This is an optimization exercise on Yosys and OpenROAD, whose aim is small area and a short achievable clock period, not a production implementation. Where RTL was checked, it was by simulation tests only, not by an equivalence proof against the original. Some runs may be left out. An edit can pass the tests and still lose a function that they never use. Only the layout flow was run in runs 9 to 23; the RTL was not checked for function there.

File: flow/flow/run.sh
#!/bin/bash
# Own layout flow: the standard flow (standard.sh, unchanged synthesis),
# except that the port buffers buffer_ports inserts are buf_1 cells rather
# than the default it picks; timing repair resizes them where needed.
set -euo pipefail
export BUFFER_PORTS_ARGS="-buffer_cell sky130_fd_sc_hd__buf_1"
bash standard.sh > standard.log 2>&1
File: flow/standard.sh
#!/bin/bash
# synth_recipe.tcl (not shown) runs the flow's synth.tcl, then flattens the netlist and writes it again
# the make line also repeats each setting of config.mk as NAME=value (left out here)
make -C /OpenROAD-flow-scripts/flow DESIGN_CONFIG=/design/flow/config.mk WORK_HOME=/design/flow/orfs CLKGATE_MAP_FILE= SYNTH_SCRIPT=/design/flow/synth_recipe.tcl "${@:-finish}"
File: flow/config.mk
export PLATFORM = sky130hd
export DESIGN_NAME = neurona_capa_1
export DESIGN_NICKNAME = neurona_capa_1
export VERILOG_FILES = /design/flow/design.v
export SDC_FILE = /design/flow/constraint.sdc
export NUM_CORES = 4
export LEC_CHECK = 0
export CAP_MARGIN = 20
export CORE_MARGIN = 2
export CORE_UTILIZATION = 40
export SETUP_SLACK_MARGIN = 4.5
export SLEW_MARGIN = 20
export SYNTH_HIERARCHICAL = 1
export SYNTH_MINIMUM_KEEP_SIZE = 0
File: flow/constraint.sdc
create_clock -name core_clock -period 8.0 [get_ports {clk}]
set_input_delay 1.6000 -clock core_clock [delete_from_list [all_inputs] [get_ports {clk}]]
set_output_delay 1.6000 -clock core_clock [all_outputs]
set_load 0.01 [all_outputs]
File: flow/design.v
module neurona_capa_1(
    weight_0, weight_1, weight_2, weight_3, weight_4, weight_5, weight_6, weight_7, weight_8, weight_9, weight_10, weight_11, weight_12, weight_13, weight_14, weight_15, weight_16, weight_17, weight_18, weight_19, weight_20, weight_21, weight_22, weight_23, weight_24, weight_25, weight_26, weight_27, weight_28, weight_29, weight_30, weight_31, weight_32, weight_33, weight_34, weight_35, weight_36, weight_37, weight_38, weight_39, weight_40, weight_41, weight_42, weight_43, weight_44, weight_45, weight_46, weight_47, weight_48,
    pixel_0, pixel_1, pixel_2, pixel_3, pixel_4, pixel_5, pixel_6, pixel_7, pixel_8, pixel_9, pixel_10, pixel_11, pixel_12, pixel_13, pixel_14, pixel_15, pixel_16, pixel_17, pixel_18, pixel_19, pixel_20, pixel_21, pixel_22, pixel_23, pixel_24, pixel_25, pixel_26, pixel_27, pixel_28, pixel_29, pixel_30, pixel_31, pixel_32, pixel_33, pixel_34, pixel_35, pixel_36, pixel_37, pixel_38, pixel_39, pixel_40, pixel_41, pixel_42, pixel_43, pixel_44, pixel_45, pixel_46, pixel_47, pixel_48,
    clk, out
);
    input wire clk;
    input wire pixel_0;
    input wire pixel_1;
    input wire pixel_2;
    input wire pixel_3;
    input wire pixel_4;
    input wire pixel_5;
    input wire pixel_6;
    input wire pixel_7;
    input wire pixel_8;
    input wire pixel_9;
    input wire pixel_10;
    input wire pixel_11;
    input wire pixel_12;
    input wire pixel_13;
    input wire pixel_14;
    input wire pixel_15;
    input wire pixel_16;
    input wire pixel_17;
    input wire pixel_18;
    input wire pixel_19;
    input wire pixel_20;
    input wire pixel_21;
    input wire pixel_22;
    input wire pixel_23;
    input wire pixel_24;
    input wire pixel_25;
    input wire pixel_26;
    input wire pixel_27;
    input wire pixel_28;
    input wire pixel_29;
    input wire pixel_30;
    input wire pixel_31;
    input wire pixel_32;
    input wire pixel_33;
    input wire pixel_34;
    input wire pixel_35;
    input wire pixel_36;
    input wire pixel_37;
    input wire pixel_38;
    input wire pixel_39;
    input wire pixel_40;
    input wire pixel_41;
    input wire pixel_42;
    input wire pixel_43;
    input wire pixel_44;
    input wire pixel_45;
    input wire pixel_46;
    input wire pixel_47;
    input wire pixel_48;
    input wire [7:0] weight_0;
    input wire [7:0] weight_1;
    input wire [7:0] weight_2;
    input wire [7:0] weight_3;
    input wire [7:0] weight_4;
    input wire [7:0] weight_5;
    input wire [7:0] weight_6;
    input wire [7:0] weight_7;
    input wire [7:0] weight_8;
    input wire [7:0] weight_9;
    input wire [7:0] weight_10;
    input wire [7:0] weight_11;
    input wire [7:0] weight_12;
    input wire [7:0] weight_13;
    input wire [7:0] weight_14;
    input wire [7:0] weight_15;
    input wire [7:0] weight_16;
    input wire [7:0] weight_17;
    input wire [7:0] weight_18;
    input wire [7:0] weight_19;
    input wire [7:0] weight_20;
    input wire [7:0] weight_21;
    input wire [7:0] weight_22;
    input wire [7:0] weight_23;
    input wire [7:0] weight_24;
    input wire [7:0] weight_25;
    input wire [7:0] weight_26;
    input wire [7:0] weight_27;
    input wire [7:0] weight_28;
    input wire [7:0] weight_29;
    input wire [7:0] weight_30;
    input wire [7:0] weight_31;
    input wire [7:0] weight_32;
    input wire [7:0] weight_33;
    input wire [7:0] weight_34;
    input wire [7:0] weight_35;
    input wire [7:0] weight_36;
    input wire [7:0] weight_37;
    input wire [7:0] weight_38;
    input wire [7:0] weight_39;
    input wire [7:0] weight_40;
    input wire [7:0] weight_41;
    input wire [7:0] weight_42;
    input wire [7:0] weight_43;
    input wire [7:0] weight_44;
    input wire [7:0] weight_45;
    input wire [7:0] weight_46;
    input wire [7:0] weight_47;
    input wire [7:0] weight_48;
    output wire [7:0] out;
    wire [7:0] nb_0 = ~({8{pixel_0}} & weight_0);
    wire [7:0] nb_1 = ~({8{pixel_1}} & weight_1);
    wire [7:0] nb_2 = ~({8{pixel_2}} & weight_2);
    wire [7:0] nb_3 = ~({8{pixel_3}} & weight_3);
    wire [7:0] nb_4 = ~({8{pixel_4}} & weight_4);
    wire [7:0] nb_5 = ~({8{pixel_5}} & weight_5);
    wire [7:0] nb_6 = ~({8{pixel_6}} & weight_6);
    wire [7:0] nb_7 = ~({8{pixel_7}} & weight_7);
    wire [7:0] nb_8 = ~({8{pixel_8}} & weight_8);
    wire [7:0] nb_9 = ~({8{pixel_9}} & weight_9);
    wire [7:0] nb_10 = ~({8{pixel_10}} & weight_10);
    wire [7:0] nb_11 = ~({8{pixel_11}} & weight_11);
    wire [7:0] nb_12 = ~({8{pixel_12}} & weight_12);
    wire [7:0] nb_13 = ~({8{pixel_13}} & weight_13);
    wire [7:0] nb_14 = ~({8{pixel_14}} & weight_14);
    wire [7:0] nb_15 = ~({8{pixel_15}} & weight_15);
    wire [7:0] nb_16 = ~({8{pixel_16}} & weight_16);
    wire [7:0] nb_17 = ~({8{pixel_17}} & weight_17);
    wire [7:0] nb_18 = ~({8{pixel_18}} & weight_18);
    wire [7:0] nb_19 = ~({8{pixel_19}} & weight_19);
    wire [7:0] nb_20 = ~({8{pixel_20}} & weight_20);
    wire [7:0] nb_21 = ~({8{pixel_21}} & weight_21);
    wire [7:0] nb_22 = ~({8{pixel_22}} & weight_22);
    wire [7:0] nb_23 = ~({8{pixel_23}} & weight_23);
    wire [7:0] nb_24 = ~({8{pixel_24}} & weight_24);
    wire [7:0] nb_25 = ~({8{pixel_25}} & weight_25);
    wire [7:0] nb_26 = ~({8{pixel_26}} & weight_26);
    wire [7:0] nb_27 = ~({8{pixel_27}} & weight_27);
    wire [7:0] nb_28 = ~({8{pixel_28}} & weight_28);
    wire [7:0] nb_29 = ~({8{pixel_29}} & weight_29);
    wire [7:0] nb_30 = ~({8{pixel_30}} & weight_30);
    wire [7:0] nb_31 = ~({8{pixel_31}} & weight_31);
    wire [7:0] nb_32 = ~({8{pixel_32}} & weight_32);
    wire [7:0] nb_33 = ~({8{pixel_33}} & weight_33);
    wire [7:0] nb_34 = ~({8{pixel_34}} & weight_34);
    wire [7:0] nb_35 = ~({8{pixel_35}} & weight_35);
    wire [7:0] nb_36 = ~({8{pixel_36}} & weight_36);
    wire [7:0] nb_37 = ~({8{pixel_37}} & weight_37);
    wire [7:0] nb_38 = ~({8{pixel_38}} & weight_38);
    wire [7:0] nb_39 = ~({8{pixel_39}} & weight_39);
    wire [7:0] nb_40 = ~({8{pixel_40}} & weight_40);
    wire [7:0] nb_41 = ~({8{pixel_41}} & weight_41);
    wire [7:0] nb_42 = ~({8{pixel_42}} & weight_42);
    wire [7:0] nb_43 = ~({8{pixel_43}} & weight_43);
    wire [7:0] nb_44 = ~({8{pixel_44}} & weight_44);
    wire [7:0] nb_45 = ~({8{pixel_45}} & weight_45);
    wire [7:0] nb_46 = ~({8{pixel_46}} & weight_46);
    wire [7:0] nb_47 = ~({8{pixel_47}} & weight_47);
    wire [7:0] nb_48 = ~({8{pixel_48}} & weight_48);
    wire x1;
    wire p2;
    wire x3;
    wire p4;
    wire s5;
    wire c6;
    wire s7;
    wire c8;
    wire s9;
    wire c10;
    wire s11;
    wire c12;
    wire s13;
    wire c14;
    wire s15;
    wire c16;
    wire s17;
    wire c18;
    wire s19;
    wire c20;
    wire s21;
    wire c22;
    wire s23;
    wire c24;
    wire s25;
    wire c26;
    wire s27;
    wire c28;
    wire s29;
    wire c30;
    wire s31;
    wire c32;
    wire s33;
    wire c34;
    wire s35;
    wire c36;
    wire s37;
    wire c38;
    wire s39;
    wire c40;
    wire s41;
    wire c42;
    wire s43;
    wire c44;
    wire s45;
    wire c46;
    wire s47;
    wire c48;
    wire s49;
    wire c50;
    wire s51;
    wire c52;
    wire s53;
    wire c54;
    wire s55;
    wire c56;
    wire s57;
    wire c58;
    wire s59;
    wire c60;
    wire s61;
    wire c62;
    wire s63;
    wire c64;
    wire s65;
    wire c66;
    wire s67;
    wire c68;
    wire s69;
    wire c70;
    wire s71;
    wire c72;
    wire s73;
    wire c74;
    wire s75;
    wire c76;
    wire s77;
    wire c78;
    wire s79;
    wire c80;
    wire s81;
    wire c82;
    wire s83;
    wire c84;
    wire s85;
    wire c86;
    wire s87;
    wire c88;
    wire s89;
    wire c90;
    wire s91;
    wire c92;
    wire s93;
    wire c94;
    wire s95;
    wire c96;
    wire s97;
    wire c98;
    wire s99;
    wire c100;
    wire s101;
    wire c102;
    wire s103;
    wire c104;
    wire s105;
    wire c106;
    wire s107;
    wire c108;
    wire s109;
    wire c110;
    wire s111;
    wire c112;
    wire s113;
    wire c114;
    wire s115;
    wire c116;
    wire s117;
    wire c118;
    wire s119;
    wire c120;
    wire s121;
    wire c122;
    wire s123;
    wire c124;
    wire s125;
    wire c126;
    wire s127;
    wire c128;
    wire s129;
    wire c130;
    wire s131;
    wire c132;
    wire s133;
    wire c134;
    wire s135;
    wire c136;
    wire s137;
    wire c138;
    wire s139;
    wire c140;
    wire s141;
    wire c142;
    wire s143;
    wire c144;
    wire s145;
    wire c146;
    wire s147;
    wire c148;
    wire s149;
    wire c150;
    wire s151;
    wire c152;
    wire s153;
    wire c154;
    wire s155;
    wire c156;
    wire s157;
    wire c158;
    wire s159;
    wire c160;
    wire s161;
    wire c162;
    wire s163;
    wire c164;
    wire s165;
    wire c166;
    wire s167;
    wire c168;
    wire s169;
    wire c170;
    wire s171;
    wire c172;
    wire s173;
    wire c174;
    wire s175;
    wire c176;
    wire s177;
    wire c178;
    wire s179;
    wire c180;
    wire s181;
    wire c182;
    wire s183;
    wire c184;
    wire s185;
    wire c186;
    wire s187;
    wire c188;
    wire s189;
    wire c190;
    wire s191;
    wire c192;
    wire s193;
    wire c194;
    wire s195;
    wire c196;
    wire s197;
    wire c198;
    wire s199;
    wire c200;
    wire s201;
    wire c202;
    wire s203;
    wire c204;
    wire s205;
    wire c206;
    wire s207;
    wire c208;
    wire s209;
    wire c210;
    wire s211;
    wire c212;
    wire s213;
    wire c214;
    wire s215;
    wire c216;
    wire s217;
    wire c218;
    wire s219;
    wire c220;
    wire s221;
    wire c222;
    wire s223;
    wire c224;
    wire s225;
    wire c226;
    wire s227;
    wire c228;
    wire s229;
    wire c230;
    wire s231;
    wire c232;
    wire s233;
    wire c234;
    wire s235;
    wire c236;
    wire s237;
    wire c238;
    wire s239;
    wire c240;
    wire s241;
    wire c242;
    wire s243;
    wire c244;
    wire s245;
    wire c246;
    wire s247;
    wire c248;
    wire s249;
    wire c250;
    wire s251;
    wire c252;
    wire s253;
    wire c254;
    wire s255;
    wire c256;
    wire s257;
    wire c258;
    wire s259;
    wire c260;
    wire s261;
    wire c262;
    wire s263;
    wire c264;
    wire s265;
    wire c266;
    wire s267;
    wire c268;
    wire s269;
    wire c270;
    wire s271;
    wire c272;
    wire s273;
    wire c274;
    wire s275;
    wire c276;
    wire s277;
    wire c278;
    wire s279;
    wire c280;
    wire s281;
    wire c282;
    wire s283;
    wire c284;
    wire s285;
    wire c286;
    wire s287;
    wire c288;
    wire s289;
    wire c290;
    wire s291;
    wire c292;
    wire s293;
    wire c294;
    wire s295;
    wire c296;
    wire s297;
    wire c298;
    wire s299;
    wire c300;
    wire s301;
    wire c302;
    wire s303;
    wire c304;
    wire s305;
    wire c306;
    wire s307;
    wire c308;
    wire s309;
    wire c310;
    wire s311;
    wire c312;
    wire s313;
    wire c314;
    wire s315;
    wire c316;
    wire s317;
    wire c318;
    wire s319;
    wire c320;
    wire s321;
    wire c322;
    wire s323;
    wire c324;
    wire s325;
    wire c326;
    wire s327;
    wire c328;
    wire s329;
    wire c330;
    wire s331;
    wire c332;
    wire s333;
    wire c334;
    wire s335;
    wire c336;
    wire s337;
    wire c338;
    wire s339;
    wire c340;
    wire s341;
    wire c342;
    wire s343;
    wire c344;
    wire s345;
    wire c346;
    wire s347;
    wire c348;
    wire s349;
    wire c350;
    wire s351;
    wire c352;
    wire s353;
    wire c354;
    wire s355;
    wire c356;
    wire s357;
    wire c358;
    wire s359;
    wire c360;
    wire s361;
    wire c362;
    wire s363;
    wire c364;
    wire s365;
    wire c366;
    wire s367;
    wire c368;
    wire s369;
    wire c370;
    wire s371;
    wire c372;
    wire s373;
    wire c374;
    wire s375;
    wire c376;
    wire s377;
    wire c378;
    wire s379;
    wire c380;
    wire s381;
    wire c382;
    wire s383;
    wire c384;
    wire s385;
    wire c386;
    wire s387;
    wire c388;
    wire s389;
    wire c390;
    wire s391;
    wire c392;
    wire s393;
    wire c394;
    wire s395;
    wire c396;
    wire s397;
    wire c398;
    wire s399;
    wire c400;
    wire s401;
    wire c402;
    wire s403;
    wire c404;
    wire s405;
    wire c406;
    wire s407;
    wire c408;
    wire s409;
    wire c410;
    wire s411;
    wire c412;
    wire s413;
    wire c414;
    wire s415;
    wire c416;
    wire s417;
    wire c418;
    wire s419;
    wire c420;
    wire s421;
    wire c422;
    wire s423;
    wire c424;
    wire s425;
    wire c426;
    wire s427;
    wire c428;
    wire s429;
    wire c430;
    wire s431;
    wire c432;
    wire s433;
    wire c434;
    wire s435;
    wire c436;
    wire s437;
    wire c438;
    wire s439;
    wire c440;
    wire s441;
    wire c442;
    wire s443;
    wire c444;
    wire s445;
    wire c446;
    wire s447;
    wire c448;
    wire s449;
    wire c450;
    wire s451;
    wire c452;
    wire x453;
    wire x454;
    wire x455;
    wire x456;
    wire x457;
    wire x458;
    wire x459;
    wire x460;
    wire x461;
    wire x462;
    wire x463;
    wire x464;
    wire x465;
    wire x466;
    wire x467;
    wire x468;
    wire x469;
    wire x470;
    wire x471;
    wire x472;
    wire x473;
    wire x474;
    wire x475;
    wire x476;
    wire x477;
    wire x478;
    wire x479;
    wire x480;
    wire x481;
    wire x482;
    wire x483;
    wire x484;
    wire x485;
    wire x486;
    wire x487;
    wire x488;
    wire x489;
    wire x490;
    wire x491;
    wire x492;
    wire x493;
    wire x494;
    wire x495;
    wire x496;
    wire x497;
    wire x498;
    wire x499;
    wire x500;
    wire x501;
    wire x502;
    wire x503;
    wire x504;
    wire x505;
    wire x506;
    wire x507;
    wire x508;
    wire x509;
    wire x510;
    wire x511;
    wire x512;
    wire x513;
    wire x514;
    wire x515;
    wire x516;
    wire x517;
    wire x518;
    wire x519;
    wire x520;
    wire x521;
    wire x522;
    wire x523;
    wire x524;
    wire x525;
    wire x526;
    wire x527;
    wire x528;
    wire x529;
    wire x530;
    wire h531;
    wire g532;
    wire s533;
    wire c534;
    wire s535;
    wire c536;
    wire s537;
    wire c538;
    wire h539;
    wire g540;
    wire s541;
    wire c542;
    wire s543;
    wire c544;
    wire s545;
    wire c546;
    wire s547;
    wire c548;
    wire s549;
    wire c550;
    wire s551;
    wire c552;
    wire s553;
    wire c554;
    wire h555;
    wire g556;
    wire s557;
    wire c558;
    wire s559;
    wire c560;
    wire s561;
    wire c562;
    wire s563;
    wire c564;
    wire s565;
    wire c566;
    wire s567;
    wire c568;
    wire s569;
    wire c570;
    wire s571;
    wire c572;
    wire s573;
    wire c574;
    wire s575;
    wire c576;
    wire h577;
    wire g578;
    wire s579;
    wire c580;
    wire s581;
    wire c582;
    wire s583;
    wire c584;
    wire s585;
    wire c586;
    wire s587;
    wire c588;
    wire s589;
    wire c590;
    wire s591;
    wire c592;
    wire s593;
    wire c594;
    wire s595;
    wire c596;
    wire s597;
    wire c598;
    wire s599;
    wire c600;
    wire s601;
    wire c602;
    wire h603;
    wire g604;
    wire s605;
    wire c606;
    wire s607;
    wire c608;
    wire s609;
    wire c610;
    wire s611;
    wire c612;
    wire s613;
    wire c614;
    wire s615;
    wire c616;
    wire s617;
    wire c618;
    wire s619;
    wire c620;
    wire s621;
    wire c622;
    wire s623;
    wire c624;
    wire s625;
    wire c626;
    wire s627;
    wire c628;
    wire h629;
    wire g630;
    wire s631;
    wire c632;
    wire s633;
    wire c634;
    wire s635;
    wire c636;
    wire s637;
    wire c638;
    wire s639;
    wire c640;
    wire s641;
    wire c642;
    wire s643;
    wire c644;
    wire s645;
    wire c646;
    wire s647;
    wire c648;
    wire s649;
    wire c650;
    wire s651;
    wire c652;
    wire s653;
    wire c654;
    wire s655;
    wire c656;
    wire h657;
    wire g658;
    wire x659;
    wire x660;
    wire x661;
    wire x662;
    wire x663;
    wire x664;
    wire x665;
    wire x666;
    wire x667;
    wire x668;
    wire x669;
    wire x670;
    wire x671;
    wire x672;
    wire x673;
    wire x674;
    wire x675;
    wire x676;
    wire h677;
    wire g678;
    wire h679;
    wire g680;
    wire h681;
    wire g682;
    wire h683;
    wire g684;
    wire h685;
    wire g686;
    wire h687;
    wire g688;
    wire h689;
    wire g690;
    wire p691;
    wire p692;
    wire p693;
    wire p694;
    wire p695;
    wire p696;
    wire p697;
    wire p698;
    wire p699;
    wire p700;
    wire p701;
    wire p702;
    wire p703;
    wire p704;
    wire p705;
    wire p706;
    wire p707;
    wire p708;
    wire p709;
    wire p710;
    wire p711;
    wire p712;
    wire p713;
    wire p714;
    wire p715;
    wire p716;
    wire p717;
    wire p718;
    wire x719;
    wire x720;
    wire x721;
    wire x722;
    wire x723;
    wire x724;
    wire x725;
    nxn2 u_x1 (.a(nb_0[4]), .b(nb_10[4]), .y(x1));
    assign p2 = nb_0[4] | nb_10[4];
    nxn2 u_x3 (.a(nb_0[5]), .b(nb_10[5]), .y(x3));
    assign p4 = nb_0[5] | nb_10[5];
    nfa u_s5 (.a(nb_0[0]), .b(nb_10[0]), .ci(nb_11[0]), .s(s5), .co(c6));
    nfa u_s7 (.a(nb_12[0]), .b(nb_13[0]), .ci(nb_14[0]), .s(s7), .co(c8));
    nfa u_s9 (.a(nb_15[0]), .b(nb_16[0]), .ci(nb_17[0]), .s(s9), .co(c10));
    nfa u_s11 (.a(nb_18[0]), .b(nb_19[0]), .ci(nb_1[0]), .s(s11), .co(c12));
    nfa u_s13 (.a(nb_20[0]), .b(nb_21[0]), .ci(nb_22[0]), .s(s13), .co(c14));
    nfa u_s15 (.a(nb_23[0]), .b(nb_24[0]), .ci(nb_25[0]), .s(s15), .co(c16));
    nfa u_s17 (.a(nb_26[0]), .b(nb_27[0]), .ci(nb_28[0]), .s(s17), .co(c18));
    nfa u_s19 (.a(nb_29[0]), .b(nb_2[0]), .ci(nb_30[0]), .s(s19), .co(c20));
    nfa u_s21 (.a(nb_31[0]), .b(nb_32[0]), .ci(nb_33[0]), .s(s21), .co(c22));
    nfa u_s23 (.a(nb_34[0]), .b(nb_35[0]), .ci(nb_36[0]), .s(s23), .co(c24));
    nfa u_s25 (.a(nb_37[0]), .b(nb_38[0]), .ci(nb_39[0]), .s(s25), .co(c26));
    nfa u_s27 (.a(nb_3[0]), .b(nb_40[0]), .ci(nb_41[0]), .s(s27), .co(c28));
    nfa u_s29 (.a(nb_42[0]), .b(nb_43[0]), .ci(nb_44[0]), .s(s29), .co(c30));
    nfa u_s31 (.a(nb_45[0]), .b(nb_46[0]), .ci(nb_47[0]), .s(s31), .co(c32));
    nfa u_s33 (.a(nb_48[0]), .b(nb_4[0]), .ci(nb_5[0]), .s(s33), .co(c34));
    nfa u_s35 (.a(nb_6[0]), .b(nb_7[0]), .ci(nb_8[0]), .s(s35), .co(c36));
    nfa u_s37 (.a(nb_9[0]), .b(s11), .ci(s13), .s(s37), .co(c38));
    nfa u_s39 (.a(s15), .b(s17), .ci(s19), .s(s39), .co(c40));
    nfa u_s41 (.a(s21), .b(s23), .ci(s25), .s(s41), .co(c42));
    nfa u_s43 (.a(s27), .b(s29), .ci(s31), .s(s43), .co(c44));
    nfa u_s45 (.a(s33), .b(s35), .ci(s5), .s(s45), .co(c46));
    nfa u_s47 (.a(s7), .b(s9), .ci(s37), .s(s47), .co(c48));
    nfa u_s49 (.a(s39), .b(s41), .ci(s43), .s(s49), .co(c50));
    nfa u_s51 (.a(nb_0[1]), .b(nb_10[1]), .ci(nb_11[1]), .s(s51), .co(c52));
    nfa u_s53 (.a(nb_12[1]), .b(nb_13[1]), .ci(nb_14[1]), .s(s53), .co(c54));
    nfa u_s55 (.a(nb_15[1]), .b(nb_16[1]), .ci(nb_17[1]), .s(s55), .co(c56));
    nfa u_s57 (.a(nb_18[1]), .b(nb_19[1]), .ci(nb_1[1]), .s(s57), .co(c58));
    nfa u_s59 (.a(nb_20[1]), .b(nb_21[1]), .ci(nb_22[1]), .s(s59), .co(c60));
    nfa u_s61 (.a(nb_23[1]), .b(nb_24[1]), .ci(nb_25[1]), .s(s61), .co(c62));
    nfa u_s63 (.a(nb_26[1]), .b(nb_27[1]), .ci(nb_28[1]), .s(s63), .co(c64));
    nfa u_s65 (.a(nb_29[1]), .b(nb_2[1]), .ci(nb_30[1]), .s(s65), .co(c66));
    nfa u_s67 (.a(nb_31[1]), .b(nb_32[1]), .ci(nb_33[1]), .s(s67), .co(c68));
    nfa u_s69 (.a(nb_34[1]), .b(nb_35[1]), .ci(nb_36[1]), .s(s69), .co(c70));
    nfa u_s71 (.a(nb_37[1]), .b(nb_38[1]), .ci(nb_39[1]), .s(s71), .co(c72));
    nfa u_s73 (.a(nb_3[1]), .b(nb_40[1]), .ci(nb_41[1]), .s(s73), .co(c74));
    nfa u_s75 (.a(nb_42[1]), .b(nb_43[1]), .ci(nb_44[1]), .s(s75), .co(c76));
    nfa u_s77 (.a(nb_45[1]), .b(nb_46[1]), .ci(nb_47[1]), .s(s77), .co(c78));
    nfa u_s79 (.a(nb_48[1]), .b(nb_4[1]), .ci(nb_5[1]), .s(s79), .co(c80));
    nfa u_s81 (.a(nb_6[1]), .b(nb_7[1]), .ci(nb_8[1]), .s(s81), .co(c82));
    nfa u_s83 (.a(nb_9[1]), .b(c10), .ci(c12), .s(s83), .co(c84));
    nfa u_s85 (.a(c14), .b(c16), .ci(c18), .s(s85), .co(c86));
    nfa u_s87 (.a(c20), .b(c22), .ci(c24), .s(s87), .co(c88));
    nfa u_s89 (.a(c26), .b(c28), .ci(c30), .s(s89), .co(c90));
    nfa u_s91 (.a(c32), .b(c34), .ci(c36), .s(s91), .co(c92));
    nfa u_s93 (.a(c6), .b(c8), .ci(s51), .s(s93), .co(c94));
    nfa u_s95 (.a(s53), .b(s55), .ci(s57), .s(s95), .co(c96));
    nfa u_s97 (.a(s59), .b(s61), .ci(s63), .s(s97), .co(c98));
    nfa u_s99 (.a(s65), .b(s67), .ci(s69), .s(s99), .co(c100));
    nfa u_s101 (.a(s71), .b(s73), .ci(s75), .s(s101), .co(c102));
    nfa u_s103 (.a(s77), .b(s79), .ci(s81), .s(s103), .co(c104));
    nfa u_s105 (.a(c38), .b(c40), .ci(c42), .s(s105), .co(c106));
    nfa u_s107 (.a(c44), .b(c46), .ci(s83), .s(s107), .co(c108));
    nfa u_s109 (.a(s85), .b(s87), .ci(s89), .s(s109), .co(c110));
    nfa u_s111 (.a(s91), .b(s101), .ci(s103), .s(s111), .co(c112));
    nfa u_s113 (.a(s93), .b(s95), .ci(s97), .s(s113), .co(c114));
    nfa u_s115 (.a(nb_0[2]), .b(nb_10[2]), .ci(nb_11[2]), .s(s115), .co(c116));
    nfa u_s117 (.a(nb_12[2]), .b(nb_13[2]), .ci(nb_14[2]), .s(s117), .co(c118));
    nfa u_s119 (.a(nb_15[2]), .b(nb_16[2]), .ci(nb_17[2]), .s(s119), .co(c120));
    nfa u_s121 (.a(nb_18[2]), .b(nb_19[2]), .ci(nb_1[2]), .s(s121), .co(c122));
    nfa u_s123 (.a(nb_20[2]), .b(nb_21[2]), .ci(nb_22[2]), .s(s123), .co(c124));
    nfa u_s125 (.a(nb_23[2]), .b(nb_24[2]), .ci(nb_25[2]), .s(s125), .co(c126));
    nfa u_s127 (.a(nb_26[2]), .b(nb_27[2]), .ci(nb_28[2]), .s(s127), .co(c128));
    nfa u_s129 (.a(nb_29[2]), .b(nb_2[2]), .ci(nb_30[2]), .s(s129), .co(c130));
    nfa u_s131 (.a(nb_31[2]), .b(nb_32[2]), .ci(nb_33[2]), .s(s131), .co(c132));
    nfa u_s133 (.a(nb_34[2]), .b(nb_35[2]), .ci(nb_36[2]), .s(s133), .co(c134));
    nfa u_s135 (.a(nb_37[2]), .b(nb_38[2]), .ci(nb_39[2]), .s(s135), .co(c136));
    nfa u_s137 (.a(nb_3[2]), .b(nb_40[2]), .ci(nb_41[2]), .s(s137), .co(c138));
    nfa u_s139 (.a(nb_42[2]), .b(nb_43[2]), .ci(nb_44[2]), .s(s139), .co(c140));
    nfa u_s141 (.a(nb_45[2]), .b(nb_46[2]), .ci(nb_47[2]), .s(s141), .co(c142));
    nfa u_s143 (.a(nb_48[2]), .b(nb_4[2]), .ci(nb_5[2]), .s(s143), .co(c144));
    nfa u_s145 (.a(nb_6[2]), .b(nb_7[2]), .ci(nb_8[2]), .s(s145), .co(c146));
    nfa u_s147 (.a(nb_9[2]), .b(c52), .ci(c54), .s(s147), .co(c148));
    nfa u_s149 (.a(c56), .b(c58), .ci(c60), .s(s149), .co(c150));
    nfa u_s151 (.a(c62), .b(c64), .ci(c66), .s(s151), .co(c152));
    nfa u_s153 (.a(c68), .b(c70), .ci(c72), .s(s153), .co(c154));
    nfa u_s155 (.a(c74), .b(c76), .ci(c78), .s(s155), .co(c156));
    nfa u_s157 (.a(c80), .b(c82), .ci(s115), .s(s157), .co(c158));
    nfa u_s159 (.a(s117), .b(s119), .ci(s121), .s(s159), .co(c160));
    nfa u_s161 (.a(s123), .b(s125), .ci(s127), .s(s161), .co(c162));
    nfa u_s163 (.a(s129), .b(s131), .ci(s133), .s(s163), .co(c164));
    nfa u_s165 (.a(s135), .b(s137), .ci(s139), .s(s165), .co(c166));
    nfa u_s167 (.a(s141), .b(s143), .ci(s145), .s(s167), .co(c168));
    nfa u_s169 (.a(c84), .b(c86), .ci(c88), .s(s169), .co(c170));
    nfa u_s171 (.a(c90), .b(c92), .ci(c100), .s(s171), .co(c172));
    nfa u_s173 (.a(c102), .b(c104), .ci(c94), .s(s173), .co(c174));
    nfa u_s175 (.a(c96), .b(c98), .ci(s147), .s(s175), .co(c176));
    nfa u_s177 (.a(s149), .b(s151), .ci(s153), .s(s177), .co(c178));
    nfa u_s179 (.a(s155), .b(s157), .ci(s159), .s(s179), .co(c180));
    nfa u_s181 (.a(s161), .b(s163), .ci(s165), .s(s181), .co(c182));
    nfa u_s183 (.a(nb_0[3]), .b(nb_10[3]), .ci(nb_11[3]), .s(s183), .co(c184));
    nfa u_s185 (.a(nb_12[3]), .b(nb_13[3]), .ci(nb_14[3]), .s(s185), .co(c186));
    nfa u_s187 (.a(nb_15[3]), .b(nb_16[3]), .ci(nb_17[3]), .s(s187), .co(c188));
    nfa u_s189 (.a(nb_18[3]), .b(nb_19[3]), .ci(nb_1[3]), .s(s189), .co(c190));
    nfa u_s191 (.a(nb_20[3]), .b(nb_21[3]), .ci(nb_22[3]), .s(s191), .co(c192));
    nfa u_s193 (.a(nb_23[3]), .b(nb_24[3]), .ci(nb_25[3]), .s(s193), .co(c194));
    nfa u_s195 (.a(nb_26[3]), .b(nb_27[3]), .ci(nb_28[3]), .s(s195), .co(c196));
    nfa u_s197 (.a(nb_29[3]), .b(nb_2[3]), .ci(nb_30[3]), .s(s197), .co(c198));
    nfa u_s199 (.a(nb_31[3]), .b(nb_32[3]), .ci(nb_33[3]), .s(s199), .co(c200));
    nfa u_s201 (.a(nb_34[3]), .b(nb_35[3]), .ci(nb_36[3]), .s(s201), .co(c202));
    nfa u_s203 (.a(nb_37[3]), .b(nb_38[3]), .ci(nb_39[3]), .s(s203), .co(c204));
    nfa u_s205 (.a(nb_3[3]), .b(nb_40[3]), .ci(nb_41[3]), .s(s205), .co(c206));
    nfa u_s207 (.a(nb_42[3]), .b(nb_43[3]), .ci(nb_44[3]), .s(s207), .co(c208));
    nfa u_s209 (.a(nb_45[3]), .b(nb_46[3]), .ci(nb_47[3]), .s(s209), .co(c210));
    nfa u_s211 (.a(nb_48[3]), .b(nb_4[3]), .ci(nb_5[3]), .s(s211), .co(c212));
    nfa u_s213 (.a(nb_6[3]), .b(nb_7[3]), .ci(nb_8[3]), .s(s213), .co(c214));
    nfa u_s215 (.a(nb_9[3]), .b(c116), .ci(c118), .s(s215), .co(c216));
    nfa u_s217 (.a(c120), .b(c122), .ci(c124), .s(s217), .co(c218));
    nfa u_s219 (.a(c126), .b(c128), .ci(c130), .s(s219), .co(c220));
    nfa u_s221 (.a(c132), .b(c134), .ci(c136), .s(s221), .co(c222));
    nfa u_s223 (.a(c138), .b(c140), .ci(c142), .s(s223), .co(c224));
    nfa u_s225 (.a(c144), .b(c146), .ci(s183), .s(s225), .co(c226));
    nfa u_s227 (.a(s185), .b(s187), .ci(s189), .s(s227), .co(c228));
    nfa u_s229 (.a(s191), .b(s193), .ci(s195), .s(s229), .co(c230));
    nfa u_s231 (.a(s197), .b(s199), .ci(s201), .s(s231), .co(c232));
    nfa u_s233 (.a(s203), .b(s205), .ci(s207), .s(s233), .co(c234));
    nfa u_s235 (.a(s209), .b(s211), .ci(s213), .s(s235), .co(c236));
    nfa u_s237 (.a(c148), .b(c150), .ci(c152), .s(s237), .co(c238));
    nfa u_s239 (.a(c154), .b(c156), .ci(c158), .s(s239), .co(c240));
    nfa u_s241 (.a(c160), .b(c162), .ci(c164), .s(s241), .co(c242));
    nfa u_s243 (.a(c166), .b(c168), .ci(s215), .s(s243), .co(c244));
    nfa u_s245 (.a(s217), .b(s219), .ci(s221), .s(s245), .co(c246));
    nfa u_s247 (.a(s223), .b(s225), .ci(s227), .s(s247), .co(c248));
    nfa u_s249 (.a(s229), .b(s231), .ci(s233), .s(s249), .co(c250));
    nfa u_s251 (.a(nb_11[4]), .b(nb_12[4]), .ci(nb_13[4]), .s(s251), .co(c252));
    nfa u_s253 (.a(nb_14[4]), .b(nb_15[4]), .ci(nb_16[4]), .s(s253), .co(c254));
    nfa u_s255 (.a(nb_17[4]), .b(nb_18[4]), .ci(nb_19[4]), .s(s255), .co(c256));
    nfa u_s257 (.a(nb_1[4]), .b(nb_20[4]), .ci(nb_21[4]), .s(s257), .co(c258));
    nfa u_s259 (.a(nb_22[4]), .b(nb_23[4]), .ci(nb_24[4]), .s(s259), .co(c260));
    nfa u_s261 (.a(nb_25[4]), .b(nb_26[4]), .ci(nb_27[4]), .s(s261), .co(c262));
    nfa u_s263 (.a(nb_28[4]), .b(nb_29[4]), .ci(nb_2[4]), .s(s263), .co(c264));
    nfa u_s265 (.a(nb_30[4]), .b(nb_31[4]), .ci(nb_32[4]), .s(s265), .co(c266));
    nfa u_s267 (.a(nb_33[4]), .b(nb_34[4]), .ci(nb_35[4]), .s(s267), .co(c268));
    nfa u_s269 (.a(nb_36[4]), .b(nb_37[4]), .ci(nb_38[4]), .s(s269), .co(c270));
    nfa u_s271 (.a(nb_39[4]), .b(nb_3[4]), .ci(nb_40[4]), .s(s271), .co(c272));
    nfa u_s273 (.a(nb_41[4]), .b(nb_42[4]), .ci(nb_43[4]), .s(s273), .co(c274));
    nfa u_s275 (.a(nb_44[4]), .b(nb_45[4]), .ci(nb_46[4]), .s(s275), .co(c276));
    nfa u_s277 (.a(nb_47[4]), .b(nb_48[4]), .ci(nb_4[4]), .s(s277), .co(c278));
    nfa u_s279 (.a(nb_5[4]), .b(nb_6[4]), .ci(nb_7[4]), .s(s279), .co(c280));
    nfa u_s281 (.a(nb_8[4]), .b(nb_9[4]), .ci(x1), .s(s281), .co(c282));
    nfa u_s283 (.a(c184), .b(c186), .ci(c188), .s(s283), .co(c284));
    nfa u_s285 (.a(c190), .b(c192), .ci(c194), .s(s285), .co(c286));
    nfa u_s287 (.a(c196), .b(c198), .ci(c200), .s(s287), .co(c288));
    nfa u_s289 (.a(c202), .b(c204), .ci(c206), .s(s289), .co(c290));
    nfa u_s291 (.a(c208), .b(c210), .ci(c212), .s(s291), .co(c292));
    nfa u_s293 (.a(c214), .b(s251), .ci(s253), .s(s293), .co(c294));
    nfa u_s295 (.a(s255), .b(s257), .ci(s259), .s(s295), .co(c296));
    nfa u_s297 (.a(s261), .b(s263), .ci(s265), .s(s297), .co(c298));
    nfa u_s299 (.a(s267), .b(s269), .ci(s271), .s(s299), .co(c300));
    nfa u_s301 (.a(s273), .b(s275), .ci(s277), .s(s301), .co(c302));
    nfa u_s303 (.a(s279), .b(s281), .ci(c216), .s(s303), .co(c304));
    nfa u_s305 (.a(c218), .b(c220), .ci(c222), .s(s305), .co(c306));
    nfa u_s307 (.a(c224), .b(c226), .ci(c228), .s(s307), .co(c308));
    nfa u_s309 (.a(c230), .b(c232), .ci(c234), .s(s309), .co(c310));
    nfa u_s311 (.a(c236), .b(s283), .ci(s285), .s(s311), .co(c312));
    nfa u_s313 (.a(s287), .b(s289), .ci(s291), .s(s313), .co(c314));
    nfa u_s315 (.a(s293), .b(s295), .ci(s297), .s(s315), .co(c316));
    nfa u_s317 (.a(nb_11[5]), .b(nb_12[5]), .ci(nb_13[5]), .s(s317), .co(c318));
    nfa u_s319 (.a(nb_14[5]), .b(nb_15[5]), .ci(nb_16[5]), .s(s319), .co(c320));
    nfa u_s321 (.a(nb_17[5]), .b(nb_18[5]), .ci(nb_19[5]), .s(s321), .co(c322));
    nfa u_s323 (.a(nb_1[5]), .b(nb_20[5]), .ci(nb_21[5]), .s(s323), .co(c324));
    nfa u_s325 (.a(nb_22[5]), .b(nb_23[5]), .ci(nb_24[5]), .s(s325), .co(c326));
    nfa u_s327 (.a(nb_25[5]), .b(nb_26[5]), .ci(nb_27[5]), .s(s327), .co(c328));
    nfa u_s329 (.a(nb_28[5]), .b(nb_29[5]), .ci(nb_2[5]), .s(s329), .co(c330));
    nfa u_s331 (.a(nb_30[5]), .b(nb_31[5]), .ci(nb_32[5]), .s(s331), .co(c332));
    nfa u_s333 (.a(nb_33[5]), .b(nb_34[5]), .ci(nb_35[5]), .s(s333), .co(c334));
    nfa u_s335 (.a(nb_36[5]), .b(nb_37[5]), .ci(nb_38[5]), .s(s335), .co(c336));
    nfa u_s337 (.a(nb_39[5]), .b(nb_3[5]), .ci(nb_40[5]), .s(s337), .co(c338));
    nfa u_s339 (.a(nb_41[5]), .b(nb_42[5]), .ci(nb_43[5]), .s(s339), .co(c340));
    nfa u_s341 (.a(nb_44[5]), .b(nb_45[5]), .ci(nb_46[5]), .s(s341), .co(c342));
    nfa u_s343 (.a(nb_47[5]), .b(nb_48[5]), .ci(nb_4[5]), .s(s343), .co(c344));
    nfa u_s345 (.a(nb_5[5]), .b(nb_6[5]), .ci(nb_7[5]), .s(s345), .co(c346));
    nfa u_s347 (.a(nb_8[5]), .b(nb_9[5]), .ci(p2), .s(s347), .co(c348));
    nfa u_s349 (.a(x3), .b(c252), .ci(c254), .s(s349), .co(c350));
    nfa u_s351 (.a(c256), .b(c258), .ci(c260), .s(s351), .co(c352));
    nfa u_s353 (.a(c262), .b(c264), .ci(c266), .s(s353), .co(c354));
    nfa u_s355 (.a(c268), .b(c270), .ci(c272), .s(s355), .co(c356));
    nfa u_s357 (.a(c274), .b(c276), .ci(c278), .s(s357), .co(c358));
    nfa u_s359 (.a(c280), .b(s317), .ci(s319), .s(s359), .co(c360));
    nfa u_s361 (.a(s321), .b(s323), .ci(s325), .s(s361), .co(c362));
    nfa u_s363 (.a(s327), .b(s329), .ci(s331), .s(s363), .co(c364));
    nfa u_s365 (.a(s333), .b(s335), .ci(s337), .s(s365), .co(c366));
    nfa u_s367 (.a(s339), .b(s341), .ci(s343), .s(s367), .co(c368));
    nfa u_s369 (.a(s345), .b(c282), .ci(s347), .s(s369), .co(c370));
    nfa u_s371 (.a(c284), .b(c286), .ci(c288), .s(s371), .co(c372));
    nfa u_s373 (.a(c290), .b(c292), .ci(c294), .s(s373), .co(c374));
    nfa u_s375 (.a(c296), .b(c298), .ci(c300), .s(s375), .co(c376));
    nfa u_s377 (.a(c302), .b(s349), .ci(s351), .s(s377), .co(c378));
    nfa u_s379 (.a(s353), .b(s355), .ci(s357), .s(s379), .co(c380));
    nfa u_s381 (.a(s359), .b(s361), .ci(s363), .s(s381), .co(c382));
    nfa u_s383 (.a(s365), .b(s367), .ci(s369), .s(s383), .co(c384));
    nfa u_s385 (.a(nb_0[6]), .b(nb_10[6]), .ci(nb_11[6]), .s(s385), .co(c386));
    nfa u_s387 (.a(nb_12[6]), .b(nb_13[6]), .ci(nb_14[6]), .s(s387), .co(c388));
    nfa u_s389 (.a(nb_15[6]), .b(nb_16[6]), .ci(nb_17[6]), .s(s389), .co(c390));
    nfa u_s391 (.a(nb_18[6]), .b(nb_19[6]), .ci(nb_1[6]), .s(s391), .co(c392));
    nfa u_s393 (.a(nb_20[6]), .b(nb_21[6]), .ci(nb_22[6]), .s(s393), .co(c394));
    nfa u_s395 (.a(nb_23[6]), .b(nb_24[6]), .ci(nb_25[6]), .s(s395), .co(c396));
    nfa u_s397 (.a(nb_26[6]), .b(nb_27[6]), .ci(nb_28[6]), .s(s397), .co(c398));
    nfa u_s399 (.a(nb_29[6]), .b(nb_2[6]), .ci(nb_30[6]), .s(s399), .co(c400));
    nfa u_s401 (.a(nb_31[6]), .b(nb_32[6]), .ci(nb_33[6]), .s(s401), .co(c402));
    nfa u_s403 (.a(nb_34[6]), .b(nb_35[6]), .ci(nb_36[6]), .s(s403), .co(c404));
    nfa u_s405 (.a(nb_37[6]), .b(nb_38[6]), .ci(nb_39[6]), .s(s405), .co(c406));
    nfa u_s407 (.a(nb_3[6]), .b(nb_40[6]), .ci(nb_41[6]), .s(s407), .co(c408));
    nfa u_s409 (.a(nb_42[6]), .b(nb_43[6]), .ci(nb_44[6]), .s(s409), .co(c410));
    nfa u_s411 (.a(nb_45[6]), .b(nb_46[6]), .ci(nb_47[6]), .s(s411), .co(c412));
    nfa u_s413 (.a(nb_48[6]), .b(nb_4[6]), .ci(nb_5[6]), .s(s413), .co(c414));
    nfa u_s415 (.a(nb_6[6]), .b(nb_7[6]), .ci(nb_8[6]), .s(s415), .co(c416));
    nfa u_s417 (.a(nb_9[6]), .b(p4), .ci(c318), .s(s417), .co(c418));
    nfa u_s419 (.a(c320), .b(c322), .ci(c324), .s(s419), .co(c420));
    nfa u_s421 (.a(c326), .b(c328), .ci(c330), .s(s421), .co(c422));
    nfa u_s423 (.a(c332), .b(c334), .ci(c336), .s(s423), .co(c424));
    nfa u_s425 (.a(c338), .b(c340), .ci(c342), .s(s425), .co(c426));
    nfa u_s427 (.a(c344), .b(c346), .ci(s385), .s(s427), .co(c428));
    nfa u_s429 (.a(s387), .b(s389), .ci(s391), .s(s429), .co(c430));
    nfa u_s431 (.a(s393), .b(s395), .ci(s397), .s(s431), .co(c432));
    nfa u_s433 (.a(s399), .b(s401), .ci(s403), .s(s433), .co(c434));
    nfa u_s435 (.a(s405), .b(s407), .ci(s409), .s(s435), .co(c436));
    nfa u_s437 (.a(s411), .b(s413), .ci(s415), .s(s437), .co(c438));
    nfa u_s439 (.a(c348), .b(c350), .ci(c352), .s(s439), .co(c440));
    nfa u_s441 (.a(c354), .b(c356), .ci(c358), .s(s441), .co(c442));
    nfa u_s443 (.a(c360), .b(c362), .ci(c364), .s(s443), .co(c444));
    nfa u_s445 (.a(c366), .b(c368), .ci(s417), .s(s445), .co(c446));
    nfa u_s447 (.a(s419), .b(s421), .ci(s423), .s(s447), .co(c448));
    nfa u_s449 (.a(s425), .b(s427), .ci(s429), .s(s449), .co(c450));
    nfa u_s451 (.a(s431), .b(s433), .ci(s435), .s(s451), .co(c452));
    nx2 u_x453 (.a(nb_0[7]), .b(nb_10[7]), .y(x453));
    nx2 u_x454 (.a(nb_11[7]), .b(nb_12[7]), .y(x454));
    nx2 u_x455 (.a(nb_13[7]), .b(nb_14[7]), .y(x455));
    nx2 u_x456 (.a(nb_15[7]), .b(nb_16[7]), .y(x456));
    nx2 u_x457 (.a(nb_17[7]), .b(nb_18[7]), .y(x457));
    nx2 u_x458 (.a(nb_19[7]), .b(nb_1[7]), .y(x458));
    nx2 u_x459 (.a(nb_20[7]), .b(nb_21[7]), .y(x459));
    nx2 u_x460 (.a(nb_22[7]), .b(nb_23[7]), .y(x460));
    nx2 u_x461 (.a(nb_24[7]), .b(nb_25[7]), .y(x461));
    nx2 u_x462 (.a(nb_26[7]), .b(nb_27[7]), .y(x462));
    nx2 u_x463 (.a(nb_28[7]), .b(nb_29[7]), .y(x463));
    nx2 u_x464 (.a(nb_2[7]), .b(nb_30[7]), .y(x464));
    nx2 u_x465 (.a(nb_31[7]), .b(nb_32[7]), .y(x465));
    nx2 u_x466 (.a(nb_33[7]), .b(nb_34[7]), .y(x466));
    nx2 u_x467 (.a(nb_35[7]), .b(nb_36[7]), .y(x467));
    nx2 u_x468 (.a(nb_37[7]), .b(nb_38[7]), .y(x468));
    nx2 u_x469 (.a(nb_39[7]), .b(nb_3[7]), .y(x469));
    nx2 u_x470 (.a(nb_40[7]), .b(nb_41[7]), .y(x470));
    nx2 u_x471 (.a(nb_42[7]), .b(nb_43[7]), .y(x471));
    nx2 u_x472 (.a(nb_44[7]), .b(nb_45[7]), .y(x472));
    nx2 u_x473 (.a(nb_46[7]), .b(nb_47[7]), .y(x473));
    nx2 u_x474 (.a(nb_48[7]), .b(nb_4[7]), .y(x474));
    nx2 u_x475 (.a(nb_5[7]), .b(nb_6[7]), .y(x475));
    nx2 u_x476 (.a(nb_7[7]), .b(nb_8[7]), .y(x476));
    nx2 u_x477 (.a(nb_9[7]), .b(x453), .y(x477));
    nx2 u_x478 (.a(x454), .b(x455), .y(x478));
    nx2 u_x479 (.a(x456), .b(x457), .y(x479));
    nx2 u_x480 (.a(x458), .b(x459), .y(x480));
    nx2 u_x481 (.a(x460), .b(x461), .y(x481));
    nx2 u_x482 (.a(x462), .b(x463), .y(x482));
    nx2 u_x483 (.a(x464), .b(x465), .y(x483));
    nx2 u_x484 (.a(x466), .b(x467), .y(x484));
    nx2 u_x485 (.a(x468), .b(x469), .y(x485));
    nx2 u_x486 (.a(x470), .b(x471), .y(x486));
    nx2 u_x487 (.a(x472), .b(x473), .y(x487));
    nx2 u_x488 (.a(x474), .b(x475), .y(x488));
    nx2 u_x489 (.a(x476), .b(x477), .y(x489));
    nx2 u_x490 (.a(x478), .b(x479), .y(x490));
    nx2 u_x491 (.a(x480), .b(x481), .y(x491));
    nx2 u_x492 (.a(x482), .b(x483), .y(x492));
    nx2 u_x493 (.a(x484), .b(x485), .y(x493));
    nx2 u_x494 (.a(x486), .b(x487), .y(x494));
    nx2 u_x495 (.a(x488), .b(c386), .y(x495));
    nx2 u_x496 (.a(c388), .b(c390), .y(x496));
    nx2 u_x497 (.a(c392), .b(c394), .y(x497));
    nx2 u_x498 (.a(c396), .b(c398), .y(x498));
    nx2 u_x499 (.a(c400), .b(c402), .y(x499));
    nx2 u_x500 (.a(c404), .b(c406), .y(x500));
    nx2 u_x501 (.a(c408), .b(c410), .y(x501));
    nx2 u_x502 (.a(c412), .b(c414), .y(x502));
    nx2 u_x503 (.a(c416), .b(x489), .y(x503));
    nx2 u_x504 (.a(x490), .b(x491), .y(x504));
    nx2 u_x505 (.a(x492), .b(x493), .y(x505));
    nx2 u_x506 (.a(x494), .b(x495), .y(x506));
    nx2 u_x507 (.a(x496), .b(x497), .y(x507));
    nx2 u_x508 (.a(x498), .b(x499), .y(x508));
    nx2 u_x509 (.a(x500), .b(x501), .y(x509));
    nx2 u_x510 (.a(x502), .b(x503), .y(x510));
    nx2 u_x511 (.a(x504), .b(x505), .y(x511));
    nx2 u_x512 (.a(x506), .b(x507), .y(x512));
    nx2 u_x513 (.a(x508), .b(x509), .y(x513));
    nx2 u_x514 (.a(c418), .b(c420), .y(x514));
    nx2 u_x515 (.a(c422), .b(c424), .y(x515));
    nx2 u_x516 (.a(c426), .b(c428), .y(x516));
    nx2 u_x517 (.a(c430), .b(c432), .y(x517));
    nx2 u_x518 (.a(c434), .b(c436), .y(x518));
    nx2 u_x519 (.a(c438), .b(x510), .y(x519));
    nx2 u_x520 (.a(x511), .b(x512), .y(x520));
    nx2 u_x521 (.a(x513), .b(x514), .y(x521));
    nx2 u_x522 (.a(x515), .b(x516), .y(x522));
    nx2 u_x523 (.a(x517), .b(x518), .y(x523));
    nx2 u_x524 (.a(x519), .b(x520), .y(x524));
    nx2 u_x525 (.a(x521), .b(x522), .y(x525));
    nx2 u_x526 (.a(x523), .b(c440), .y(x526));
    nx2 u_x527 (.a(c442), .b(c444), .y(x527));
    nx2 u_x528 (.a(c446), .b(c448), .y(x528));
    nx2 u_x529 (.a(c450), .b(c452), .y(x529));
    nx2 u_x530 (.a(x524), .b(x525), .y(x530));
    reg [89:0] r1;
    always @(posedge clk)
        r1 <= {x530, x529, x528, x527, x526, c384, s451, s449, s447, s445, s443, c382, s441, s439, c380, c378, c376, c374, c372, c370, s437, s383, s381, s379, s377, s375, s373, c316, s371, c314, c312, c310, c308, c306, c304, s315, s313, s311, s309, s307, c250, c248, s305, s303, c246, c244, c242, c240, c238, s301, s299, s249, s247, s245, s243, s241, s239, c182, c180, s237, c178, c176, c174, c172, c170, s235, s181, s179, s177, s175, s173, s171, c114, c112, s169, c110, c108, c106, s167, s113, s111, s109, s107, s105, c50, c48, s99, s49, s47, s45};
    nha u_h531 (.a(r1[0]), .b(r1[1]), .s(h531), .co(g532));
    nfa u_s533 (.a(r1[10]), .b(r1[3]), .ci(r1[4]), .s(s533), .co(c534));
    nfa u_s535 (.a(r1[5]), .b(r1[6]), .ci(r1[7]), .s(s535), .co(c536));
    nfa u_s537 (.a(r1[8]), .b(r1[9]), .ci(g532), .s(s537), .co(c538));
    nha u_h539 (.a(s533), .b(s535), .s(h539), .co(g540));
    nfa u_s541 (.a(r1[11]), .b(r1[12]), .ci(r1[13]), .s(s541), .co(c542));
    nfa u_s543 (.a(r1[14]), .b(r1[15]), .ci(r1[16]), .s(s543), .co(c544));
    nfa u_s545 (.a(r1[17]), .b(r1[18]), .ci(r1[19]), .s(s545), .co(c546));
    nfa u_s547 (.a(r1[20]), .b(r1[21]), .ci(r1[22]), .s(s547), .co(c548));
    nfa u_s549 (.a(r1[23]), .b(c534), .ci(c536), .s(s549), .co(c550));
    nfa u_s551 (.a(s541), .b(s543), .ci(s545), .s(s551), .co(c552));
    nfa u_s553 (.a(s547), .b(c538), .ci(g540), .s(s553), .co(c554));
    nha u_h555 (.a(s549), .b(s551), .s(h555), .co(g556));
    nfa u_s557 (.a(r1[24]), .b(r1[25]), .ci(r1[26]), .s(s557), .co(c558));
    nfa u_s559 (.a(r1[27]), .b(r1[28]), .ci(r1[29]), .s(s559), .co(c560));
    nfa u_s561 (.a(r1[30]), .b(r1[31]), .ci(r1[32]), .s(s561), .co(c562));
    nfa u_s563 (.a(r1[33]), .b(r1[34]), .ci(r1[35]), .s(s563), .co(c564));
    nfa u_s565 (.a(r1[36]), .b(r1[37]), .ci(r1[38]), .s(s565), .co(c566));
    nfa u_s567 (.a(c542), .b(c544), .ci(c546), .s(s567), .co(c568));
    nfa u_s569 (.a(c548), .b(s557), .ci(s559), .s(s569), .co(c570));
    nfa u_s571 (.a(s561), .b(s563), .ci(s565), .s(s571), .co(c572));
    nfa u_s573 (.a(c550), .b(c552), .ci(s567), .s(s573), .co(c574));
    nfa u_s575 (.a(s569), .b(s571), .ci(c554), .s(s575), .co(c576));
    nha u_h577 (.a(g556), .b(s573), .s(h577), .co(g578));
    nfa u_s579 (.a(r1[39]), .b(r1[40]), .ci(r1[41]), .s(s579), .co(c580));
    nfa u_s581 (.a(r1[42]), .b(r1[43]), .ci(r1[44]), .s(s581), .co(c582));
    nfa u_s583 (.a(r1[45]), .b(r1[46]), .ci(r1[47]), .s(s583), .co(c584));
    nfa u_s585 (.a(r1[48]), .b(r1[49]), .ci(r1[50]), .s(s585), .co(c586));
    nfa u_s587 (.a(r1[51]), .b(r1[52]), .ci(r1[53]), .s(s587), .co(c588));
    nfa u_s589 (.a(r1[54]), .b(c558), .ci(c560), .s(s589), .co(c590));
    nfa u_s591 (.a(c562), .b(c564), .ci(c566), .s(s591), .co(c592));
    nfa u_s593 (.a(s579), .b(s581), .ci(s583), .s(s593), .co(c594));
    nfa u_s595 (.a(s585), .b(s587), .ci(c568), .s(s595), .co(c596));
    nfa u_s597 (.a(c570), .b(c572), .ci(s589), .s(s597), .co(c598));
    nfa u_s599 (.a(s591), .b(s593), .ci(c574), .s(s599), .co(c600));
    nfa u_s601 (.a(s595), .b(s597), .ci(c576), .s(s601), .co(c602));
    nha u_h603 (.a(g578), .b(s599), .s(h603), .co(g604));
    nfa u_s605 (.a(r1[55]), .b(r1[56]), .ci(r1[57]), .s(s605), .co(c606));
    nfa u_s607 (.a(r1[58]), .b(r1[59]), .ci(r1[60]), .s(s607), .co(c608));
    nfa u_s609 (.a(r1[61]), .b(r1[62]), .ci(r1[63]), .s(s609), .co(c610));
    nfa u_s611 (.a(r1[64]), .b(r1[65]), .ci(r1[66]), .s(s611), .co(c612));
    nfa u_s613 (.a(r1[67]), .b(r1[68]), .ci(c580), .s(s613), .co(c614));
    nfa u_s615 (.a(c582), .b(c584), .ci(c586), .s(s615), .co(c616));
    nfa u_s617 (.a(c588), .b(s605), .ci(s607), .s(s617), .co(c618));
    nfa u_s619 (.a(s609), .b(s611), .ci(c590), .s(s619), .co(c620));
    nfa u_s621 (.a(c592), .b(c594), .ci(s613), .s(s621), .co(c622));
    nfa u_s623 (.a(s615), .b(s617), .ci(c596), .s(s623), .co(c624));
    nfa u_s625 (.a(c598), .b(s619), .ci(s621), .s(s625), .co(c626));
    nfa u_s627 (.a(c600), .b(s623), .ci(s625), .s(s627), .co(c628));
    nha u_h629 (.a(c602), .b(g604), .s(h629), .co(g630));
    nfa u_s631 (.a(r1[69]), .b(r1[70]), .ci(r1[71]), .s(s631), .co(c632));
    nfa u_s633 (.a(r1[72]), .b(r1[73]), .ci(r1[74]), .s(s633), .co(c634));
    nfa u_s635 (.a(r1[75]), .b(r1[76]), .ci(r1[77]), .s(s635), .co(c636));
    nfa u_s637 (.a(r1[78]), .b(r1[79]), .ci(r1[80]), .s(s637), .co(c638));
    nfa u_s639 (.a(r1[81]), .b(r1[82]), .ci(r1[83]), .s(s639), .co(c640));
    nfa u_s641 (.a(r1[84]), .b(c606), .ci(c608), .s(s641), .co(c642));
    nfa u_s643 (.a(c610), .b(c612), .ci(s631), .s(s643), .co(c644));
    nfa u_s645 (.a(s633), .b(s635), .ci(s637), .s(s645), .co(c646));
    nfa u_s647 (.a(s639), .b(c614), .ci(c616), .s(s647), .co(c648));
    nfa u_s649 (.a(c618), .b(s641), .ci(s643), .s(s649), .co(c650));
    nfa u_s651 (.a(s645), .b(c620), .ci(c622), .s(s651), .co(c652));
    nfa u_s653 (.a(s647), .b(s649), .ci(c624), .s(s653), .co(c654));
    nfa u_s655 (.a(c626), .b(s651), .ci(s653), .s(s655), .co(c656));
    nha u_h657 (.a(g630), .b(c628), .s(h657), .co(g658));
    nx2 u_x659 (.a(r1[85]), .b(r1[86]), .y(x659));
    nx2 u_x660 (.a(r1[87]), .b(r1[88]), .y(x660));
    nx2 u_x661 (.a(r1[89]), .b(x659), .y(x661));
    nx2 u_x662 (.a(x660), .b(x661), .y(x662));
    nx2 u_x663 (.a(c632), .b(c634), .y(x663));
    nx2 u_x664 (.a(c636), .b(c638), .y(x664));
    nx2 u_x665 (.a(c640), .b(x662), .y(x665));
    nx2 u_x666 (.a(x663), .b(x664), .y(x666));
    nx2 u_x667 (.a(x665), .b(x666), .y(x667));
    nx2 u_x668 (.a(c642), .b(c644), .y(x668));
    nx2 u_x669 (.a(c646), .b(x667), .y(x669));
    nx2 u_x670 (.a(x668), .b(x669), .y(x670));
    nx2 u_x671 (.a(c648), .b(c650), .y(x671));
    nx2 u_x672 (.a(x670), .b(x671), .y(x672));
    nx2 u_x673 (.a(c652), .b(x672), .y(x673));
    nx2 u_x674 (.a(x673), .b(c654), .y(x674));
    nx2 u_x675 (.a(x674), .b(g658), .y(x675));
    nha u_h677 (.a(r1[2]), .b(h531), .s(h677), .co(g678));
    nha u_h679 (.a(s537), .b(h539), .s(h679), .co(g680));
    nha u_h681 (.a(s553), .b(h555), .s(h681), .co(g682));
    nha u_h683 (.a(s575), .b(h577), .s(h683), .co(g684));
    nha u_h685 (.a(s601), .b(h603), .s(h685), .co(g686));
    nha u_h687 (.a(h629), .b(s627), .s(h687), .co(g688));
    assign p691 = g680 | (h679 & g678);
    assign p692 = g682 | (h681 & g680);
    assign p693 = h681 & h679;
    assign p694 = g684 | (h683 & g682);
    assign p695 = h683 & h681;
    assign p696 = g686 | (h685 & g684);
    assign p697 = h685 & h683;
    assign p698 = g688 | (h687 & g686);
    assign p699 = h687 & h685;
    assign p704 = p692 | (p693 & g678);
    assign p705 = p694 | (p695 & p691);
    assign p706 = p696 | (p697 & p692);
    assign p707 = p697 & p693;
    assign p718 = ~h677;
    nxn2 u_x719 (.a(h679), .b(g678), .y(x719));
    nxn2 u_x720 (.a(h681), .b(p691), .y(x720));
    nxn2 u_x721 (.a(h683), .b(p704), .y(x721));
    nxn2 u_x722 (.a(h685), .b(p705), .y(x722));
    reg r2_c656;
    reg r2_x675;
    reg r2_h657;
    reg r2_s655;
    reg r2_g688;
    reg r2_h687;
    reg r2_p698;
    reg r2_p699;
    reg r2_p694;
    reg r2_p695;
    reg r2_p696;
    reg r2_p697;
    reg r2_p706;
    reg r2_p707;
    reg r2_g678;
    reg r2_p691;
    reg r2_p704;
    reg r2_p705;
    reg r2_p718;
    reg r2_x719;
    reg r2_x720;
    reg r2_x721;
    reg r2_x722;
    always @(posedge clk) begin
        r2_c656 <= c656;
        r2_x675 <= x675;
        r2_h657 <= h657;
        r2_s655 <= s655;
        r2_g688 <= g688;
        r2_h687 <= h687;
        r2_p698 <= p698;
        r2_p699 <= p699;
        r2_p694 <= p694;
        r2_p695 <= p695;
        r2_p696 <= p696;
        r2_p697 <= p697;
        r2_p706 <= p706;
        r2_p707 <= p707;
        r2_g678 <= g678;
        r2_p691 <= p691;
        r2_p704 <= p704;
        r2_p705 <= p705;
        r2_p718 <= p718;
        r2_x719 <= x719;
        r2_x720 <= x720;
        r2_x721 <= x721;
        r2_x722 <= x722;
    end
    nx2 u_x676 (.a(r2_c656), .b(r2_x675), .y(x676));
    nha u_h689 (.a(r2_h657), .b(r2_s655), .s(h689), .co(g690));
    assign p700 = g690 | (h689 & r2_g688);
    assign p701 = h689 & r2_h687;
    assign p702 = x676 & g690;
    assign p703 = x676 & h689;
    assign p708 = r2_p698 | (r2_p699 & r2_p694);
    assign p709 = r2_p699 & r2_p695;
    assign p710 = p700 | (p701 & r2_p696);
    assign p711 = p701 & r2_p697;
    assign p712 = p702 | (p703 & r2_p698);
    assign p713 = p703 & r2_p699;
    assign p714 = r2_p706 | (r2_p707 & r2_g678);
    assign p715 = p708 | (p709 & r2_p691);
    assign p716 = p710 | (p711 & r2_p704);
    assign p717 = p712 | (p713 & r2_p705);
    nxn2 u_x723 (.a(r2_h687), .b(p714), .y(x723));
    nxn2 u_x724 (.a(h689), .b(p715), .y(x724));
    nxn2 u_x725 (.a(x676), .b(p716), .y(x725));
    assign out = {x725, x724, x723, r2_x722, r2_x721, r2_x720, r2_x719, r2_p718};
endmodule
module nfa(input wire a, input wire b, input wire ci, output wire s, output wire co);
    assign s = a ^ b ^ ci;
    assign co = (a & b) | (a & ci) | (b & ci);
endmodule
module nha(input wire a, input wire b, output wire s, output wire co);
    assign s = a ^ b;
    assign co = a & b;
endmodule
module nx2(input wire a, input wire b, output wire y);
    assign y = a ^ b;
endmodule
module nxn2(input wire a, input wire b, output wire y);
    assign y = ~(a ^ b);
endmodule
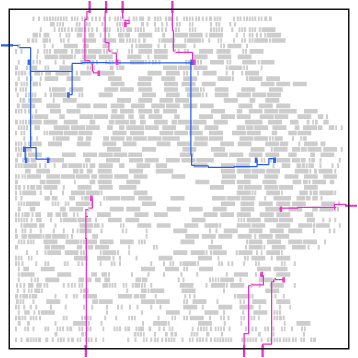
Figure 1: run 1, nets reached from selected ports.
Scale: 2 px per um.
| port | colour | bits | direction | end cells | buffers | wire |
|---|---|---|---|---|---|---|
| `weight_9` | magenta | 8 | input | 8 | 8 | 320 um |
| `pixel_38` | blue | 1 | input | 8 | 1 | 285 um |
I/O pins: 450
# port buffers: 449

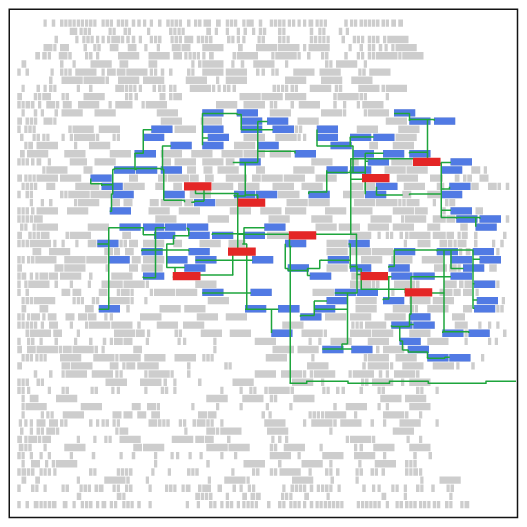
Figure 2: run 1, clock wires, drivers and flops.
Scale: 3 px per um.
[flip-flops] blue | count: 112
[clock wires] green | length: 1260 um
[cells driving clock nets] red | count: 9
routed clock nets: 10
Worst-Skew Late Latency: 0.35 ns

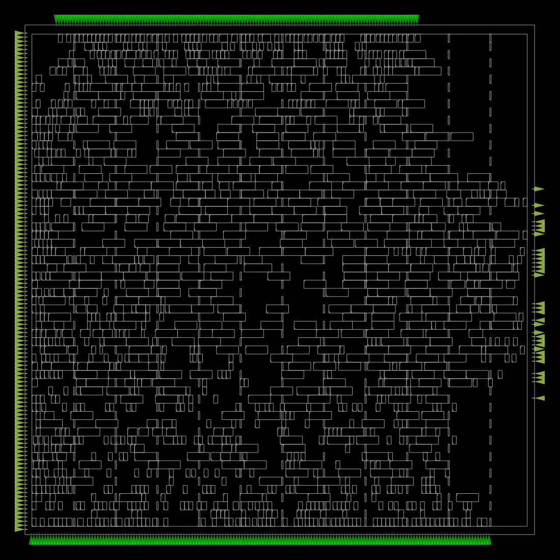
Figure 3: run 1, placement view.
FFs & Latches: 112
# rows: 60
Layout Cells excl Fill: 1740
Finished Core Util: 48.83%
total core area: 26800 um2

==> impl_results.md, run 1 <==
- Met2 Use GR: 53.81%
- Fin crit period: 3.478 ns
- Vias in the first global route: 9569
- Post-synth top cells: nand2_1 (395), fa_1 (281), dfxtp_1 (112), xor2_1 (96), buf_2 (49)
- WS Path Type: primary input to flop
- Slew margin rel.: 67.04%
- Commonest non-fill, non-tap cell in the layout: buf_1
- Max Clock Skew: 0.01145 ns
- DRC: 0
- Met2 WL: 22210 um
- Worst path cell trace: buf_2, nand2_1, fa_1, fa_1, fa_2, xor2_1
- Adder-Cell Fraction of Synth Area: 53.30%
- Layout non-clock buf frac: 13.40%
- Drt pass-1 iters: 6
- Top delay family on crit path: adder cells
- Layout cell share with drive strength beyond 1: 4.882%
- Count of different cell masters after synthesis: 17
- RSZ-0062 raised after global routing: false
- WHS Path Cells: 2
- Mapped Area: 10880 um2
- Fin. Hold Viols: 0
- Largest net degree at the start of global routing: 22
- Post-CTS Setup Inserts: 0
- Crit path launch type: primary input
- Setup TNS: 0 ns
- Clock Path Buffers: 2
- Detailed placement HPWL: 37160 um
- Non-clock buffer count in the final layout: 449
- Initial antenna violation count: 6
- Top Metal Used: met4
- GR Util All Layers: 29.06%
- Crit Reg-Reg Endpoint: r2_p699$_DFF_P_
- DP Area: 12690 um2
- Antenna Diode Count: 6
- Cells after DPL: 1718
- Register area share after synthesis: 20.60%
- Mux cell area share after synthesis: 0%
- Top cell category: multi-input gates
- Design area: 13090 um2
- R2R Setup Slk: 4.66 ns
- RD Place Congestion: 0.9618
- DR WL met3: 2740 um
- Worst path buffer plus inverter count: 1
- H-tree Lvls: 3
- Clock Buffer Count: 9
- Met1 Wirelength: 14380 um
- GRT met1 Usage: 33.08%
- WL final: 40730 um
- Die area: 28540 um2
- Final period utilization: 43.47%
- Min Hold Slack: 0.5200 ns
- Post-synth EDFFs: 0
- Initial DRC Count: 446
- Top-count cell post-synth: nand2_1
- Most frequent cells in the layout: buf_1 (401), nand2_1 (395), fa_1 (280), dfxtp_1 (112), xor2_1 (94)
- Worst-margin pin slew: 0.4944 ns
- Vias: 8537
- CP most frequent cell: fa_1
- Via density: 4.906
- Min-delay worst type: flop to flop
- Critical path fanouts, max: 8
- R2r startpoint: r1[40]$_DFF_P_
- Comb_multi_in: 814
- GRT Max-Usage Layer: met2
- TritonCTS clock tree: built
- Total global routing overflow: 0
- Max reg flops: 90
- P&R area growth vs syn: 20.25%
- Critical Path Start: pixel_28
- Global-route wire length before repair: 57590 um
- Status: timing/DRC/antenna clean
Figure 4. Met2 routing (run 1).
Scale: 3 px per um.
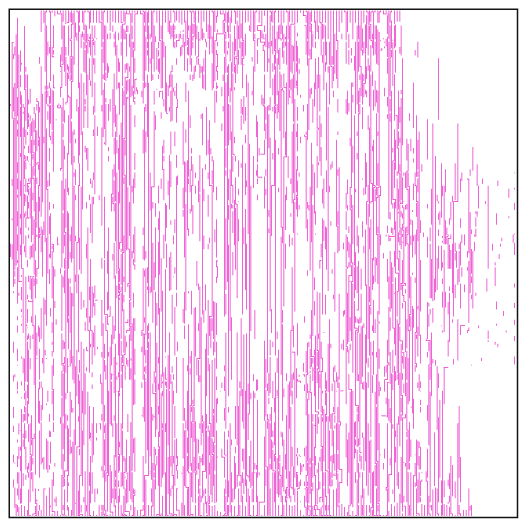

==> run 2: changes to the inputs <==
--- a/flow/config.mk
+++ b/flow/config.mk
@@ -9,5 +9,5 @@
 export CORE_MARGIN = 2
 export CORE_UTILIZATION = 40
-export SETUP_SLACK_MARGIN = 4.5
+export SETUP_SLACK_MARGIN = 5.0
 export SLEW_MARGIN = 20
 export SYNTH_HIERARCHICAL = 1
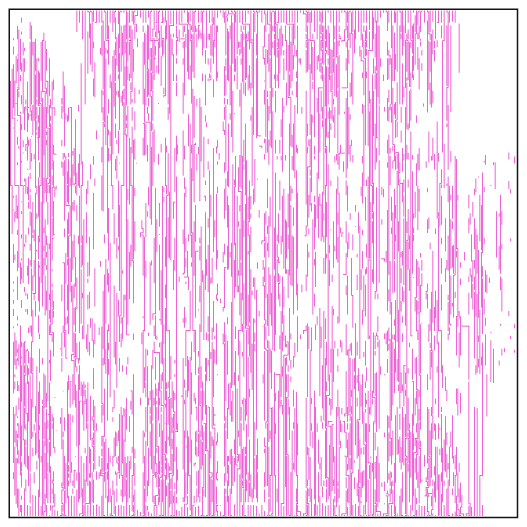
Figure 5: run 2, met2 routing.
Scale: 3 px per um.
nets with wire on the layer: 1945
share of all routed wire: 56%

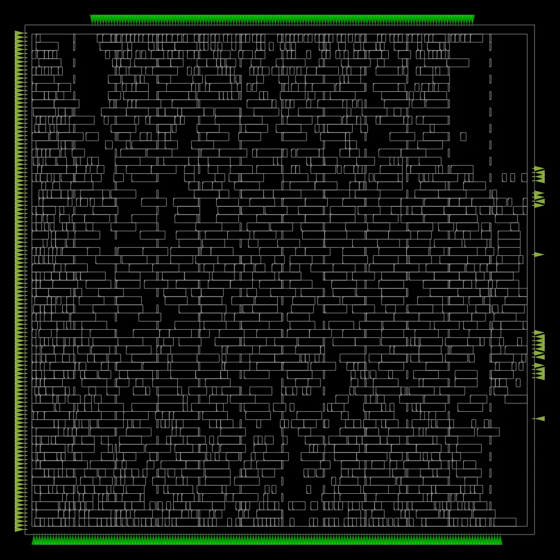
Figure 6: run 2, placement view.
Finished Core Util: 59.83%
fillers: 2234

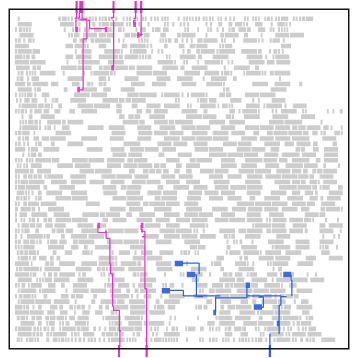
Figure 7: run 2, nets reached from selected ports.
Scale: 2 px per um.
| port | colour | bits | direction | end cells | buffers | wire |
|---|---|---|---|---|---|---|
| `weight_9` | magenta | 8 | input | 8 | 8 | 270 um |
| `pixel_38` | blue | 1 | input | 8 | 6 | 153 um |

==> run 2 against run 1 <==
Net effect: still clean on timing, DRC and antenna; clock skew is 0.00089 ns higher; first-iteration DRC count is 27% lower; critical path type is now flop to flop.
==> impl_results.md, run 2 <==
- Status: timing/DRC/antenna clean
- Layout non-clock buf frac: 18.11%
- Fin. Hold Viols: 0
- Critical Path Start: r1[41]$_DFF_P_
- Count of different cell masters after synthesis: 17
- RSZ-0062 raised after global routing: true
- Min Hold Slack: 0.5173 ns
- Total core area: 26800 um2
- Worst path buffer plus inverter count: 0
- DR WL met3: 1712 um
- Vias in the first global route: 9886
- FFs & Latches: 112
- Worst-Skew Late Latency: 0.36 ns
- Setup TNS: 0 ns
- P&R area growth vs syn: 47.34%
- Largest net degree at the start of global routing: 20
- Drt pass-1 iters: 5
- Layout cell share with drive strength beyond 1: 45.09%
- I/O pins: 450
- Clock Buffer Count: 11
- Crit Reg-Reg Endpoint: r2_p699$_DFF_P_
- Commonest non-fill, non-tap cell in the layout: buf_1
- Mapped Area: 10880 um2
- R2R Setup Slk: 4.75 ns
- Detailed placement HPWL: 37290 um
- Total global routing overflow: 0
- Mux cell area share after synthesis: 0%
- CP most frequent cell: fa_1
- Comb_multi_in: 814
- Clock Path Buffers: 2
- Final period utilization: 40.59%
- Met2 WL: 23250 um
- WL final: 41500 um
- Met1 Wirelength: 15490 um
- Die area: 28540 um2
- Top Metal Used: met5
- Top cell category: multi-input gates
- Initial antenna violation count: 3
- Met2 Use GR: 55.70%
- Top-count cell post-synth: nand2_1
- DP Area: 13710 um2
- R2r startpoint: r1[41]$_DFF_P_
- Post-synth top cells: nand2_1 (395), fa_1 (281), dfxtp_1 (112), xor2_1 (96), buf_2 (49)
- RD Place Congestion: 0.9451
- Slew margin rel.: 77.15%
- Worst-margin pin slew: 0.3416 ns
Figure 8. Ports around the boundary (run 2).
Scale: 2 px per um. Pins as bars across the die edge, other pins in grey.
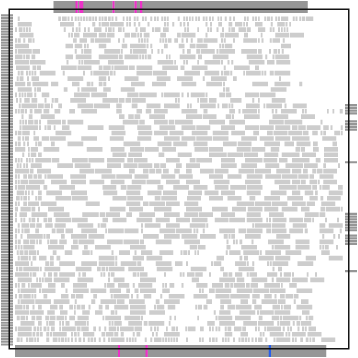

==> run 3: changes to the inputs <==
--- a/flow/config.mk
+++ b/flow/config.mk
@@ -9,5 +9,5 @@
 export CORE_MARGIN = 2
 export CORE_UTILIZATION = 40
-export SETUP_SLACK_MARGIN = 5.0
+export SETUP_SLACK_MARGIN = 4.7
 export SLEW_MARGIN = 20
 export SYNTH_HIERARCHICAL = 1
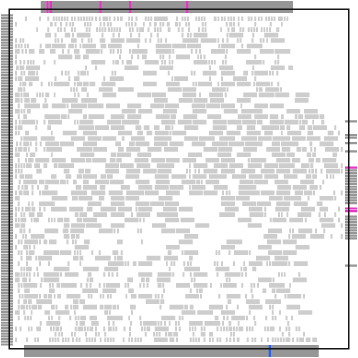
Figure 9: run 3, ports around the boundary.
Scale: 2 px per um. Pins as bars across the die edge, other pins in grey.
| port | colour | pins | direction | edge |
|---|---|---|---|---|
| `pixel_38` | blue | 1 | input | bottom |
| `weight_9` | magenta | 8 | input | 5 top, 3 right |
all pins by edge: 160 bottom, 137 top, 122 left, 31 right

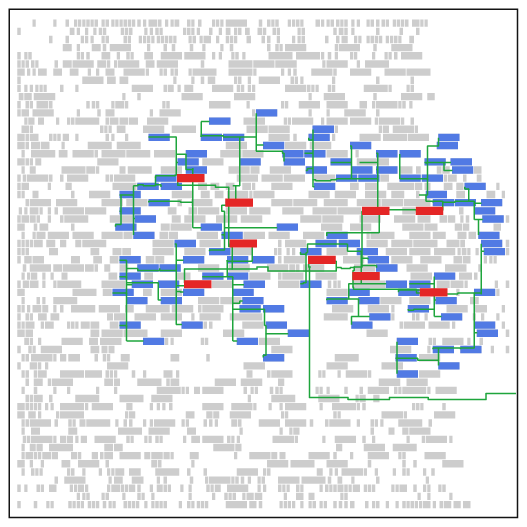
Figure 10: run 3, clock wires, drivers and flops.
Scale: 3 px per um.
[cells driving clock nets] red | count: 9
[clock wires] green | length: 1260 um
[flip-flops] blue | count: 112
routed clock nets: 10
Max Clock Skew: 0.007787 ns

==> run 3 against run 2 <==
Net effect: setup slack got worse by 0.050 ns; still clean on timing, DRC and antenna; worst hold slack improved by 0.0028 ns; area after synthesis unchanged; design area decreased by 15%; fmax decreased by 1.5%; routed wire length decreased by 5.4%; largest cell class unchanged; synthesized cell count unchanged; die area unchanged; via count decreased by 1.6%.
==> impl_results.md, run 3 <==
- I/O pins: 450
- DP Worst Slack: 3.780 ns
- Critical path fanouts, max: 8
- CP Capture Point: r1[89]$_DFF_P_
- Slew margin rel.: 79.72%
- Die area: 28540 um2
- Top delay family on crit path: XOR/XNOR gates
- GR Util All Layers: 28.25%
- Met2 Use GR: 53.30%
- Syn avg cell area: 11.05 um2
- Multi-input gate area: 8701 um2
- Met2 WL: 21810 um
- Met1 Wirelength: 14520 um
- Mapped Area: 10880 um2
- R2R Setup Slk: 4.75 ns
- H-tree Lvls: 3
- RD Place Congestion: 0.9307
- Worst Setup End Kind: flop
- CP arrival: 3.58 ns
- Ys async rst share: 0%
- Max reg flops: 90
- DR WL met3: 2047 um
- Seq/total area: 16.53%
- Initial DRC Count: 347
- Most frequent cells in the layout: buf_1 (399), nand2_1 (329), fa_1 (225), dfxtp_1 (111), xor2_1 (95)
- FFs & Latches: 112
- WS Path Type: primary input to flop
- Detailed placement HPWL: 35580 um
- Total core area: 26800 um2
- CTS Hold Bufs: 0
- Non-clock buffer count in the final layout: 449
- Slowest library cell on the worst path: xor2_1
- Worst-margin pin slew: 0.3032 ns
- Via density: 4.829
- Tap cells: 341
- Worst-Skew Late Latency: 0.34 ns
- Comb_multi_in: 814
- Fillers: 2527
- Finished Core Util: 50.63%
- Initial antenna violation count: 2
- Register area share after synthesis: 20.60%
- Cells after DPL: 1718
- Adder-Cell Fraction of Synth Area: 53.30%
- Largest net degree at the start of global routing: 18
- Layout cell share with drive strength beyond 1: 13.78%
- Mux cell area share after synthesis: 0%
- Nets: 2125
- Critical Path Start: pixel_47
- DRC: 0
- # rows: 60
- Die height: 168.9 um
- Global-route wire length before repair: 56460 um
- CTS resizes: 83
- Commonest non-fill, non-tap cell in the layout: buf_1
- Count of different cell masters after synthesis: 17
- R2r startpoint: r1[41]$_DFF_P_
- Fin crit period: 3.298 ns
- WL final: 39260 um
- Clock Buffer Count: 11
- Worst path cell trace: buf_2, nand2_1, xor2_1, xor2_1, xor2_1, xor2_1, xor2_1, xor2_1, xor2_1, xor2_1
- Post-synth EDFFs: 0
- Design area: 13570 um2
- Final setup vio count: 0
- Layout Cells excl Fill: 1736
- Status: timing/DRC/antenna clean
- Top cell category: multi-input gates
- Setup TNS: 0 ns
- RSZ-0062 raised after global routing: true
- GRT Max-Usage Layer: met2
- Final period utilization: 41.22%
- Clock Path Buffers: 2
- Crit path launch type: primary input
- Post-CTS Setup Inserts: 0
- Layout non-clock buf frac: 13.55%
- # port buffers: 449
- Drt pass-1 iters: 4
- TritonCTS clock tree: built
- Vias in the first global route: 9574
- GRT met1 Usage: 33.05%
- CP most frequent cell: xor2_1
- WHS Path Cells: 2
- DP Area: 13000 um2
- FMAX: 0.3033 GHz
- Worst path buffer plus inverter count: 1
- Min Hold Slack: 0.5200 ns
- Top Metal Used: met4
- Antenna Diode Count: 2
- Fin. Hold Viols: 0
- Top-count cell post-synth: nand2_1
- Hold endpoint: r2_p718$_DFF_P_
- Min-delay worst type: flop to flop
- Synth top area cells: fa_1 (52%), dfxtp_1 (21%), nand2_1 (14%)
- Total global routing overflow: 0
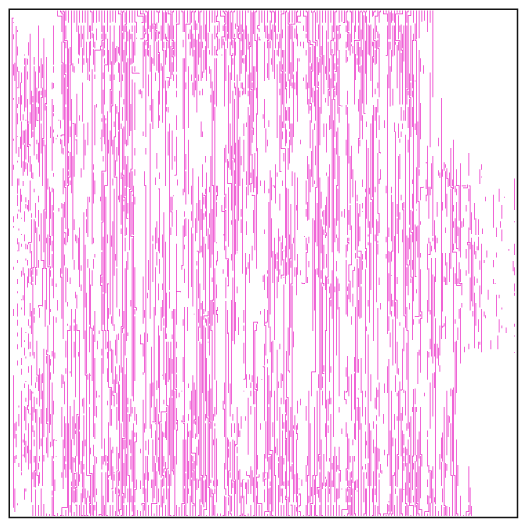
Figure 11: run 3, met2 routing.
Scale: 3 px per um.
longest straight run: 105 um
share of all routed wire: 56%
wire length on this layer: 21.8 mm

Figure 12. Placement view (run 3).
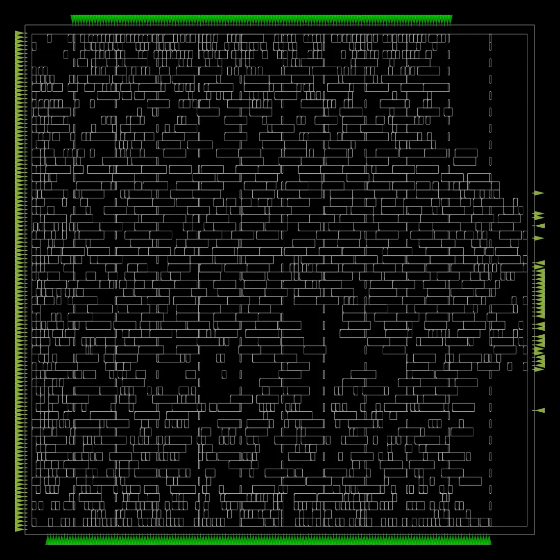

==> run 4: changes to the inputs <==
--- a/flow/config.mk
+++ b/flow/config.mk
@@ -8,5 +8,5 @@
 export CAP_MARGIN = 20
 export CORE_MARGIN = 2
-export CORE_UTILIZATION = 40
+export CORE_UTILIZATION = 60
 export SETUP_SLACK_MARGIN = 4.7
 export SLEW_MARGIN = 20
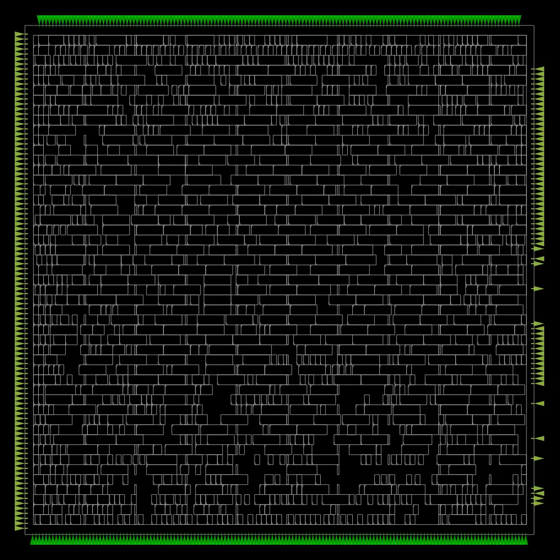
Figure 13: run 4, placement view.
Layout Cells excl Fill: 1625
Finished Core Util: 76.27%
# rows: 49
total core area: 17900 um2

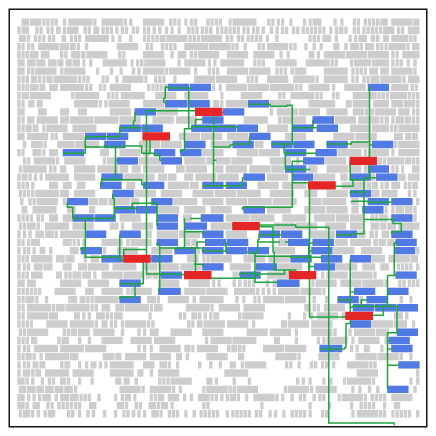
Figure 14: run 4, clock wires, drivers and flops.
Scale: 3 px per um.
[clock wires] green | length: 1280 um
[flip-flops] blue | count: 112
[cells driving clock nets] red | count: 9
routed clock nets: 10
Max Clock Skew: 0.007737 ns
Worst-Skew Late Latency: 0.36 ns

==> run 4 against run 3 <==
Net effect: still clean on timing, DRC and antenna; critical path depth did not move; design area rose by 0.64%; utilization rose by 26 points; final cell count fell by 6.4%; routed wire length fell by 2.8%; count of clock-buffer cells in the layout did not move; via count rose by 5.2%; setup slack got worse by 0.043 ns.
==> impl_results.md, run 4 <==
- CP arrival: 3.64 ns
- Status: timing/DRC/antenna clean
- Detailed placement HPWL: 32750 um
- RD Place Congestion: 1.009
- Clock Path Buffers: 2
- Post-synth EDFFs: 0
- WHS Path Cells: 2
- Vias in the first global route: 9907
- TritonCTS clock tree: built
- Die height: 138.7 um
- CTS resizes: 77
- DP Area: 12860 um2
- Worst path cell trace: buf_2, nand2_1, xor2_1, xor2_1, xor2_1, xor2_1, xor2_1, xor2_1, xor2_1, xor2_1
- Mapped Area: 10880 um2
- WS Path Type: primary input to flop
- # port buffers: 449
- Fin. Hold Viols: 0
- Syn avg cell area: 11.05 um2
- Fillers: 1252
- Layout cell share with drive strength beyond 1: 16.20%
- H-tree Lvls: 3
- I/O pins: 450
- Min Hold Slack: 0.5320 ns
- DRC: 0
- Worst Setup End Kind: flop
- Most frequent cells in the layout: buf_1 (399), nand2_1 (319), fa_1 (220), dfxtp_1 (105), xor2_1 (85)
- Slowest library cell on the worst path: xor2_1
- CP most frequent cell: xor2_1
- DP Worst Slack: 3.693 ns
- Count of different cell masters after synthesis: 17
- Met1 Wirelength: 13450 um
- Hold endpoint: r2_p718$_DFF_P_
- FFs & Latches: 112
- R2R Setup Slk: 4.74 ns
- Seq/total area: 16.48%
- Global-route wire length before repair: 55420 um
- Non-clock buffer count in the final layout: 451
- Min-delay worst type: flop to flop
- Critical Path Start: pixel_12
- Design area: 13650 um2
- DR WL met3: 2837 um
- Adder-Cell Fraction of Synth Area: 53.30%
- Ys async rst share: 0%
- Met2 Use GR: 71.44%
- Initial antenna violation count: 2
- CP Capture Point: r1[89]$_DFF_P_
- Post-synth top cells: nand2_1 (395), fa_1 (281), dfxtp_1 (112), xor2_1 (96), buf_2 (49)
- FMAX: 0.2993 GHz
- Final period utilization: 41.76%
- Crit Reg-Reg Endpoint: r2_p698$_DFF_P_
- CTS Hold Bufs: 0
- Layout non-clock buf frac: 14.53%
- Setup TNS: 0 ns
- Via density: 5.426
- Die area: 19230 um2
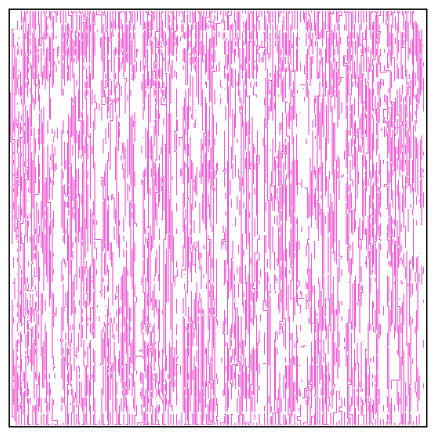
Figure 15: run 4, met2 routing.
Scale: 3 px per um.
wire length on this layer: 20000 um
share of all routed wire: 52%
main direction: vertical
longest straight run: 80.9 um
nets with wire on the layer: 1914

Figure 16. Nets reached from selected ports (run 4).
Scale: 3 px per um.
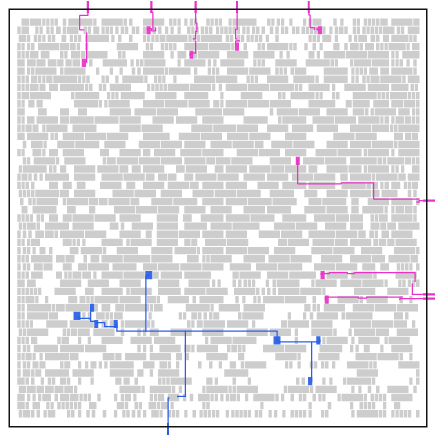

==> run 5: changes to the inputs <==
--- a/flow/config.mk
+++ b/flow/config.mk
@@ -8,5 +8,6 @@
 export CAP_MARGIN = 20
 export CORE_MARGIN = 2
-export CORE_UTILIZATION = 60
+export CORE_UTILIZATION = 40
+export CTS_BUF_LIST = sky130_fd_sc_hd__clkbuf_4 sky130_fd_sc_hd__clkbuf_8
 export SETUP_SLACK_MARGIN = 4.7
 export SLEW_MARGIN = 20
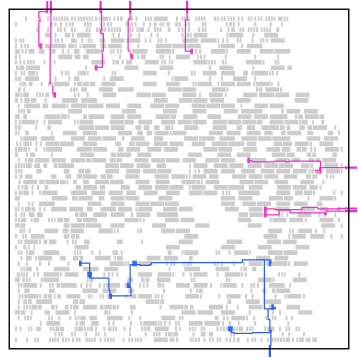
Figure 17: run 5, nets reached from selected ports.
Scale: 2 px per um.
| port | colour | bits | direction | end cells | buffers | wire |
|---|---|---|---|---|---|---|
| `weight_9` | magenta | 8 | input | 8 | 8 | 306 um |
| `pixel_38` | blue | 1 | input | 8 | 1 | 212 um |

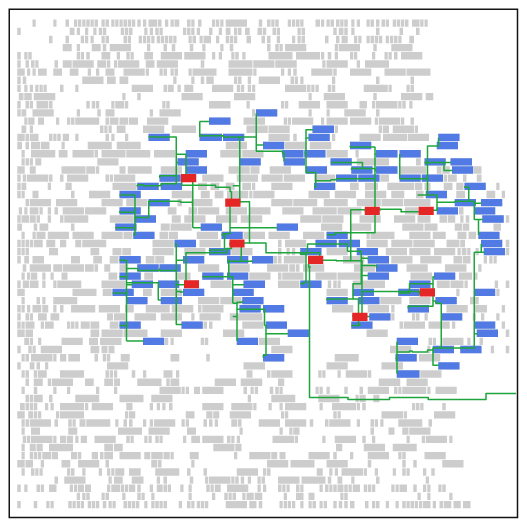
Figure 18: run 5, clock wires, drivers and flops.
Scale: 3 px per um.
[flip-flops] blue | count: 112
[clock wires] green | length: 1270 um
[cells driving clock nets] red | count: 9
routed clock nets: 10
Max Clock Skew: 0.01169 ns
Worst-Skew Late Latency: 0.38 ns

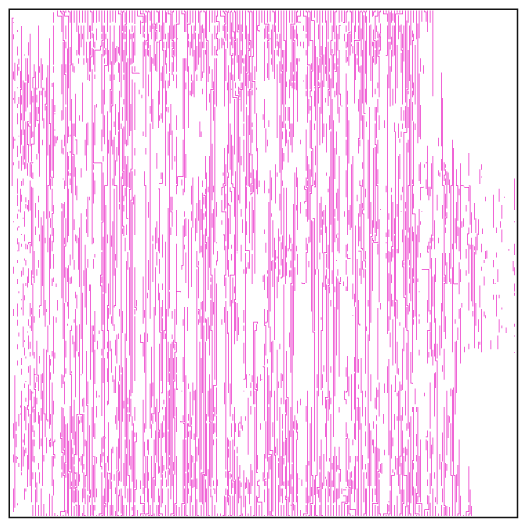
Figure 19: run 5, met2 routing.
Scale: 3 px per um.
main direction: vertical
longest straight run: 105 um
wire length on this layer: 21.7 mm
nets with wire on the layer: 1884
Vias: 8308
WL final: 39090 um
met2 Use GR: 52.92%

==> run 5 against run 4 <==
Net effect: still clean; critical path depth fell by 2; design area down 1.5%; worst hold slack worse by 0.0081 ns; routed wire length increased by 2.5%; first-iteration DRC count fell by 25%; synthesized cell count stayed put; area after synthesis did not move; setup slack better by 0.036 ns; global-route usage decreased by 12 points; flip-flop and latch count did not move; critical path type unchanged; largest cell class unchanged; highest routed layer is now met4.
==> impl_results.md, run 5 <==
- Status: timing/DRC/antenna clean
- Top delay family on crit path: adder cells
- CTS resizes: 67
- Worst Setup End Kind: flop
- Total global routing overflow: 0
- RSZ-0062 raised after global routing: true
- Design area: 13450 um2
- CP most frequent cell: xor2_1
- Min Hold Slack: 0.5239 ns
- Clock Path Buffers: 2
- FMAX: 0.3026 GHz
- # rows: 60
- Syn avg cell area: 11.05 um2
- Hold endpoint: r2_p718$_DFF_P_
- P&R area growth vs syn: 23.60%
- Mapped Area: 10880 um2
- WHS Path Cells: 2
- Critical path fanouts, max: 10
- R2R Setup Slk: 4.72 ns
- CP arrival: 3.62 ns
- Largest net degree at the start of global routing: 18
- GR Util All Layers: 28.14%
- Most frequent cells in the layout: buf_1 (399), nand2_1 (328), fa_1 (227), dfxtp_1 (110), xor2_1 (96)
- Global-route wire length before repair: 56210 um
- Min-delay worst type: flop to flop
- Multi-input gate area: 8703 um2
- Detailed placement HPWL: 35580 um
- Vias in the first global route: 9550
- Crit Reg-Reg Endpoint: r2_p699$_DFF_P_
- Max reg flops: 90
- Fillers: 2540
- Top-count cell post-synth: nand2_1
- Worst path buffer plus inverter count: 1
- Comb_multi_in: 814
- Post-synth EDFFs: 0
- Layout cell share with drive strength beyond 1: 13.85%
- Initial antenna violation count: 2
- Worst-margin pin slew: 0.3030 ns
- Clock Buffer Count: 11
- Met2 WL: 21650 um
- Layout Cells excl Fill: 1736
- Synth top area cells: fa_1 (52%), dfxtp_1 (21%), nand2_1 (14%)
- CTS Hold Bufs: 0
- DP Area: 13000 um2
- Finished Core Util: 50.19%
- Antenna Diode Count: 2
- Met1 Wirelength: 14210 um
- Commonest non-fill, non-tap cell in the layout: buf_1
- Final setup vio count: 0
- Crit path launch type: primary input
- Critical Path Start: pixel_10
- Final period utilization: 41.31%
- R2r startpoint: r1[40]$_DFF_P_
- Slowest library cell on the worst path: fa_1
- Layout non-clock buf frac: 13.50%
- RD Place Congestion: 0.9307
- Top Metal Used: met4
- Die area: 28540 um2
- FFs & Latches: 112
- I/O pins: 450
- Top cell category: multi-input gates
- Adder-Cell Fraction of Synth Area: 53.30%
- GRT Max-Usage Layer: met2
- Non-clock buffer count in the final layout: 449
- DR WL met3: 2297 um
- Count of different cell masters after synthesis: 17
- CP Capture Point: r1[89]$_DFF_P_
- Register area share after synthesis: 20.60%
- Setup TNS: 0 ns
- GRT met1 Usage: 32.93%
Figure 20. Ports around the boundary (run 5).
Scale: 2 px per um. Pins as bars across the die edge, other pins in grey.
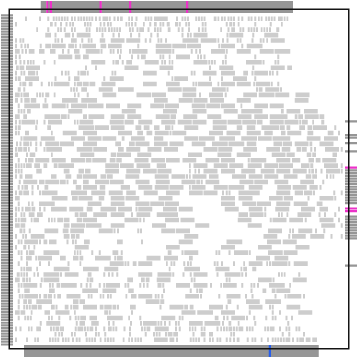

==> run 6: changes to the inputs <==
--- a/flow/config.mk
+++ b/flow/config.mk
@@ -10,4 +10,5 @@
 export CORE_UTILIZATION = 40
 export CTS_BUF_LIST = sky130_fd_sc_hd__clkbuf_4 sky130_fd_sc_hd__clkbuf_8
+export PLACE_DENSITY = 0.8
 export SETUP_SLACK_MARGIN = 4.7
 export SLEW_MARGIN = 20
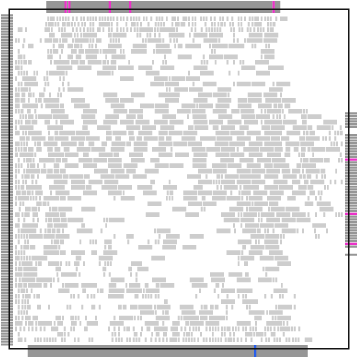
Figure 21: run 6, ports around the boundary.
Scale: 2 px per um. Pins as bars across the die edge, other pins in grey.
| port | colour | pins | direction | edge |
|---|---|---|---|---|
| `weight_9` | magenta | 8 | input | 5 top, 3 right |
| `pixel_38` | blue | 1 | input | bottom |
all pins by edge: 152 bottom, 127 top, 122 left, 49 right

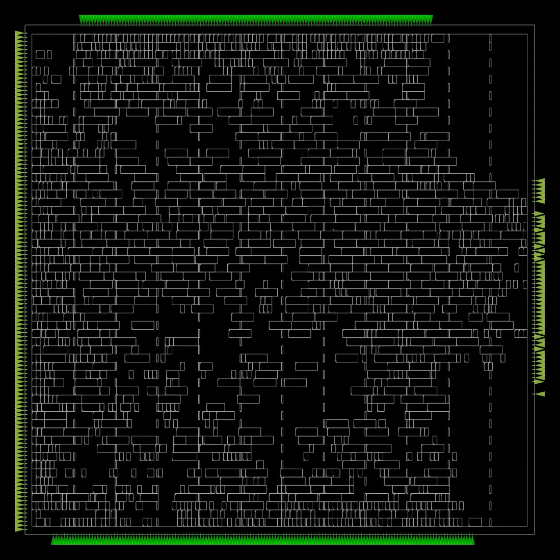
Figure 22: run 6, placement view.
fillers: 2404
tap cells: 341
Layout Cells excl Fill: 1733

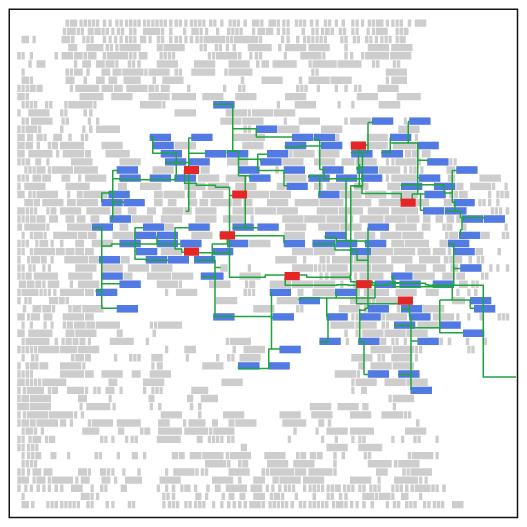
Figure 23: run 6, clock wires, drivers and flops.
Scale: 3 px per um.
[clock wires] green | length: 1330 um
[cells driving clock nets] red | count: 9
[flip-flops] blue | count: 112
routed clock nets: 10
Max Clock Skew: 0.008839 ns

==> run 6 against run 5 <==
Net effect: still clean; routed wire length rose by 5.3%; setup slack improved by 0.0016 ns; flip-flop and latch count is the same; sequential share of layout area shrank 0.25 points; critical path depth rose by 2; register-to-register slack barely moved.
==> impl_results.md, run 6 <==
- Status: timing/DRC/antenna clean
- Initial DRC Count: 419
- WL final: 41160 um
- RSZ-0062 raised after global routing: true
- Detailed placement HPWL: 36620 um
- # rows: 60
- Post-synth top cells: nand2_1 (395), fa_1 (281), dfxtp_1 (112), xor2_1 (96), buf_2 (49)
- Vias in the first global route: 9793
- Synth top area cells: fa_1 (52%), dfxtp_1 (21%), nand2_1 (14%)
- GRT met1 Usage: 33.68%
- WHS Path Cells: 2
- Register area share after synthesis: 20.60%
- Layout cell share with drive strength beyond 1: 15.38%
- Top cell category: multi-input gates
- Via density: 5.042
- P&R area growth vs syn: 25.45%
- CTS Hold Bufs: 0
- Most frequent cells in the layout: buf_1 (399), nand2_1 (321), fa_1 (225), dfxtp_1 (110), xor2_1 (84)
- Die height: 168.9 um
- Seq/total area: 16.44%
- Die area: 28540 um2
- Drt pass-1 iters: 5
- Finished Core Util: 50.94%
- Worst-Skew Late Latency: 0.38 ns
- Worst path buffer plus inverter count: 1
- Total core area: 26800 um2
- Comb_multi_in: 814
- GRT Max-Usage Layer: met2
- Ys async rst share: 0%
- Worst path cell trace: buf_4, nand2_2, xor2_2, xor2_1, xor2_1, xor2_1, xor2_1, xor2_1, xor2_1, xor2_1
- Non-clock buffer count in the final layout: 449
- Largest net degree at the start of global routing: 17
- Mux cell area share after synthesis: 0%
- Critical path fanouts, max: 8
- Layout non-clock buf frac: 14.15%
- Initial antenna violation count: 1
- Vias: 8738
- CP arrival: 3.61 ns
- Top Metal Used: met4
- Cells after DPL: 1718
Figure 24. Met2 routing (run 6).
Scale: 3 px per um.
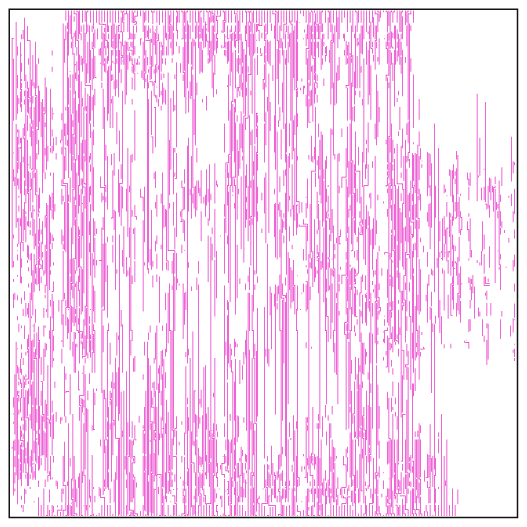

==> run 7: changes to the inputs <==
==> flow/flow/run.sh (replaced) <==
#!/bin/bash
# Own layout flow: the standard flow (standard.sh, unchanged synthesis),
# except that the port buffers buffer_ports inserts are buf_1 cells rather
# than the default it picks, and power recovery (downsizing gates off the
# critical paths) runs after global routing.
set -euo pipefail
export BUFFER_PORTS_ARGS="-buffer_cell sky130_fd_sc_hd__buf_1"
export RECOVER_POWER=100
bash standard.sh > standard.log 2>&1
--- a/flow/config.mk
+++ b/flow/config.mk
@@ -10,5 +10,4 @@
 export CORE_UTILIZATION = 40
 export CTS_BUF_LIST = sky130_fd_sc_hd__clkbuf_4 sky130_fd_sc_hd__clkbuf_8
-export PLACE_DENSITY = 0.8
 export SETUP_SLACK_MARGIN = 4.7
 export SLEW_MARGIN = 20
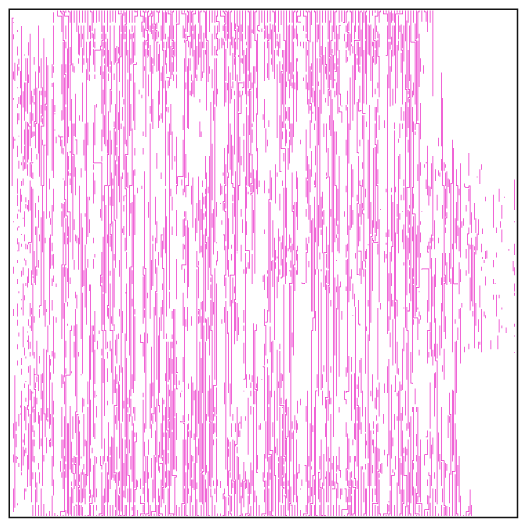
Figure 25: run 7, met2 routing.
Scale: 3 px per um.
wire length on this layer: 21.6 mm
main direction: vertical
nets with wire on the layer: 1880
share of all routed wire: 55%

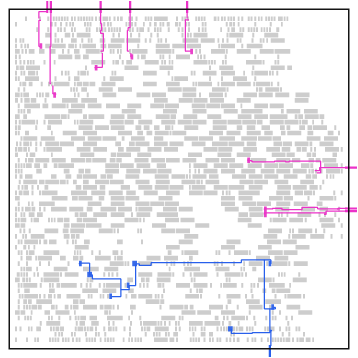
Figure 26: run 7, nets reached from selected ports.
Scale: 2 px per um.
| port | colour | bits | direction | end cells | buffers | wire |
|---|---|---|---|---|---|---|
| `weight_9` | magenta | 8 | input | 8 | 8 | 304 um |
| `pixel_38` | blue | 1 | input | 8 | 1 | 211 um |

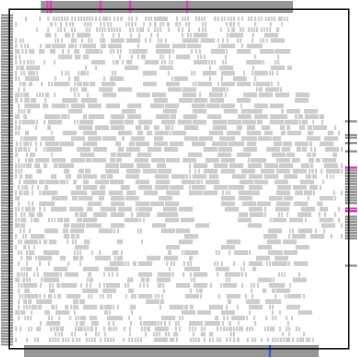
Figure 27: run 7, ports around the boundary.
Scale: 2 px per um. Pins as bars across the die edge, other pins in grey.
| port | colour | pins | direction | edge |
|---|---|---|---|---|
| `pixel_38` | blue | 1 | input | bottom |
| `weight_9` | magenta | 8 | input | 5 top, 3 right |
all pins by edge: 160 bottom, 137 top, 122 left, 31 right
die height: 168.9 um
chip width: 168.9 um

==> run 7 against run 6 <==
Net effect: area after synthesis stayed put; critical path depth is 2 lower; register-to-register slack worse by 0.07 ns; largest cell class unchanged; first-iteration DRC count is 23% lower; die area stayed put; non-clock buffer count stayed put; global-route usage is 1.1 points lower; count of clock-buffer cells in the layout stayed put.
==> impl_results.md, run 7 <==
- CTS resizes: 67
- GRT met1 Usage: 32.93%
- Synth top area cells: fa_1 (52%), dfxtp_1 (21%), nand2_1 (14%)
- Commonest non-fill, non-tap cell in the layout: buf_1
- Min Hold Slack: 0.5240 ns
- Critical path fanouts, max: 8
- DP Area: 13000 um2
- Mux cell area share after synthesis: 0%
- RSZ-0062 raised after global routing: true
- Worst path buffer plus inverter count: 1
- Seq/total area: 16.78%
- Register area share after synthesis: 20.60%
- Min-delay worst type: flop to flop
- Top cell category: multi-input gates
- Mapped Area: 10880 um2
- Status: timing/DRC/antenna clean
- Total core area: 26800 um2
- Top-count cell post-synth: nand2_1
- Global-route wire length before repair: 56210 um
- WHS Path Cells: 2
- GR Util All Layers: 28.14%
- R2R Setup Slk: 4.64 ns
- Comb_multi_in: 814
- Post-synth top cells: nand2_1 (395), fa_1 (281), dfxtp_1 (112), xor2_1 (96), buf_2 (49)
- Via density: 4.822
- Worst-margin pin slew: 0.8235 ns
- Top delay family on crit path: adder cells
- Finished Core Util: 49.89%
- WS Path Type: primary input to flop
- Adder-Cell Fraction of Synth Area: 53.30%
- CP arrival: 4.07 ns
- Fillers: 2561
- Final period utilization: 46.97%
- GRT Max-Usage Layer: met2
- Detailed placement HPWL: 35580 um
- # port buffers: 449
- Largest net degree at the start of global routing: 18
- Met1 Wirelength: 14370 um
- Antenna Diode Count: 2
- TritonCTS clock tree: built
- Max Clock Skew: 0.01249 ns
- Clock Buffer Count: 11
- H-tree Lvls: 3
- Ys async rst share: 0%
- DRC: 0
- Non-clock buffer count in the final layout: 449
- Critical Path Start: pixel_41
- Layout Cells excl Fill: 1736
- Initial antenna violation count: 2
- FFs & Latches: 112
- Max reg flops: 90
- Cells after DPL: 1718
- Crit path launch type: primary input
- Final setup vio count: 0
- Clock Path Buffers: 2
- Met2 WL: 21630 um
- P&R area growth vs syn: 22.86%
- Die area: 28540 um2
- Setup TNS: 0 ns
- Total global routing overflow: 0
- Met2 Use GR: 52.92%
- FMAX: 0.2661 GHz
Figure 28. Clock wires, drivers and flops (run 7).
Scale: 3 px per um.
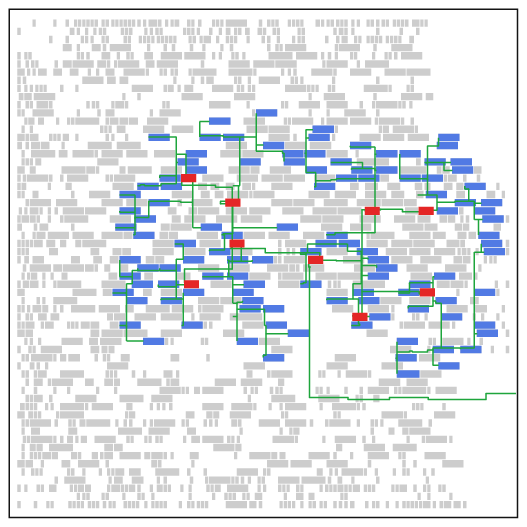

==> run 8: changes to the inputs <==
==> flow/run.sh (new file) <==
#!/bin/bash
# synth_recipe.tcl (not shown) runs the flow's synth.tcl, then flattens the netlist and writes it again
# the make line also repeats each setting of config.mk as NAME=value (left out here)
make -C /OpenROAD-flow-scripts/flow DESIGN_CONFIG=/design/flow/config.mk WORK_HOME=/design/flow/orfs CLKGATE_MAP_FILE= SYNTH_SCRIPT=/design/flow/synth_recipe.tcl finish
--- a/flow/config.mk
+++ b/flow/config.mk
@@ -9,6 +9,5 @@
 export CORE_MARGIN = 2
 export CORE_UTILIZATION = 40
-export CTS_BUF_LIST = sky130_fd_sc_hd__clkbuf_4 sky130_fd_sc_hd__clkbuf_8
-export SETUP_SLACK_MARGIN = 4.7
+export SETUP_SLACK_MARGIN = 4.5
 export SLEW_MARGIN = 20
 export SYNTH_HIERARCHICAL = 1
removed: flow/flow/run.sh
removed: flow/standard.sh
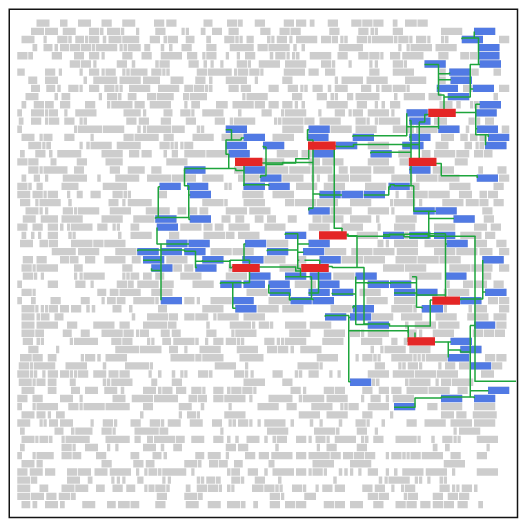
Figure 29: run 8, clock wires, drivers and flops.
Scale: 3 px per um.
[flip-flops] blue | count: 112
[clock wires] green | length: 1310 um
[cells driving clock nets] red | count: 9
routed clock nets: 10

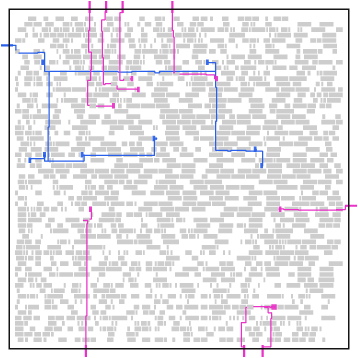
Figure 30: run 8, nets reached from selected ports.
Scale: 2 px per um.
| port | colour | bits | direction | end cells | buffers | wire |
|---|---|---|---|---|---|---|
| `weight_9` | magenta | 8 | input | 8 | 8 | 386 um |
| `pixel_38` | blue | 1 | input | 8 | 1 | 323 um |

==> run 8 against run 7 <==
Net effect: routed wire length increased by 12%; synthesized cell count unchanged; flip-flop and latch count unchanged; sequential share of layout area decreased by 2.8 points; critical path depth unchanged; area after synthesis unchanged; fmax increased by 7.1%; design area increased by 20%; via count increased by 0.86%.
==> impl_results.md, run 8 <==
- Status: timing/DRC/antenna clean
- Cells after DPL: 1718
- Met2 WL: 23610 um
- Crit Reg-Reg Endpoint: r2_p698$_DFF_P_
- Die height: 168.9 um
- CP arrival: 3.80 ns
- Top Metal Used: met4
- Crit path launch type: primary input
- Critical path fanouts, max: 1
- TritonCTS clock tree: built
- DP Area: 15500 um2
- RD Place Congestion: 0.9574
- Max Clock Skew: 0.009888 ns
- Count of different cell masters after synthesis: 17
- Fin. Hold Viols: 0
- Seq/total area: 13.98%
- Register area share after synthesis: 20.60%
- Largest net degree at the start of global routing: 20
- DP Worst Slack: 3.417 ns
- Adder-Cell Fraction of Synth Area: 53.30%
- Mapped Area: 10880 um2
- Final setup vio count: 0
- CP Capture Point: r1[89]$_DFF_P_
- Mux cell area share after synthesis: 0%
- Clock Path Buffers: 2
- Min Hold Slack: 0.5044 ns
- RSZ-0062 raised after global routing: true
- Detailed placement HPWL: 39700 um
- Fillers: 2315
- Layout non-clock buf frac: 27.96%
- Initial antenna violation count: 8
- DR WL met3: 2667 um
- Max reg flops: 90
- Layout cell share with drive strength beyond 1: 9.261%
- Total global routing overflow: 0
- Initial DRC Count: 394
- Design area: 16040 um2
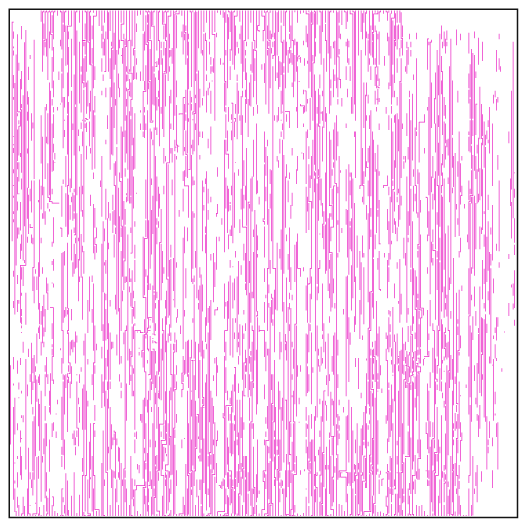
Figure 31: run 8, met2 routing.
Scale: 3 px per um.
longest straight run: 84.0 um
share of all routed wire: 54%
Vias: 8443
WL final: 43930 um
met2 Use GR: 58.21%

Figure 32. Placement view (run 8).
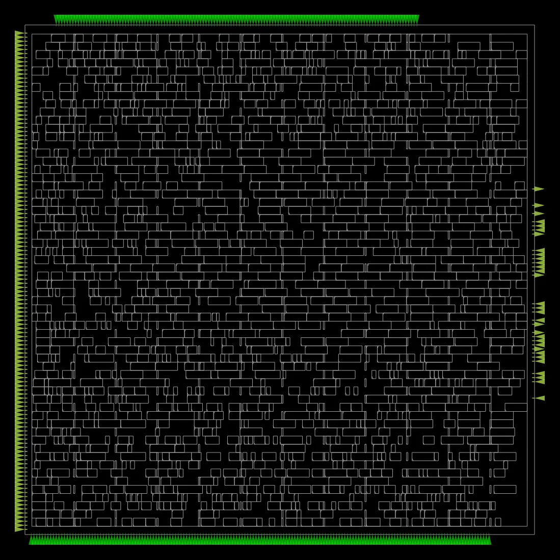

==> run 9: changes to the inputs <==
--- a/flow/design.v
+++ b/flow/design.v
@@ -1372,4 +1372,10 @@
     assign y = a ^ b;
 endmodule
+module nmx(input wire s, input wire a, input wire b, output wire y);
+    assign y = s ? b : a;
+endmodule
+module nmj(input wire a, input wire b, input wire c, output wire y);
+    assign y = (a & b) | (a & c) | (b & c);
+endmodule
 module nxn2(input wire a, input wire b, output wire y);
     assign y = ~(a ^ b);
==> flow/flow/run.sh (new file) <==
#!/bin/bash
# Own layout flow: the standard flow (standard.sh, unchanged synthesis),
# except that the port buffers buffer_ports inserts are buf_1 cells rather
# than the default it picks; timing repair resizes them where needed.
set -euo pipefail
export BUFFER_PORTS_ARGS="-buffer_cell sky130_fd_sc_hd__buf_1"
bash standard.sh > standard.log 2>&1
==> flow/standard.sh (new file) <==
#!/bin/bash
# synth_recipe.tcl (not shown) runs the flow's synth.tcl, then flattens the netlist and writes it again
# the make line also repeats each setting of config.mk as NAME=value (left out here)
make -C /OpenROAD-flow-scripts/flow DESIGN_CONFIG=/design/flow/config.mk WORK_HOME=/design/flow/orfs CLKGATE_MAP_FILE= SYNTH_SCRIPT=/design/flow/synth_recipe.tcl "${@:-finish}"
--- a/flow/config.mk
+++ b/flow/config.mk
@@ -6,8 +6,9 @@
 export NUM_CORES = 4
 export LEC_CHECK = 0
+export ABC_AREA = 1
 export CAP_MARGIN = 20
 export CORE_MARGIN = 2
 export CORE_UTILIZATION = 40
-export SETUP_SLACK_MARGIN = 4.5
+export SETUP_SLACK_MARGIN = 4.7
 export SLEW_MARGIN = 20
 export SYNTH_HIERARCHICAL = 1
removed: flow/run.sh
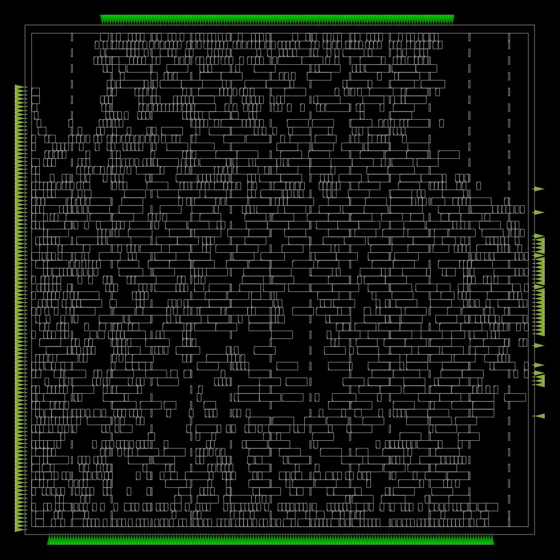
Figure 33: run 9, placement view.
# rows: 63
fillers: 2928
Finished Core Util: 49.52%
Seq/total area: 15.34%

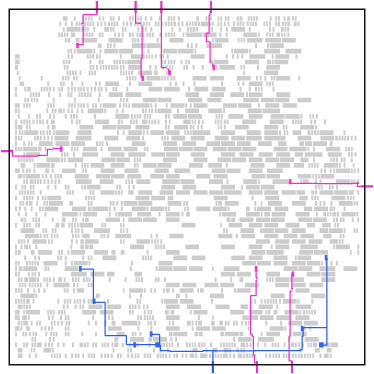
Figure 34: run 9, nets reached from selected ports.
Scale: 2 px per um.
| port | colour | bits | direction | end cells | buffers | wire |
|---|---|---|---|---|---|---|
| `pixel_38` | blue | 1 | input | 8 | 1 | 238 um |
| `weight_9` | magenta | 8 | input | 8 | 8 | 300 um |

==> run 9 against run 8 <==
Net effect: still clean on timing, DRC and antenna; sequential share of layout area up 1.4 points; area after synthesis rose by 9.9%; via count grew 24%; setup slack better by 0.17 ns; routed wire length is 2.5% higher; critical path depth is 3 lower; non-clock buffer count did not move; clock skew down 0.0017 ns; count of clock-buffer cells in the layout shrank 1; register-to-register slack better by 0.14 ns; first-iteration DRC count is 26% higher; fmax up 5.2%.
==> impl_results.md, run 9 <==
- H-tree Lvls: 3
- Commonest non-fill, non-tap cell in the layout: nand2_1
- CTS resizes: 88
- I/O pins: 450
- DR WL met3: 2986 um
- Slew margin rel.: 78.23%
- Final setup vio count: 0
- Adder-Cell Fraction of Synth Area: 48.48%
- WHS Path Cells: 2
- Slowest library cell on the worst path: fa_2
- Total global routing overflow: 0
- Most frequent cells in the layout: nand2_1 (656), buf_1 (400), fa_1 (246), inv_1 (218), dfxtp_1 (110)
- Met2 WL: 23820 um
- Met1 Wirelength: 16410 um
- Post-synth EDFFs: 0
- Drt pass-1 iters: 7
- Worst path buffer plus inverter count: 1
- CP Capture Point: r1[32]$_DFF_P_
- Hold endpoint: r2_p718$_DFF_P_
- Chip width: 176.9 um
- Non-clock buffer count in the final layout: 449
- # port buffers: 449
- Critical path fanouts, max: 8
- Top cell category: multi-input gates
- P&R area growth vs syn: 22.34%
- Nets: 2561
- Final period utilization: 41.69%
- Top Metal Used: met4
- Clock Buffer Count: 9
- Top delay family on crit path: adder cells
- Layout cell share with drive strength beyond 1: 9.623%
- Worst-margin pin slew: 0.3265 ns
- Cells after DPL: 2203
- Min Hold Slack: 0.5249 ns
- WL final: 45010 um
- GRT Max-Usage Layer: met2
- Vias in the first global route: 11210
- Register area share after synthesis: 18.74%
- Tap cells: 390
- FMAX: 0.2999 GHz
- Crit path launch type: primary input
- DP Worst Slack: 3.686 ns
- Mux cell area share after synthesis: 0%
- Layout non-clock buf frac: 12.66%
- GRT met1 Usage: 33.87%
- Die area: 31310 um2
- Status: timing/DRC/antenna clean
- Global-route wire length before repair: 65030 um
- R2r startpoint: r1[44]$_DFF_P_
- Post-synth top cells: nand2_1 (724), fa_1 (281), inv_1 (218), dfxtp_1 (112), buf_2 (49)
- Multi-input gate area: 8897 um2
- DRC: 0
- TritonCTS clock tree: built
- CP most frequent cell: fa_2
- Worst Setup End Kind: flop
- Max Clock Skew: 0.008162 ns
- Fin crit period: 3.335 ns
- Total core area: 29560 um2
- GR Util All Layers: 29.68%
- Top-count cell post-synth: nand2_1
- RSZ-0062 raised after global routing: true
- Comb_multi_in: 1032
- Largest family of logic cells by synthesized area: adder cells
- R2R Setup Slk: 4.74 ns
- Worst-Skew Late Latency: 0.36 ns
- DP Area: 14100 um2
- FFs & Latches: 112
- Worst path cell trace: buf_4, nand2_1, fa_2, fa_2, fa_1
- Max reg flops: 90
- Clock Path Buffers: 2
- Count of different cell masters after synthesis: 14
- Antenna Diode Count: 6
- Fin. Hold Viols: 0
- Setup TNS: 0 ns
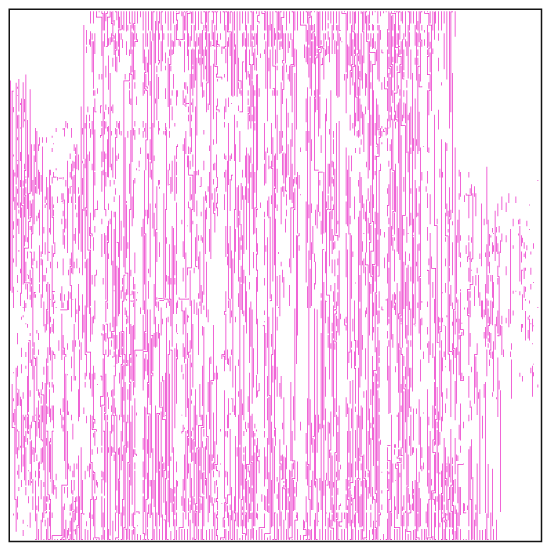
Figure 35: run 9, met2 routing.
Scale: 3 px per um.
wire length on this layer: 23.8 mm
nets with wire on the layer: 2165
share of all routed wire: 53%
longest straight run: 106 um
main direction: vertical
Vias: 10460
met2 Use GR: 54.13%

Figure 36. Ports around the boundary (run 9).
Scale: 2 px per um. Pins as bars across the die edge, other pins in grey.
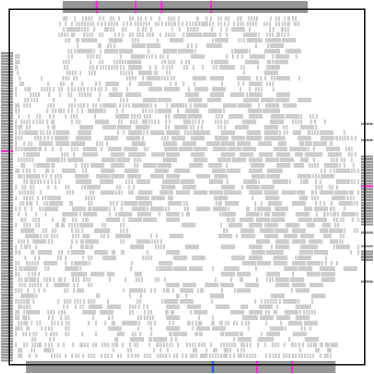

==> run 10: changes to the inputs <==
--- a/flow/design.v
+++ b/flow/design.v
@@ -841,6 +841,6 @@
     wire h687;
     wire g688;
-    wire h689;
-    wire g690;
+    wire p689;
+    wire p690;
     wire p691;
     wire p692;
@@ -861,21 +861,17 @@
     wire p707;
     wire p708;
-    wire p709;
-    wire p710;
-    wire p711;
-    wire p712;
-    wire p713;
-    wire p714;
-    wire p715;
+    wire x709;
+    wire x710;
+    wire x711;
+    wire x712;
+    wire x713;
+    wire h714;
+    wire g715;
     wire p716;
     wire p717;
     wire p718;
-    wire x719;
+    wire p719;
     wire x720;
     wire x721;
-    wire x722;
-    wire x723;
-    wire x724;
-    wire x725;
     nxn2 u_x1 (.a(nb_0[4]), .b(nb_10[4]), .y(x1));
     assign p2 = nb_0[4] | nb_10[4];
@@ -1268,4 +1264,5 @@
     nx2 u_x674 (.a(x673), .b(c654), .y(x674));
     nx2 u_x675 (.a(x674), .b(g658), .y(x675));
+    nx2 u_x676 (.a(c656), .b(x675), .y(x676));
     nha u_h677 (.a(r1[2]), .b(h531), .s(h677), .co(g678));
     nha u_h679 (.a(s537), .b(h539), .s(h679), .co(g680));
@@ -1274,90 +1271,59 @@
     nha u_h685 (.a(s601), .b(h603), .s(h685), .co(g686));
     nha u_h687 (.a(h629), .b(s627), .s(h687), .co(g688));
-    assign p691 = g680 | (h679 & g678);
-    assign p692 = g682 | (h681 & g680);
-    assign p693 = h681 & h679;
-    assign p694 = g684 | (h683 & g682);
-    assign p695 = h683 & h681;
-    assign p696 = g686 | (h685 & g684);
-    assign p697 = h685 & h683;
-    assign p698 = g688 | (h687 & g686);
-    assign p699 = h687 & h685;
-    assign p704 = p692 | (p693 & g678);
-    assign p705 = p694 | (p695 & p691);
-    assign p706 = p696 | (p697 & p692);
-    assign p707 = p697 & p693;
-    assign p718 = ~h677;
-    nxn2 u_x719 (.a(h679), .b(g678), .y(x719));
-    nxn2 u_x720 (.a(h681), .b(p691), .y(x720));
-    nxn2 u_x721 (.a(h683), .b(p704), .y(x721));
-    nxn2 u_x722 (.a(h685), .b(p705), .y(x722));
-    reg r2_c656;
-    reg r2_x675;
+    assign p689 = g680 | (h679 & g678);
+    assign p690 = h679 & h677;
+    assign p691 = g682 | (h681 & g680);
+    assign p692 = h681 & h679;
+    assign p693 = g684 | (h683 & g682);
+    assign p694 = h683 & h681;
+    assign p695 = g686 | (h685 & g684);
+    assign p696 = h685 & h683;
+    assign p697 = g688 | (h687 & g686);
+    assign p698 = h687 & h685;
+    assign p699 = p691 | (p692 & g678);
+    assign p700 = p693 | (p694 & p689);
+    assign p701 = p694 & p690;
+    assign p702 = p695 | (p696 & p691);
+    assign p703 = p696 & p692;
+    assign p704 = p697 | (p698 & p693);
+    assign p705 = p698 & p694;
+    assign p706 = p702 | (p703 & g678);
+    assign p707 = p704 | (p705 & p689);
+    assign p708 = ~h677;
+    nxn2 u_x709 (.a(h679), .b(g678), .y(x709));
+    nxn2 u_x710 (.a(h681), .b(p689), .y(x710));
+    nxn2 u_x711 (.a(h683), .b(p699), .y(x711));
+    nxn2 u_x712 (.a(h685), .b(p700), .y(x712));
+    nxn2 u_x713 (.a(h687), .b(p706), .y(x713));
     reg r2_h657;
     reg r2_s655;
-    reg r2_g688;
-    reg r2_h687;
-    reg r2_p698;
-    reg r2_p699;
-    reg r2_p694;
-    reg r2_p695;
-    reg r2_p696;
-    reg r2_p697;
-    reg r2_p706;
     reg r2_p707;
-    reg r2_g678;
-    reg r2_p691;
-    reg r2_p704;
-    reg r2_p705;
-    reg r2_p718;
-    reg r2_x719;
-    reg r2_x720;
-    reg r2_x721;
-    reg r2_x722;
+    reg r2_x676;
+    reg r2_p708;
+    reg r2_x709;
+    reg r2_x710;
+    reg r2_x711;
+    reg r2_x712;
+    reg r2_x713;
     always @(posedge clk) begin
-        r2_c656 <= c656;
-        r2_x675 <= x675;
         r2_h657 <= h657;
         r2_s655 <= s655;
-        r2_g688 <= g688;
-        r2_h687 <= h687;
-        r2_p698 <= p698;
-        r2_p699 <= p699;
-        r2_p694 <= p694;
-        r2_p695 <= p695;
-        r2_p696 <= p696;
-        r2_p697 <= p697;
-        r2_p706 <= p706;
         r2_p707 <= p707;
-        r2_g678 <= g678;
-        r2_p691 <= p691;
-        r2_p704 <= p704;
-        r2_p705 <= p705;
-        r2_p718 <= p718;
-        r2_x719 <= x719;
-        r2_x720 <= x720;
-        r2_x721 <= x721;
-        r2_x722 <= x722;
+        r2_x676 <= x676;
+        r2_p708 <= p708;
+        r2_x709 <= x709;
+        r2_x710 <= x710;
+        r2_x711 <= x711;
+        r2_x712 <= x712;
+        r2_x713 <= x713;
     end
-    nx2 u_x676 (.a(r2_c656), .b(r2_x675), .y(x676));
-    nha u_h689 (.a(r2_h657), .b(r2_s655), .s(h689), .co(g690));
-    assign p700 = g690 | (h689 & r2_g688);
-    assign p701 = h689 & r2_h687;
-    assign p702 = x676 & g690;
-    assign p703 = x676 & h689;
-    assign p708 = r2_p698 | (r2_p699 & r2_p694);
-    assign p709 = r2_p699 & r2_p695;
-    assign p710 = p700 | (p701 & r2_p696);
-    assign p711 = p701 & r2_p697;
-    assign p712 = p702 | (p703 & r2_p698);
-    assign p713 = p703 & r2_p699;
-    assign p714 = r2_p706 | (r2_p707 & r2_g678);
-    assign p715 = p708 | (p709 & r2_p691);
-    assign p716 = p710 | (p711 & r2_p704);
-    assign p717 = p712 | (p713 & r2_p705);
-    nxn2 u_x723 (.a(r2_h687), .b(p714), .y(x723));
-    nxn2 u_x724 (.a(h689), .b(p715), .y(x724));
-    nxn2 u_x725 (.a(x676), .b(p716), .y(x725));
-    assign out = {x725, x724, x723, r2_x722, r2_x721, r2_x720, r2_x719, r2_p718};
+    nha u_h714 (.a(r2_h657), .b(r2_s655), .s(h714), .co(g715));
+    assign p716 = g715 | (h714 & r2_p707);
+    assign p717 = r2_x676 & g715;
+    assign p718 = r2_x676 & h714;
+    assign p719 = p717 | (p718 & r2_p707);
+    nxn2 u_x720 (.a(h714), .b(r2_p707), .y(x720));
+    nxn2 u_x721 (.a(r2_x676), .b(p716), .y(x721));
+    assign out = {x721, x720, r2_x713, r2_x712, r2_x711, r2_x710, r2_x709, r2_p708};
 endmodule
 module nfa(input wire a, input wire b, input wire ci, output wire s, output wire co);
--- a/flow/config.mk
+++ b/flow/config.mk
@@ -6,8 +6,8 @@
 export NUM_CORES = 4
 export LEC_CHECK = 0
-export ABC_AREA = 1
 export CAP_MARGIN = 20
 export CORE_MARGIN = 2
 export CORE_UTILIZATION = 40
+export CTS_BUF_LIST = sky130_fd_sc_hd__clkbuf_4 sky130_fd_sc_hd__clkbuf_8
 export SETUP_SLACK_MARGIN = 4.7
 export SLEW_MARGIN = 20
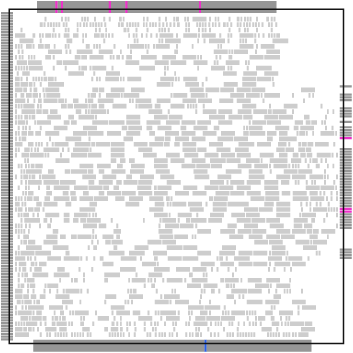
Figure 37: run 10, ports around the boundary.
Scale: 2 px per um. Pins as bars across the die edge, other pins in grey.
| port | colour | pins | direction | edge |
|---|---|---|---|---|
| `pixel_38` | blue | 1 | input | bottom |
| `weight_9` | magenta | 8 | input | 5 top, 3 right |
all pins by edge: 151 bottom, 130 top, 121 left, 48 right

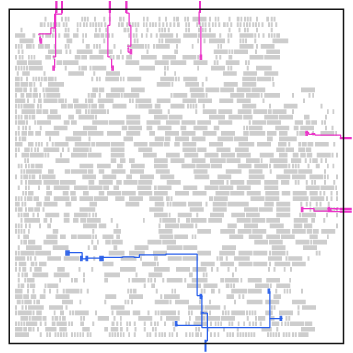
Figure 38: run 10, nets reached from selected ports.
Scale: 2 px per um.
| port | colour | bits | direction | end cells | buffers | wire |
|---|---|---|---|---|---|---|
| `weight_9` | magenta | 8 | input | 8 | 8 | 191 um |
| `pixel_38` | blue | 1 | input | 8 | 1 | 201 um |

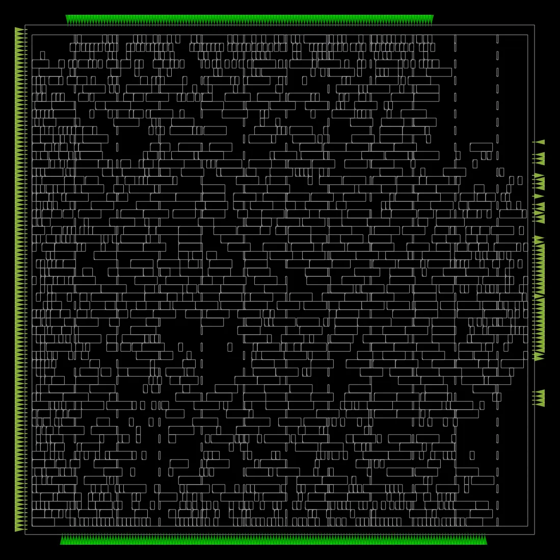
Figure 39: run 10, placement view.
fillers: 2461
Layout Cells excl Fill: 1709

==> run 10 against run 9 <==
Net effect: first-iteration DRC count fell by 23%; worst hold slack got worse by 0.016 ns; critical endpoint is now r2_p707$_DFF_P_.
==> impl_results.md, run 10 <==
- Antenna Diode Count: 0
- FMAX: 0.2906 GHz
- Vias in the first global route: 9526
- Worst-Skew Late Latency: 0.39 ns
- Met2 WL: 21660 um
- Crit Reg-Reg Endpoint: r2_p707$_DFF_P_
- WHS Path Cells: 2
- Comb_multi_in: 806
- Worst path buffer plus inverter count: 0
- Vias: 8310
- CTS resizes: 111
- Top cell category: multi-input gates
- Slowest library cell on the worst path: fa_1
- RD Place Congestion: 0.9792
- Synth top area cells: fa_1 (53%), dfxtp_1 (19%), nand2_1 (14%)
- Commonest non-fill, non-tap cell in the layout: buf_1
- Syn avg cell area: 10.93 um2
- Top Metal Used: met4
- Register area share after synthesis: 18.97%
- DRC: 0
- Total global routing overflow: 0
- Final period utilization: 43.02%
- RSZ-0062 raised after global routing: true
- CTS Hold Bufs: 0
- H-tree Lvls: 3
- Post-CTS Setup Inserts: 0
- DP Area: 12750 um2
- Worst path cell trace: fa_1, fa_2, fa_1, fa_1, fa_2, ha_4, nor2_1, a311oi_2
- Tap cells: 335
- Design area: 13550 um2
- GRT Max-Usage Layer: met2
- Status: timing/DRC/antenna clean
- Adder-Cell Fraction of Synth Area: 54.97%
- # rows: 59
- Top delay family on crit path: adder cells
- Die area: 27690 um2
- R2R Setup Slk: 4.56 ns
- Clock Buffer Count: 9
- FFs & Latches: 100
- Largest net degree at the start of global routing: 19
- Setup TNS: 0 ns
- Slew margin rel.: 79.07%
- Seq/total area: 14.79%
- Hold endpoint: r2_p708$_DFF_P_
- Final setup vio count: 0
- CP Capture Point: r2_p707$_DFF_P_
- Max Clock Skew: 0.01670 ns
- Drt pass-1 iters: 5
- Initial antenna violation count: 0
- GR Util All Layers: 28.52%
- Global-route wire length before repair: 56530 um
- Crit path launch type: flop
- Cells after DPL: 1692
- I/O pins: 450
- Total core area: 25980 um2
- Via density: 4.862
- GRT met1 Usage: 33.91%
- DP Worst Slack: 3.770 ns
- CP most frequent cell: fa_1
- Met2 Use GR: 54.22%
- P&R area growth vs syn: 28.45%
- Die height: 166.4 um
- Critical Path Start: r1[41]$_DFF_P_
- Clock Path Buffers: 2
Figure 40. Clock wires, drivers and flops (run 10).
Scale: 3 px per um.
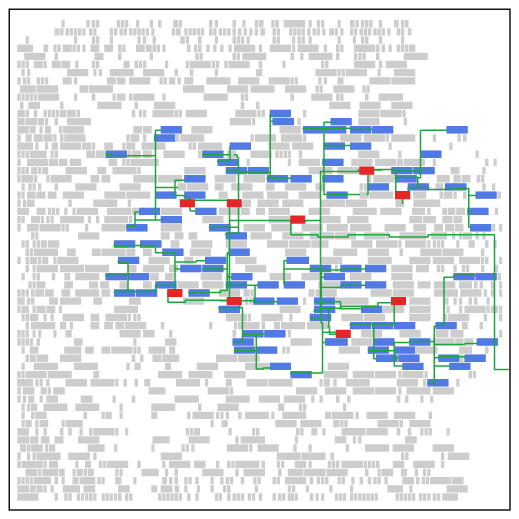

==> run 11: changes to the inputs <==
--- a/flow/design.v
+++ b/flow/design.v
@@ -839,6 +839,6 @@
     wire h685;
     wire g686;
-    wire h687;
-    wire g688;
+    wire p687;
+    wire p688;
     wire p689;
     wire p690;
@@ -854,24 +854,22 @@
     wire p700;
     wire p701;
-    wire p702;
-    wire p703;
-    wire p704;
-    wire p705;
-    wire p706;
-    wire p707;
-    wire p708;
-    wire x709;
-    wire x710;
-    wire x711;
-    wire x712;
-    wire x713;
-    wire h714;
-    wire g715;
+    wire x702;
+    wire x703;
+    wire x704;
+    wire x705;
+    wire h706;
+    wire g707;
+    wire h708;
+    wire g709;
+    wire p710;
+    wire p711;
+    wire p712;
+    wire p713;
+    wire p714;
+    wire p715;
     wire p716;
-    wire p717;
-    wire p718;
-    wire p719;
-    wire x720;
-    wire x721;
+    wire x717;
+    wire x718;
+    wire x719;
     nxn2 u_x1 (.a(nb_0[4]), .b(nb_10[4]), .y(x1));
     assign p2 = nb_0[4] | nb_10[4];
@@ -1270,60 +1268,60 @@
     nha u_h683 (.a(s575), .b(h577), .s(h683), .co(g684));
     nha u_h685 (.a(s601), .b(h603), .s(h685), .co(g686));
-    nha u_h687 (.a(h629), .b(s627), .s(h687), .co(g688));
-    assign p689 = g680 | (h679 & g678);
-    assign p690 = h679 & h677;
-    assign p691 = g682 | (h681 & g680);
-    assign p692 = h681 & h679;
-    assign p693 = g684 | (h683 & g682);
-    assign p694 = h683 & h681;
-    assign p695 = g686 | (h685 & g684);
-    assign p696 = h685 & h683;
-    assign p697 = g688 | (h687 & g686);
-    assign p698 = h687 & h685;
-    assign p699 = p691 | (p692 & g678);
-    assign p700 = p693 | (p694 & p689);
-    assign p701 = p694 & p690;
-    assign p702 = p695 | (p696 & p691);
-    assign p703 = p696 & p692;
-    assign p704 = p697 | (p698 & p693);
-    assign p705 = p698 & p694;
-    assign p706 = p702 | (p703 & g678);
-    assign p707 = p704 | (p705 & p689);
-    assign p708 = ~h677;
-    nxn2 u_x709 (.a(h679), .b(g678), .y(x709));
-    nxn2 u_x710 (.a(h681), .b(p689), .y(x710));
-    nxn2 u_x711 (.a(h683), .b(p699), .y(x711));
-    nxn2 u_x712 (.a(h685), .b(p700), .y(x712));
-    nxn2 u_x713 (.a(h687), .b(p706), .y(x713));
+    assign p687 = g680 | (h679 & g678);
+    assign p688 = h679 & h677;
+    assign p689 = g682 | (h681 & g680);
+    assign p690 = h681 & h679;
+    assign p691 = g684 | (h683 & g682);
+    assign p692 = h683 & h681;
+    assign p693 = g686 | (h685 & g684);
+    assign p694 = h685 & h683;
+    assign p695 = p689 | (p690 & g678);
+    assign p696 = p691 | (p692 & p687);
+    assign p697 = p692 & p688;
+    assign p698 = p693 | (p694 & p689);
+    assign p699 = p694 & p690;
+    assign p700 = p698 | (p699 & g678);
+    assign p701 = ~h677;
+    nxn2 u_x702 (.a(h679), .b(g678), .y(x702));
+    nxn2 u_x703 (.a(h681), .b(p687), .y(x703));
+    nxn2 u_x704 (.a(h683), .b(p695), .y(x704));
+    nxn2 u_x705 (.a(h685), .b(p696), .y(x705));
+    reg r2_h629;
+    reg r2_s627;
     reg r2_h657;
     reg r2_s655;
-    reg r2_p707;
+    reg r2_p700;
     reg r2_x676;
-    reg r2_p708;
-    reg r2_x709;
-    reg r2_x710;
-    reg r2_x711;
-    reg r2_x712;
-    reg r2_x713;
+    reg r2_p701;
+    reg r2_x702;
+    reg r2_x703;
+    reg r2_x704;
+    reg r2_x705;
     always @(posedge clk) begin
+        r2_h629 <= h629;
+        r2_s627 <= s627;
         r2_h657 <= h657;
         r2_s655 <= s655;
-        r2_p707 <= p707;
+        r2_p700 <= p700;
         r2_x676 <= x676;
-        r2_p708 <= p708;
-        r2_x709 <= x709;
-        r2_x710 <= x710;
-        r2_x711 <= x711;
-        r2_x712 <= x712;
-        r2_x713 <= x713;
+        r2_p701 <= p701;
+        r2_x702 <= x702;
+        r2_x703 <= x703;
+        r2_x704 <= x704;
+        r2_x705 <= x705;
     end
-    nha u_h714 (.a(r2_h657), .b(r2_s655), .s(h714), .co(g715));
-    assign p716 = g715 | (h714 & r2_p707);
-    assign p717 = r2_x676 & g715;
-    assign p718 = r2_x676 & h714;
-    assign p719 = p717 | (p718 & r2_p707);
-    nxn2 u_x720 (.a(h714), .b(r2_p707), .y(x720));
-    nxn2 u_x721 (.a(r2_x676), .b(p716), .y(x721));
-    assign out = {x721, x720, r2_x713, r2_x712, r2_x711, r2_x710, r2_x709, r2_p708};
+    nha u_h706 (.a(r2_h629), .b(r2_s627), .s(h706), .co(g707));
+    nha u_h708 (.a(r2_h657), .b(r2_s655), .s(h708), .co(g709));
+    assign p710 = g707 | (h706 & r2_p700);
+    assign p711 = g709 | (h708 & g707);
+    assign p712 = h708 & h706;
+    assign p713 = r2_x676 & g709;
+    assign p714 = r2_x676 & h708;
+    assign p715 = p711 | (p712 & r2_p700);
+    assign p716 = p713 | (p714 & p710);
+    nxn2 u_x717 (.a(h706), .b(r2_p700), .y(x717));
+    nxn2 u_x718 (.a(h708), .b(p710), .y(x718));
+    nxn2 u_x719 (.a(r2_x676), .b(p715), .y(x719));
+    assign out = {x719, x718, x717, r2_x705, r2_x704, r2_x703, r2_x702, r2_p701};
 endmodule
 module nfa(input wire a, input wire b, input wire ci, output wire s, output wire co);
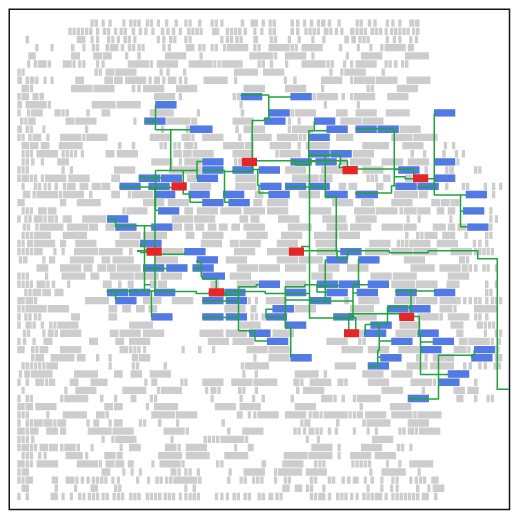
Figure 41: run 11, clock wires, drivers and flops.
Scale: 3 px per um.
[flip-flops] blue | count: 101
[clock wires] green | length: 1280 um
[cells driving clock nets] red | count: 9
routed clock nets: 10

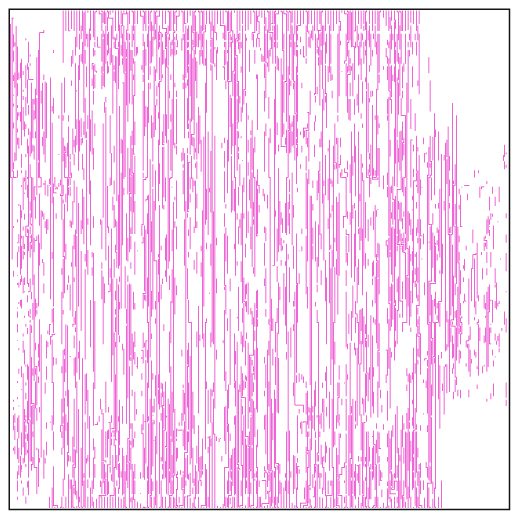
Figure 42: run 11, met2 routing.
Scale: 3 px per um.
main direction: vertical
wire length on this layer: 21.0 mm
WL final: 38490 um
Vias: 8307
met2 Use GR: 52.03%

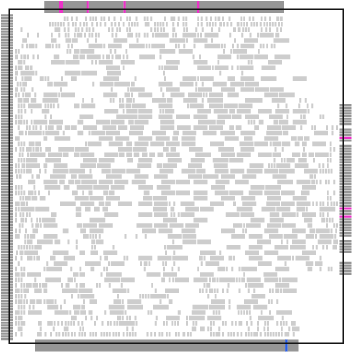
Figure 43: run 11, ports around the boundary.
Scale: 2 px per um. Pins as bars across the die edge, other pins in grey.
| port | colour | pins | direction | edge |
|---|---|---|---|---|
| `pixel_38` | blue | 1 | input | bottom |
| `weight_9` | magenta | 8 | input | 5 top, 3 right |

==> run 11 against run 10 <==
Net effect: critical path type is now primary input to flop; sequential share of layout area up 0.57 points; largest cell class unchanged; worst hold slack better by 0.019 ns; utilization down 1.3 points; final cell count down 0.12%; non-clock buffer count up 2; design area down 2.6%; setup slack better by 0.12 ns; area after synthesis down 0.23%; still clean on timing, DRC and antenna.
==> impl_results.md, run 11 <==
- Final setup vio count: 0
- GR Util All Layers: 27.98%
- Non-clock buffer count in the final layout: 452
- Comb_multi_in: 801
- CTS Hold Bufs: 0
- FMAX: 0.3009 GHz
- DRC: 0
- Antenna Diode Count: 1
- WS Path Type: primary input to flop
- Design area: 13200 um2
- R2r startpoint: r1[41]$_DFF_P_
- DR WL met3: 1809 um
- Status: timing/DRC/antenna clean
- Top-count cell post-synth: nand2_1
- DP Area: 12740 um2
- Drt pass-1 iters: 5
- Fillers: 2499
- TritonCTS clock tree: built
- Via density: 4.866
- I/O pins: 450
- Layout cell share with drive strength beyond 1: 14.66%
- Critical path fanouts, max: 8
- Chip width: 166.2 um
- Syn avg cell area: 10.97 um2
- Fin crit period: 3.323 ns
- Top delay family on crit path: adder cells
- Adder-Cell Fraction of Synth Area: 55.10%
- Total core area: 25980 um2
- Min-delay worst type: flop to flop
- Multi-input gate area: 8693 um2
- Slew margin rel.: 80.43%
- Initial antenna violation count: 1
- Post-synth EDFFs: 0
- Post-synth top cells: nand2_1 (392), fa_1 (281), dfxtp_1 (101), xor2_1 (96), clkbuf_1 (49)
- FFs & Latches: 101
- Worst-margin pin slew: 0.2936 ns
- Worst Setup End Kind: flop
- Initial DRC Count: 403
- Mapped Area: 10530 um2
- CP arrival: 3.61 ns
- Min Hold Slack: 0.5284 ns
- Synth top area cells: fa_1 (53%), dfxtp_1 (19%), nand2_1 (14%)
- Crit path launch type: primary input
- Post-CTS Setup Inserts: 1
- Register area share after synthesis: 19.21%
- Finished Core Util: 50.81%
- Die area: 27630 um2
- Largest family of logic cells by synthesized area: adder cells
- Max Clock Skew: 0.01394 ns
- Layout non-clock buf frac: 14.06%
- Met2 WL: 20970 um
- Max reg flops: 90
- Hold endpoint: r2_p701$_DFF_P_
- # rows: 59
- Global-route wire length before repair: 55370 um
- Worst path buffer plus inverter count: 3
- Most frequent cells in the layout: buf_1 (400), nand2_1 (341), fa_1 (211), dfxtp_1 (96), xor2_1 (92)
- Die height: 166.2 um
- Worst path cell trace: buf_1, buf_6, buf_4, nand2_4, fa_1, fa_2, fa_2
- CTS resizes: 86
- Tap cells: 335
Figure 44. Placement view (run 11).
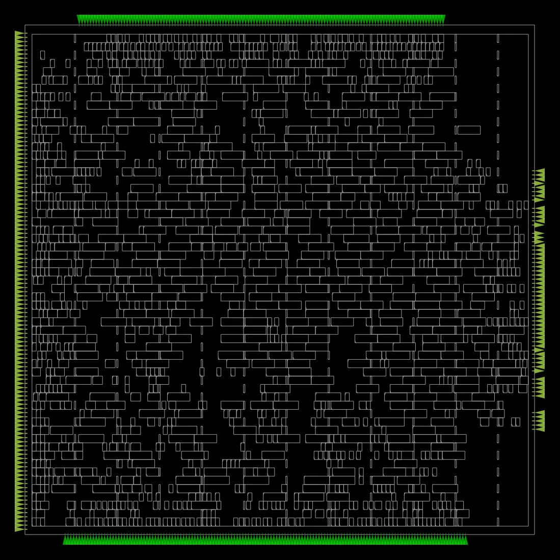

==> run 12: changes to the inputs <==
==> flow/flow/run.sh (replaced) <==
#!/bin/bash
# Own layout flow: the standard flow (standard.sh, unchanged synthesis),
# with two changes: the port buffers buffer_ports inserts are buf_1 cells
# (timing repair resizes them where needed), and the setup repair margin is
# 0 ns for the pre-placement repair in floorplan and 4.7 ns for the
# repairs after clock-tree synthesis and global routing, so that gates are
# upsized from placed timing rather than from the wire-less estimate.
set -euo pipefail
export BUFFER_PORTS_ARGS="-buffer_cell sky130_fd_sc_hd__buf_1"
SETUP_SLACK_MARGIN=0 bash standard.sh synth floorplan > standard_floorplan.log 2>&1
SETUP_SLACK_MARGIN=4.7 bash standard.sh > standard.log 2>&1
--- a/flow/config.mk
+++ b/flow/config.mk
@@ -10,5 +10,4 @@
 export CORE_UTILIZATION = 40
 export CTS_BUF_LIST = sky130_fd_sc_hd__clkbuf_4 sky130_fd_sc_hd__clkbuf_8
-export SETUP_SLACK_MARGIN = 4.7
 export SLEW_MARGIN = 20
 export SYNTH_HIERARCHICAL = 1
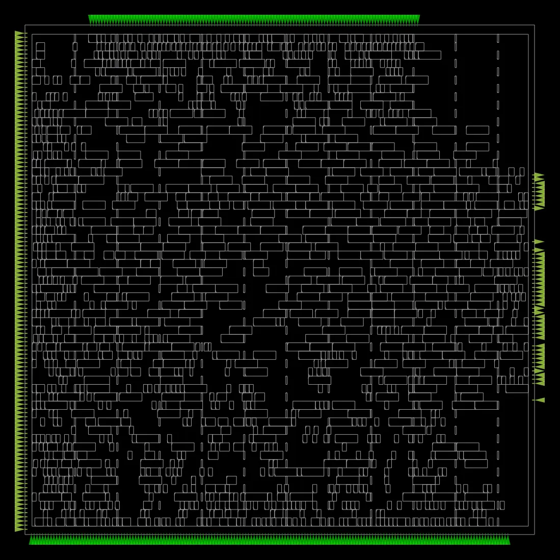
Figure 45: run 12, placement view.
tap cells: 335
Finished Core Util: 49.53%

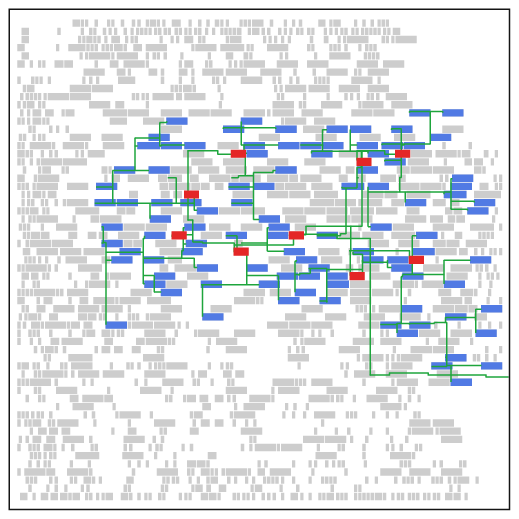
Figure 46: run 12, clock wires, drivers and flops.
Scale: 3 px per um.
[clock wires] green | length: 1210 um
[cells driving clock nets] red | count: 9
[flip-flops] blue | count: 101
routed clock nets: 10
Max Clock Skew: 0.01327 ns

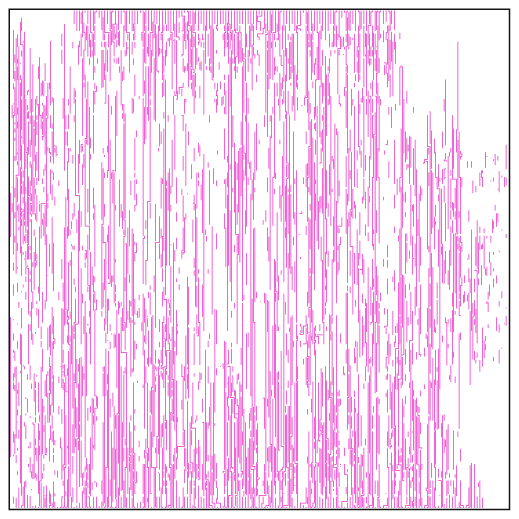
Figure 47: run 12, met2 routing.
Scale: 3 px per um.
wire length on this layer: 20.8 mm
nets with wire on the layer: 1842

==> run 12 against run 11 <==
Net effect: fmax up 1.7%; clock skew is 0.00067 ns lower; still clean on timing, DRC and antenna; non-clock buffer count shrank 3; routed wire length is 1.9% higher.
==> impl_results.md, run 12 <==
- Status: timing/DRC/antenna clean
- Top Metal Used: met4
- Final period utilization: 40.85%
- Post-synth top cells: nand2_1 (392), fa_1 (281), dfxtp_1 (101), xor2_1 (96), clkbuf_1 (49)
- Worst Setup End Kind: flop
- Mux cell area share after synthesis: 0%
- I/O pins: 450
- Top delay family on crit path: adder cells
- Post-synth EDFFs: 0
- Adder-Cell Fraction of Synth Area: 55.10%
- # port buffers: 449
- Critical path fanouts, max: 8
- Via density: 4.849
- Clock Buffer Count: 12
- DP Worst Slack: 3.863 ns
- FMAX: 0.3060 GHz
- Register area share after synthesis: 19.21%
- Commonest non-fill, non-tap cell in the layout: buf_1
- CTS resizes: 84
- R2R Setup Slk: 4.79 ns
- Mapped Area: 10530 um2
- Met2 WL: 20810 um
- Vias: 8272
- Detailed placement HPWL: 35720 um
- Antenna Diode Count: 3
- Layout Cells excl Fill: 1706
- # rows: 59
- Setup TNS: 0 ns
- Worst-margin pin slew: 0.3276 ns
- DP Area: 12390 um2
- FFs & Latches: 101
- Critical Path Start: pixel_30
- Vias in the first global route: 9369
- Hold endpoint: r2_p701$_DFF_P_
- RD Place Congestion: 1.014
- CP arrival: 3.53 ns
- Max reg flops: 90
- Worst path buffer plus inverter count: 1
- Clock Path Buffers: 2
- Drt pass-1 iters: 5
- Worst-Skew Late Latency: 0.37 ns
- Top-count cell post-synth: nand2_1
- Count of different cell masters after synthesis: 12
- Fin. Hold Viols: 0
- Fin crit period: 3.268 ns
- Design area: 12870 um2
- Met1 Wirelength: 14810 um
- Initial DRC Count: 385
- Slowest library cell on the worst path: fa_1
- Slew margin rel.: 78.16%
- Non-clock buffer count in the final layout: 449
- DR WL met3: 2314 um
- Die area: 27630 um2
- Synth top area cells: fa_1 (53%), dfxtp_1 (19%), nand2_1 (14%)
- Comb_multi_in: 801
Figure 48. Ports around the boundary (run 12).
Scale: 2 px per um. Pins as bars across the die edge, other pins in grey.
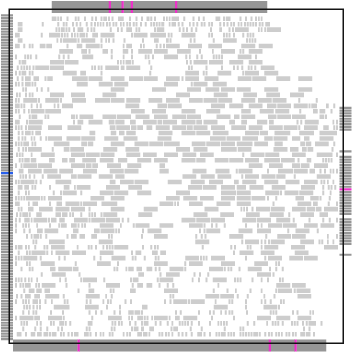

==> run 13: changes to the inputs <==
--- a/flow/design.v
+++ b/flow/design.v
@@ -689,26 +689,26 @@
     wire s535;
     wire c536;
-    wire s537;
-    wire c538;
-    wire h539;
-    wire g540;
-    wire s541;
-    wire c542;
-    wire s543;
-    wire c544;
-    wire s545;
-    wire c546;
-    wire s547;
-    wire c548;
-    wire s549;
-    wire c550;
-    wire s551;
-    wire c552;
-    wire s553;
-    wire c554;
-    wire h555;
-    wire g556;
-    wire s557;
-    wire c558;
+    wire fp537;
+    wire s538;
+    wire c539;
+    wire h540;
+    wire g541;
+    wire s542;
+    wire c543;
+    wire s544;
+    wire c545;
+    wire s546;
+    wire c547;
+    wire s548;
+    wire c549;
+    wire s550;
+    wire c551;
+    wire s552;
+    wire c553;
+    wire fp554;
+    wire s555;
+    wire c556;
+    wire h557;
+    wire g558;
     wire s559;
     wire c560;
@@ -729,8 +729,8 @@
     wire s575;
     wire c576;
-    wire h577;
-    wire g578;
-    wire s579;
-    wire c580;
+    wire s577;
+    wire c578;
+    wire h579;
+    wire g580;
     wire s581;
     wire c582;
@@ -749,16 +749,16 @@
     wire s595;
     wire c596;
-    wire s597;
-    wire c598;
-    wire s599;
-    wire c600;
-    wire s601;
-    wire c602;
-    wire h603;
-    wire g604;
+    wire fp597;
+    wire s598;
+    wire c599;
+    wire s600;
+    wire c601;
+    wire fp602;
+    wire s603;
+    wire c604;
     wire s605;
     wire c606;
-    wire s607;
-    wire c608;
+    wire h607;
+    wire g608;
     wire s609;
     wire c610;
@@ -769,56 +769,56 @@
     wire s615;
     wire c616;
-    wire s617;
-    wire c618;
-    wire s619;
-    wire c620;
-    wire s621;
-    wire c622;
-    wire s623;
-    wire c624;
+    wire fp617;
+    wire s618;
+    wire c619;
+    wire s620;
+    wire c621;
+    wire s622;
+    wire c623;
+    wire fp624;
     wire s625;
     wire c626;
     wire s627;
     wire c628;
-    wire h629;
-    wire g630;
+    wire s629;
+    wire c630;
     wire s631;
     wire c632;
-    wire s633;
-    wire c634;
-    wire s635;
-    wire c636;
-    wire s637;
-    wire c638;
-    wire s639;
-    wire c640;
-    wire s641;
-    wire c642;
-    wire s643;
-    wire c644;
-    wire s645;
-    wire c646;
-    wire s647;
-    wire c648;
-    wire s649;
-    wire c650;
-    wire s651;
-    wire c652;
-    wire s653;
-    wire c654;
+    wire fp633;
+    wire s634;
+    wire c635;
+    wire h636;
+    wire g637;
+    wire s638;
+    wire c639;
+    wire s640;
+    wire c641;
+    wire s642;
+    wire c643;
+    wire s644;
+    wire c645;
+    wire s646;
+    wire c647;
+    wire s648;
+    wire c649;
+    wire s650;
+    wire c651;
+    wire s652;
+    wire c653;
+    wire fp654;
     wire s655;
     wire c656;
-    wire h657;
-    wire g658;
-    wire x659;
-    wire x660;
-    wire x661;
-    wire x662;
-    wire x663;
-    wire x664;
-    wire x665;
-    wire x666;
-    wire x667;
-    wire x668;
+    wire s657;
+    wire c658;
+    wire fp659;
+    wire s660;
+    wire c661;
+    wire s662;
+    wire c663;
+    wire fp664;
+    wire s665;
+    wire c666;
+    wire h667;
+    wire g668;
     wire x669;
     wire x670;
@@ -829,37 +829,37 @@
     wire x675;
     wire x676;
-    wire h677;
-    wire g678;
-    wire h679;
-    wire g680;
-    wire h681;
-    wire g682;
-    wire h683;
-    wire g684;
-    wire h685;
-    wire g686;
-    wire p687;
-    wire p688;
-    wire p689;
-    wire p690;
-    wire p691;
-    wire p692;
-    wire p693;
-    wire p694;
-    wire p695;
-    wire p696;
-    wire p697;
-    wire p698;
-    wire p699;
-    wire p700;
+    wire x677;
+    wire x678;
+    wire x679;
+    wire x680;
+    wire x681;
+    wire x682;
+    wire x683;
+    wire x684;
+    wire x685;
+    wire x686;
+    wire h687;
+    wire g688;
+    wire h689;
+    wire g690;
+    wire h691;
+    wire g692;
+    wire h693;
+    wire g694;
+    wire h695;
+    wire g696;
+    wire h697;
+    wire g698;
+    wire h699;
+    wire g700;
     wire p701;
-    wire x702;
-    wire x703;
-    wire x704;
-    wire x705;
-    wire h706;
-    wire g707;
-    wire h708;
-    wire g709;
+    wire p702;
+    wire p703;
+    wire p704;
+    wire p705;
+    wire p706;
+    wire p707;
+    wire p708;
+    wire p709;
     wire p710;
     wire p711;
@@ -869,7 +869,23 @@
     wire p715;
     wire p716;
-    wire x717;
-    wire x718;
-    wire x719;
+    wire p717;
+    wire p718;
+    wire p719;
+    wire p720;
+    wire p721;
+    wire p722;
+    wire p723;
+    wire p724;
+    wire p725;
+    wire p726;
+    wire p727;
+    wire p728;
+    wire x729;
+    wire x730;
+    wire x731;
+    wire x732;
+    wire x733;
+    wire x734;
+    wire x735;
     nxn2 u_x1 (.a(nb_0[4]), .b(nb_10[4]), .y(x1));
     assign p2 = nb_0[4] | nb_10[4];
@@ -1184,144 +1200,190 @@
     nfa u_s533 (.a(r1[10]), .b(r1[3]), .ci(r1[4]), .s(s533), .co(c534));
     nfa u_s535 (.a(r1[5]), .b(r1[6]), .ci(r1[7]), .s(s535), .co(c536));
-    nfa u_s537 (.a(r1[8]), .b(r1[9]), .ci(g532), .s(s537), .co(c538));
-    nha u_h539 (.a(s533), .b(s535), .s(h539), .co(g540));
-    nfa u_s541 (.a(r1[11]), .b(r1[12]), .ci(r1[13]), .s(s541), .co(c542));
-    nfa u_s543 (.a(r1[14]), .b(r1[15]), .ci(r1[16]), .s(s543), .co(c544));
-    nfa u_s545 (.a(r1[17]), .b(r1[18]), .ci(r1[19]), .s(s545), .co(c546));
-    nfa u_s547 (.a(r1[20]), .b(r1[21]), .ci(r1[22]), .s(s547), .co(c548));
-    nfa u_s549 (.a(r1[23]), .b(c534), .ci(c536), .s(s549), .co(c550));
-    nfa u_s551 (.a(s541), .b(s543), .ci(s545), .s(s551), .co(c552));
-    nfa u_s553 (.a(s547), .b(c538), .ci(g540), .s(s553), .co(c554));
-    nha u_h555 (.a(s549), .b(s551), .s(h555), .co(g556));
-    nfa u_s557 (.a(r1[24]), .b(r1[25]), .ci(r1[26]), .s(s557), .co(c558));
-    nfa u_s559 (.a(r1[27]), .b(r1[28]), .ci(r1[29]), .s(s559), .co(c560));
-    nfa u_s561 (.a(r1[30]), .b(r1[31]), .ci(r1[32]), .s(s561), .co(c562));
-    nfa u_s563 (.a(r1[33]), .b(r1[34]), .ci(r1[35]), .s(s563), .co(c564));
-    nfa u_s565 (.a(r1[36]), .b(r1[37]), .ci(r1[38]), .s(s565), .co(c566));
-    nfa u_s567 (.a(c542), .b(c544), .ci(c546), .s(s567), .co(c568));
-    nfa u_s569 (.a(c548), .b(s557), .ci(s559), .s(s569), .co(c570));
-    nfa u_s571 (.a(s561), .b(s563), .ci(s565), .s(s571), .co(c572));
-    nfa u_s573 (.a(c550), .b(c552), .ci(s567), .s(s573), .co(c574));
-    nfa u_s575 (.a(s569), .b(s571), .ci(c554), .s(s575), .co(c576));
-    nha u_h577 (.a(g556), .b(s573), .s(h577), .co(g578));
-    nfa u_s579 (.a(r1[39]), .b(r1[40]), .ci(r1[41]), .s(s579), .co(c580));
-    nfa u_s581 (.a(r1[42]), .b(r1[43]), .ci(r1[44]), .s(s581), .co(c582));
-    nfa u_s583 (.a(r1[45]), .b(r1[46]), .ci(r1[47]), .s(s583), .co(c584));
-    nfa u_s585 (.a(r1[48]), .b(r1[49]), .ci(r1[50]), .s(s585), .co(c586));
-    nfa u_s587 (.a(r1[51]), .b(r1[52]), .ci(r1[53]), .s(s587), .co(c588));
-    nfa u_s589 (.a(r1[54]), .b(c558), .ci(c560), .s(s589), .co(c590));
-    nfa u_s591 (.a(c562), .b(c564), .ci(c566), .s(s591), .co(c592));
-    nfa u_s593 (.a(s579), .b(s581), .ci(s583), .s(s593), .co(c594));
-    nfa u_s595 (.a(s585), .b(s587), .ci(c568), .s(s595), .co(c596));
-    nfa u_s597 (.a(c570), .b(c572), .ci(s589), .s(s597), .co(c598));
-    nfa u_s599 (.a(s591), .b(s593), .ci(c574), .s(s599), .co(c600));
-    nfa u_s601 (.a(s595), .b(s597), .ci(c576), .s(s601), .co(c602));
-    nha u_h603 (.a(g578), .b(s599), .s(h603), .co(g604));
-    nfa u_s605 (.a(r1[55]), .b(r1[56]), .ci(r1[57]), .s(s605), .co(c606));
-    nfa u_s607 (.a(r1[58]), .b(r1[59]), .ci(r1[60]), .s(s607), .co(c608));
-    nfa u_s609 (.a(r1[61]), .b(r1[62]), .ci(r1[63]), .s(s609), .co(c610));
-    nfa u_s611 (.a(r1[64]), .b(r1[65]), .ci(r1[66]), .s(s611), .co(c612));
-    nfa u_s613 (.a(r1[67]), .b(r1[68]), .ci(c580), .s(s613), .co(c614));
-    nfa u_s615 (.a(c582), .b(c584), .ci(c586), .s(s615), .co(c616));
-    nfa u_s617 (.a(c588), .b(s605), .ci(s607), .s(s617), .co(c618));
-    nfa u_s619 (.a(s609), .b(s611), .ci(c590), .s(s619), .co(c620));
-    nfa u_s621 (.a(c592), .b(c594), .ci(s613), .s(s621), .co(c622));
-    nfa u_s623 (.a(s615), .b(s617), .ci(c596), .s(s623), .co(c624));
-    nfa u_s625 (.a(c598), .b(s619), .ci(s621), .s(s625), .co(c626));
-    nfa u_s627 (.a(c600), .b(s623), .ci(s625), .s(s627), .co(c628));
-    nha u_h629 (.a(c602), .b(g604), .s(h629), .co(g630));
-    nfa u_s631 (.a(r1[69]), .b(r1[70]), .ci(r1[71]), .s(s631), .co(c632));
-    nfa u_s633 (.a(r1[72]), .b(r1[73]), .ci(r1[74]), .s(s633), .co(c634));
-    nfa u_s635 (.a(r1[75]), .b(r1[76]), .ci(r1[77]), .s(s635), .co(c636));
-    nfa u_s637 (.a(r1[78]), .b(r1[79]), .ci(r1[80]), .s(s637), .co(c638));
-    nfa u_s639 (.a(r1[81]), .b(r1[82]), .ci(r1[83]), .s(s639), .co(c640));
-    nfa u_s641 (.a(r1[84]), .b(c606), .ci(c608), .s(s641), .co(c642));
-    nfa u_s643 (.a(c610), .b(c612), .ci(s631), .s(s643), .co(c644));
-    nfa u_s645 (.a(s633), .b(s635), .ci(s637), .s(s645), .co(c646));
-    nfa u_s647 (.a(s639), .b(c614), .ci(c616), .s(s647), .co(c648));
-    nfa u_s649 (.a(c618), .b(s641), .ci(s643), .s(s649), .co(c650));
-    nfa u_s651 (.a(s645), .b(c620), .ci(c622), .s(s651), .co(c652));
-    nfa u_s653 (.a(s647), .b(s649), .ci(c624), .s(s653), .co(c654));
-    nfa u_s655 (.a(c626), .b(s651), .ci(s653), .s(s655), .co(c656));
-    nha u_h657 (.a(g630), .b(c628), .s(h657), .co(g658));
-    nx2 u_x659 (.a(r1[85]), .b(r1[86]), .y(x659));
-    nx2 u_x660 (.a(r1[87]), .b(r1[88]), .y(x660));
-    nx2 u_x661 (.a(r1[89]), .b(x659), .y(x661));
-    nx2 u_x662 (.a(x660), .b(x661), .y(x662));
-    nx2 u_x663 (.a(c632), .b(c634), .y(x663));
-    nx2 u_x664 (.a(c636), .b(c638), .y(x664));
-    nx2 u_x665 (.a(c640), .b(x662), .y(x665));
-    nx2 u_x666 (.a(x663), .b(x664), .y(x666));
-    nx2 u_x667 (.a(x665), .b(x666), .y(x667));
-    nx2 u_x668 (.a(c642), .b(c644), .y(x668));
-    nx2 u_x669 (.a(c646), .b(x667), .y(x669));
-    nx2 u_x670 (.a(x668), .b(x669), .y(x670));
-    nx2 u_x671 (.a(c648), .b(c650), .y(x671));
+    nx2 u_fp537 (.a(r1[8]), .b(r1[9]), .y(fp537));
+    nx2 u_s538 (.a(fp537), .b(g532), .y(s538));
+    nmx u_c539 (.s(fp537), .a(r1[8]), .b(g532), .y(c539));
+    nha u_h540 (.a(s538), .b(s533), .s(h540), .co(g541));
+    nfa u_s542 (.a(r1[11]), .b(r1[12]), .ci(r1[13]), .s(s542), .co(c543));
+    nfa u_s544 (.a(r1[14]), .b(r1[15]), .ci(r1[16]), .s(s544), .co(c545));
+    nfa u_s546 (.a(r1[17]), .b(r1[18]), .ci(r1[19]), .s(s546), .co(c547));
+    nfa u_s548 (.a(r1[20]), .b(r1[21]), .ci(r1[22]), .s(s548), .co(c549));
+    nfa u_s550 (.a(r1[23]), .b(c534), .ci(c536), .s(s550), .co(c551));
+    nfa u_s552 (.a(c539), .b(s542), .ci(s544), .s(s552), .co(c553));
+    nx2 u_fp554 (.a(s546), .b(s548), .y(fp554));
+    nx2 u_s555 (.a(fp554), .b(g541), .y(s555));
+    nmx u_c556 (.s(fp554), .a(s546), .b(g541), .y(c556));
+    nha u_h557 (.a(s555), .b(s550), .s(h557), .co(g558));
+    nfa u_s559 (.a(r1[24]), .b(r1[25]), .ci(r1[26]), .s(s559), .co(c560));
+    nfa u_s561 (.a(r1[27]), .b(r1[28]), .ci(r1[29]), .s(s561), .co(c562));
+    nfa u_s563 (.a(r1[30]), .b(r1[31]), .ci(r1[32]), .s(s563), .co(c564));
+    nfa u_s565 (.a(r1[33]), .b(r1[34]), .ci(r1[35]), .s(s565), .co(c566));
+    nfa u_s567 (.a(r1[36]), .b(r1[37]), .ci(r1[38]), .s(s567), .co(c568));
+    nfa u_s569 (.a(c543), .b(c545), .ci(c547), .s(s569), .co(c570));
+    nfa u_s571 (.a(c549), .b(s559), .ci(s561), .s(s571), .co(c572));
+    nfa u_s573 (.a(s563), .b(s565), .ci(s567), .s(s573), .co(c574));
+    nfa u_s575 (.a(c551), .b(c553), .ci(s569), .s(s575), .co(c576));
+    nfa u_s577 (.a(c556), .b(s571), .ci(s573), .s(s577), .co(c578));
+    nha u_h579 (.a(g558), .b(s575), .s(h579), .co(g580));
+    nfa u_s581 (.a(r1[39]), .b(r1[40]), .ci(r1[41]), .s(s581), .co(c582));
+    nfa u_s583 (.a(r1[42]), .b(r1[43]), .ci(r1[44]), .s(s583), .co(c584));
+    nfa u_s585 (.a(r1[45]), .b(r1[46]), .ci(r1[47]), .s(s585), .co(c586));
+    nfa u_s587 (.a(r1[48]), .b(r1[49]), .ci(r1[50]), .s(s587), .co(c588));
+    nfa u_s589 (.a(r1[51]), .b(r1[52]), .ci(r1[53]), .s(s589), .co(c590));
+    nfa u_s591 (.a(r1[54]), .b(c560), .ci(c562), .s(s591), .co(c592));
+    nfa u_s593 (.a(c564), .b(c566), .ci(c568), .s(s593), .co(c594));
+    nfa u_s595 (.a(s581), .b(s583), .ci(s585), .s(s595), .co(c596));
+    nx2 u_fp597 (.a(s587), .b(s589), .y(fp597));
+    nx2 u_s598 (.a(fp597), .b(c570), .y(s598));
+    nmx u_c599 (.s(fp597), .a(s587), .b(c570), .y(c599));
+    nfa u_s600 (.a(c572), .b(c574), .ci(s591), .s(s600), .co(c601));
+    nx2 u_fp602 (.a(s593), .b(s595), .y(fp602));
+    nx2 u_s603 (.a(fp602), .b(s598), .y(s603));
+    nmx u_c604 (.s(fp602), .a(s593), .b(s598), .y(c604));
+    nfa u_s605 (.a(c576), .b(s603), .ci(c578), .s(s605), .co(c606));
+    nha u_h607 (.a(s600), .b(g580), .s(h607), .co(g608));
+    nfa u_s609 (.a(r1[55]), .b(r1[56]), .ci(r1[57]), .s(s609), .co(c610));
+    nfa u_s611 (.a(r1[58]), .b(r1[59]), .ci(r1[60]), .s(s611), .co(c612));
+    nfa u_s613 (.a(r1[61]), .b(r1[62]), .ci(r1[63]), .s(s613), .co(c614));
+    nfa u_s615 (.a(r1[64]), .b(r1[65]), .ci(r1[66]), .s(s615), .co(c616));
+    nx2 u_fp617 (.a(r1[67]), .b(r1[68]), .y(fp617));
+    nx2 u_s618 (.a(fp617), .b(c582), .y(s618));
+    nmx u_c619 (.s(fp617), .a(r1[67]), .b(c582), .y(c619));
+    nfa u_s620 (.a(c584), .b(c586), .ci(c588), .s(s620), .co(c621));
+    nfa u_s622 (.a(c590), .b(s609), .ci(s611), .s(s622), .co(c623));
+    nx2 u_fp624 (.a(s613), .b(s615), .y(fp624));
+    nx2 u_s625 (.a(fp624), .b(s618), .y(s625));
+    nmx u_c626 (.s(fp624), .a(s613), .b(s618), .y(c626));
+    nfa u_s627 (.a(s625), .b(c592), .ci(c594), .s(s627), .co(c628));
+    nfa u_s629 (.a(c596), .b(s620), .ci(s622), .s(s629), .co(c630));
+    nfa u_s631 (.a(c599), .b(c601), .ci(s627), .s(s631), .co(c632));
+    nx2 u_fp633 (.a(c604), .b(s629), .y(fp633));
+    nx2 u_s634 (.a(fp633), .b(g608), .y(s634));
+    nmx u_c635 (.s(fp633), .a(c604), .b(g608), .y(c635));
+    nha u_h636 (.a(c606), .b(s631), .s(h636), .co(g637));
+    nfa u_s638 (.a(r1[69]), .b(r1[70]), .ci(r1[71]), .s(s638), .co(c639));
+    nfa u_s640 (.a(r1[72]), .b(r1[73]), .ci(r1[74]), .s(s640), .co(c641));
+    nfa u_s642 (.a(r1[75]), .b(r1[76]), .ci(r1[77]), .s(s642), .co(c643));
+    nfa u_s644 (.a(r1[78]), .b(r1[79]), .ci(r1[80]), .s(s644), .co(c645));
+    nfa u_s646 (.a(r1[81]), .b(r1[82]), .ci(r1[83]), .s(s646), .co(c647));
+    nfa u_s648 (.a(r1[84]), .b(c610), .ci(c612), .s(s648), .co(c649));
+    nfa u_s650 (.a(c614), .b(c616), .ci(s638), .s(s650), .co(c651));
+    nfa u_s652 (.a(s640), .b(s642), .ci(s644), .s(s652), .co(c653));
+    nx2 u_fp654 (.a(s646), .b(c619), .y(fp654));
+    nx2 u_s655 (.a(fp654), .b(c621), .y(s655));
+    nmx u_c656 (.s(fp654), .a(s646), .b(c621), .y(c656));
+    nfa u_s657 (.a(c623), .b(s648), .ci(c626), .s(s657), .co(c658));
+    nx2 u_fp659 (.a(s650), .b(s652), .y(fp659));
+    nx2 u_s660 (.a(fp659), .b(s655), .y(s660));
+    nmx u_c661 (.s(fp659), .a(s650), .b(s655), .y(c661));
+    nfa u_s662 (.a(c628), .b(s660), .ci(c630), .s(s662), .co(c663));
+    nx2 u_fp664 (.a(s657), .b(c632), .y(fp664));
+    nx2 u_s665 (.a(fp664), .b(s662), .y(s665));
+    nmx u_c666 (.s(fp664), .a(s657), .b(s662), .y(c666));
+    nha u_h667 (.a(c635), .b(g637), .s(h667), .co(g668));
+    nx2 u_x669 (.a(r1[85]), .b(r1[86]), .y(x669));
+    nx2 u_x670 (.a(r1[87]), .b(r1[88]), .y(x670));
+    nx2 u_x671 (.a(r1[89]), .b(x669), .y(x671));
     nx2 u_x672 (.a(x670), .b(x671), .y(x672));
-    nx2 u_x673 (.a(c652), .b(x672), .y(x673));
-    nx2 u_x674 (.a(x673), .b(c654), .y(x674));
-    nx2 u_x675 (.a(x674), .b(g658), .y(x675));
-    nx2 u_x676 (.a(c656), .b(x675), .y(x676));
-    nha u_h677 (.a(r1[2]), .b(h531), .s(h677), .co(g678));
-    nha u_h679 (.a(s537), .b(h539), .s(h679), .co(g680));
-    nha u_h681 (.a(s553), .b(h555), .s(h681), .co(g682));
-    nha u_h683 (.a(s575), .b(h577), .s(h683), .co(g684));
-    nha u_h685 (.a(s601), .b(h603), .s(h685), .co(g686));
-    assign p687 = g680 | (h679 & g678);
-    assign p688 = h679 & h677;
-    assign p689 = g682 | (h681 & g680);
-    assign p690 = h681 & h679;
-    assign p691 = g684 | (h683 & g682);
-    assign p692 = h683 & h681;
-    assign p693 = g686 | (h685 & g684);
-    assign p694 = h685 & h683;
-    assign p695 = p689 | (p690 & g678);
-    assign p696 = p691 | (p692 & p687);
-    assign p697 = p692 & p688;
-    assign p698 = p693 | (p694 & p689);
-    assign p699 = p694 & p690;
-    assign p700 = p698 | (p699 & g678);
-    assign p701 = ~h677;
-    nxn2 u_x702 (.a(h679), .b(g678), .y(x702));
-    nxn2 u_x703 (.a(h681), .b(p687), .y(x703));
-    nxn2 u_x704 (.a(h683), .b(p695), .y(x704));
-    nxn2 u_x705 (.a(h685), .b(p696), .y(x705));
-    reg r2_h629;
-    reg r2_s627;
-    reg r2_h657;
-    reg r2_s655;
-    reg r2_p700;
-    reg r2_x676;
+    nx2 u_x673 (.a(c639), .b(c641), .y(x673));
+    nx2 u_x674 (.a(c643), .b(c645), .y(x674));
+    nx2 u_x675 (.a(c647), .b(x672), .y(x675));
+    nx2 u_x676 (.a(x673), .b(x674), .y(x676));
+    nx2 u_x677 (.a(x675), .b(x676), .y(x677));
+    nx2 u_x678 (.a(c649), .b(c651), .y(x678));
+    nx2 u_x679 (.a(c653), .b(x677), .y(x679));
+    nx2 u_x680 (.a(x678), .b(c656), .y(x680));
+    nx2 u_x681 (.a(x679), .b(x680), .y(x681));
+    nx2 u_x682 (.a(c658), .b(c661), .y(x682));
+    nx2 u_x683 (.a(x681), .b(x682), .y(x683));
+    nx2 u_x684 (.a(c663), .b(x683), .y(x684));
+    nx2 u_x685 (.a(x684), .b(g668), .y(x685));
+    nx2 u_x686 (.a(c666), .b(x685), .y(x686));
+    nha u_h687 (.a(r1[2]), .b(h531), .s(h687), .co(g688));
+    nha u_h689 (.a(s535), .b(h540), .s(h689), .co(g690));
+    nha u_h691 (.a(s552), .b(h557), .s(h691), .co(g692));
+    nha u_h693 (.a(s577), .b(h579), .s(h693), .co(g694));
+    nha u_h695 (.a(h607), .b(s605), .s(h695), .co(g696));
+    nha u_h697 (.a(s634), .b(h636), .s(h697), .co(g698));
+    nha u_h699 (.a(s665), .b(h667), .s(h699), .co(g700));
+    assign p701 = g690 | (h689 & g688);
+    assign p702 = g692 | (h691 & g690);
+    assign p703 = h691 & h689;
+    assign p704 = g694 | (h693 & g692);
+    assign p705 = h693 & h691;
+    assign p706 = g696 | (h695 & g694);
+    assign p707 = h695 & h693;
+    assign p708 = g698 | (h697 & g696);
+    assign p709 = h697 & h695;
+    assign p710 = g700 | (h699 & g698);
+    assign p711 = h699 & h697;
+    assign p714 = p702 | (p703 & g688);
+    assign p715 = p704 | (p705 & p701);
+    assign p716 = p706 | (p707 & p702);
+    assign p717 = p707 & p703;
+    assign p718 = p708 | (p709 & p704);
+    assign p719 = p709 & p705;
+    assign p724 = p716 | (p717 & g688);
+    assign p728 = ~h687;
+    nxn2 u_x729 (.a(h689), .b(g688), .y(x729));
+    nxn2 u_x730 (.a(h691), .b(p701), .y(x730));
+    nxn2 u_x731 (.a(h693), .b(p714), .y(x731));
+    nxn2 u_x732 (.a(h695), .b(p715), .y(x732));
+    reg r2_x686;
+    reg r2_g700;
+    reg r2_h699;
+    reg r2_p710;
+    reg r2_p711;
+    reg r2_p706;
+    reg r2_p707;
+    reg r2_p708;
+    reg r2_p709;
+    reg r2_p718;
+    reg r2_p719;
     reg r2_p701;
-    reg r2_x702;
-    reg r2_x703;
-    reg r2_x704;
-    reg r2_x705;
+    reg r2_p714;
+    reg r2_p715;
+    reg r2_h697;
+    reg r2_p724;
+    reg r2_p728;
+    reg r2_x729;
+    reg r2_x730;
+    reg r2_x731;
+    reg r2_x732;
     always @(posedge clk) begin
-        r2_h629 <= h629;
-        r2_s627 <= s627;
-        r2_h657 <= h657;
-        r2_s655 <= s655;
-        r2_p700 <= p700;
-        r2_x676 <= x676;
+        r2_x686 <= x686;
+        r2_g700 <= g700;
+        r2_h699 <= h699;
+        r2_p710 <= p710;
+        r2_p711 <= p711;
+        r2_p706 <= p706;
+        r2_p707 <= p707;
+        r2_p708 <= p708;
+        r2_p709 <= p709;
+        r2_p718 <= p718;
+        r2_p719 <= p719;
         r2_p701 <= p701;
-        r2_x702 <= x702;
-        r2_x703 <= x703;
-        r2_x704 <= x704;
-        r2_x705 <= x705;
+        r2_p714 <= p714;
+        r2_p715 <= p715;
+        r2_h697 <= h697;
+        r2_p724 <= p724;
+        r2_p728 <= p728;
+        r2_x729 <= x729;
+        r2_x730 <= x730;
+        r2_x731 <= x731;
+        r2_x732 <= x732;
     end
-    nha u_h706 (.a(r2_h629), .b(r2_s627), .s(h706), .co(g707));
-    nha u_h708 (.a(r2_h657), .b(r2_s655), .s(h708), .co(g709));
-    assign p710 = g707 | (h706 & r2_p700);
-    assign p711 = g709 | (h708 & g707);
-    assign p712 = h708 & h706;
-    assign p713 = r2_x676 & g709;
-    assign p714 = r2_x676 & h708;
-    assign p715 = p711 | (p712 & r2_p700);
-    assign p716 = p713 | (p714 & p710);
-    nxn2 u_x717 (.a(h706), .b(r2_p700), .y(x717));
-    nxn2 u_x718 (.a(h708), .b(p710), .y(x718));
-    nxn2 u_x719 (.a(r2_x676), .b(p715), .y(x719));
-    assign out = {x719, x718, x717, r2_x705, r2_x704, r2_x703, r2_x702, r2_p701};
+    assign p712 = r2_x686 & r2_g700;
+    assign p713 = r2_x686 & r2_h699;
+    assign p720 = r2_p710 | (r2_p711 & r2_p706);
+    assign p721 = r2_p711 & r2_p707;
+    assign p722 = p712 | (p713 & r2_p708);
+    assign p723 = p713 & r2_p709;
+    assign p725 = r2_p718 | (r2_p719 & r2_p701);
+    assign p726 = p720 | (p721 & r2_p714);
+    assign p727 = p722 | (p723 & r2_p715);
+    nxn2 u_x733 (.a(r2_h697), .b(r2_p724), .y(x733));
+    nxn2 u_x734 (.a(r2_h699), .b(p725), .y(x734));
+    nxn2 u_x735 (.a(r2_x686), .b(p726), .y(x735));
+    assign out = {x735, x734, x733, r2_x732, r2_x731, r2_x730, r2_x729, r2_p728};
 endmodule
 module nfa(input wire a, input wire b, input wire ci, output wire s, output wire co);
@@ -1339,7 +1401,4 @@
     assign y = s ? b : a;
 endmodule
-module nmj(input wire a, input wire b, input wire c, output wire y);
-    assign y = (a & b) | (a & c) | (b & c);
-endmodule
 module nxn2(input wire a, input wire b, output wire y);
     assign y = ~(a ^ b);
==> flow/flow/run.sh (replaced) <==
#!/bin/bash
# Own layout flow: the standard flow (standard.sh, unchanged synthesis),
# except that the port buffers buffer_ports inserts are buf_1 cells rather
# than the default it picks; timing repair resizes them where needed.
set -euo pipefail
export BUFFER_PORTS_ARGS="-buffer_cell sky130_fd_sc_hd__buf_1"
bash standard.sh > standard.log 2>&1
--- a/flow/config.mk
+++ b/flow/config.mk
@@ -9,5 +9,5 @@
 export CORE_MARGIN = 2
 export CORE_UTILIZATION = 40
-export CTS_BUF_LIST = sky130_fd_sc_hd__clkbuf_4 sky130_fd_sc_hd__clkbuf_8
+export SETUP_SLACK_MARGIN = 4.7
 export SLEW_MARGIN = 20
 export SYNTH_HIERARCHICAL = 1
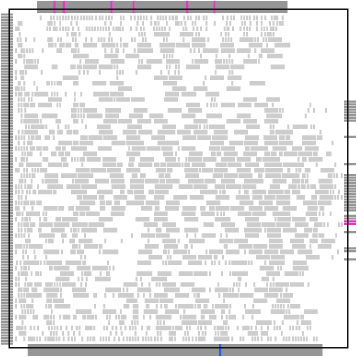
Figure 49: run 13, ports around the boundary.
Scale: 2 px per um. Pins as bars across the die edge, other pins in grey.
| port | colour | pins | direction | edge |
|---|---|---|---|---|
| `pixel_38` | blue | 1 | input | bottom |
| `weight_9` | magenta | 8 | input | 6 top, 2 right |
chip width: 168.5 um
die height: 168.5 um

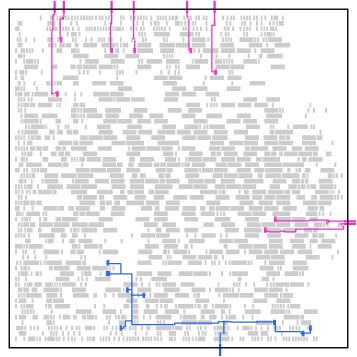
Figure 50: run 13, nets reached from selected ports.
Scale: 2 px per um.
| port | colour | bits | direction | end cells | buffers | wire |
|---|---|---|---|---|---|---|
| `weight_9` | magenta | 8 | input | 8 | 8 | 243 um |
| `pixel_38` | blue | 1 | input | 8 | 1 | 181 um |

==> run 13 against run 12 <==
Net effect: register-to-register slack is essentially flat; clock skew is 0.0055 ns lower; die area grew 2.8%; synthesized cell count grew 3.9%; critical path type unchanged; design area grew 7.8%; non-clock buffer count up 4; still clean.
==> impl_results.md, run 13 <==
- Count of different cell masters after synthesis: 17
- Mux cell area share after synthesis: 1.387%
- Worst-margin pin slew: 0.3696 ns
- CP arrival: 3.50 ns
- Drt pass-1 iters: 5
- Seq/total area: 15.47%
- Worst path buffer plus inverter count: 1
- Vias in the first global route: 9803
- Design area: 13880 um2
- Multi-input gate area: 8982 um2
- WHS Path Cells: 2
- R2r startpoint: r1[55]$_DFF_P_
- Worst Setup End Kind: flop
- Layout non-clock buf frac: 14.34%
- Max reg flops: 90
- Worst path cell trace: clkbuf_4, nand2_1, fa_1, fa_1, fa_2
- Met3 Use GR: 5.027%
- Critical path fanouts, max: 8
- Largest net degree at the start of global routing: 18
- Slowest library cell on the worst path: fa_1
- Most frequent cells in the layout: buf_1 (399), nand2_1 (343), fa_1 (199), dfxtp_1 (103), xor2_1 (102)
- DP Area: 13040 um2
- Tap cells: 341
- Finished Core Util: 51.78%
- Total core area: 26800 um2
- Non-clock buffer count in the final layout: 453
- WP data required: 8.23 ns
- Slew margin rel.: 75.28%
- Global-route wire length before repair: 57330 um
- Detailed placement HPWL: 36090 um
- # rows: 60
- Reg area: 2147 um2
- Worst-Skew Late Latency: 0.35 ns
- Status: timing/DRC/antenna clean
- CTS Hold Bufs: 0
- Min Hold Slack: 0.5085 ns
- Synth top area cells: fa_1 (50%), dfxtp_1 (20%), nand2_1 (14%)
- Initial antenna violation count: 1
- Commonest non-fill, non-tap cell in the layout: buf_1
- Worst reg2reg path depth: 8
- Layout cell share with drive strength beyond 1: 16.04%
- H-tree Lvls: 3
- Syn avg cell area: 10.86 um2
- Fillers: 2485
- Top-count cell post-synth: nand2_1
- Total global routing overflow: 0
- DRC: 0
- Routed len/inst: 22.88 um
- Met2 WL: 21780 um
- Nets: 2131
- Register area share after synthesis: 19.79%
- Largest family of logic cells by synthesized area: adder cells
- WS Path Type: primary input to flop
- Via density: 4.871
- Post-CTS Setup Inserts: 3
- CP Capture Point: r1[68]$_DFF_P_
- R2R Setup Slk: 4.79 ns
- Initial DRC Count: 418
- Clock-pin slew on the worst setup and hold paths: 0.07 ns
- P&R area growth vs syn: 28.19%
- Clock Path Buffers: 2
- GRT met1 Usage: 32.90%
- Ys async rst share: 0%
- Hold endpoint: r2_p728$_DFF_P_
- Layout Cells excl Fill: 1752
- Cells after DPL: 1730
- Die area: 28400 um2
- # port buffers: 449
- RD Place Congestion: 0.9590
- Adder-Cell Fraction of Synth Area: 51.73%
- WL final: 40090 um
- Min-delay worst type: flop to flop
- Top delay family on crit path: adder cells
- Critical Path Start: pixel_9
- Post-synth EDFFs: 0
- Fin. Hold Viols: 0
- Final setup vio count: 0
- CTS sink cnt: 107
- Comb_multi_in: 831
- Crit path launch type: primary input
- Mapped Area: 10830 um2
- GRT Max-Usage Layer: met2
- RSZ-0062 raised after global routing: true
- CTS resizes: 118
- Fin crit period: 3.279 ns
- Antenna Diode Count: 2
- FFs & Latches: 107
- TritonCTS clock tree: built
- Met1 Wirelength: 14340 um
- Top Metal Used: met4
- Post-synth top cells: nand2_1 (394), fa_1 (271), xor2_1 (116), dfxtp_1 (107), clkbuf_1 (49)
- GR Util All Layers: 28.76%
- DR WL met3: 2370 um
- Setup TNS: 0 ns
- CP most frequent cell: fa_1
- Crit Reg-Reg Endpoint: r2_p710$_DFF_P_
- FMAX: 0.3050 GHz
- I/O pins: 450
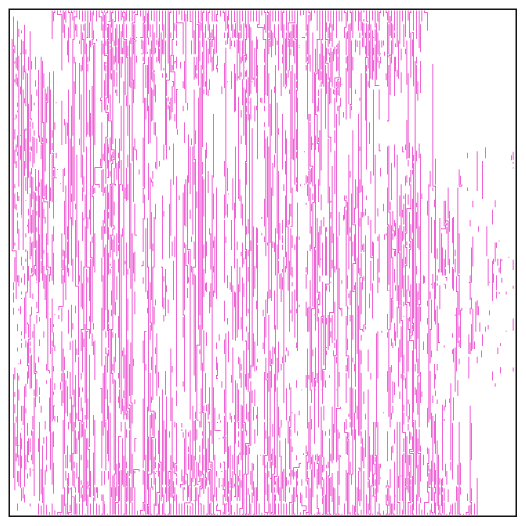
Figure 51: run 13, met2 routing.
Scale: 3 px per um.
share of all routed wire: 54%
nets with wire on the layer: 1895
main direction: vertical
Vias: 8534
met2 Use GR: 53.55%

Figure 52. Clock wires, drivers and flops (run 13).
Scale: 3 px per um.
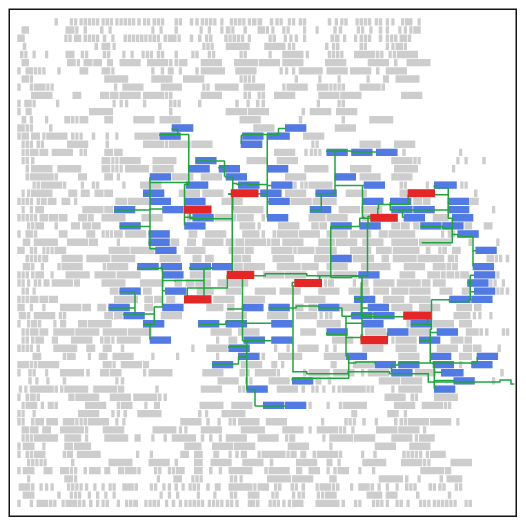

==> run 14: changes to the inputs <==
--- a/flow/config.mk
+++ b/flow/config.mk
@@ -9,5 +9,5 @@
 export CORE_MARGIN = 2
 export CORE_UTILIZATION = 40
-export SETUP_SLACK_MARGIN = 4.7
+export SETUP_SLACK_MARGIN = 4.5
 export SLEW_MARGIN = 20
 export SYNTH_HIERARCHICAL = 1
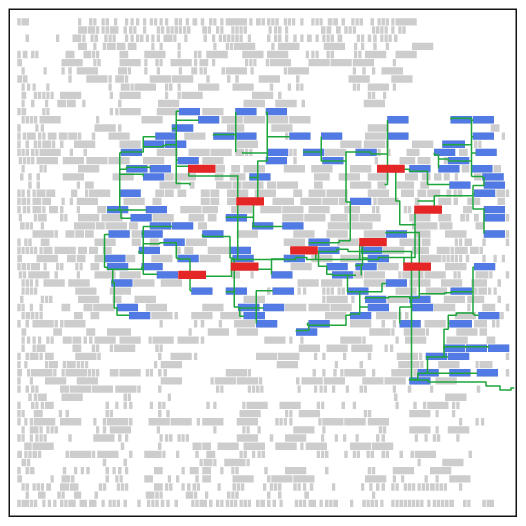
Figure 53: run 14, clock wires, drivers and flops.
Scale: 3 px per um.
[clock wires] green | length: 1280 um
[flip-flops] blue | count: 107
[cells driving clock nets] red | count: 9
routed clock nets: 10
Max Clock Skew: 0.01021 ns
Worst-Skew Late Latency: 0.35 ns

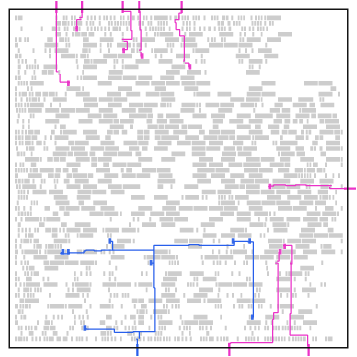
Figure 54: run 14, nets reached from selected ports.
Scale: 2 px per um.
| port | colour | bits | direction | end cells | buffers | wire |
|---|---|---|---|---|---|---|
| `weight_9` | magenta | 8 | input | 8 | 8 | 328 um |
| `pixel_38` | blue | 1 | input | 8 | 1 | 236 um |

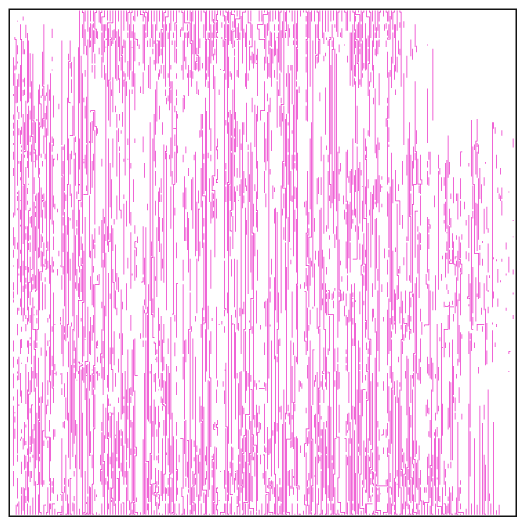
Figure 55: run 14, met2 routing.
Scale: 3 px per um.
wire length on this layer: 22.0 mm
share of all routed wire: 53%

==> run 14 against run 13 <==
Net effect: critical path depth rose by 3; clock skew is 0.0024 ns higher; flip-flop and latch count did not move; count of clock-buffer cells in the layout fell by 1; critical endpoint is now r1[89]$_DFF_P_.
==> impl_results.md, run 14 <==
- CTS Hold Bufs: 0
- I/O pins: 450
- FFs & Latches: 107
- FMAX: 0.2911 GHz
- GRT Max-Usage Layer: met2
- Multi-input gate area: 8488 um2
- Met2 WL: 22000 um
- Syn avg cell area: 10.86 um2
- Mux cell area share after synthesis: 1.387%
- RD Place Congestion: 0.9921
- R2R Setup Slk: 4.58 ns
- Met1 Wirelength: 15640 um
- Slew margin rel.: 69.75%
- WS Path Type: primary input to flop
- Nets: 2127
- Commonest non-fill, non-tap cell in the layout: buf_1
- Fin crit period: 3.435 ns
- Layout Cells excl Fill: 1751
- Layout non-clock buf frac: 13.55%
- Post-synth top cells: nand2_1 (394), fa_1 (271), xor2_1 (116), dfxtp_1 (107), clkbuf_1 (49)
- Fin. Hold Viols: 0
- Top Metal Used: met4
- Post-synth EDFFs: 0
- R2r startpoint: r1[61]$_DFF_P_
- Die area: 28400 um2
- Critical Path Start: pixel_30
- Largest family of logic cells by synthesized area: adder cells
- Mapped Area: 10830 um2
- Antenna Diode Count: 5
- DRC: 0
- Cells after DPL: 1730
- CTS resizes: 55
- Clock-pin slew on the worst setup and hold paths: 0.08 ns
- RSZ-0062 raised after global routing: false
- CP Capture Point: r1[89]$_DFF_P_
- Top cell category: multi-input gates
- Fillers: 2605
- WL final: 41390 um
- Post-CTS Setup Inserts: 0
- # rows: 60
- Drt pass-1 iters: 4
- Min Hold Slack: 0.5034 ns
- CTS sink cnt: 107
- Worst path buffer plus inverter count: 1
- Synth top area cells: fa_1 (50%), dfxtp_1 (20%), nand2_1 (14%)
- DP Worst Slack: 3.748 ns
- Initial antenna violation count: 4
- Die height: 168.5 um
- WP data required: 8.28 ns
- Tap cells: 341
- Crit Reg-Reg Endpoint: r2_p710$_DFF_P_
- DR WL met3: 2268 um
- Design area: 13140 um2
- WHS Path Cells: 2
- Met2 Use GR: 53.91%
- Finished Core Util: 49.01%
- Most frequent cells in the layout: buf_1 (401), nand2_1 (394), fa_1 (270), xor2_1 (109), dfxtp_1 (105)
- Met3 Use GR: 5.307%
- Min-delay worst type: flop to flop
- Chip width: 168.5 um
- Final setup vio count: 0
- Worst path cell trace: buf_2, nand2_1, fa_1, fa_1, xor2_1, xor2_1, xor2_1, xor2_1
- Via density: 4.898
- CP arrival: 3.71 ns
- Layout cell share with drive strength beyond 1: 5.979%
- Clock Buffer Count: 9
- Status: timing/DRC/antenna clean
- GRT met1 Usage: 34.76%
- TritonCTS clock tree: built
- Top delay family on crit path: adder cells
- Count of different cell masters after synthesis: 17
- Comb_multi_in: 831
- Worst Setup End Kind: flop
- Max reg flops: 90
- Ys async rst share: 0%
- DP Area: 12700 um2
- Hold endpoint: r2_p728$_DFF_P_
- Non-clock buffer count in the final layout: 449
- Initial DRC Count: 415
- Global-route wire length before repair: 58470 um
- Setup TNS: 0 ns
Figure 56. Ports around the boundary (run 14).
Scale: 2 px per um. Pins as bars across the die edge, other pins in grey.
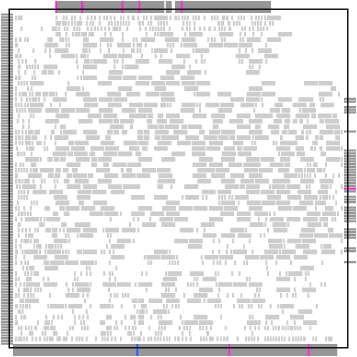

==> run 15: changes to the inputs <==
--- a/flow/config.mk
+++ b/flow/config.mk
@@ -9,5 +9,6 @@
 export CORE_MARGIN = 2
 export CORE_UTILIZATION = 40
-export SETUP_SLACK_MARGIN = 4.5
+export CTS_BUF_LIST = sky130_fd_sc_hd__clkbuf_4 sky130_fd_sc_hd__clkbuf_8
+export SETUP_SLACK_MARGIN = 4.7
 export SLEW_MARGIN = 20
 export SYNTH_HIERARCHICAL = 1
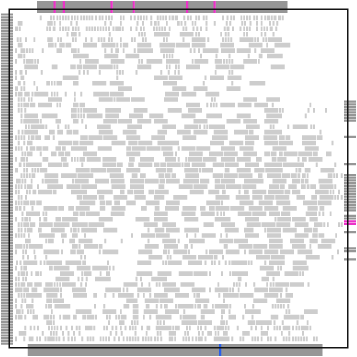
Figure 57: run 15, ports around the boundary.
Scale: 2 px per um. Pins as bars across the die edge, other pins in grey.
| port | colour | pins | direction | edge |
|---|---|---|---|---|
| `weight_9` | magenta | 8 | input | 6 top, 2 right |
| `pixel_38` | blue | 1 | input | bottom |
all pins by edge: 160 bottom, 136 top, 122 left, 32 right

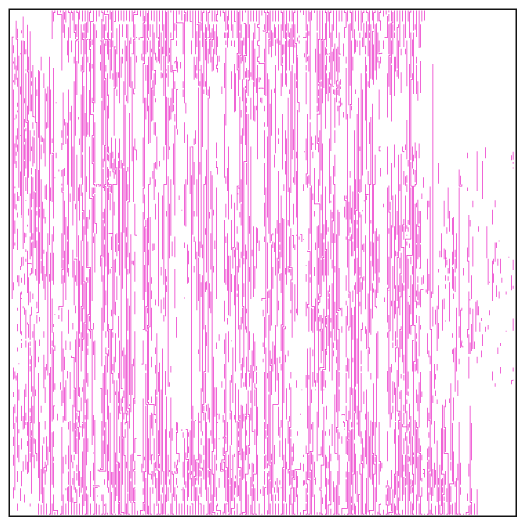
Figure 58: run 15, met2 routing.
Scale: 3 px per um.
nets with wire on the layer: 1895
main direction: vertical
share of all routed wire: 56%

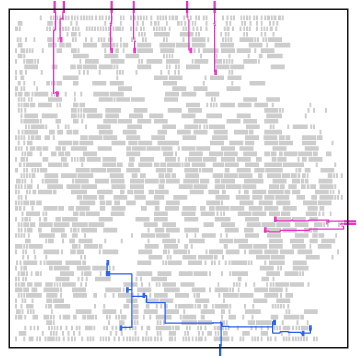
Figure 59: run 15, nets reached from selected ports.
Scale: 2 px per um.
| port | colour | bits | direction | end cells | buffers | wire |
|---|---|---|---|---|---|---|
| `pixel_38` | blue | 1 | input | 8 | 1 | 183 um |
| `weight_9` | magenta | 8 | input | 8 | 8 | 240 um |

==> run 15 against run 14 <==
Net effect: fmax is 4.8% higher; count of clock-buffer cells in the layout is 1 higher; via count is 0.56% lower; non-clock buffer count is 5 higher; global-route usage is 0.86 points lower; largest cell class unchanged; design area is 4.1% higher; area after synthesis stayed put; synthesized cell count stayed put; utilization is 2.0 points higher.
==> impl_results.md, run 15 <==
- Syn avg cell area: 10.86 um2
- Met2 WL: 22230 um
- Critical Path Start: pixel_47
- Chip width: 168.5 um
- WS Path Type: primary input to flop
- Max Clock Skew: 0.01539 ns
- DR WL met3: 1928 um
- Worst Setup End Kind: flop
- Clock-pin slew on the worst setup and hold paths: 0.10 ns
- FMAX: 0.3051 GHz
- Crit Reg-Reg Endpoint: r2_p710$_DFF_P_
- Die area: 28400 um2
- CP Capture Point: r1[2]$_DFF_P_
- CP arrival: 3.61 ns
- DRC: 0
- Drt pass-1 iters: 5
- GRT met1 Usage: 33.69%
- Met2 Use GR: 55.07%
- Status: timing/DRC/antenna clean
- Tap cells: 341
- Total global routing overflow: 0
- Top delay family on crit path: adder cells
- Initial antenna violation count: 1
- Worst-margin pin slew: 0.3328 ns
- Worst reg2reg path depth: 8
- Critical path fanouts, max: 8
- I/O pins: 450
- CTS sink cnt: 107
- Commonest non-fill, non-tap cell in the layout: buf_1
- Via density: 4.865
- Global-route wire length before repair: 57260 um
- Synth top area cells: fa_1 (50%), dfxtp_1 (20%), nand2_1 (14%)
- Min Hold Slack: 0.5127 ns
- Detailed placement HPWL: 36090 um
- Register area share after synthesis: 19.79%
- Nets: 2132
- Worst path cell trace: buf_2, nand2_2, fa_2, fa_2, fa_2
- Final setup vio count: 0
- RSZ-0062 raised after global routing: true
- Seq/total area: 15.73%
- Final period utilization: 40.97%
Figure 60. Clock wires, drivers and flops (run 15).
Scale: 3 px per um.
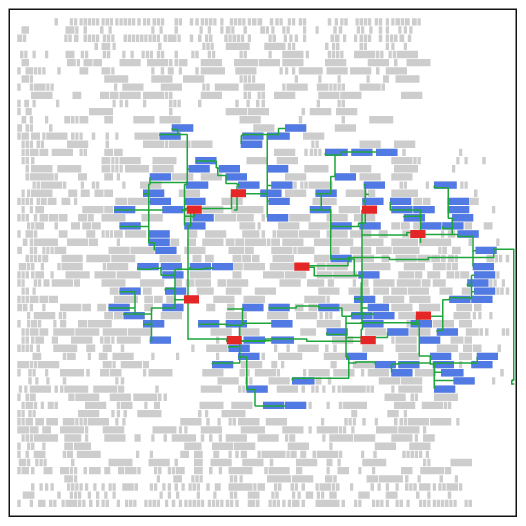

==> run 16: changes to the inputs <==
--- a/flow/config.mk
+++ b/flow/config.mk
@@ -10,5 +10,5 @@
 export CORE_UTILIZATION = 40
 export CTS_BUF_LIST = sky130_fd_sc_hd__clkbuf_4 sky130_fd_sc_hd__clkbuf_8
-export SETUP_SLACK_MARGIN = 4.7
+export SETUP_SLACK_MARGIN = 4.8
 export SLEW_MARGIN = 20
 export SYNTH_HIERARCHICAL = 1
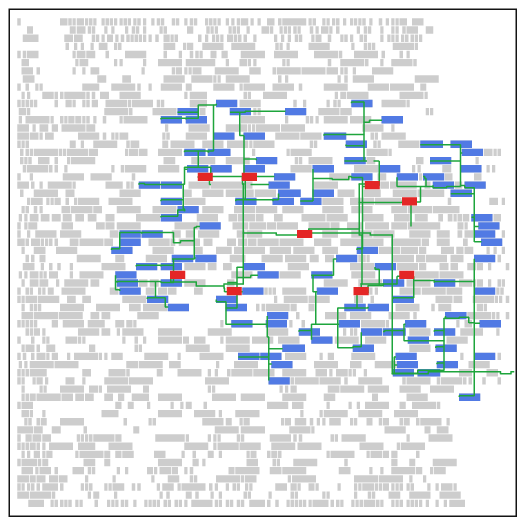
Figure 61: run 16, clock wires, drivers and flops.
Scale: 3 px per um.
[flip-flops] blue | count: 107
[cells driving clock nets] red | count: 9
[clock wires] green | length: 1290 um
routed clock nets: 10
Max Clock Skew: 0.01808 ns

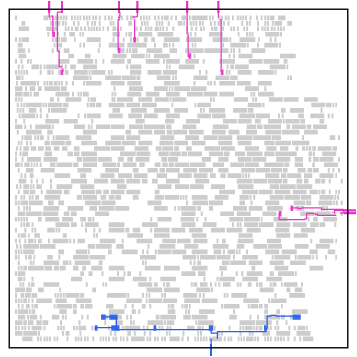
Figure 62: run 16, nets reached from selected ports.
Scale: 2 px per um.
| port | colour | bits | direction | end cells | buffers | wire |
|---|---|---|---|---|---|---|
| `weight_9` | magenta | 8 | input | 8 | 8 | 214 um |
| `pixel_38` | blue | 1 | input | 8 | 1 | 136 um |

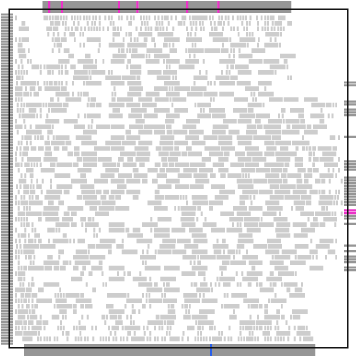
Figure 63: run 16, ports around the boundary.
Scale: 2 px per um. Pins as bars across the die edge, other pins in grey.
| port | colour | pins | direction | edge |
|---|---|---|---|---|
| `weight_9` | magenta | 8 | input | 6 top, 2 right |
| `pixel_38` | blue | 1 | input | bottom |

==> run 16 against run 15 <==
Net effect: sequential share of layout area shrank 0.87 points; still clean on timing, DRC and antenna; die area did not move; synthesized cell count unchanged; first-iteration DRC count grew 24%; highest routed layer unchanged.
==> impl_results.md, run 16 <==
- Crit path launch type: flop
- Fillers: 2438
- # rows: 60
- Syn avg cell area: 10.86 um2
- TritonCTS clock tree: built
- Min Hold Slack: 0.5278 ns
- R2r startpoint: r1[8]$_DFF_P_
- Finished Core Util: 54.01%
- Top cell category: multi-input gates
- Worst path cell trace: xor2_2, mux2_4, fa_2, fa_1, ha_1, ha_1, mux2_4, ha_4, ha_4, a21o_1
- Top delay family on crit path: adder cells
- Most frequent cells in the layout: buf_1 (400), nand2_1 (273), fa_2 (145), fa_1 (126), dfxtp_1 (100)
- WL final: 40150 um
- Global-route wire length before repair: 57130 um
- Layout cell share with drive strength beyond 1: 26.88%
- Nets: 2132
- Status: timing/DRC/antenna clean
- Max reg flops: 90
- Initial antenna violation count: 4
- Count of different cell masters after synthesis: 17
- CP arrival: 3.49 ns
- Top-count cell post-synth: nand2_1
- Detailed placement HPWL: 35970 um
- RD Place Congestion: 0.9638
- Commonest non-fill, non-tap cell in the layout: buf_1
- Clock Path Buffers: 2
- Via density: 4.834
- Seq/total area: 14.86%
- Largest net degree at the start of global routing: 19
- Final setup vio count: 0
- Design area: 14470 um2
- Drt pass-1 iters: 5
- Setup TNS: 0 ns
- DR WL met3: 1946 um
- Chip width: 168.5 um
- CTS Hold Bufs: 0
- CTS sink cnt: 107
- Mux cell area share after synthesis: 1.387%
- Routed len/inst: 22.86 um
- Tap cells: 341
- Antenna Diode Count: 5
- Total global routing overflow: 0
- Cells after DPL: 1730
Figure 64. Met2 routing (run 16).
Scale: 3 px per um.
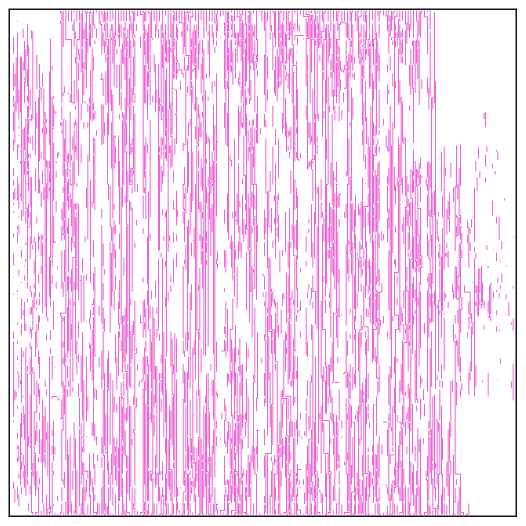

--- run 17: outline of the changes from run 16 ---
flow/design.v: 1405 -> 1519 lines; modules unchanged: 5
  neurona_capa_1: edited, 1388 -> 1502 lines
--- a/flow/config.mk
+++ b/flow/config.mk
@@ -9,6 +9,5 @@
 export CORE_MARGIN = 2
 export CORE_UTILIZATION = 40
-export CTS_BUF_LIST = sky130_fd_sc_hd__clkbuf_4 sky130_fd_sc_hd__clkbuf_8
-export SETUP_SLACK_MARGIN = 4.8
+export SETUP_SLACK_MARGIN = 4.7
 export SLEW_MARGIN = 20
 export SYNTH_HIERARCHICAL = 1
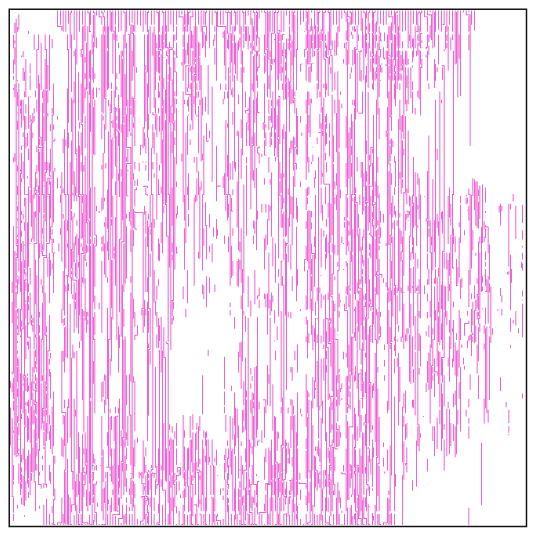
Figure 65: run 17, met2 routing.
Scale: 3 px per um.
longest straight run: 127 um
share of all routed wire: 54%
nets with wire on the layer: 1938
wire length on this layer: 24.1 mm
Vias: 9235
met2 Use GR: 55.54%
WL final: 44760 um

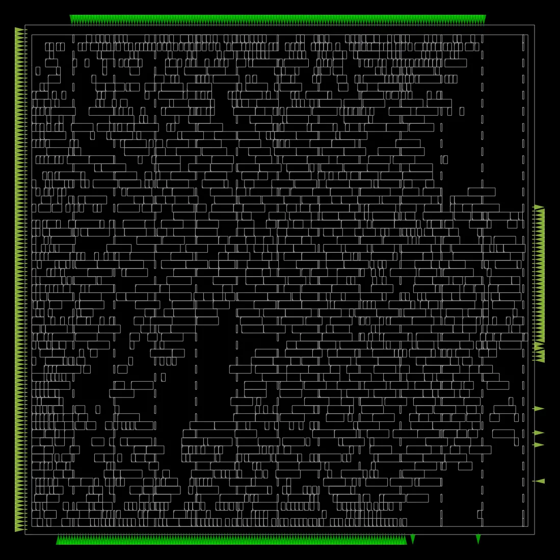
Figure 66: run 17, placement view.
Seq/total area: 14.51%
total core area: 27780 um2
fillers: 2623
Layout Cells excl Fill: 1875

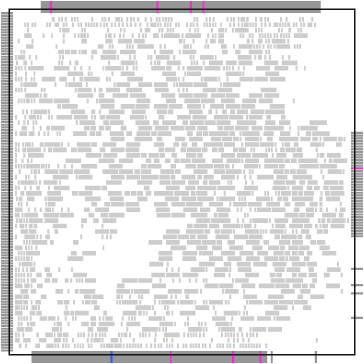
Figure 67: run 17, ports around the boundary.
Scale: 2 px per um. Pins as bars across the die edge, other pins in grey.
| port | colour | pins | direction | edge |
|---|---|---|---|---|
| `weight_9` | magenta | 8 | input | 4 top, 3 bottom, 1 right |
| `pixel_38` | blue | 1 | input | bottom |
all pins by edge: 152 top, 130 bottom, 125 left, 43 right

==> run 17 against run 16 <==
Net effect: still clean on timing, DRC and antenna; sequential share of layout area decreased by 0.35 points; design area up 2.5%; die area is 4.1% higher; largest cell class unchanged.
==> impl_results.md, run 17 <==
- Top Metal Used: met4
- Total global routing overflow: 0
- Met1 Wirelength: 16530 um
- Min Hold Slack: 0.5214 ns
- Non-clock buffer count in the final layout: 466
- Multi-input gate area: 9806 um2
- Reg area: 2152 um2
- GRT met1 Usage: 35.47%
- Initial DRC Count: 492
- Chip width: 171.9 um
- Drt pass-1 iters: 5
- Met2 WL: 24090 um
- Antenna Diode Count: 0
- Clock-pin slew on the worst setup and hold paths: 0.07 ns
- Mapped Area: 11280 um2
- Max reg flops: 90
- DP Area: 13590 um2
- Largest net degree at the start of global routing: 19
- Top cell category: multi-input gates
- Via density: 4.925
- Global-route wire length before repair: 61020 um
- I/O pins: 450
- Design area: 14830 um2
- Min-delay worst type: flop to flop
- CTS sink cnt: 106
- Commonest non-fill, non-tap cell in the layout: buf_1
- CP arrival: 3.59 ns
- WS Path Type: primary input to flop
- Fin crit period: 3.294 ns
- Critical path fanouts, max: 8
- Layout non-clock buf frac: 14.09%
- DP Worst Slack: 3.678 ns
- WHS Path Cells: 2
- Clock Path Buffers: 2
- Status: timing/DRC/antenna clean
- WP data required: 8.29 ns
- Setup TNS: 0 ns
- Top delay family on crit path: adder cells
- Comb_multi_in: 907
- Die height: 171.9 um
- DRC: 0
- Worst path cell trace: buf_4, nand2_1, fa_1, fa_1, xor2_1, xor2_1, xor2_1
- Top-count cell post-synth: nand2_1
- Final setup vio count: 0
- Nets: 2181
- Post-synth EDFFs: 0
- Cells after DPL: 1842
- Die area: 29570 um2
- Syn avg cell area: 10.52 um2
- Count of different cell masters after synthesis: 17
- Worst-margin pin slew: 0.3578 ns
- Vias in the first global route: 9936
- Most frequent cells in the layout: buf_1 (398), nand2_1 (343), fa_1 (167), xor2_1 (147), dfxtp_1 (92)
- Crit path launch type: primary input
- CP Capture Point: r1[85]$_DFF_P_
- Fin. Hold Viols: 0
- FMAX: 0.3036 GHz
- GRT Max-Usage Layer: met2
- TritonCTS clock tree: built
- Detailed placement HPWL: 38550 um
- Routed len/inst: 23.87 um
- GR Util All Layers: 30.03%
- Max Clock Skew: 0.01381 ns
- Synth top area cells: fa_1 (41%), dfxtp_1 (19%), xor2_1 (15%)
- Adder-Cell Fraction of Synth Area: 42.90%
Figure 68. Clock wires, drivers and flops (run 17).
Scale: 3 px per um.
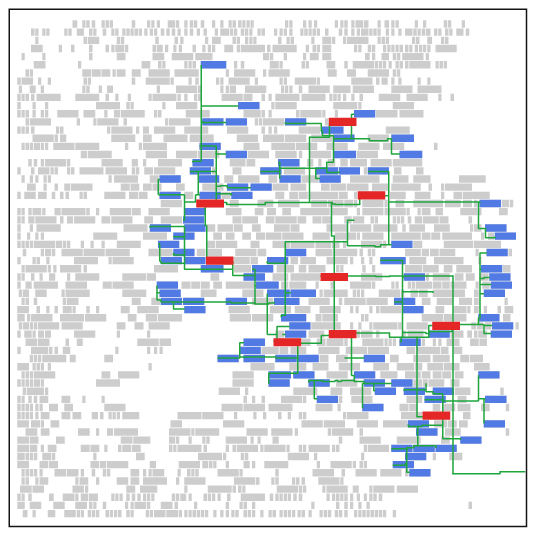

==> run 18: too many edits to list; what changed since run 17 <==
flow/design.v: 1519 -> 1361 lines; modules unchanged: 4
  neurona_capa_1: edited, 1502 -> 1347 lines
  removed: nmx
--- a/flow/config.mk
+++ b/flow/config.mk
@@ -9,5 +9,5 @@
 export CORE_MARGIN = 2
 export CORE_UTILIZATION = 40
-export SETUP_SLACK_MARGIN = 4.7
+export SETUP_SLACK_MARGIN = 5.0
 export SLEW_MARGIN = 20
 export SYNTH_HIERARCHICAL = 1
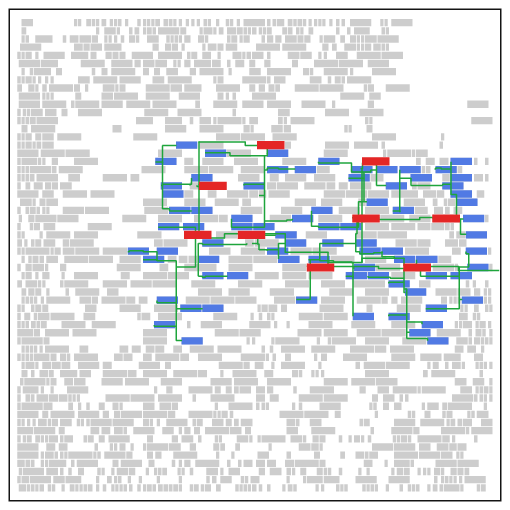
Figure 69: run 18, clock wires, drivers and flops.
Scale: 3 px per um.
[clock wires] green | length: 990 um
[cells driving clock nets] red | count: 9
[flip-flops] blue | count: 78
routed clock nets: 10

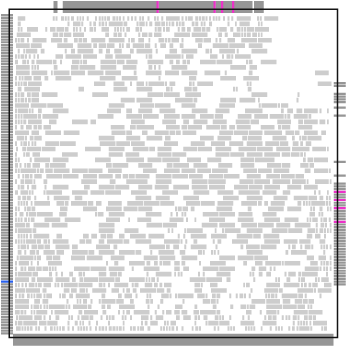
Figure 70: run 18, ports around the boundary.
Scale: 2 px per um. Pins as bars across the die edge, other pins in grey.
| port | colour | pins | direction | edge |
|---|---|---|---|---|
| `weight_9` | magenta | 8 | input | 4 top, 4 right |
| `pixel_38` | blue | 1 | input | left |

==> run 18 against run 17 <==
Net effect: still clean on timing, DRC and antenna; first-iteration DRC count decreased by 33%; sequential share of layout area shrank 4.1 points; utilization increased by 6.3 points; count of clock-buffer cells in the layout down 1; area after synthesis is 10% lower; fmax down 9.7%; global-route usage rose by 0.083 points; critical path type unchanged; critical endpoint is now r1[0]$_DFF_P_.
==> impl_results.md, run 18 <==
- Global-route wire length before repair: 55840 um
- Most frequent cells in the layout: buf_1 (325), fa_2 (208), nand2_1 (162), nand2_2 (157), xor2_1 (84)
- Total global routing overflow: 0
- Layout non-clock buf frac: 18.45%
- Final setup vio count: 0
- P&R area growth vs syn: 47.19%
- Ys async rst share: 0%
- Worst path buffer plus inverter count: 1
- Met3 Use GR: 6.094%
- Initial antenna violation count: 4
- RD Place Congestion: 0.9754
- Post-CTS Setup Inserts: 7
- Initial DRC Count: 331
- Die area: 26680 um2
- TritonCTS clock tree: built
- Final period utilization: 45.59%
- FMAX: 0.2742 GHz
- DP Worst Slack: 3.485 ns
- R2R Setup Slk: 5.06 ns
- Status: timing/DRC/antenna clean
- CP most frequent cell: fa_2
- Worst Setup End Kind: flop
- Top-count cell post-synth: nand2_1
- Slowest library cell on the worst path: fa_2
- Tap cells: 330
- DP Area: 12740 um2
- Antenna Diode Count: 4
- Setup TNS: 0 ns
- Post-synth top cells: nand2_1 (395), fa_1 (282), xor2_1 (96), dfxtp_1 (78), buf_2 (49)
- GRT Max-Usage Layer: met2
- Total core area: 25040 um2
- Detailed placement HPWL: 35290 um
- Commonest non-fill, non-tap cell in the layout: buf_1
- Design area: 14950 um2
- Top delay family on crit path: adder cells
- R2r startpoint: r1[33]$_DFF_P_
- Worst path cell trace: buf_12, nand2_2, fa_2, fa_2, fa_2, fa_1
- Top Metal Used: met4
- Via density: 4.856
- GRT met1 Usage: 36.15%
- Slew margin rel.: 73.61%
- Mux cell area share after synthesis: 0%
- Comb_multi_in: 808
- CTS Hold Bufs: 0
- Crit Reg-Reg Endpoint: r2_p704$_DFF_P_
- Met2 WL: 21490 um
- I/O pins: 450
- Fin crit period: 3.647 ns
- Post-synth EDFFs: 0
- Worst-Skew Late Latency: 0.34 ns
- H-tree Lvls: 3
- Seq/total area: 10.44%
- WP data required: 8.22 ns
- Max reg flops: 61
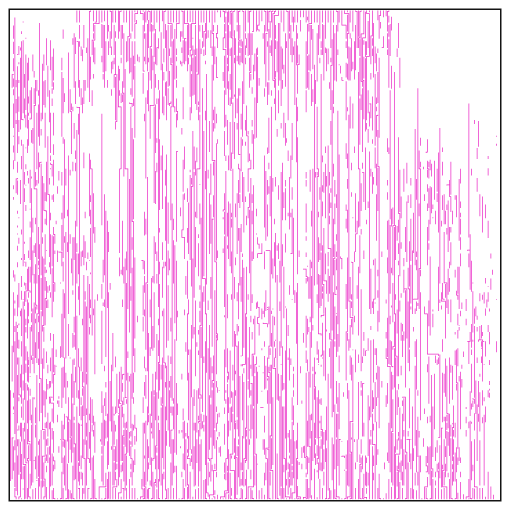
Figure 71: run 18, met2 routing.
Scale: 3 px per um.
wire length on this layer: 21.5 mm
share of all routed wire: 54%
main direction: vertical
longest straight run: 79.9 um
nets with wire on the layer: 1874
met2 Use GR: 55.85%
WL final: 39520 um
Vias: 8294

Figure 72. Nets reached from selected ports (run 18).
Scale: 2 px per um.
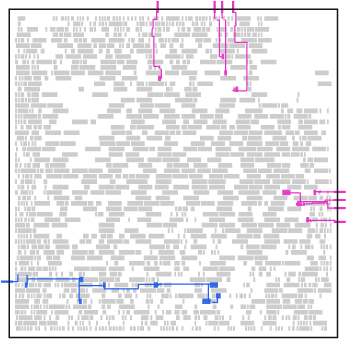

==> run 19: changes to the inputs <==
--- a/flow/config.mk
+++ b/flow/config.mk
@@ -9,5 +9,5 @@
 export CORE_MARGIN = 2
 export CORE_UTILIZATION = 40
-export SETUP_SLACK_MARGIN = 5.0
+export SETUP_SLACK_MARGIN = 4.5
 export SLEW_MARGIN = 20
 export SYNTH_HIERARCHICAL = 1
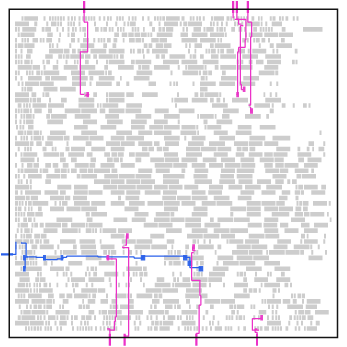
Figure 73: run 19, nets reached from selected ports.
Scale: 2 px per um.
| port | colour | bits | direction | end cells | buffers | wire |
|---|---|---|---|---|---|---|
| `pixel_38` | blue | 1 | input | 8 | 1 | 123 um |
| `weight_9` | magenta | 8 | input | 8 | 8 | 376 um |

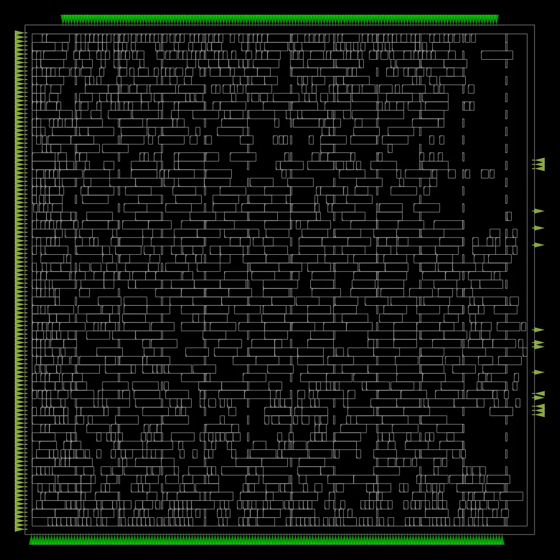
Figure 74: run 19, placement view.
FFs & Latches: 78
Layout Cells excl Fill: 1693

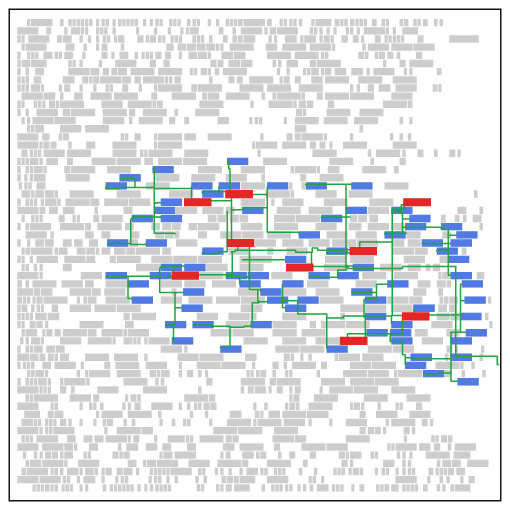
Figure 75: run 19, clock wires, drivers and flops.
Scale: 3 px per um.
[cells driving clock nets] red | count: 9
[flip-flops] blue | count: 78
[clock wires] green | length: 1070 um
routed clock nets: 10

==> run 19 against run 18 <==
Net effect: fmax down 0.11%; critical path depth unchanged; design area down 5.2%; count of clock-buffer cells in the layout up 1; via count down 1.5%; final cell count down 0.88%; utilization down 3.1 points; highest routed layer unchanged.
==> impl_results.md, run 19 <==
- CP Capture Point: r1[21]$_DFF_P_
- Finished Core Util: 56.58%
- Final period utilization: 45.64%
- WS Path Type: primary input to flop
- Top cell category: multi-input gates
- Detailed placement HPWL: 34950 um
- Hold endpoint: r2_p713$_DFF_P_
- Tap cells: 330
- Min-delay worst type: flop to flop
- CP most frequent cell: fa_2
- Drt pass-1 iters: 5
- Top delay family on crit path: adder cells
- Worst path cell trace: buf_12, nand2_4, fa_2, fa_2, fa_2, fa_2
- Syn avg cell area: 10.75 um2
- DP Worst Slack: 3.346 ns
- Routed len/inst: 22.78 um
- Ys async rst share: 0%
- Mux cell area share after synthesis: 0%
- # port buffers: 449
- Status: timing/DRC/antenna clean
- Worst reg2reg path depth: 7
- Fillers: 2250
- Vias in the first global route: 9492
- GR Util All Layers: 29.93%
- Clock Buffer Count: 10
- Vias: 8171
- Total global routing overflow: 0
- Fin. Hold Viols: 0
- DRC: 0
- Most frequent cells in the layout: buf_1 (363), nand2_1 (220), fa_2 (173), nand2_2 (137), fa_1 (109)
- Cells after DPL: 1667
- H-tree Lvls: 3
- Comb_multi_in: 808
- Met1 Wirelength: 14290 um
- Post-synth top cells: nand2_1 (395), fa_1 (282), xor2_1 (96), dfxtp_1 (78), buf_2 (49)
- Register area share after synthesis: 15.37%
- Nets: 2093
- R2r startpoint: r1[33]$_DFF_P_
- Largest net degree at the start of global routing: 14
- Synth top area cells: fa_1 (56%), dfxtp_1 (15%), nand2_1 (15%)
- Final setup vio count: 0
- RD Place Congestion: 0.9670
- Initial DRC Count: 366
- P&R area growth vs syn: 39.47%
- Non-clock buffer count in the final layout: 458
- Design area: 14170 um2
- Slowest library cell on the worst path: fa_2
- Crit path launch type: primary input
- Critical Path Start: pixel_13
- CTS sink cnt: 78
- I/O pins: 450
- WL final: 38570 um
- RSZ-0062 raised after global routing: true
- DR WL met3: 1638 um
- Largest family of logic cells by synthesized area: adder cells
- Layout non-clock buf frac: 17.81%
- Total core area: 25040 um2
- Count of different cell masters after synthesis: 16
- Global-route wire length before repair: 55700 um
- Initial antenna violation count: 0
- Post-CTS Setup Inserts: 2
- Worst path buffer plus inverter count: 1
- Reg area: 1562 um2
- WP data required: 8.21 ns
- WHS Path Cells: 1
- GRT Max-Usage Layer: met2
- Worst Setup End Kind: flop
- Max Clock Skew: 0.005074 ns
- Adder-Cell Fraction of Synth Area: 57.06%
- Clock Path Buffers: 2
- Fin crit period: 3.651 ns
- Slew margin rel.: 77.58%
- Max reg flops: 61
- FMAX: 0.2739 GHz
- CTS resizes: 287
- Layout cell share with drive strength beyond 1: 33.99%
- Post-synth EDFFs: 0
- Critical path fanouts, max: 8
Figure 76. Met2 routing (run 19).
Scale: 3 px per um.
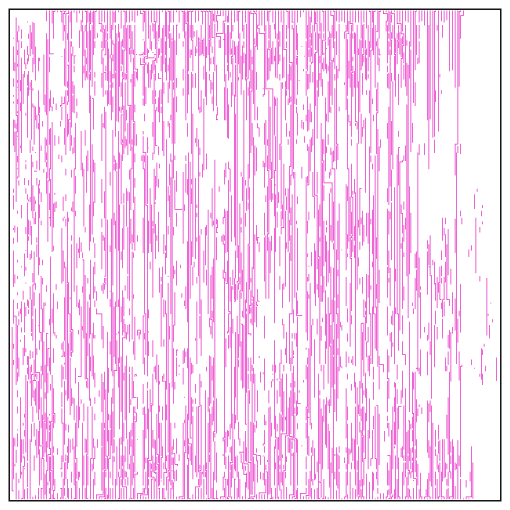

==> run 20: changes to the inputs <==
--- a/flow/design.v
+++ b/flow/design.v
@@ -837,8 +837,8 @@
     wire h683;
     wire g684;
-    wire h685;
-    wire g686;
-    wire h687;
-    wire g688;
+    wire p685;
+    wire p686;
+    wire p687;
+    wire p688;
     wire p689;
     wire p690;
@@ -850,11 +850,11 @@
     wire p696;
     wire p697;
-    wire p698;
-    wire p699;
-    wire p700;
-    wire p701;
-    wire p702;
-    wire p703;
-    wire p704;
+    wire x698;
+    wire x699;
+    wire x700;
+    wire h701;
+    wire g702;
+    wire h703;
+    wire g704;
     wire p705;
     wire p706;
@@ -864,13 +864,7 @@
     wire p710;
     wire p711;
-    wire p712;
-    wire p713;
-    wire p714;
-    wire x715;
-    wire x716;
-    wire x717;
-    wire x718;
-    wire x719;
-    wire x720;
+    wire x712;
+    wire x713;
+    wire x714;
     nxn2 u_x1 (.a(nb_0[4]), .b(nb_10[4]), .y(x1));
     assign p2 = nb_0[4] | nb_10[4];
@@ -1268,81 +1262,57 @@
     nha u_h681 (.a(s606), .b(h608), .s(h681), .co(g682));
     nha u_h683 (.a(s622), .b(h624), .s(h683), .co(g684));
-    nha u_h685 (.a(h642), .b(s640), .s(h685), .co(g686));
-    nha u_h687 (.a(h660), .b(s658), .s(h687), .co(g688));
-    assign p689 = g680 | (h679 & g678);
-    assign p690 = h679 & h677;
-    assign p691 = g682 | (h681 & g680);
-    assign p692 = h681 & h679;
-    assign p693 = g684 | (h683 & g682);
-    assign p694 = h683 & h681;
-    assign p695 = g686 | (h685 & g684);
-    assign p696 = h685 & h683;
-    assign p701 = p691 | (p692 & g678);
-    assign p702 = p693 | (p694 & p689);
-    assign p703 = p694 & p690;
-    assign p704 = p695 | (p696 & p691);
-    assign p705 = p696 & p692;
-    assign p713 = ~r1[0];
-    assign p714 = ~h677;
-    nxn2 u_x715 (.a(h679), .b(g678), .y(x715));
-    nxn2 u_x716 (.a(h681), .b(p689), .y(x716));
-    nxn2 u_x717 (.a(h683), .b(p701), .y(x717));
-    nxn2 u_x718 (.a(h685), .b(p702), .y(x718));
-    reg r2_g688;
-    reg r2_h687;
-    reg r2_g686;
-    reg r2_h685;
-    reg r2_x676;
-    reg r2_p693;
+    assign p685 = h677 & r1[0];
+    assign p686 = g680 | (h679 & g678);
+    assign p687 = h679 & h677;
+    assign p688 = g682 | (h681 & g680);
+    assign p689 = h681 & h679;
+    assign p690 = g684 | (h683 & g682);
+    assign p691 = h683 & h681;
+    assign p692 = p688 | (p689 & g678);
+    assign p693 = p689 & p685;
+    assign p694 = p690 | (p691 & p686);
+    assign p695 = p691 & p687;
+    assign p696 = ~r1[0];
+    assign p697 = ~h677;
+    nxn2 u_x698 (.a(h679), .b(g678), .y(x698));
+    nxn2 u_x699 (.a(h681), .b(p686), .y(x699));
+    nxn2 u_x700 (.a(h683), .b(p692), .y(x700));
+    reg r2_h642;
+    reg r2_s640;
+    reg r2_h660;
+    reg r2_s658;
     reg r2_p694;
-    reg r2_p695;
+    reg r2_x676;
     reg r2_p696;
-    reg r2_p704;
-    reg r2_p705;
-    reg r2_g678;
-    reg r2_p689;
-    reg r2_p701;
-    reg r2_p713;
-    reg r2_p714;
-    reg r2_x715;
-    reg r2_x716;
-    reg r2_x717;
-    reg r2_x718;
+    reg r2_p697;
+    reg r2_x698;
+    reg r2_x699;
+    reg r2_x700;
     always @(posedge clk) begin
-        r2_g688 <= g688;
-        r2_h687 <= h687;
-        r2_g686 <= g686;
-        r2_h685 <= h685;
-        r2_x676 <= x676;
-        r2_p693 <= p693;
+        r2_h642 <= h642;
+        r2_s640 <= s640;
+        r2_h660 <= h660;
+        r2_s658 <= s658;
         r2_p694 <= p694;
-        r2_p695 <= p695;
+        r2_x676 <= x676;
         r2_p696 <= p696;
-        r2_p704 <= p704;
-        r2_p705 <= p705;
-        r2_g678 <= g678;
-        r2_p689 <= p689;
-        r2_p701 <= p701;
-        r2_p713 <= p713;
-        r2_p714 <= p714;
-        r2_x715 <= x715;
-        r2_x716 <= x716;
-        r2_x717 <= x717;
-        r2_x718 <= x718;
+        r2_p697 <= p697;
+        r2_x698 <= x698;
+        r2_x699 <= x699;
+        r2_x700 <= x700;
     end
-    assign p697 = r2_g688 | (r2_h687 & r2_g686);
-    assign p698 = r2_h687 & r2_h685;
-    assign p699 = r2_x676 & r2_g688;
-    assign p700 = r2_x676 & r2_h687;
-    assign p706 = p697 | (p698 & r2_p693);
-    assign p707 = p698 & r2_p694;
-    assign p708 = p699 | (p700 & r2_p695);
-    assign p709 = p700 & r2_p696;
-    assign p710 = r2_p704 | (r2_p705 & r2_g678);
-    assign p711 = p706 | (p707 & r2_p689);
-    assign p712 = p708 | (p709 & r2_p701);
-    nxn2 u_x719 (.a(r2_h687), .b(p710), .y(x719));
-    nxn2 u_x720 (.a(r2_x676), .b(p711), .y(x720));
-    assign out = {x720, x719, r2_x718, r2_x717, r2_x716, r2_x715, r2_p714, r2_p713};
+    nha u_h701 (.a(r2_h642), .b(r2_s640), .s(h701), .co(g702));
+    nha u_h703 (.a(r2_h660), .b(r2_s658), .s(h703), .co(g704));
+    assign p705 = g702 | (h701 & r2_p694);
+    assign p706 = g704 | (h703 & g702);
+    assign p707 = h703 & h701;
+    assign p708 = r2_x676 & g704;
+    assign p709 = r2_x676 & h703;
+    assign p710 = p706 | (p707 & r2_p694);
+    assign p711 = p708 | (p709 & p705);
+    nxn2 u_x712 (.a(h701), .b(r2_p694), .y(x712));
+    nxn2 u_x713 (.a(h703), .b(p705), .y(x713));
+    nxn2 u_x714 (.a(r2_x676), .b(p710), .y(x714));
+    assign out = {x714, x713, x712, r2_x700, r2_x699, r2_x698, r2_p697, r2_p696};
 endmodule
 module nfa(input wire a, input wire b, input wire ci, output wire s, output wire co);
@@ -1357,4 +1327,10 @@
     assign y = a ^ b;
 endmodule
+module nmx(input wire s, input wire a, input wire b, output wire y);
+    assign y = s ? b : a;
+endmodule
+module nmj(input wire a, input wire b, input wire c, output wire y);
+    assign y = (a & b) | (a & c) | (b & c);
+endmodule
 module nxn2(input wire a, input wire b, output wire y);
     assign y = ~(a ^ b);
==> flow/flow/run.sh (replaced) <==
#!/bin/bash
# Own layout flow: the standard flow (standard.sh, unchanged synthesis),
# with two changes: the port buffers buffer_ports inserts are buf_1 cells
# (timing repair resizes them where needed), and the setup repair margin is
# 0 ns for the pre-placement repair in floorplan and 4.7 ns for the
# repairs after clock-tree synthesis and global routing, so that gates are
# upsized from placed timing rather than from the wire-less estimate.
set -euo pipefail
export BUFFER_PORTS_ARGS="-buffer_cell sky130_fd_sc_hd__buf_1"
SETUP_SLACK_MARGIN=0 bash standard.sh synth floorplan > standard_floorplan.log 2>&1
SETUP_SLACK_MARGIN=4.7 bash standard.sh > standard.log 2>&1
--- a/flow/config.mk
+++ b/flow/config.mk
@@ -9,5 +9,5 @@
 export CORE_MARGIN = 2
 export CORE_UTILIZATION = 40
-export SETUP_SLACK_MARGIN = 4.5
+export CTS_BUF_LIST = sky130_fd_sc_hd__clkbuf_4 sky130_fd_sc_hd__clkbuf_8
 export SLEW_MARGIN = 20
 export SYNTH_HIERARCHICAL = 1
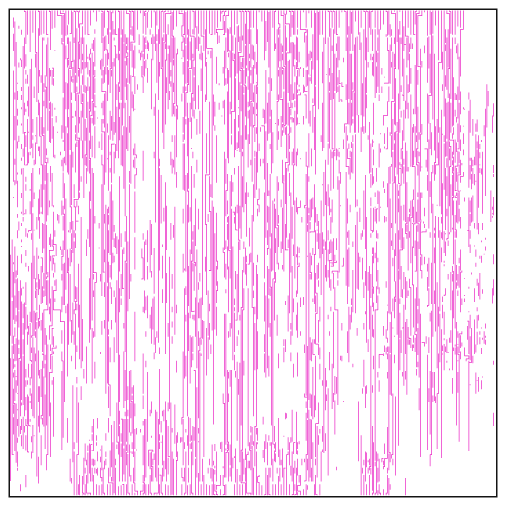
Figure 77: run 20, met2 routing.
Scale: 3 px per um.
share of all routed wire: 53%
longest straight run: 84.0 um
wire length on this layer: 21.8 mm
nets with wire on the layer: 1873
Vias: 8401
met2 Use GR: 57.54%
WL final: 40870 um

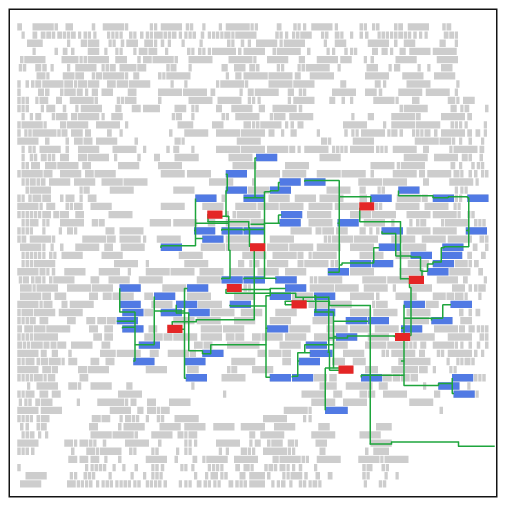
Figure 78: run 20, clock wires, drivers and flops.
Scale: 3 px per um.
[clock wires] green | length: 1120 um
[cells driving clock nets] red | count: 9
[flip-flops] blue | count: 72
routed clock nets: 10
Max Clock Skew: 0.007727 ns
Worst-Skew Late Latency: 0.37 ns

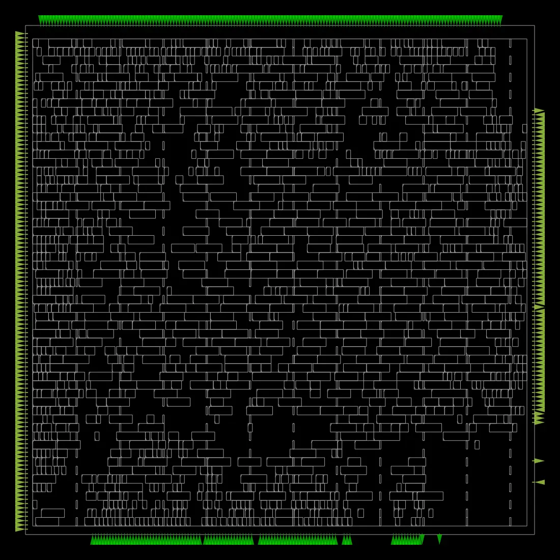
Figure 79: run 20, placement view.
# rows: 57
tap cells: 324
FFs & Latches: 72

==> run 20 against run 19 <==
Net effect: flip-flop and latch count fell by 6; worst hold slack improved by 0.016 ns; highest routed layer unchanged; non-clock buffer count rose by 2; clock skew rose by 0.0027 ns; sequential share of layout area fell by 0.70 points; still clean on timing, DRC and antenna; setup slack improved by 0.052 ns.
==> impl_results.md, run 20 <==
- Status: timing/DRC/antenna clean
- Final period utilization: 44.99%
- Min Hold Slack: 0.3770 ns
- # port buffers: 449
- Crit path launch type: primary input
- Antenna Diode Count: 2
- Worst path buffer plus inverter count: 1
- Layout non-clock buf frac: 18.81%
- Mux cell area share after synthesis: 0%
- Met2 WL: 21820 um
- Slowest library cell on the worst path: fa_2
- Top cell category: multi-input gates
- Layout cell share with drive strength beyond 1: 33.46%
- Largest net degree at the start of global routing: 13
- Register area share after synthesis: 14.43%
- Slew margin rel.: 79.75%
- R2r startpoint: r1[13]$_DFF_P_
- Most frequent cells in the layout: buf_1 (345), nand2_1 (253), fa_2 (174), fa_1 (108), nand2_2 (101)
- Setup TNS: 0 ns
- Top-count cell post-synth: nand2_1
- Initial DRC Count: 539
- GRT Max-Usage Layer: met2
- Global-route wire length before repair: 57040 um
- CTS resizes: 516
- Largest family of logic cells by synthesized area: adder cells
- Die height: 162.0 um
- Worst reg2reg path depth: 7
- Layout Cells excl Fill: 1674
- Met3 Use GR: 6.282%
- DP Area: 11780 um2
- Non-clock buffer count in the final layout: 460
- CP Capture Point: r1[0]$_DFF_P_
- DR WL met3: 2883 um
- Adder-Cell Fraction of Synth Area: 58.01%
- I/O pins: 450
- DP Worst Slack: 3.402 ns
- Detailed placement HPWL: 36470 um
- Post-synth top cells: nand2_1 (392), fa_1 (282), xor2_1 (96), dfxtp_1 (72), buf_2 (49)
- R2R Setup Slk: 5.20 ns
- Ys async rst share: 0%
- Fin crit period: 3.599 ns
- Chip width: 162.0 um
- Routed len/inst: 24.42 um
- Hold endpoint: r2_p696$_DFF_P_
- Post-synth EDFFs: 0
- Fillers: 2187
- Design area: 13980 um2
- Seq/total area: 10.32%
- Worst-margin pin slew: 0.3028 ns
- Clock Path Buffers: 2
- Clock Buffer Count: 12
- Mapped Area: 9991 um2
- TritonCTS clock tree: built
- RD Place Congestion: 0.9528
- Commonest non-fill, non-tap cell in the layout: buf_1
- Total global routing overflow: 0
- Min-delay worst type: flop to flop
- Multi-input gate area: 9253 um2
- Initial antenna violation count: 2
- Clock-pin slew on the worst setup and hold paths: 0.08 ns
- Critical Path Start: pixel_24
- Critical path fanouts, max: 8
- Top delay family on crit path: adder cells
- RSZ-0062 raised after global routing: true
Figure 80. Ports around the boundary (run 20).
Scale: 2 px per um. Pins as bars across the die edge, other pins in grey.
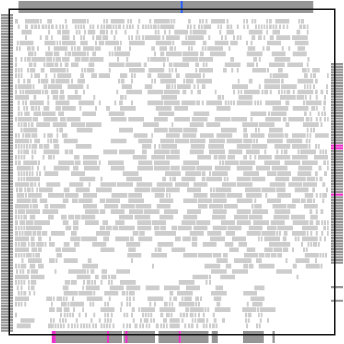

--- run 21: outline of the changes from run 20 ---
flow/design.v: 1337 -> 1266 lines; modules unchanged: 3
  neurona_capa_1: edited, 1317 -> 1255 lines
  removed: nmx, nmj, nxn2
==> flow/run.sh (new file) <==
#!/bin/bash
# synth_recipe.tcl (not shown) runs the flow's synth.tcl, then flattens the netlist and writes it again
# the make line also repeats each setting of config.mk as NAME=value (left out here)
make -C /OpenROAD-flow-scripts/flow DESIGN_CONFIG=/design/flow/config.mk WORK_HOME=/design/flow/orfs CLKGATE_MAP_FILE= SYNTH_SCRIPT=/design/flow/synth_recipe.tcl finish
--- a/flow/config.mk
+++ b/flow/config.mk
@@ -9,5 +9,4 @@
 export CORE_MARGIN = 2
 export CORE_UTILIZATION = 40
-export CTS_BUF_LIST = sky130_fd_sc_hd__clkbuf_4 sky130_fd_sc_hd__clkbuf_8
 export SLEW_MARGIN = 20
 export SYNTH_HIERARCHICAL = 1
removed: flow/flow/run.sh
removed: flow/standard.sh
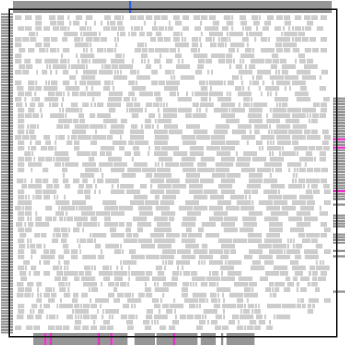
Figure 81: run 21, ports around the boundary.
Scale: 2 px per um. Pins as bars across the die edge, other pins in grey.
| port | colour | pins | direction | edge |
|---|---|---|---|---|
| `pixel_38` | blue | 1 | input | top |
| `weight_9` | magenta | 8 | input | 5 bottom, 3 right |
all pins by edge: 173 top, 118 left, 108 bottom, 51 right

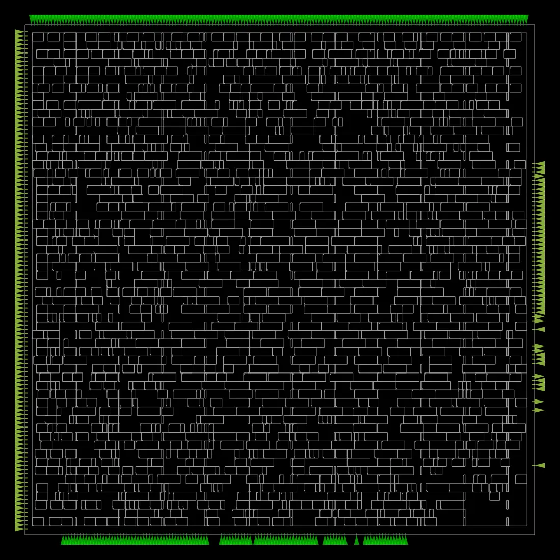
Figure 82: run 21, placement view.
Finished Core Util: 60.74%
Layout Cells excl Fill: 1697
FFs & Latches: 76

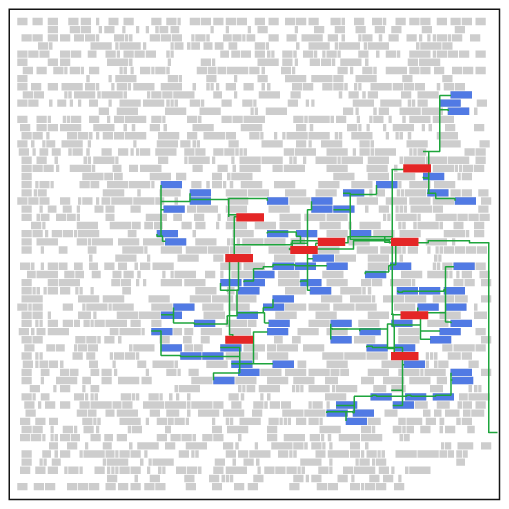
Figure 83: run 21, clock wires, drivers and flops.
Scale: 3 px per um.
[clock wires] green | length: 1030 um
[flip-flops] blue | count: 76
[cells driving clock nets] red | count: 9
routed clock nets: 10

==> run 21 against run 20 <==
Net effect: global-route usage rose by 0.41 points; fmax fell by 20%; critical endpoint is now r1[53]$_DFF_P_.
==> impl_results.md, run 21 <==
- Status: timing/DRC/antenna clean
- Largest net degree at the start of global routing: 15
- Antenna Diode Count: 4
- CP arrival: 4.72 ns
- Seq/total area: 10.03%
- Clock-pin slew on the worst setup and hold paths: 0.06 ns
- Adder-Cell Fraction of Synth Area: 57.79%
- Clock Buffer Count: 11
- Worst path buffer plus inverter count: 1
- P&R area growth vs syn: 50.04%
- Max reg flops: 62
- Critical Path Start: pixel_39
- Drt pass-1 iters: 5
- Final setup vio count: 0
- Layout cell share with drive strength beyond 1: 1.541%
- Post-CTS Setup Inserts: 0
- Via density: 4.818
- DRC: 0
- Min-delay worst type: flop to flop
- Cells after DPL: 1677
- Fin. Hold Viols: 0
- Initial antenna violation count: 5
- DP Area: 14840 um2
- TritonCTS clock tree: built
- Chip width: 163.0 um
- CTS Hold Bufs: 0
- Worst-Skew Late Latency: 0.34 ns
- Nets: 2097
- Die area: 26550 um2
- Routed len/inst: 24.32 um
- Hold endpoint: r2_0_0$_DFF_P_
- Worst path cell trace: clkdlybuf4s50_1, nand2_1, fa_1, fa_1, fa_1, fa_1
- Most frequent cells in the layout: clkdlybuf4s50_1 (449), nand2_1 (390), fa_1 (283), xor2_1 (98), dfxtp_1 (76)
- H-tree Lvls: 3
- R2R Setup Slk: 5.16 ns
- Max Clock Skew: 0.007287 ns
- Mapped Area: 10110 um2
- Met2 Use GR: 57.45%
- Non-clock buffer count in the final layout: 449
- Worst Setup End Kind: flop
- Detailed placement HPWL: 38080 um
- GRT Max-Usage Layer: met2
- # port buffers: 449
- Synth top area cells: fa_1 (56%), dfxtp_1 (15%), nand2_1 (14%)
- DP Worst Slack: 3.152 ns
- Top cell category: multi-input gates
- Critical path fanouts, max: 8
- Clock Path Buffers: 2
- Largest family of logic cells by synthesized area: adder cells
- Die height: 163.0 um
- WL final: 41260 um
- Met1 Wirelength: 15320 um
- Multi-input gate area: 8374 um2
- R2r startpoint: r1[25]$_DFF_P_
- # rows: 58
- Tap cells: 330
- Setup TNS: 0 ns
- Initial DRC Count: 416
- Vias: 8176
- DR WL met3: 2695 um
- Top-count cell post-synth: nand2_1
- Worst-margin pin slew: 0.6641 ns
- I/O pins: 450
- Design area: 15160 um2
- Commonest non-fill, non-tap cell in the layout: clkdlybuf4s50_1
Figure 84. Nets reached from selected ports (run 21).
Scale: 2 px per um.
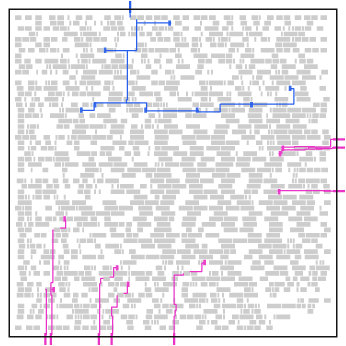

==> run 22: changes to the inputs <==
--- a/flow/config.mk
+++ b/flow/config.mk
@@ -9,4 +9,5 @@
 export CORE_MARGIN = 2
 export CORE_UTILIZATION = 40
+export SETUP_SLACK_MARGIN = 4.5
 export SLEW_MARGIN = 20
 export SYNTH_HIERARCHICAL = 1
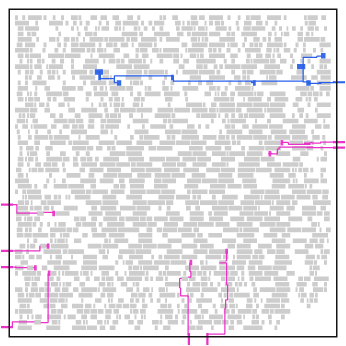
Figure 85: run 22, nets reached from selected ports.
Scale: 2 px per um.
| port | colour | bits | direction | end cells | buffers | wire |
|---|---|---|---|---|---|---|
| `weight_9` | magenta | 8 | input | 8 | 8 | 264 um |
| `pixel_38` | blue | 1 | input | 8 | 1 | 155 um |

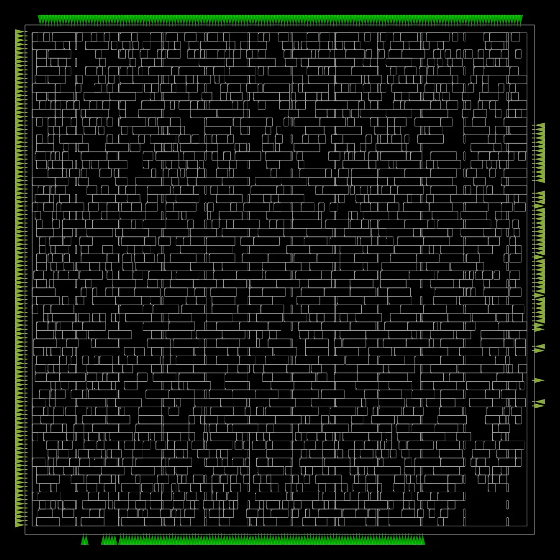
Figure 86: run 22, placement view.
Finished Core Util: 64.99%
fillers: 2117
# rows: 58
Layout Cells excl Fill: 1726
Seq/total area: 9.393%

==> run 22 against run 21 <==
Net effect: still clean; design area increased by 7.0%; first-iteration DRC count is 0.24% lower; setup slack better by 0.86 ns; critical endpoint is now r1[0]$_DFF_P_; sequential share of layout area fell by 0.64 points; highest routed layer is now met4.
==> impl_results.md, run 22 <==
- Max Clock Skew: 0.003339 ns
- Cells after DPL: 1677
- Final setup vio count: 0
- Worst path buffer plus inverter count: 1
- Initial DRC Count: 415
- Met2 Use GR: 57.84%
- Die height: 163.0 um
- Top cell category: multi-input gates
- I/O pins: 450
- Clock-pin slew on the worst setup and hold paths: 0.06 ns
- GRT met1 Usage: 37.95%
- Clock Buffer Count: 11
- Via density: 4.863
- FFs & Latches: 76
- Count of different cell masters after synthesis: 28
- Largest net degree at the start of global routing: 13
- Post-synth top cells: nand2_1 (390), fa_1 (283), xor2_1 (98), dfxtp_1 (76), clkbuf_1 (47)
- Multi-input gate area: 9813 um2
- CP arrival: 3.87 ns
- Mux cell area share after synthesis: 0%
- Vias in the first global route: 9915
- Global-route wire length before repair: 58850 um
- Slowest library cell on the worst path: fa_2
- P&R area growth vs syn: 60.54%
- Fin crit period: 3.643 ns
- Die area: 26550 um2
- Crit path launch type: primary input
- Worst path cell trace: buf_12, nand2_2, fa_2, fa_2, fa_2, fa_2
- Worst-Skew Late Latency: 0.34 ns
- Slew margin rel.: 75.21%
- TritonCTS clock tree: built
- Detailed placement HPWL: 36760 um
- Most frequent cells in the layout: fa_2 (189), nand2_2 (179), nand2_1 (164), buf_2 (145), fa_1 (94)
- Clock Path Buffers: 2
- Total global routing overflow: 0
- RSZ-0062 raised after global routing: true
- Tap cells: 330
- Status: timing/DRC/antenna clean
- DR WL met3: 2430 um
- Total core area: 24960 um2
- Commonest non-fill, non-tap cell in the layout: fa_2
- RD Place Congestion: 0.9210
- Nets: 2126
- Top delay family on crit path: adder cells
- Min-delay worst type: flop to flop
- Reg area: 1524 um2
- GR Util All Layers: 31.74%
- Mapped Area: 10110 um2
- Met2 WL: 22080 um
- WL final: 41260 um
- FMAX: 0.2745 GHz
- Synth top area cells: fa_1 (56%), dfxtp_1 (15%), nand2_1 (14%)
- Antenna Diode Count: 5
- GRT Max-Usage Layer: met2
- Drt pass-1 iters: 4
- Largest family of logic cells by synthesized area: adder cells
- Routed len/inst: 23.91 um
- Adder-Cell Fraction of Synth Area: 57.79%
- DP Area: 15430 um2
- Design area: 16220 um2
- Layout cell share with drive strength beyond 1: 53.49%
- Final period utilization: 45.54%
- R2r startpoint: r1[33]$_DFF_P_
- CTS Hold Bufs: 0
- Worst-margin pin slew: 0.3715 ns
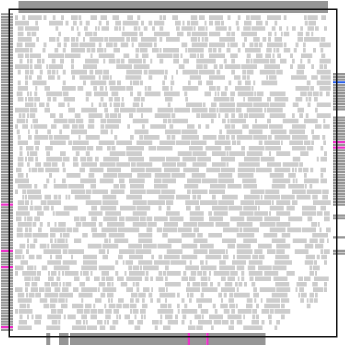
Figure 87: run 22, ports around the boundary.
Scale: 2 px per um. Pins as bars across the die edge, other pins in grey.
| port | colour | pins | direction | edge |
|---|---|---|---|---|
| `weight_9` | magenta | 8 | input | 4 left, 2 right, 2 bottom |
| `pixel_38` | blue | 1 | input | right |
all pins by edge: 168 top, 117 left, 113 bottom, 52 right

Figure 88. Clock wires, drivers and flops (run 22).
Scale: 3 px per um.
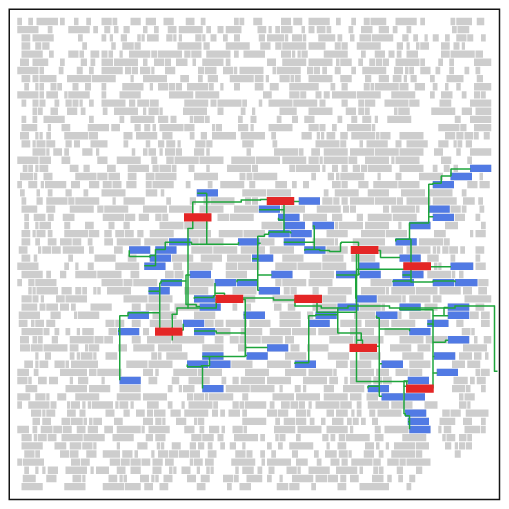

==> run 23: too many edits to list; what changed since run 22 <==
flow/design.v: 1266 -> 218 lines; modules unchanged: 0
  neurona_capa_1: edited, 1255 -> 218 lines
  removed: nfa, nha, nx2
--- a/flow/config.mk
+++ b/flow/config.mk
@@ -9,6 +9,3 @@
 export CORE_MARGIN = 2
 export CORE_UTILIZATION = 40
-export SETUP_SLACK_MARGIN = 4.5
 export SLEW_MARGIN = 20
-export SYNTH_HIERARCHICAL = 1
-export SYNTH_MINIMUM_KEEP_SIZE = 0
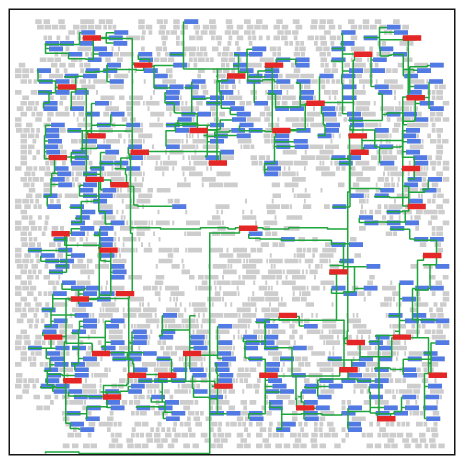
Figure 89: run 23, clock wires, drivers and flops.
Scale: 2 px per um.
[cells driving clock nets] red | count: 44
[clock wires] green | length: 4990 um
[flip-flops] blue | count: 400
routed clock nets: 45
Worst-Skew Late Latency: 0.56 ns
Max Clock Skew: 0.01182 ns

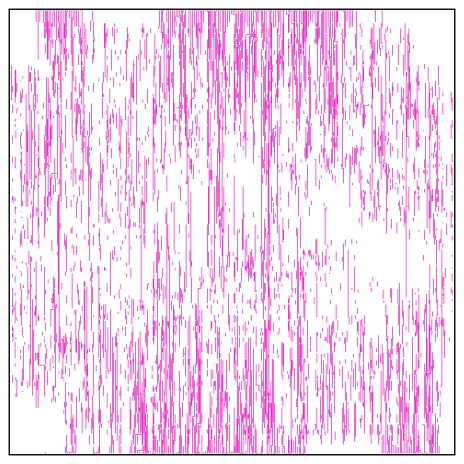
Figure 90: run 23, met2 routing.
Scale: 2 px per um.
main direction: vertical
share of all routed wire: 49%

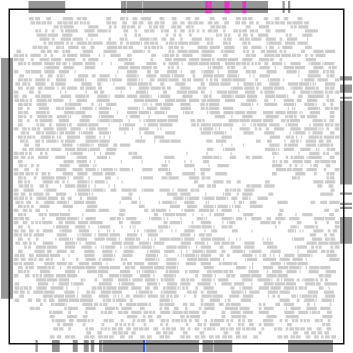
Figure 91: run 23, ports around the boundary.
Scale: 1.5 px per um. Pins as bars across the die edge, other pins in grey.
| port | colour | pins | direction | edge |
|---|---|---|---|---|
| `weight_9` | magenta | 8 | input | top |
| `pixel_38` | blue | 1 | input | bottom |
all pins by edge: 136 bottom, 132 top, 118 left, 64 right
chip width: 222.1 um
die height: 222.1 um

==> run 23 against run 22 <==
Net effect: clock skew increased by 0.0085 ns; critical path type is now flop to flop; area after synthesis grew 88%; sequential share of layout area increased by 22 points; highest routed layer is now met5.
==> impl_results.md, run 23 <==
- Largest net degree at the start of global routing: 13
- I/O pins: 450
- Largest family of logic cells by synthesized area: adder cells
- Vias: 11370
- Crit Reg-Reg Endpoint: out[7]$_DFF_P_
- FMAX: 0.1426 GHz
- Status: timing/DRC/antenna clean
- GR Util All Layers: 20.58%
- Detailed placement HPWL: 42510 um
- Most frequent cells in the layout: clkdlybuf4s50_1 (449), inv_1 (408), dfxtp_1 (400), and2_1 (392), fa_1 (286)
- Hold endpoint: out[0]$_DFF_P_
- WS Path Type: flop to flop
- WHS Path Cells: 4
- TritonCTS clock tree: built
- Setup TNS: 0 ns
- Slowest library cell on the worst path: fa_1
- Post-CTS Setup Inserts: 0
- WL final: 48900 um
- RSZ-0062 raised after global routing: false
- Worst path buffer plus inverter count: 6
- Worst path cell trace: inv_1, fa_1, inv_1, fa_1, fa_1, inv_1, fa_1, inv_1, fa_1, fa_1, fa_1, fa_1, inv_1, fa_1, inv_1, ha_1, fa_1, a21o_1, a21oi_1, xnor2_1, xnor3_1, xnor3_1
- Post-synth top cells: inv_1 (408), dfxtp_1 (400), and2_1 (392), fa_1 (286), xnor2_1 (81)
- Clock Path Buffers: 3
- CP Capture Point: out[7]$_DFF_P_
- Worst reg2reg path depth: 22
- Met2 WL: 24090 um
- Post-synth EDFFs: 0
- Slew margin rel.: 57.45%
- Min-delay worst type: flop to flop
- H-tree Lvls: 2
- Global-route wire length before repair: 75140 um
- Drt pass-1 iters: 4
- Initial DRC Count: 279
- Critical path fanouts, max: 2
- Via density: 4.129
- Clock-pin slew on the worst setup and hold paths: 0.06 ns
- Ys async rst share: 0%
- Met1 Wirelength: 21780 um
- FFs & Latches: 400
- Antenna Diode Count: 2
- R2R Setup Slk: 0.99 ns
- Layout Cells excl Fill: 2753
- Count of different cell masters after synthesis: 11
- Cells after DPL: 2674
- DR WL met3: 1808 um
- Tap cells: 607
- Top delay family on crit path: adder cells
- Clock Buffer Count: 69
- Met3 Use GR: 3.326%
- Mapped Area: 19020 um2
- Synth top area cells: dfxtp_1 (42%), fa_1 (30%), and2_1 (13%)
- Fin crit period: 7.010 ns
- Initial antenna violation count: 3
- Comb_multi_in: 810
- Seq/total area: 31.21%
- DRC: 0
- # port buffers: 449
- Fin. Hold Viols: 0
- Die area: 49310 um2
- RD Place Congestion: 0.8095
- Design area: 25650 um2
- Multi-input gate area: 9479 um2
- Met2 Use GR: 35.68%
- GRT Max-Usage Layer: met2
- Nets: 2873
- Worst-margin pin slew: 0.6337 ns
- CTS sink cnt: 400
- DP Worst Slack: 0.9343 ns
- R2r startpoint: mul_33[2]$_DFF_P_
- Total global routing overflow: 0
- Top-count cell post-synth: inv_1

==> screenshots <==
Ports around the boundary.
(a)
Scale: 3 px per um. Pins as bars across the die edge, other pins in grey.
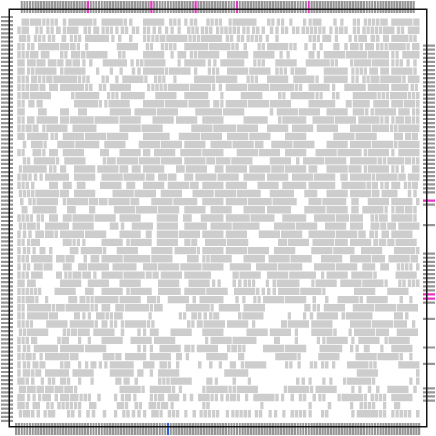
(b)
Scale: 2 px per um. Pins as bars across the die edge, other pins in grey.
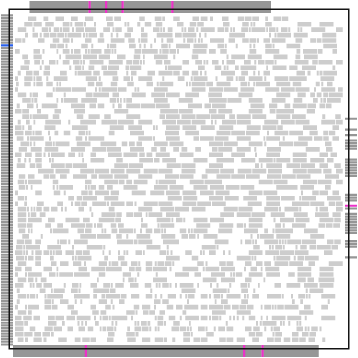
(c)
Scale: 2 px per um. Pins as bars across the die edge, other pins in grey.
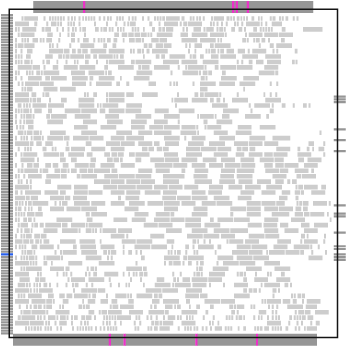
The one with the smallest die is (a).
(a) -> run 4
(b) -> run 8
(c) -> run 19

Key to (b):
| port | colour | pins | direction | edge |
|---|---|---|---|---|
| `pixel_38` | blue | 1 | input | left |
| `weight_9` | magenta | 8 | input | 4 top, 3 bottom, 1 right |
all pins by edge: 166 bottom, 131 top, 122 left, 31 right


==> screenshots <==
Nets reached from selected ports.
picture 1
Scale: 2 px per um.
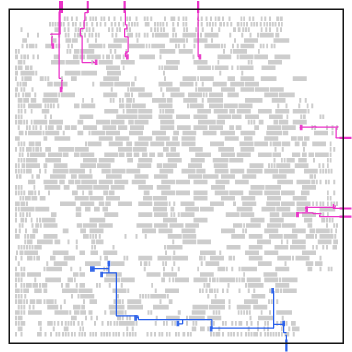
picture 2
Scale: 2 px per um.
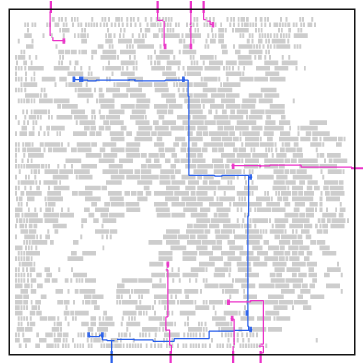
picture 3
Scale: 2 px per um.
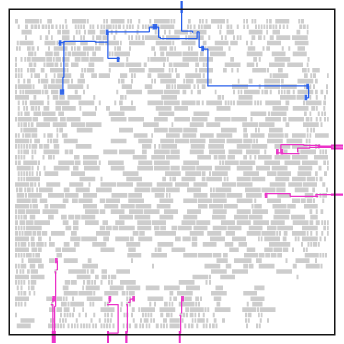
picture 4
Scale: 2 px per um.
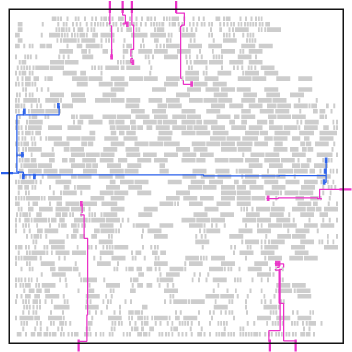
picture 5
Scale: 2 px per um.
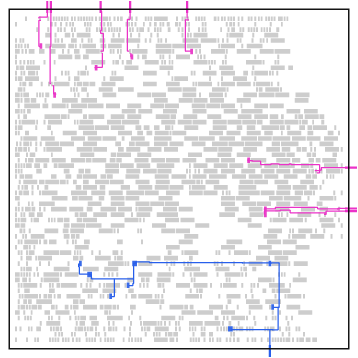
picture 6
Scale: 1.5 px per um.
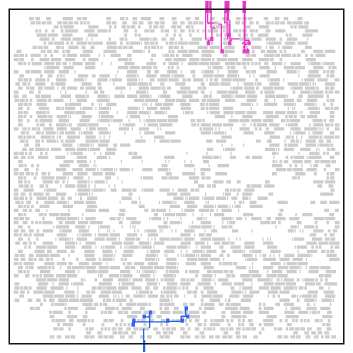
Run 17 is picture 2.
Run 23 is picture 6.
Run 12 is picture 4.
Run 11 is picture 1.
Run 20 is picture 3.
Run 3 is picture 5.
Of these, largest die: picture 6
Of these, most cells: picture 6

Key to picture 4:
| port | colour | bits | direction | end cells | buffers | wire |
|---|---|---|---|---|---|---|
| `weight_9` | magenta | 8 | input | 8 | 8 | 329 um |
| `pixel_38` | blue | 1 | input | 8 | 1 | 235 um |

[afterwards: timing with drivers on the ports]
Ports are ideal in the flow. The routed layouts listed here were re-timed in OpenROAD. Step 1: set_driving_cell puts a clkbuf_16 on clk and a buf_2 on each other input, an assumption about the parent block. Step 2 times the ports against the registers' clock, not the clock port: input delays grow and output delays shrink by t, the midpoint of the rising clock arrivals with the driver on. Slacks: ideal / step 1 / step 2; pairs: ideal / step 1.
run	t (ns)	setup WS [ns]	clock arrival spread, ns	slew at the worst register clock pin (ns)	cell pins on the clock port's net
run 1	0.391	4.522 / 4.538 / 4.147	0.012 / 0.012	0.08 / 0.08	1
run 2	0.394	4.753 / 4.753 / 4.367	0.012 / 0.012	0.08 / 0.08	1
run 3	0.382	4.702 / 4.718 / 4.336	0.009 / 0.010	0.07 / 0.07	1
run 4	0.401	4.659 / 4.641 / 4.240	0.008 / 0.008	0.07 / 0.07	1
run 5	0.408	4.695 / 4.707 / 4.299	0.014 / 0.013	0.10 / 0.10	1
run 6	0.413	4.697 / 4.668 / 4.255	0.009 / 0.010	0.10 / 0.10	1
run 7	0.410	4.242 / 4.226 / 3.816	0.014 / 0.014	0.10 / 0.10	1
run 8	0.391	4.491 / 4.473 / 4.082	0.011 / 0.012	0.08 / 0.08	1
run 9	0.401	4.665 / 4.684 / 4.283	0.008 / 0.008	0.08 / 0.08	1
run 10	0.421	4.559 / 4.559 / 4.353	0.018 / 0.017	0.11 / 0.11	1
run 11	0.428	4.677 / 4.665 / 4.261	0.014 / 0.014	0.11 / 0.11	1
run 12	0.402	4.732 / 4.746 / 4.343	0.015 / 0.015	0.10 / 0.10	1
run 13	0.384	4.721 / 4.731 / 4.348	0.008 / 0.009	0.07 / 0.07	1
run 14	0.389	4.565 / 4.584 / 4.198	0.013 / 0.013	0.08 / 0.08	1
run 15	0.421	4.722 / 4.741 / 4.320	0.015 / 0.015	0.11 / 0.11	1
run 16	0.410	4.782 / 4.782 / 4.417	0.021 / 0.021	0.11 / 0.11	1
run 17	0.403	4.706 / 4.714 / 4.326	0.016 / 0.016	0.08 / 0.08	1
run 18	0.370	4.353 / 4.304 / 3.933	0.009 / 0.009	0.07 / 0.07	1
run 19	0.374	4.349 / 4.321 / 3.946	0.006 / 0.005	0.06 / 0.06	1
run 20	0.402	4.401 / 4.338 / 3.936	0.009 / 0.009	0.08 / 0.08	1
run 21	0.381	3.499 / 3.489 / 3.108	0.008 / 0.008	0.06 / 0.06	1
run 22	0.380	4.357 / 4.325 / 3.946	0.004 / 0.005	0.06 / 0.06	1
run 23	0.608	0.990 / 0.990 / 0.990	0.017 / 0.016	0.06 / 0.06	1
After both steps setup and hold are still met in every run listed. The setup slack of run 20, which loses most, moves by -0.063 ns with the drivers and by -0.465 ns with both steps.
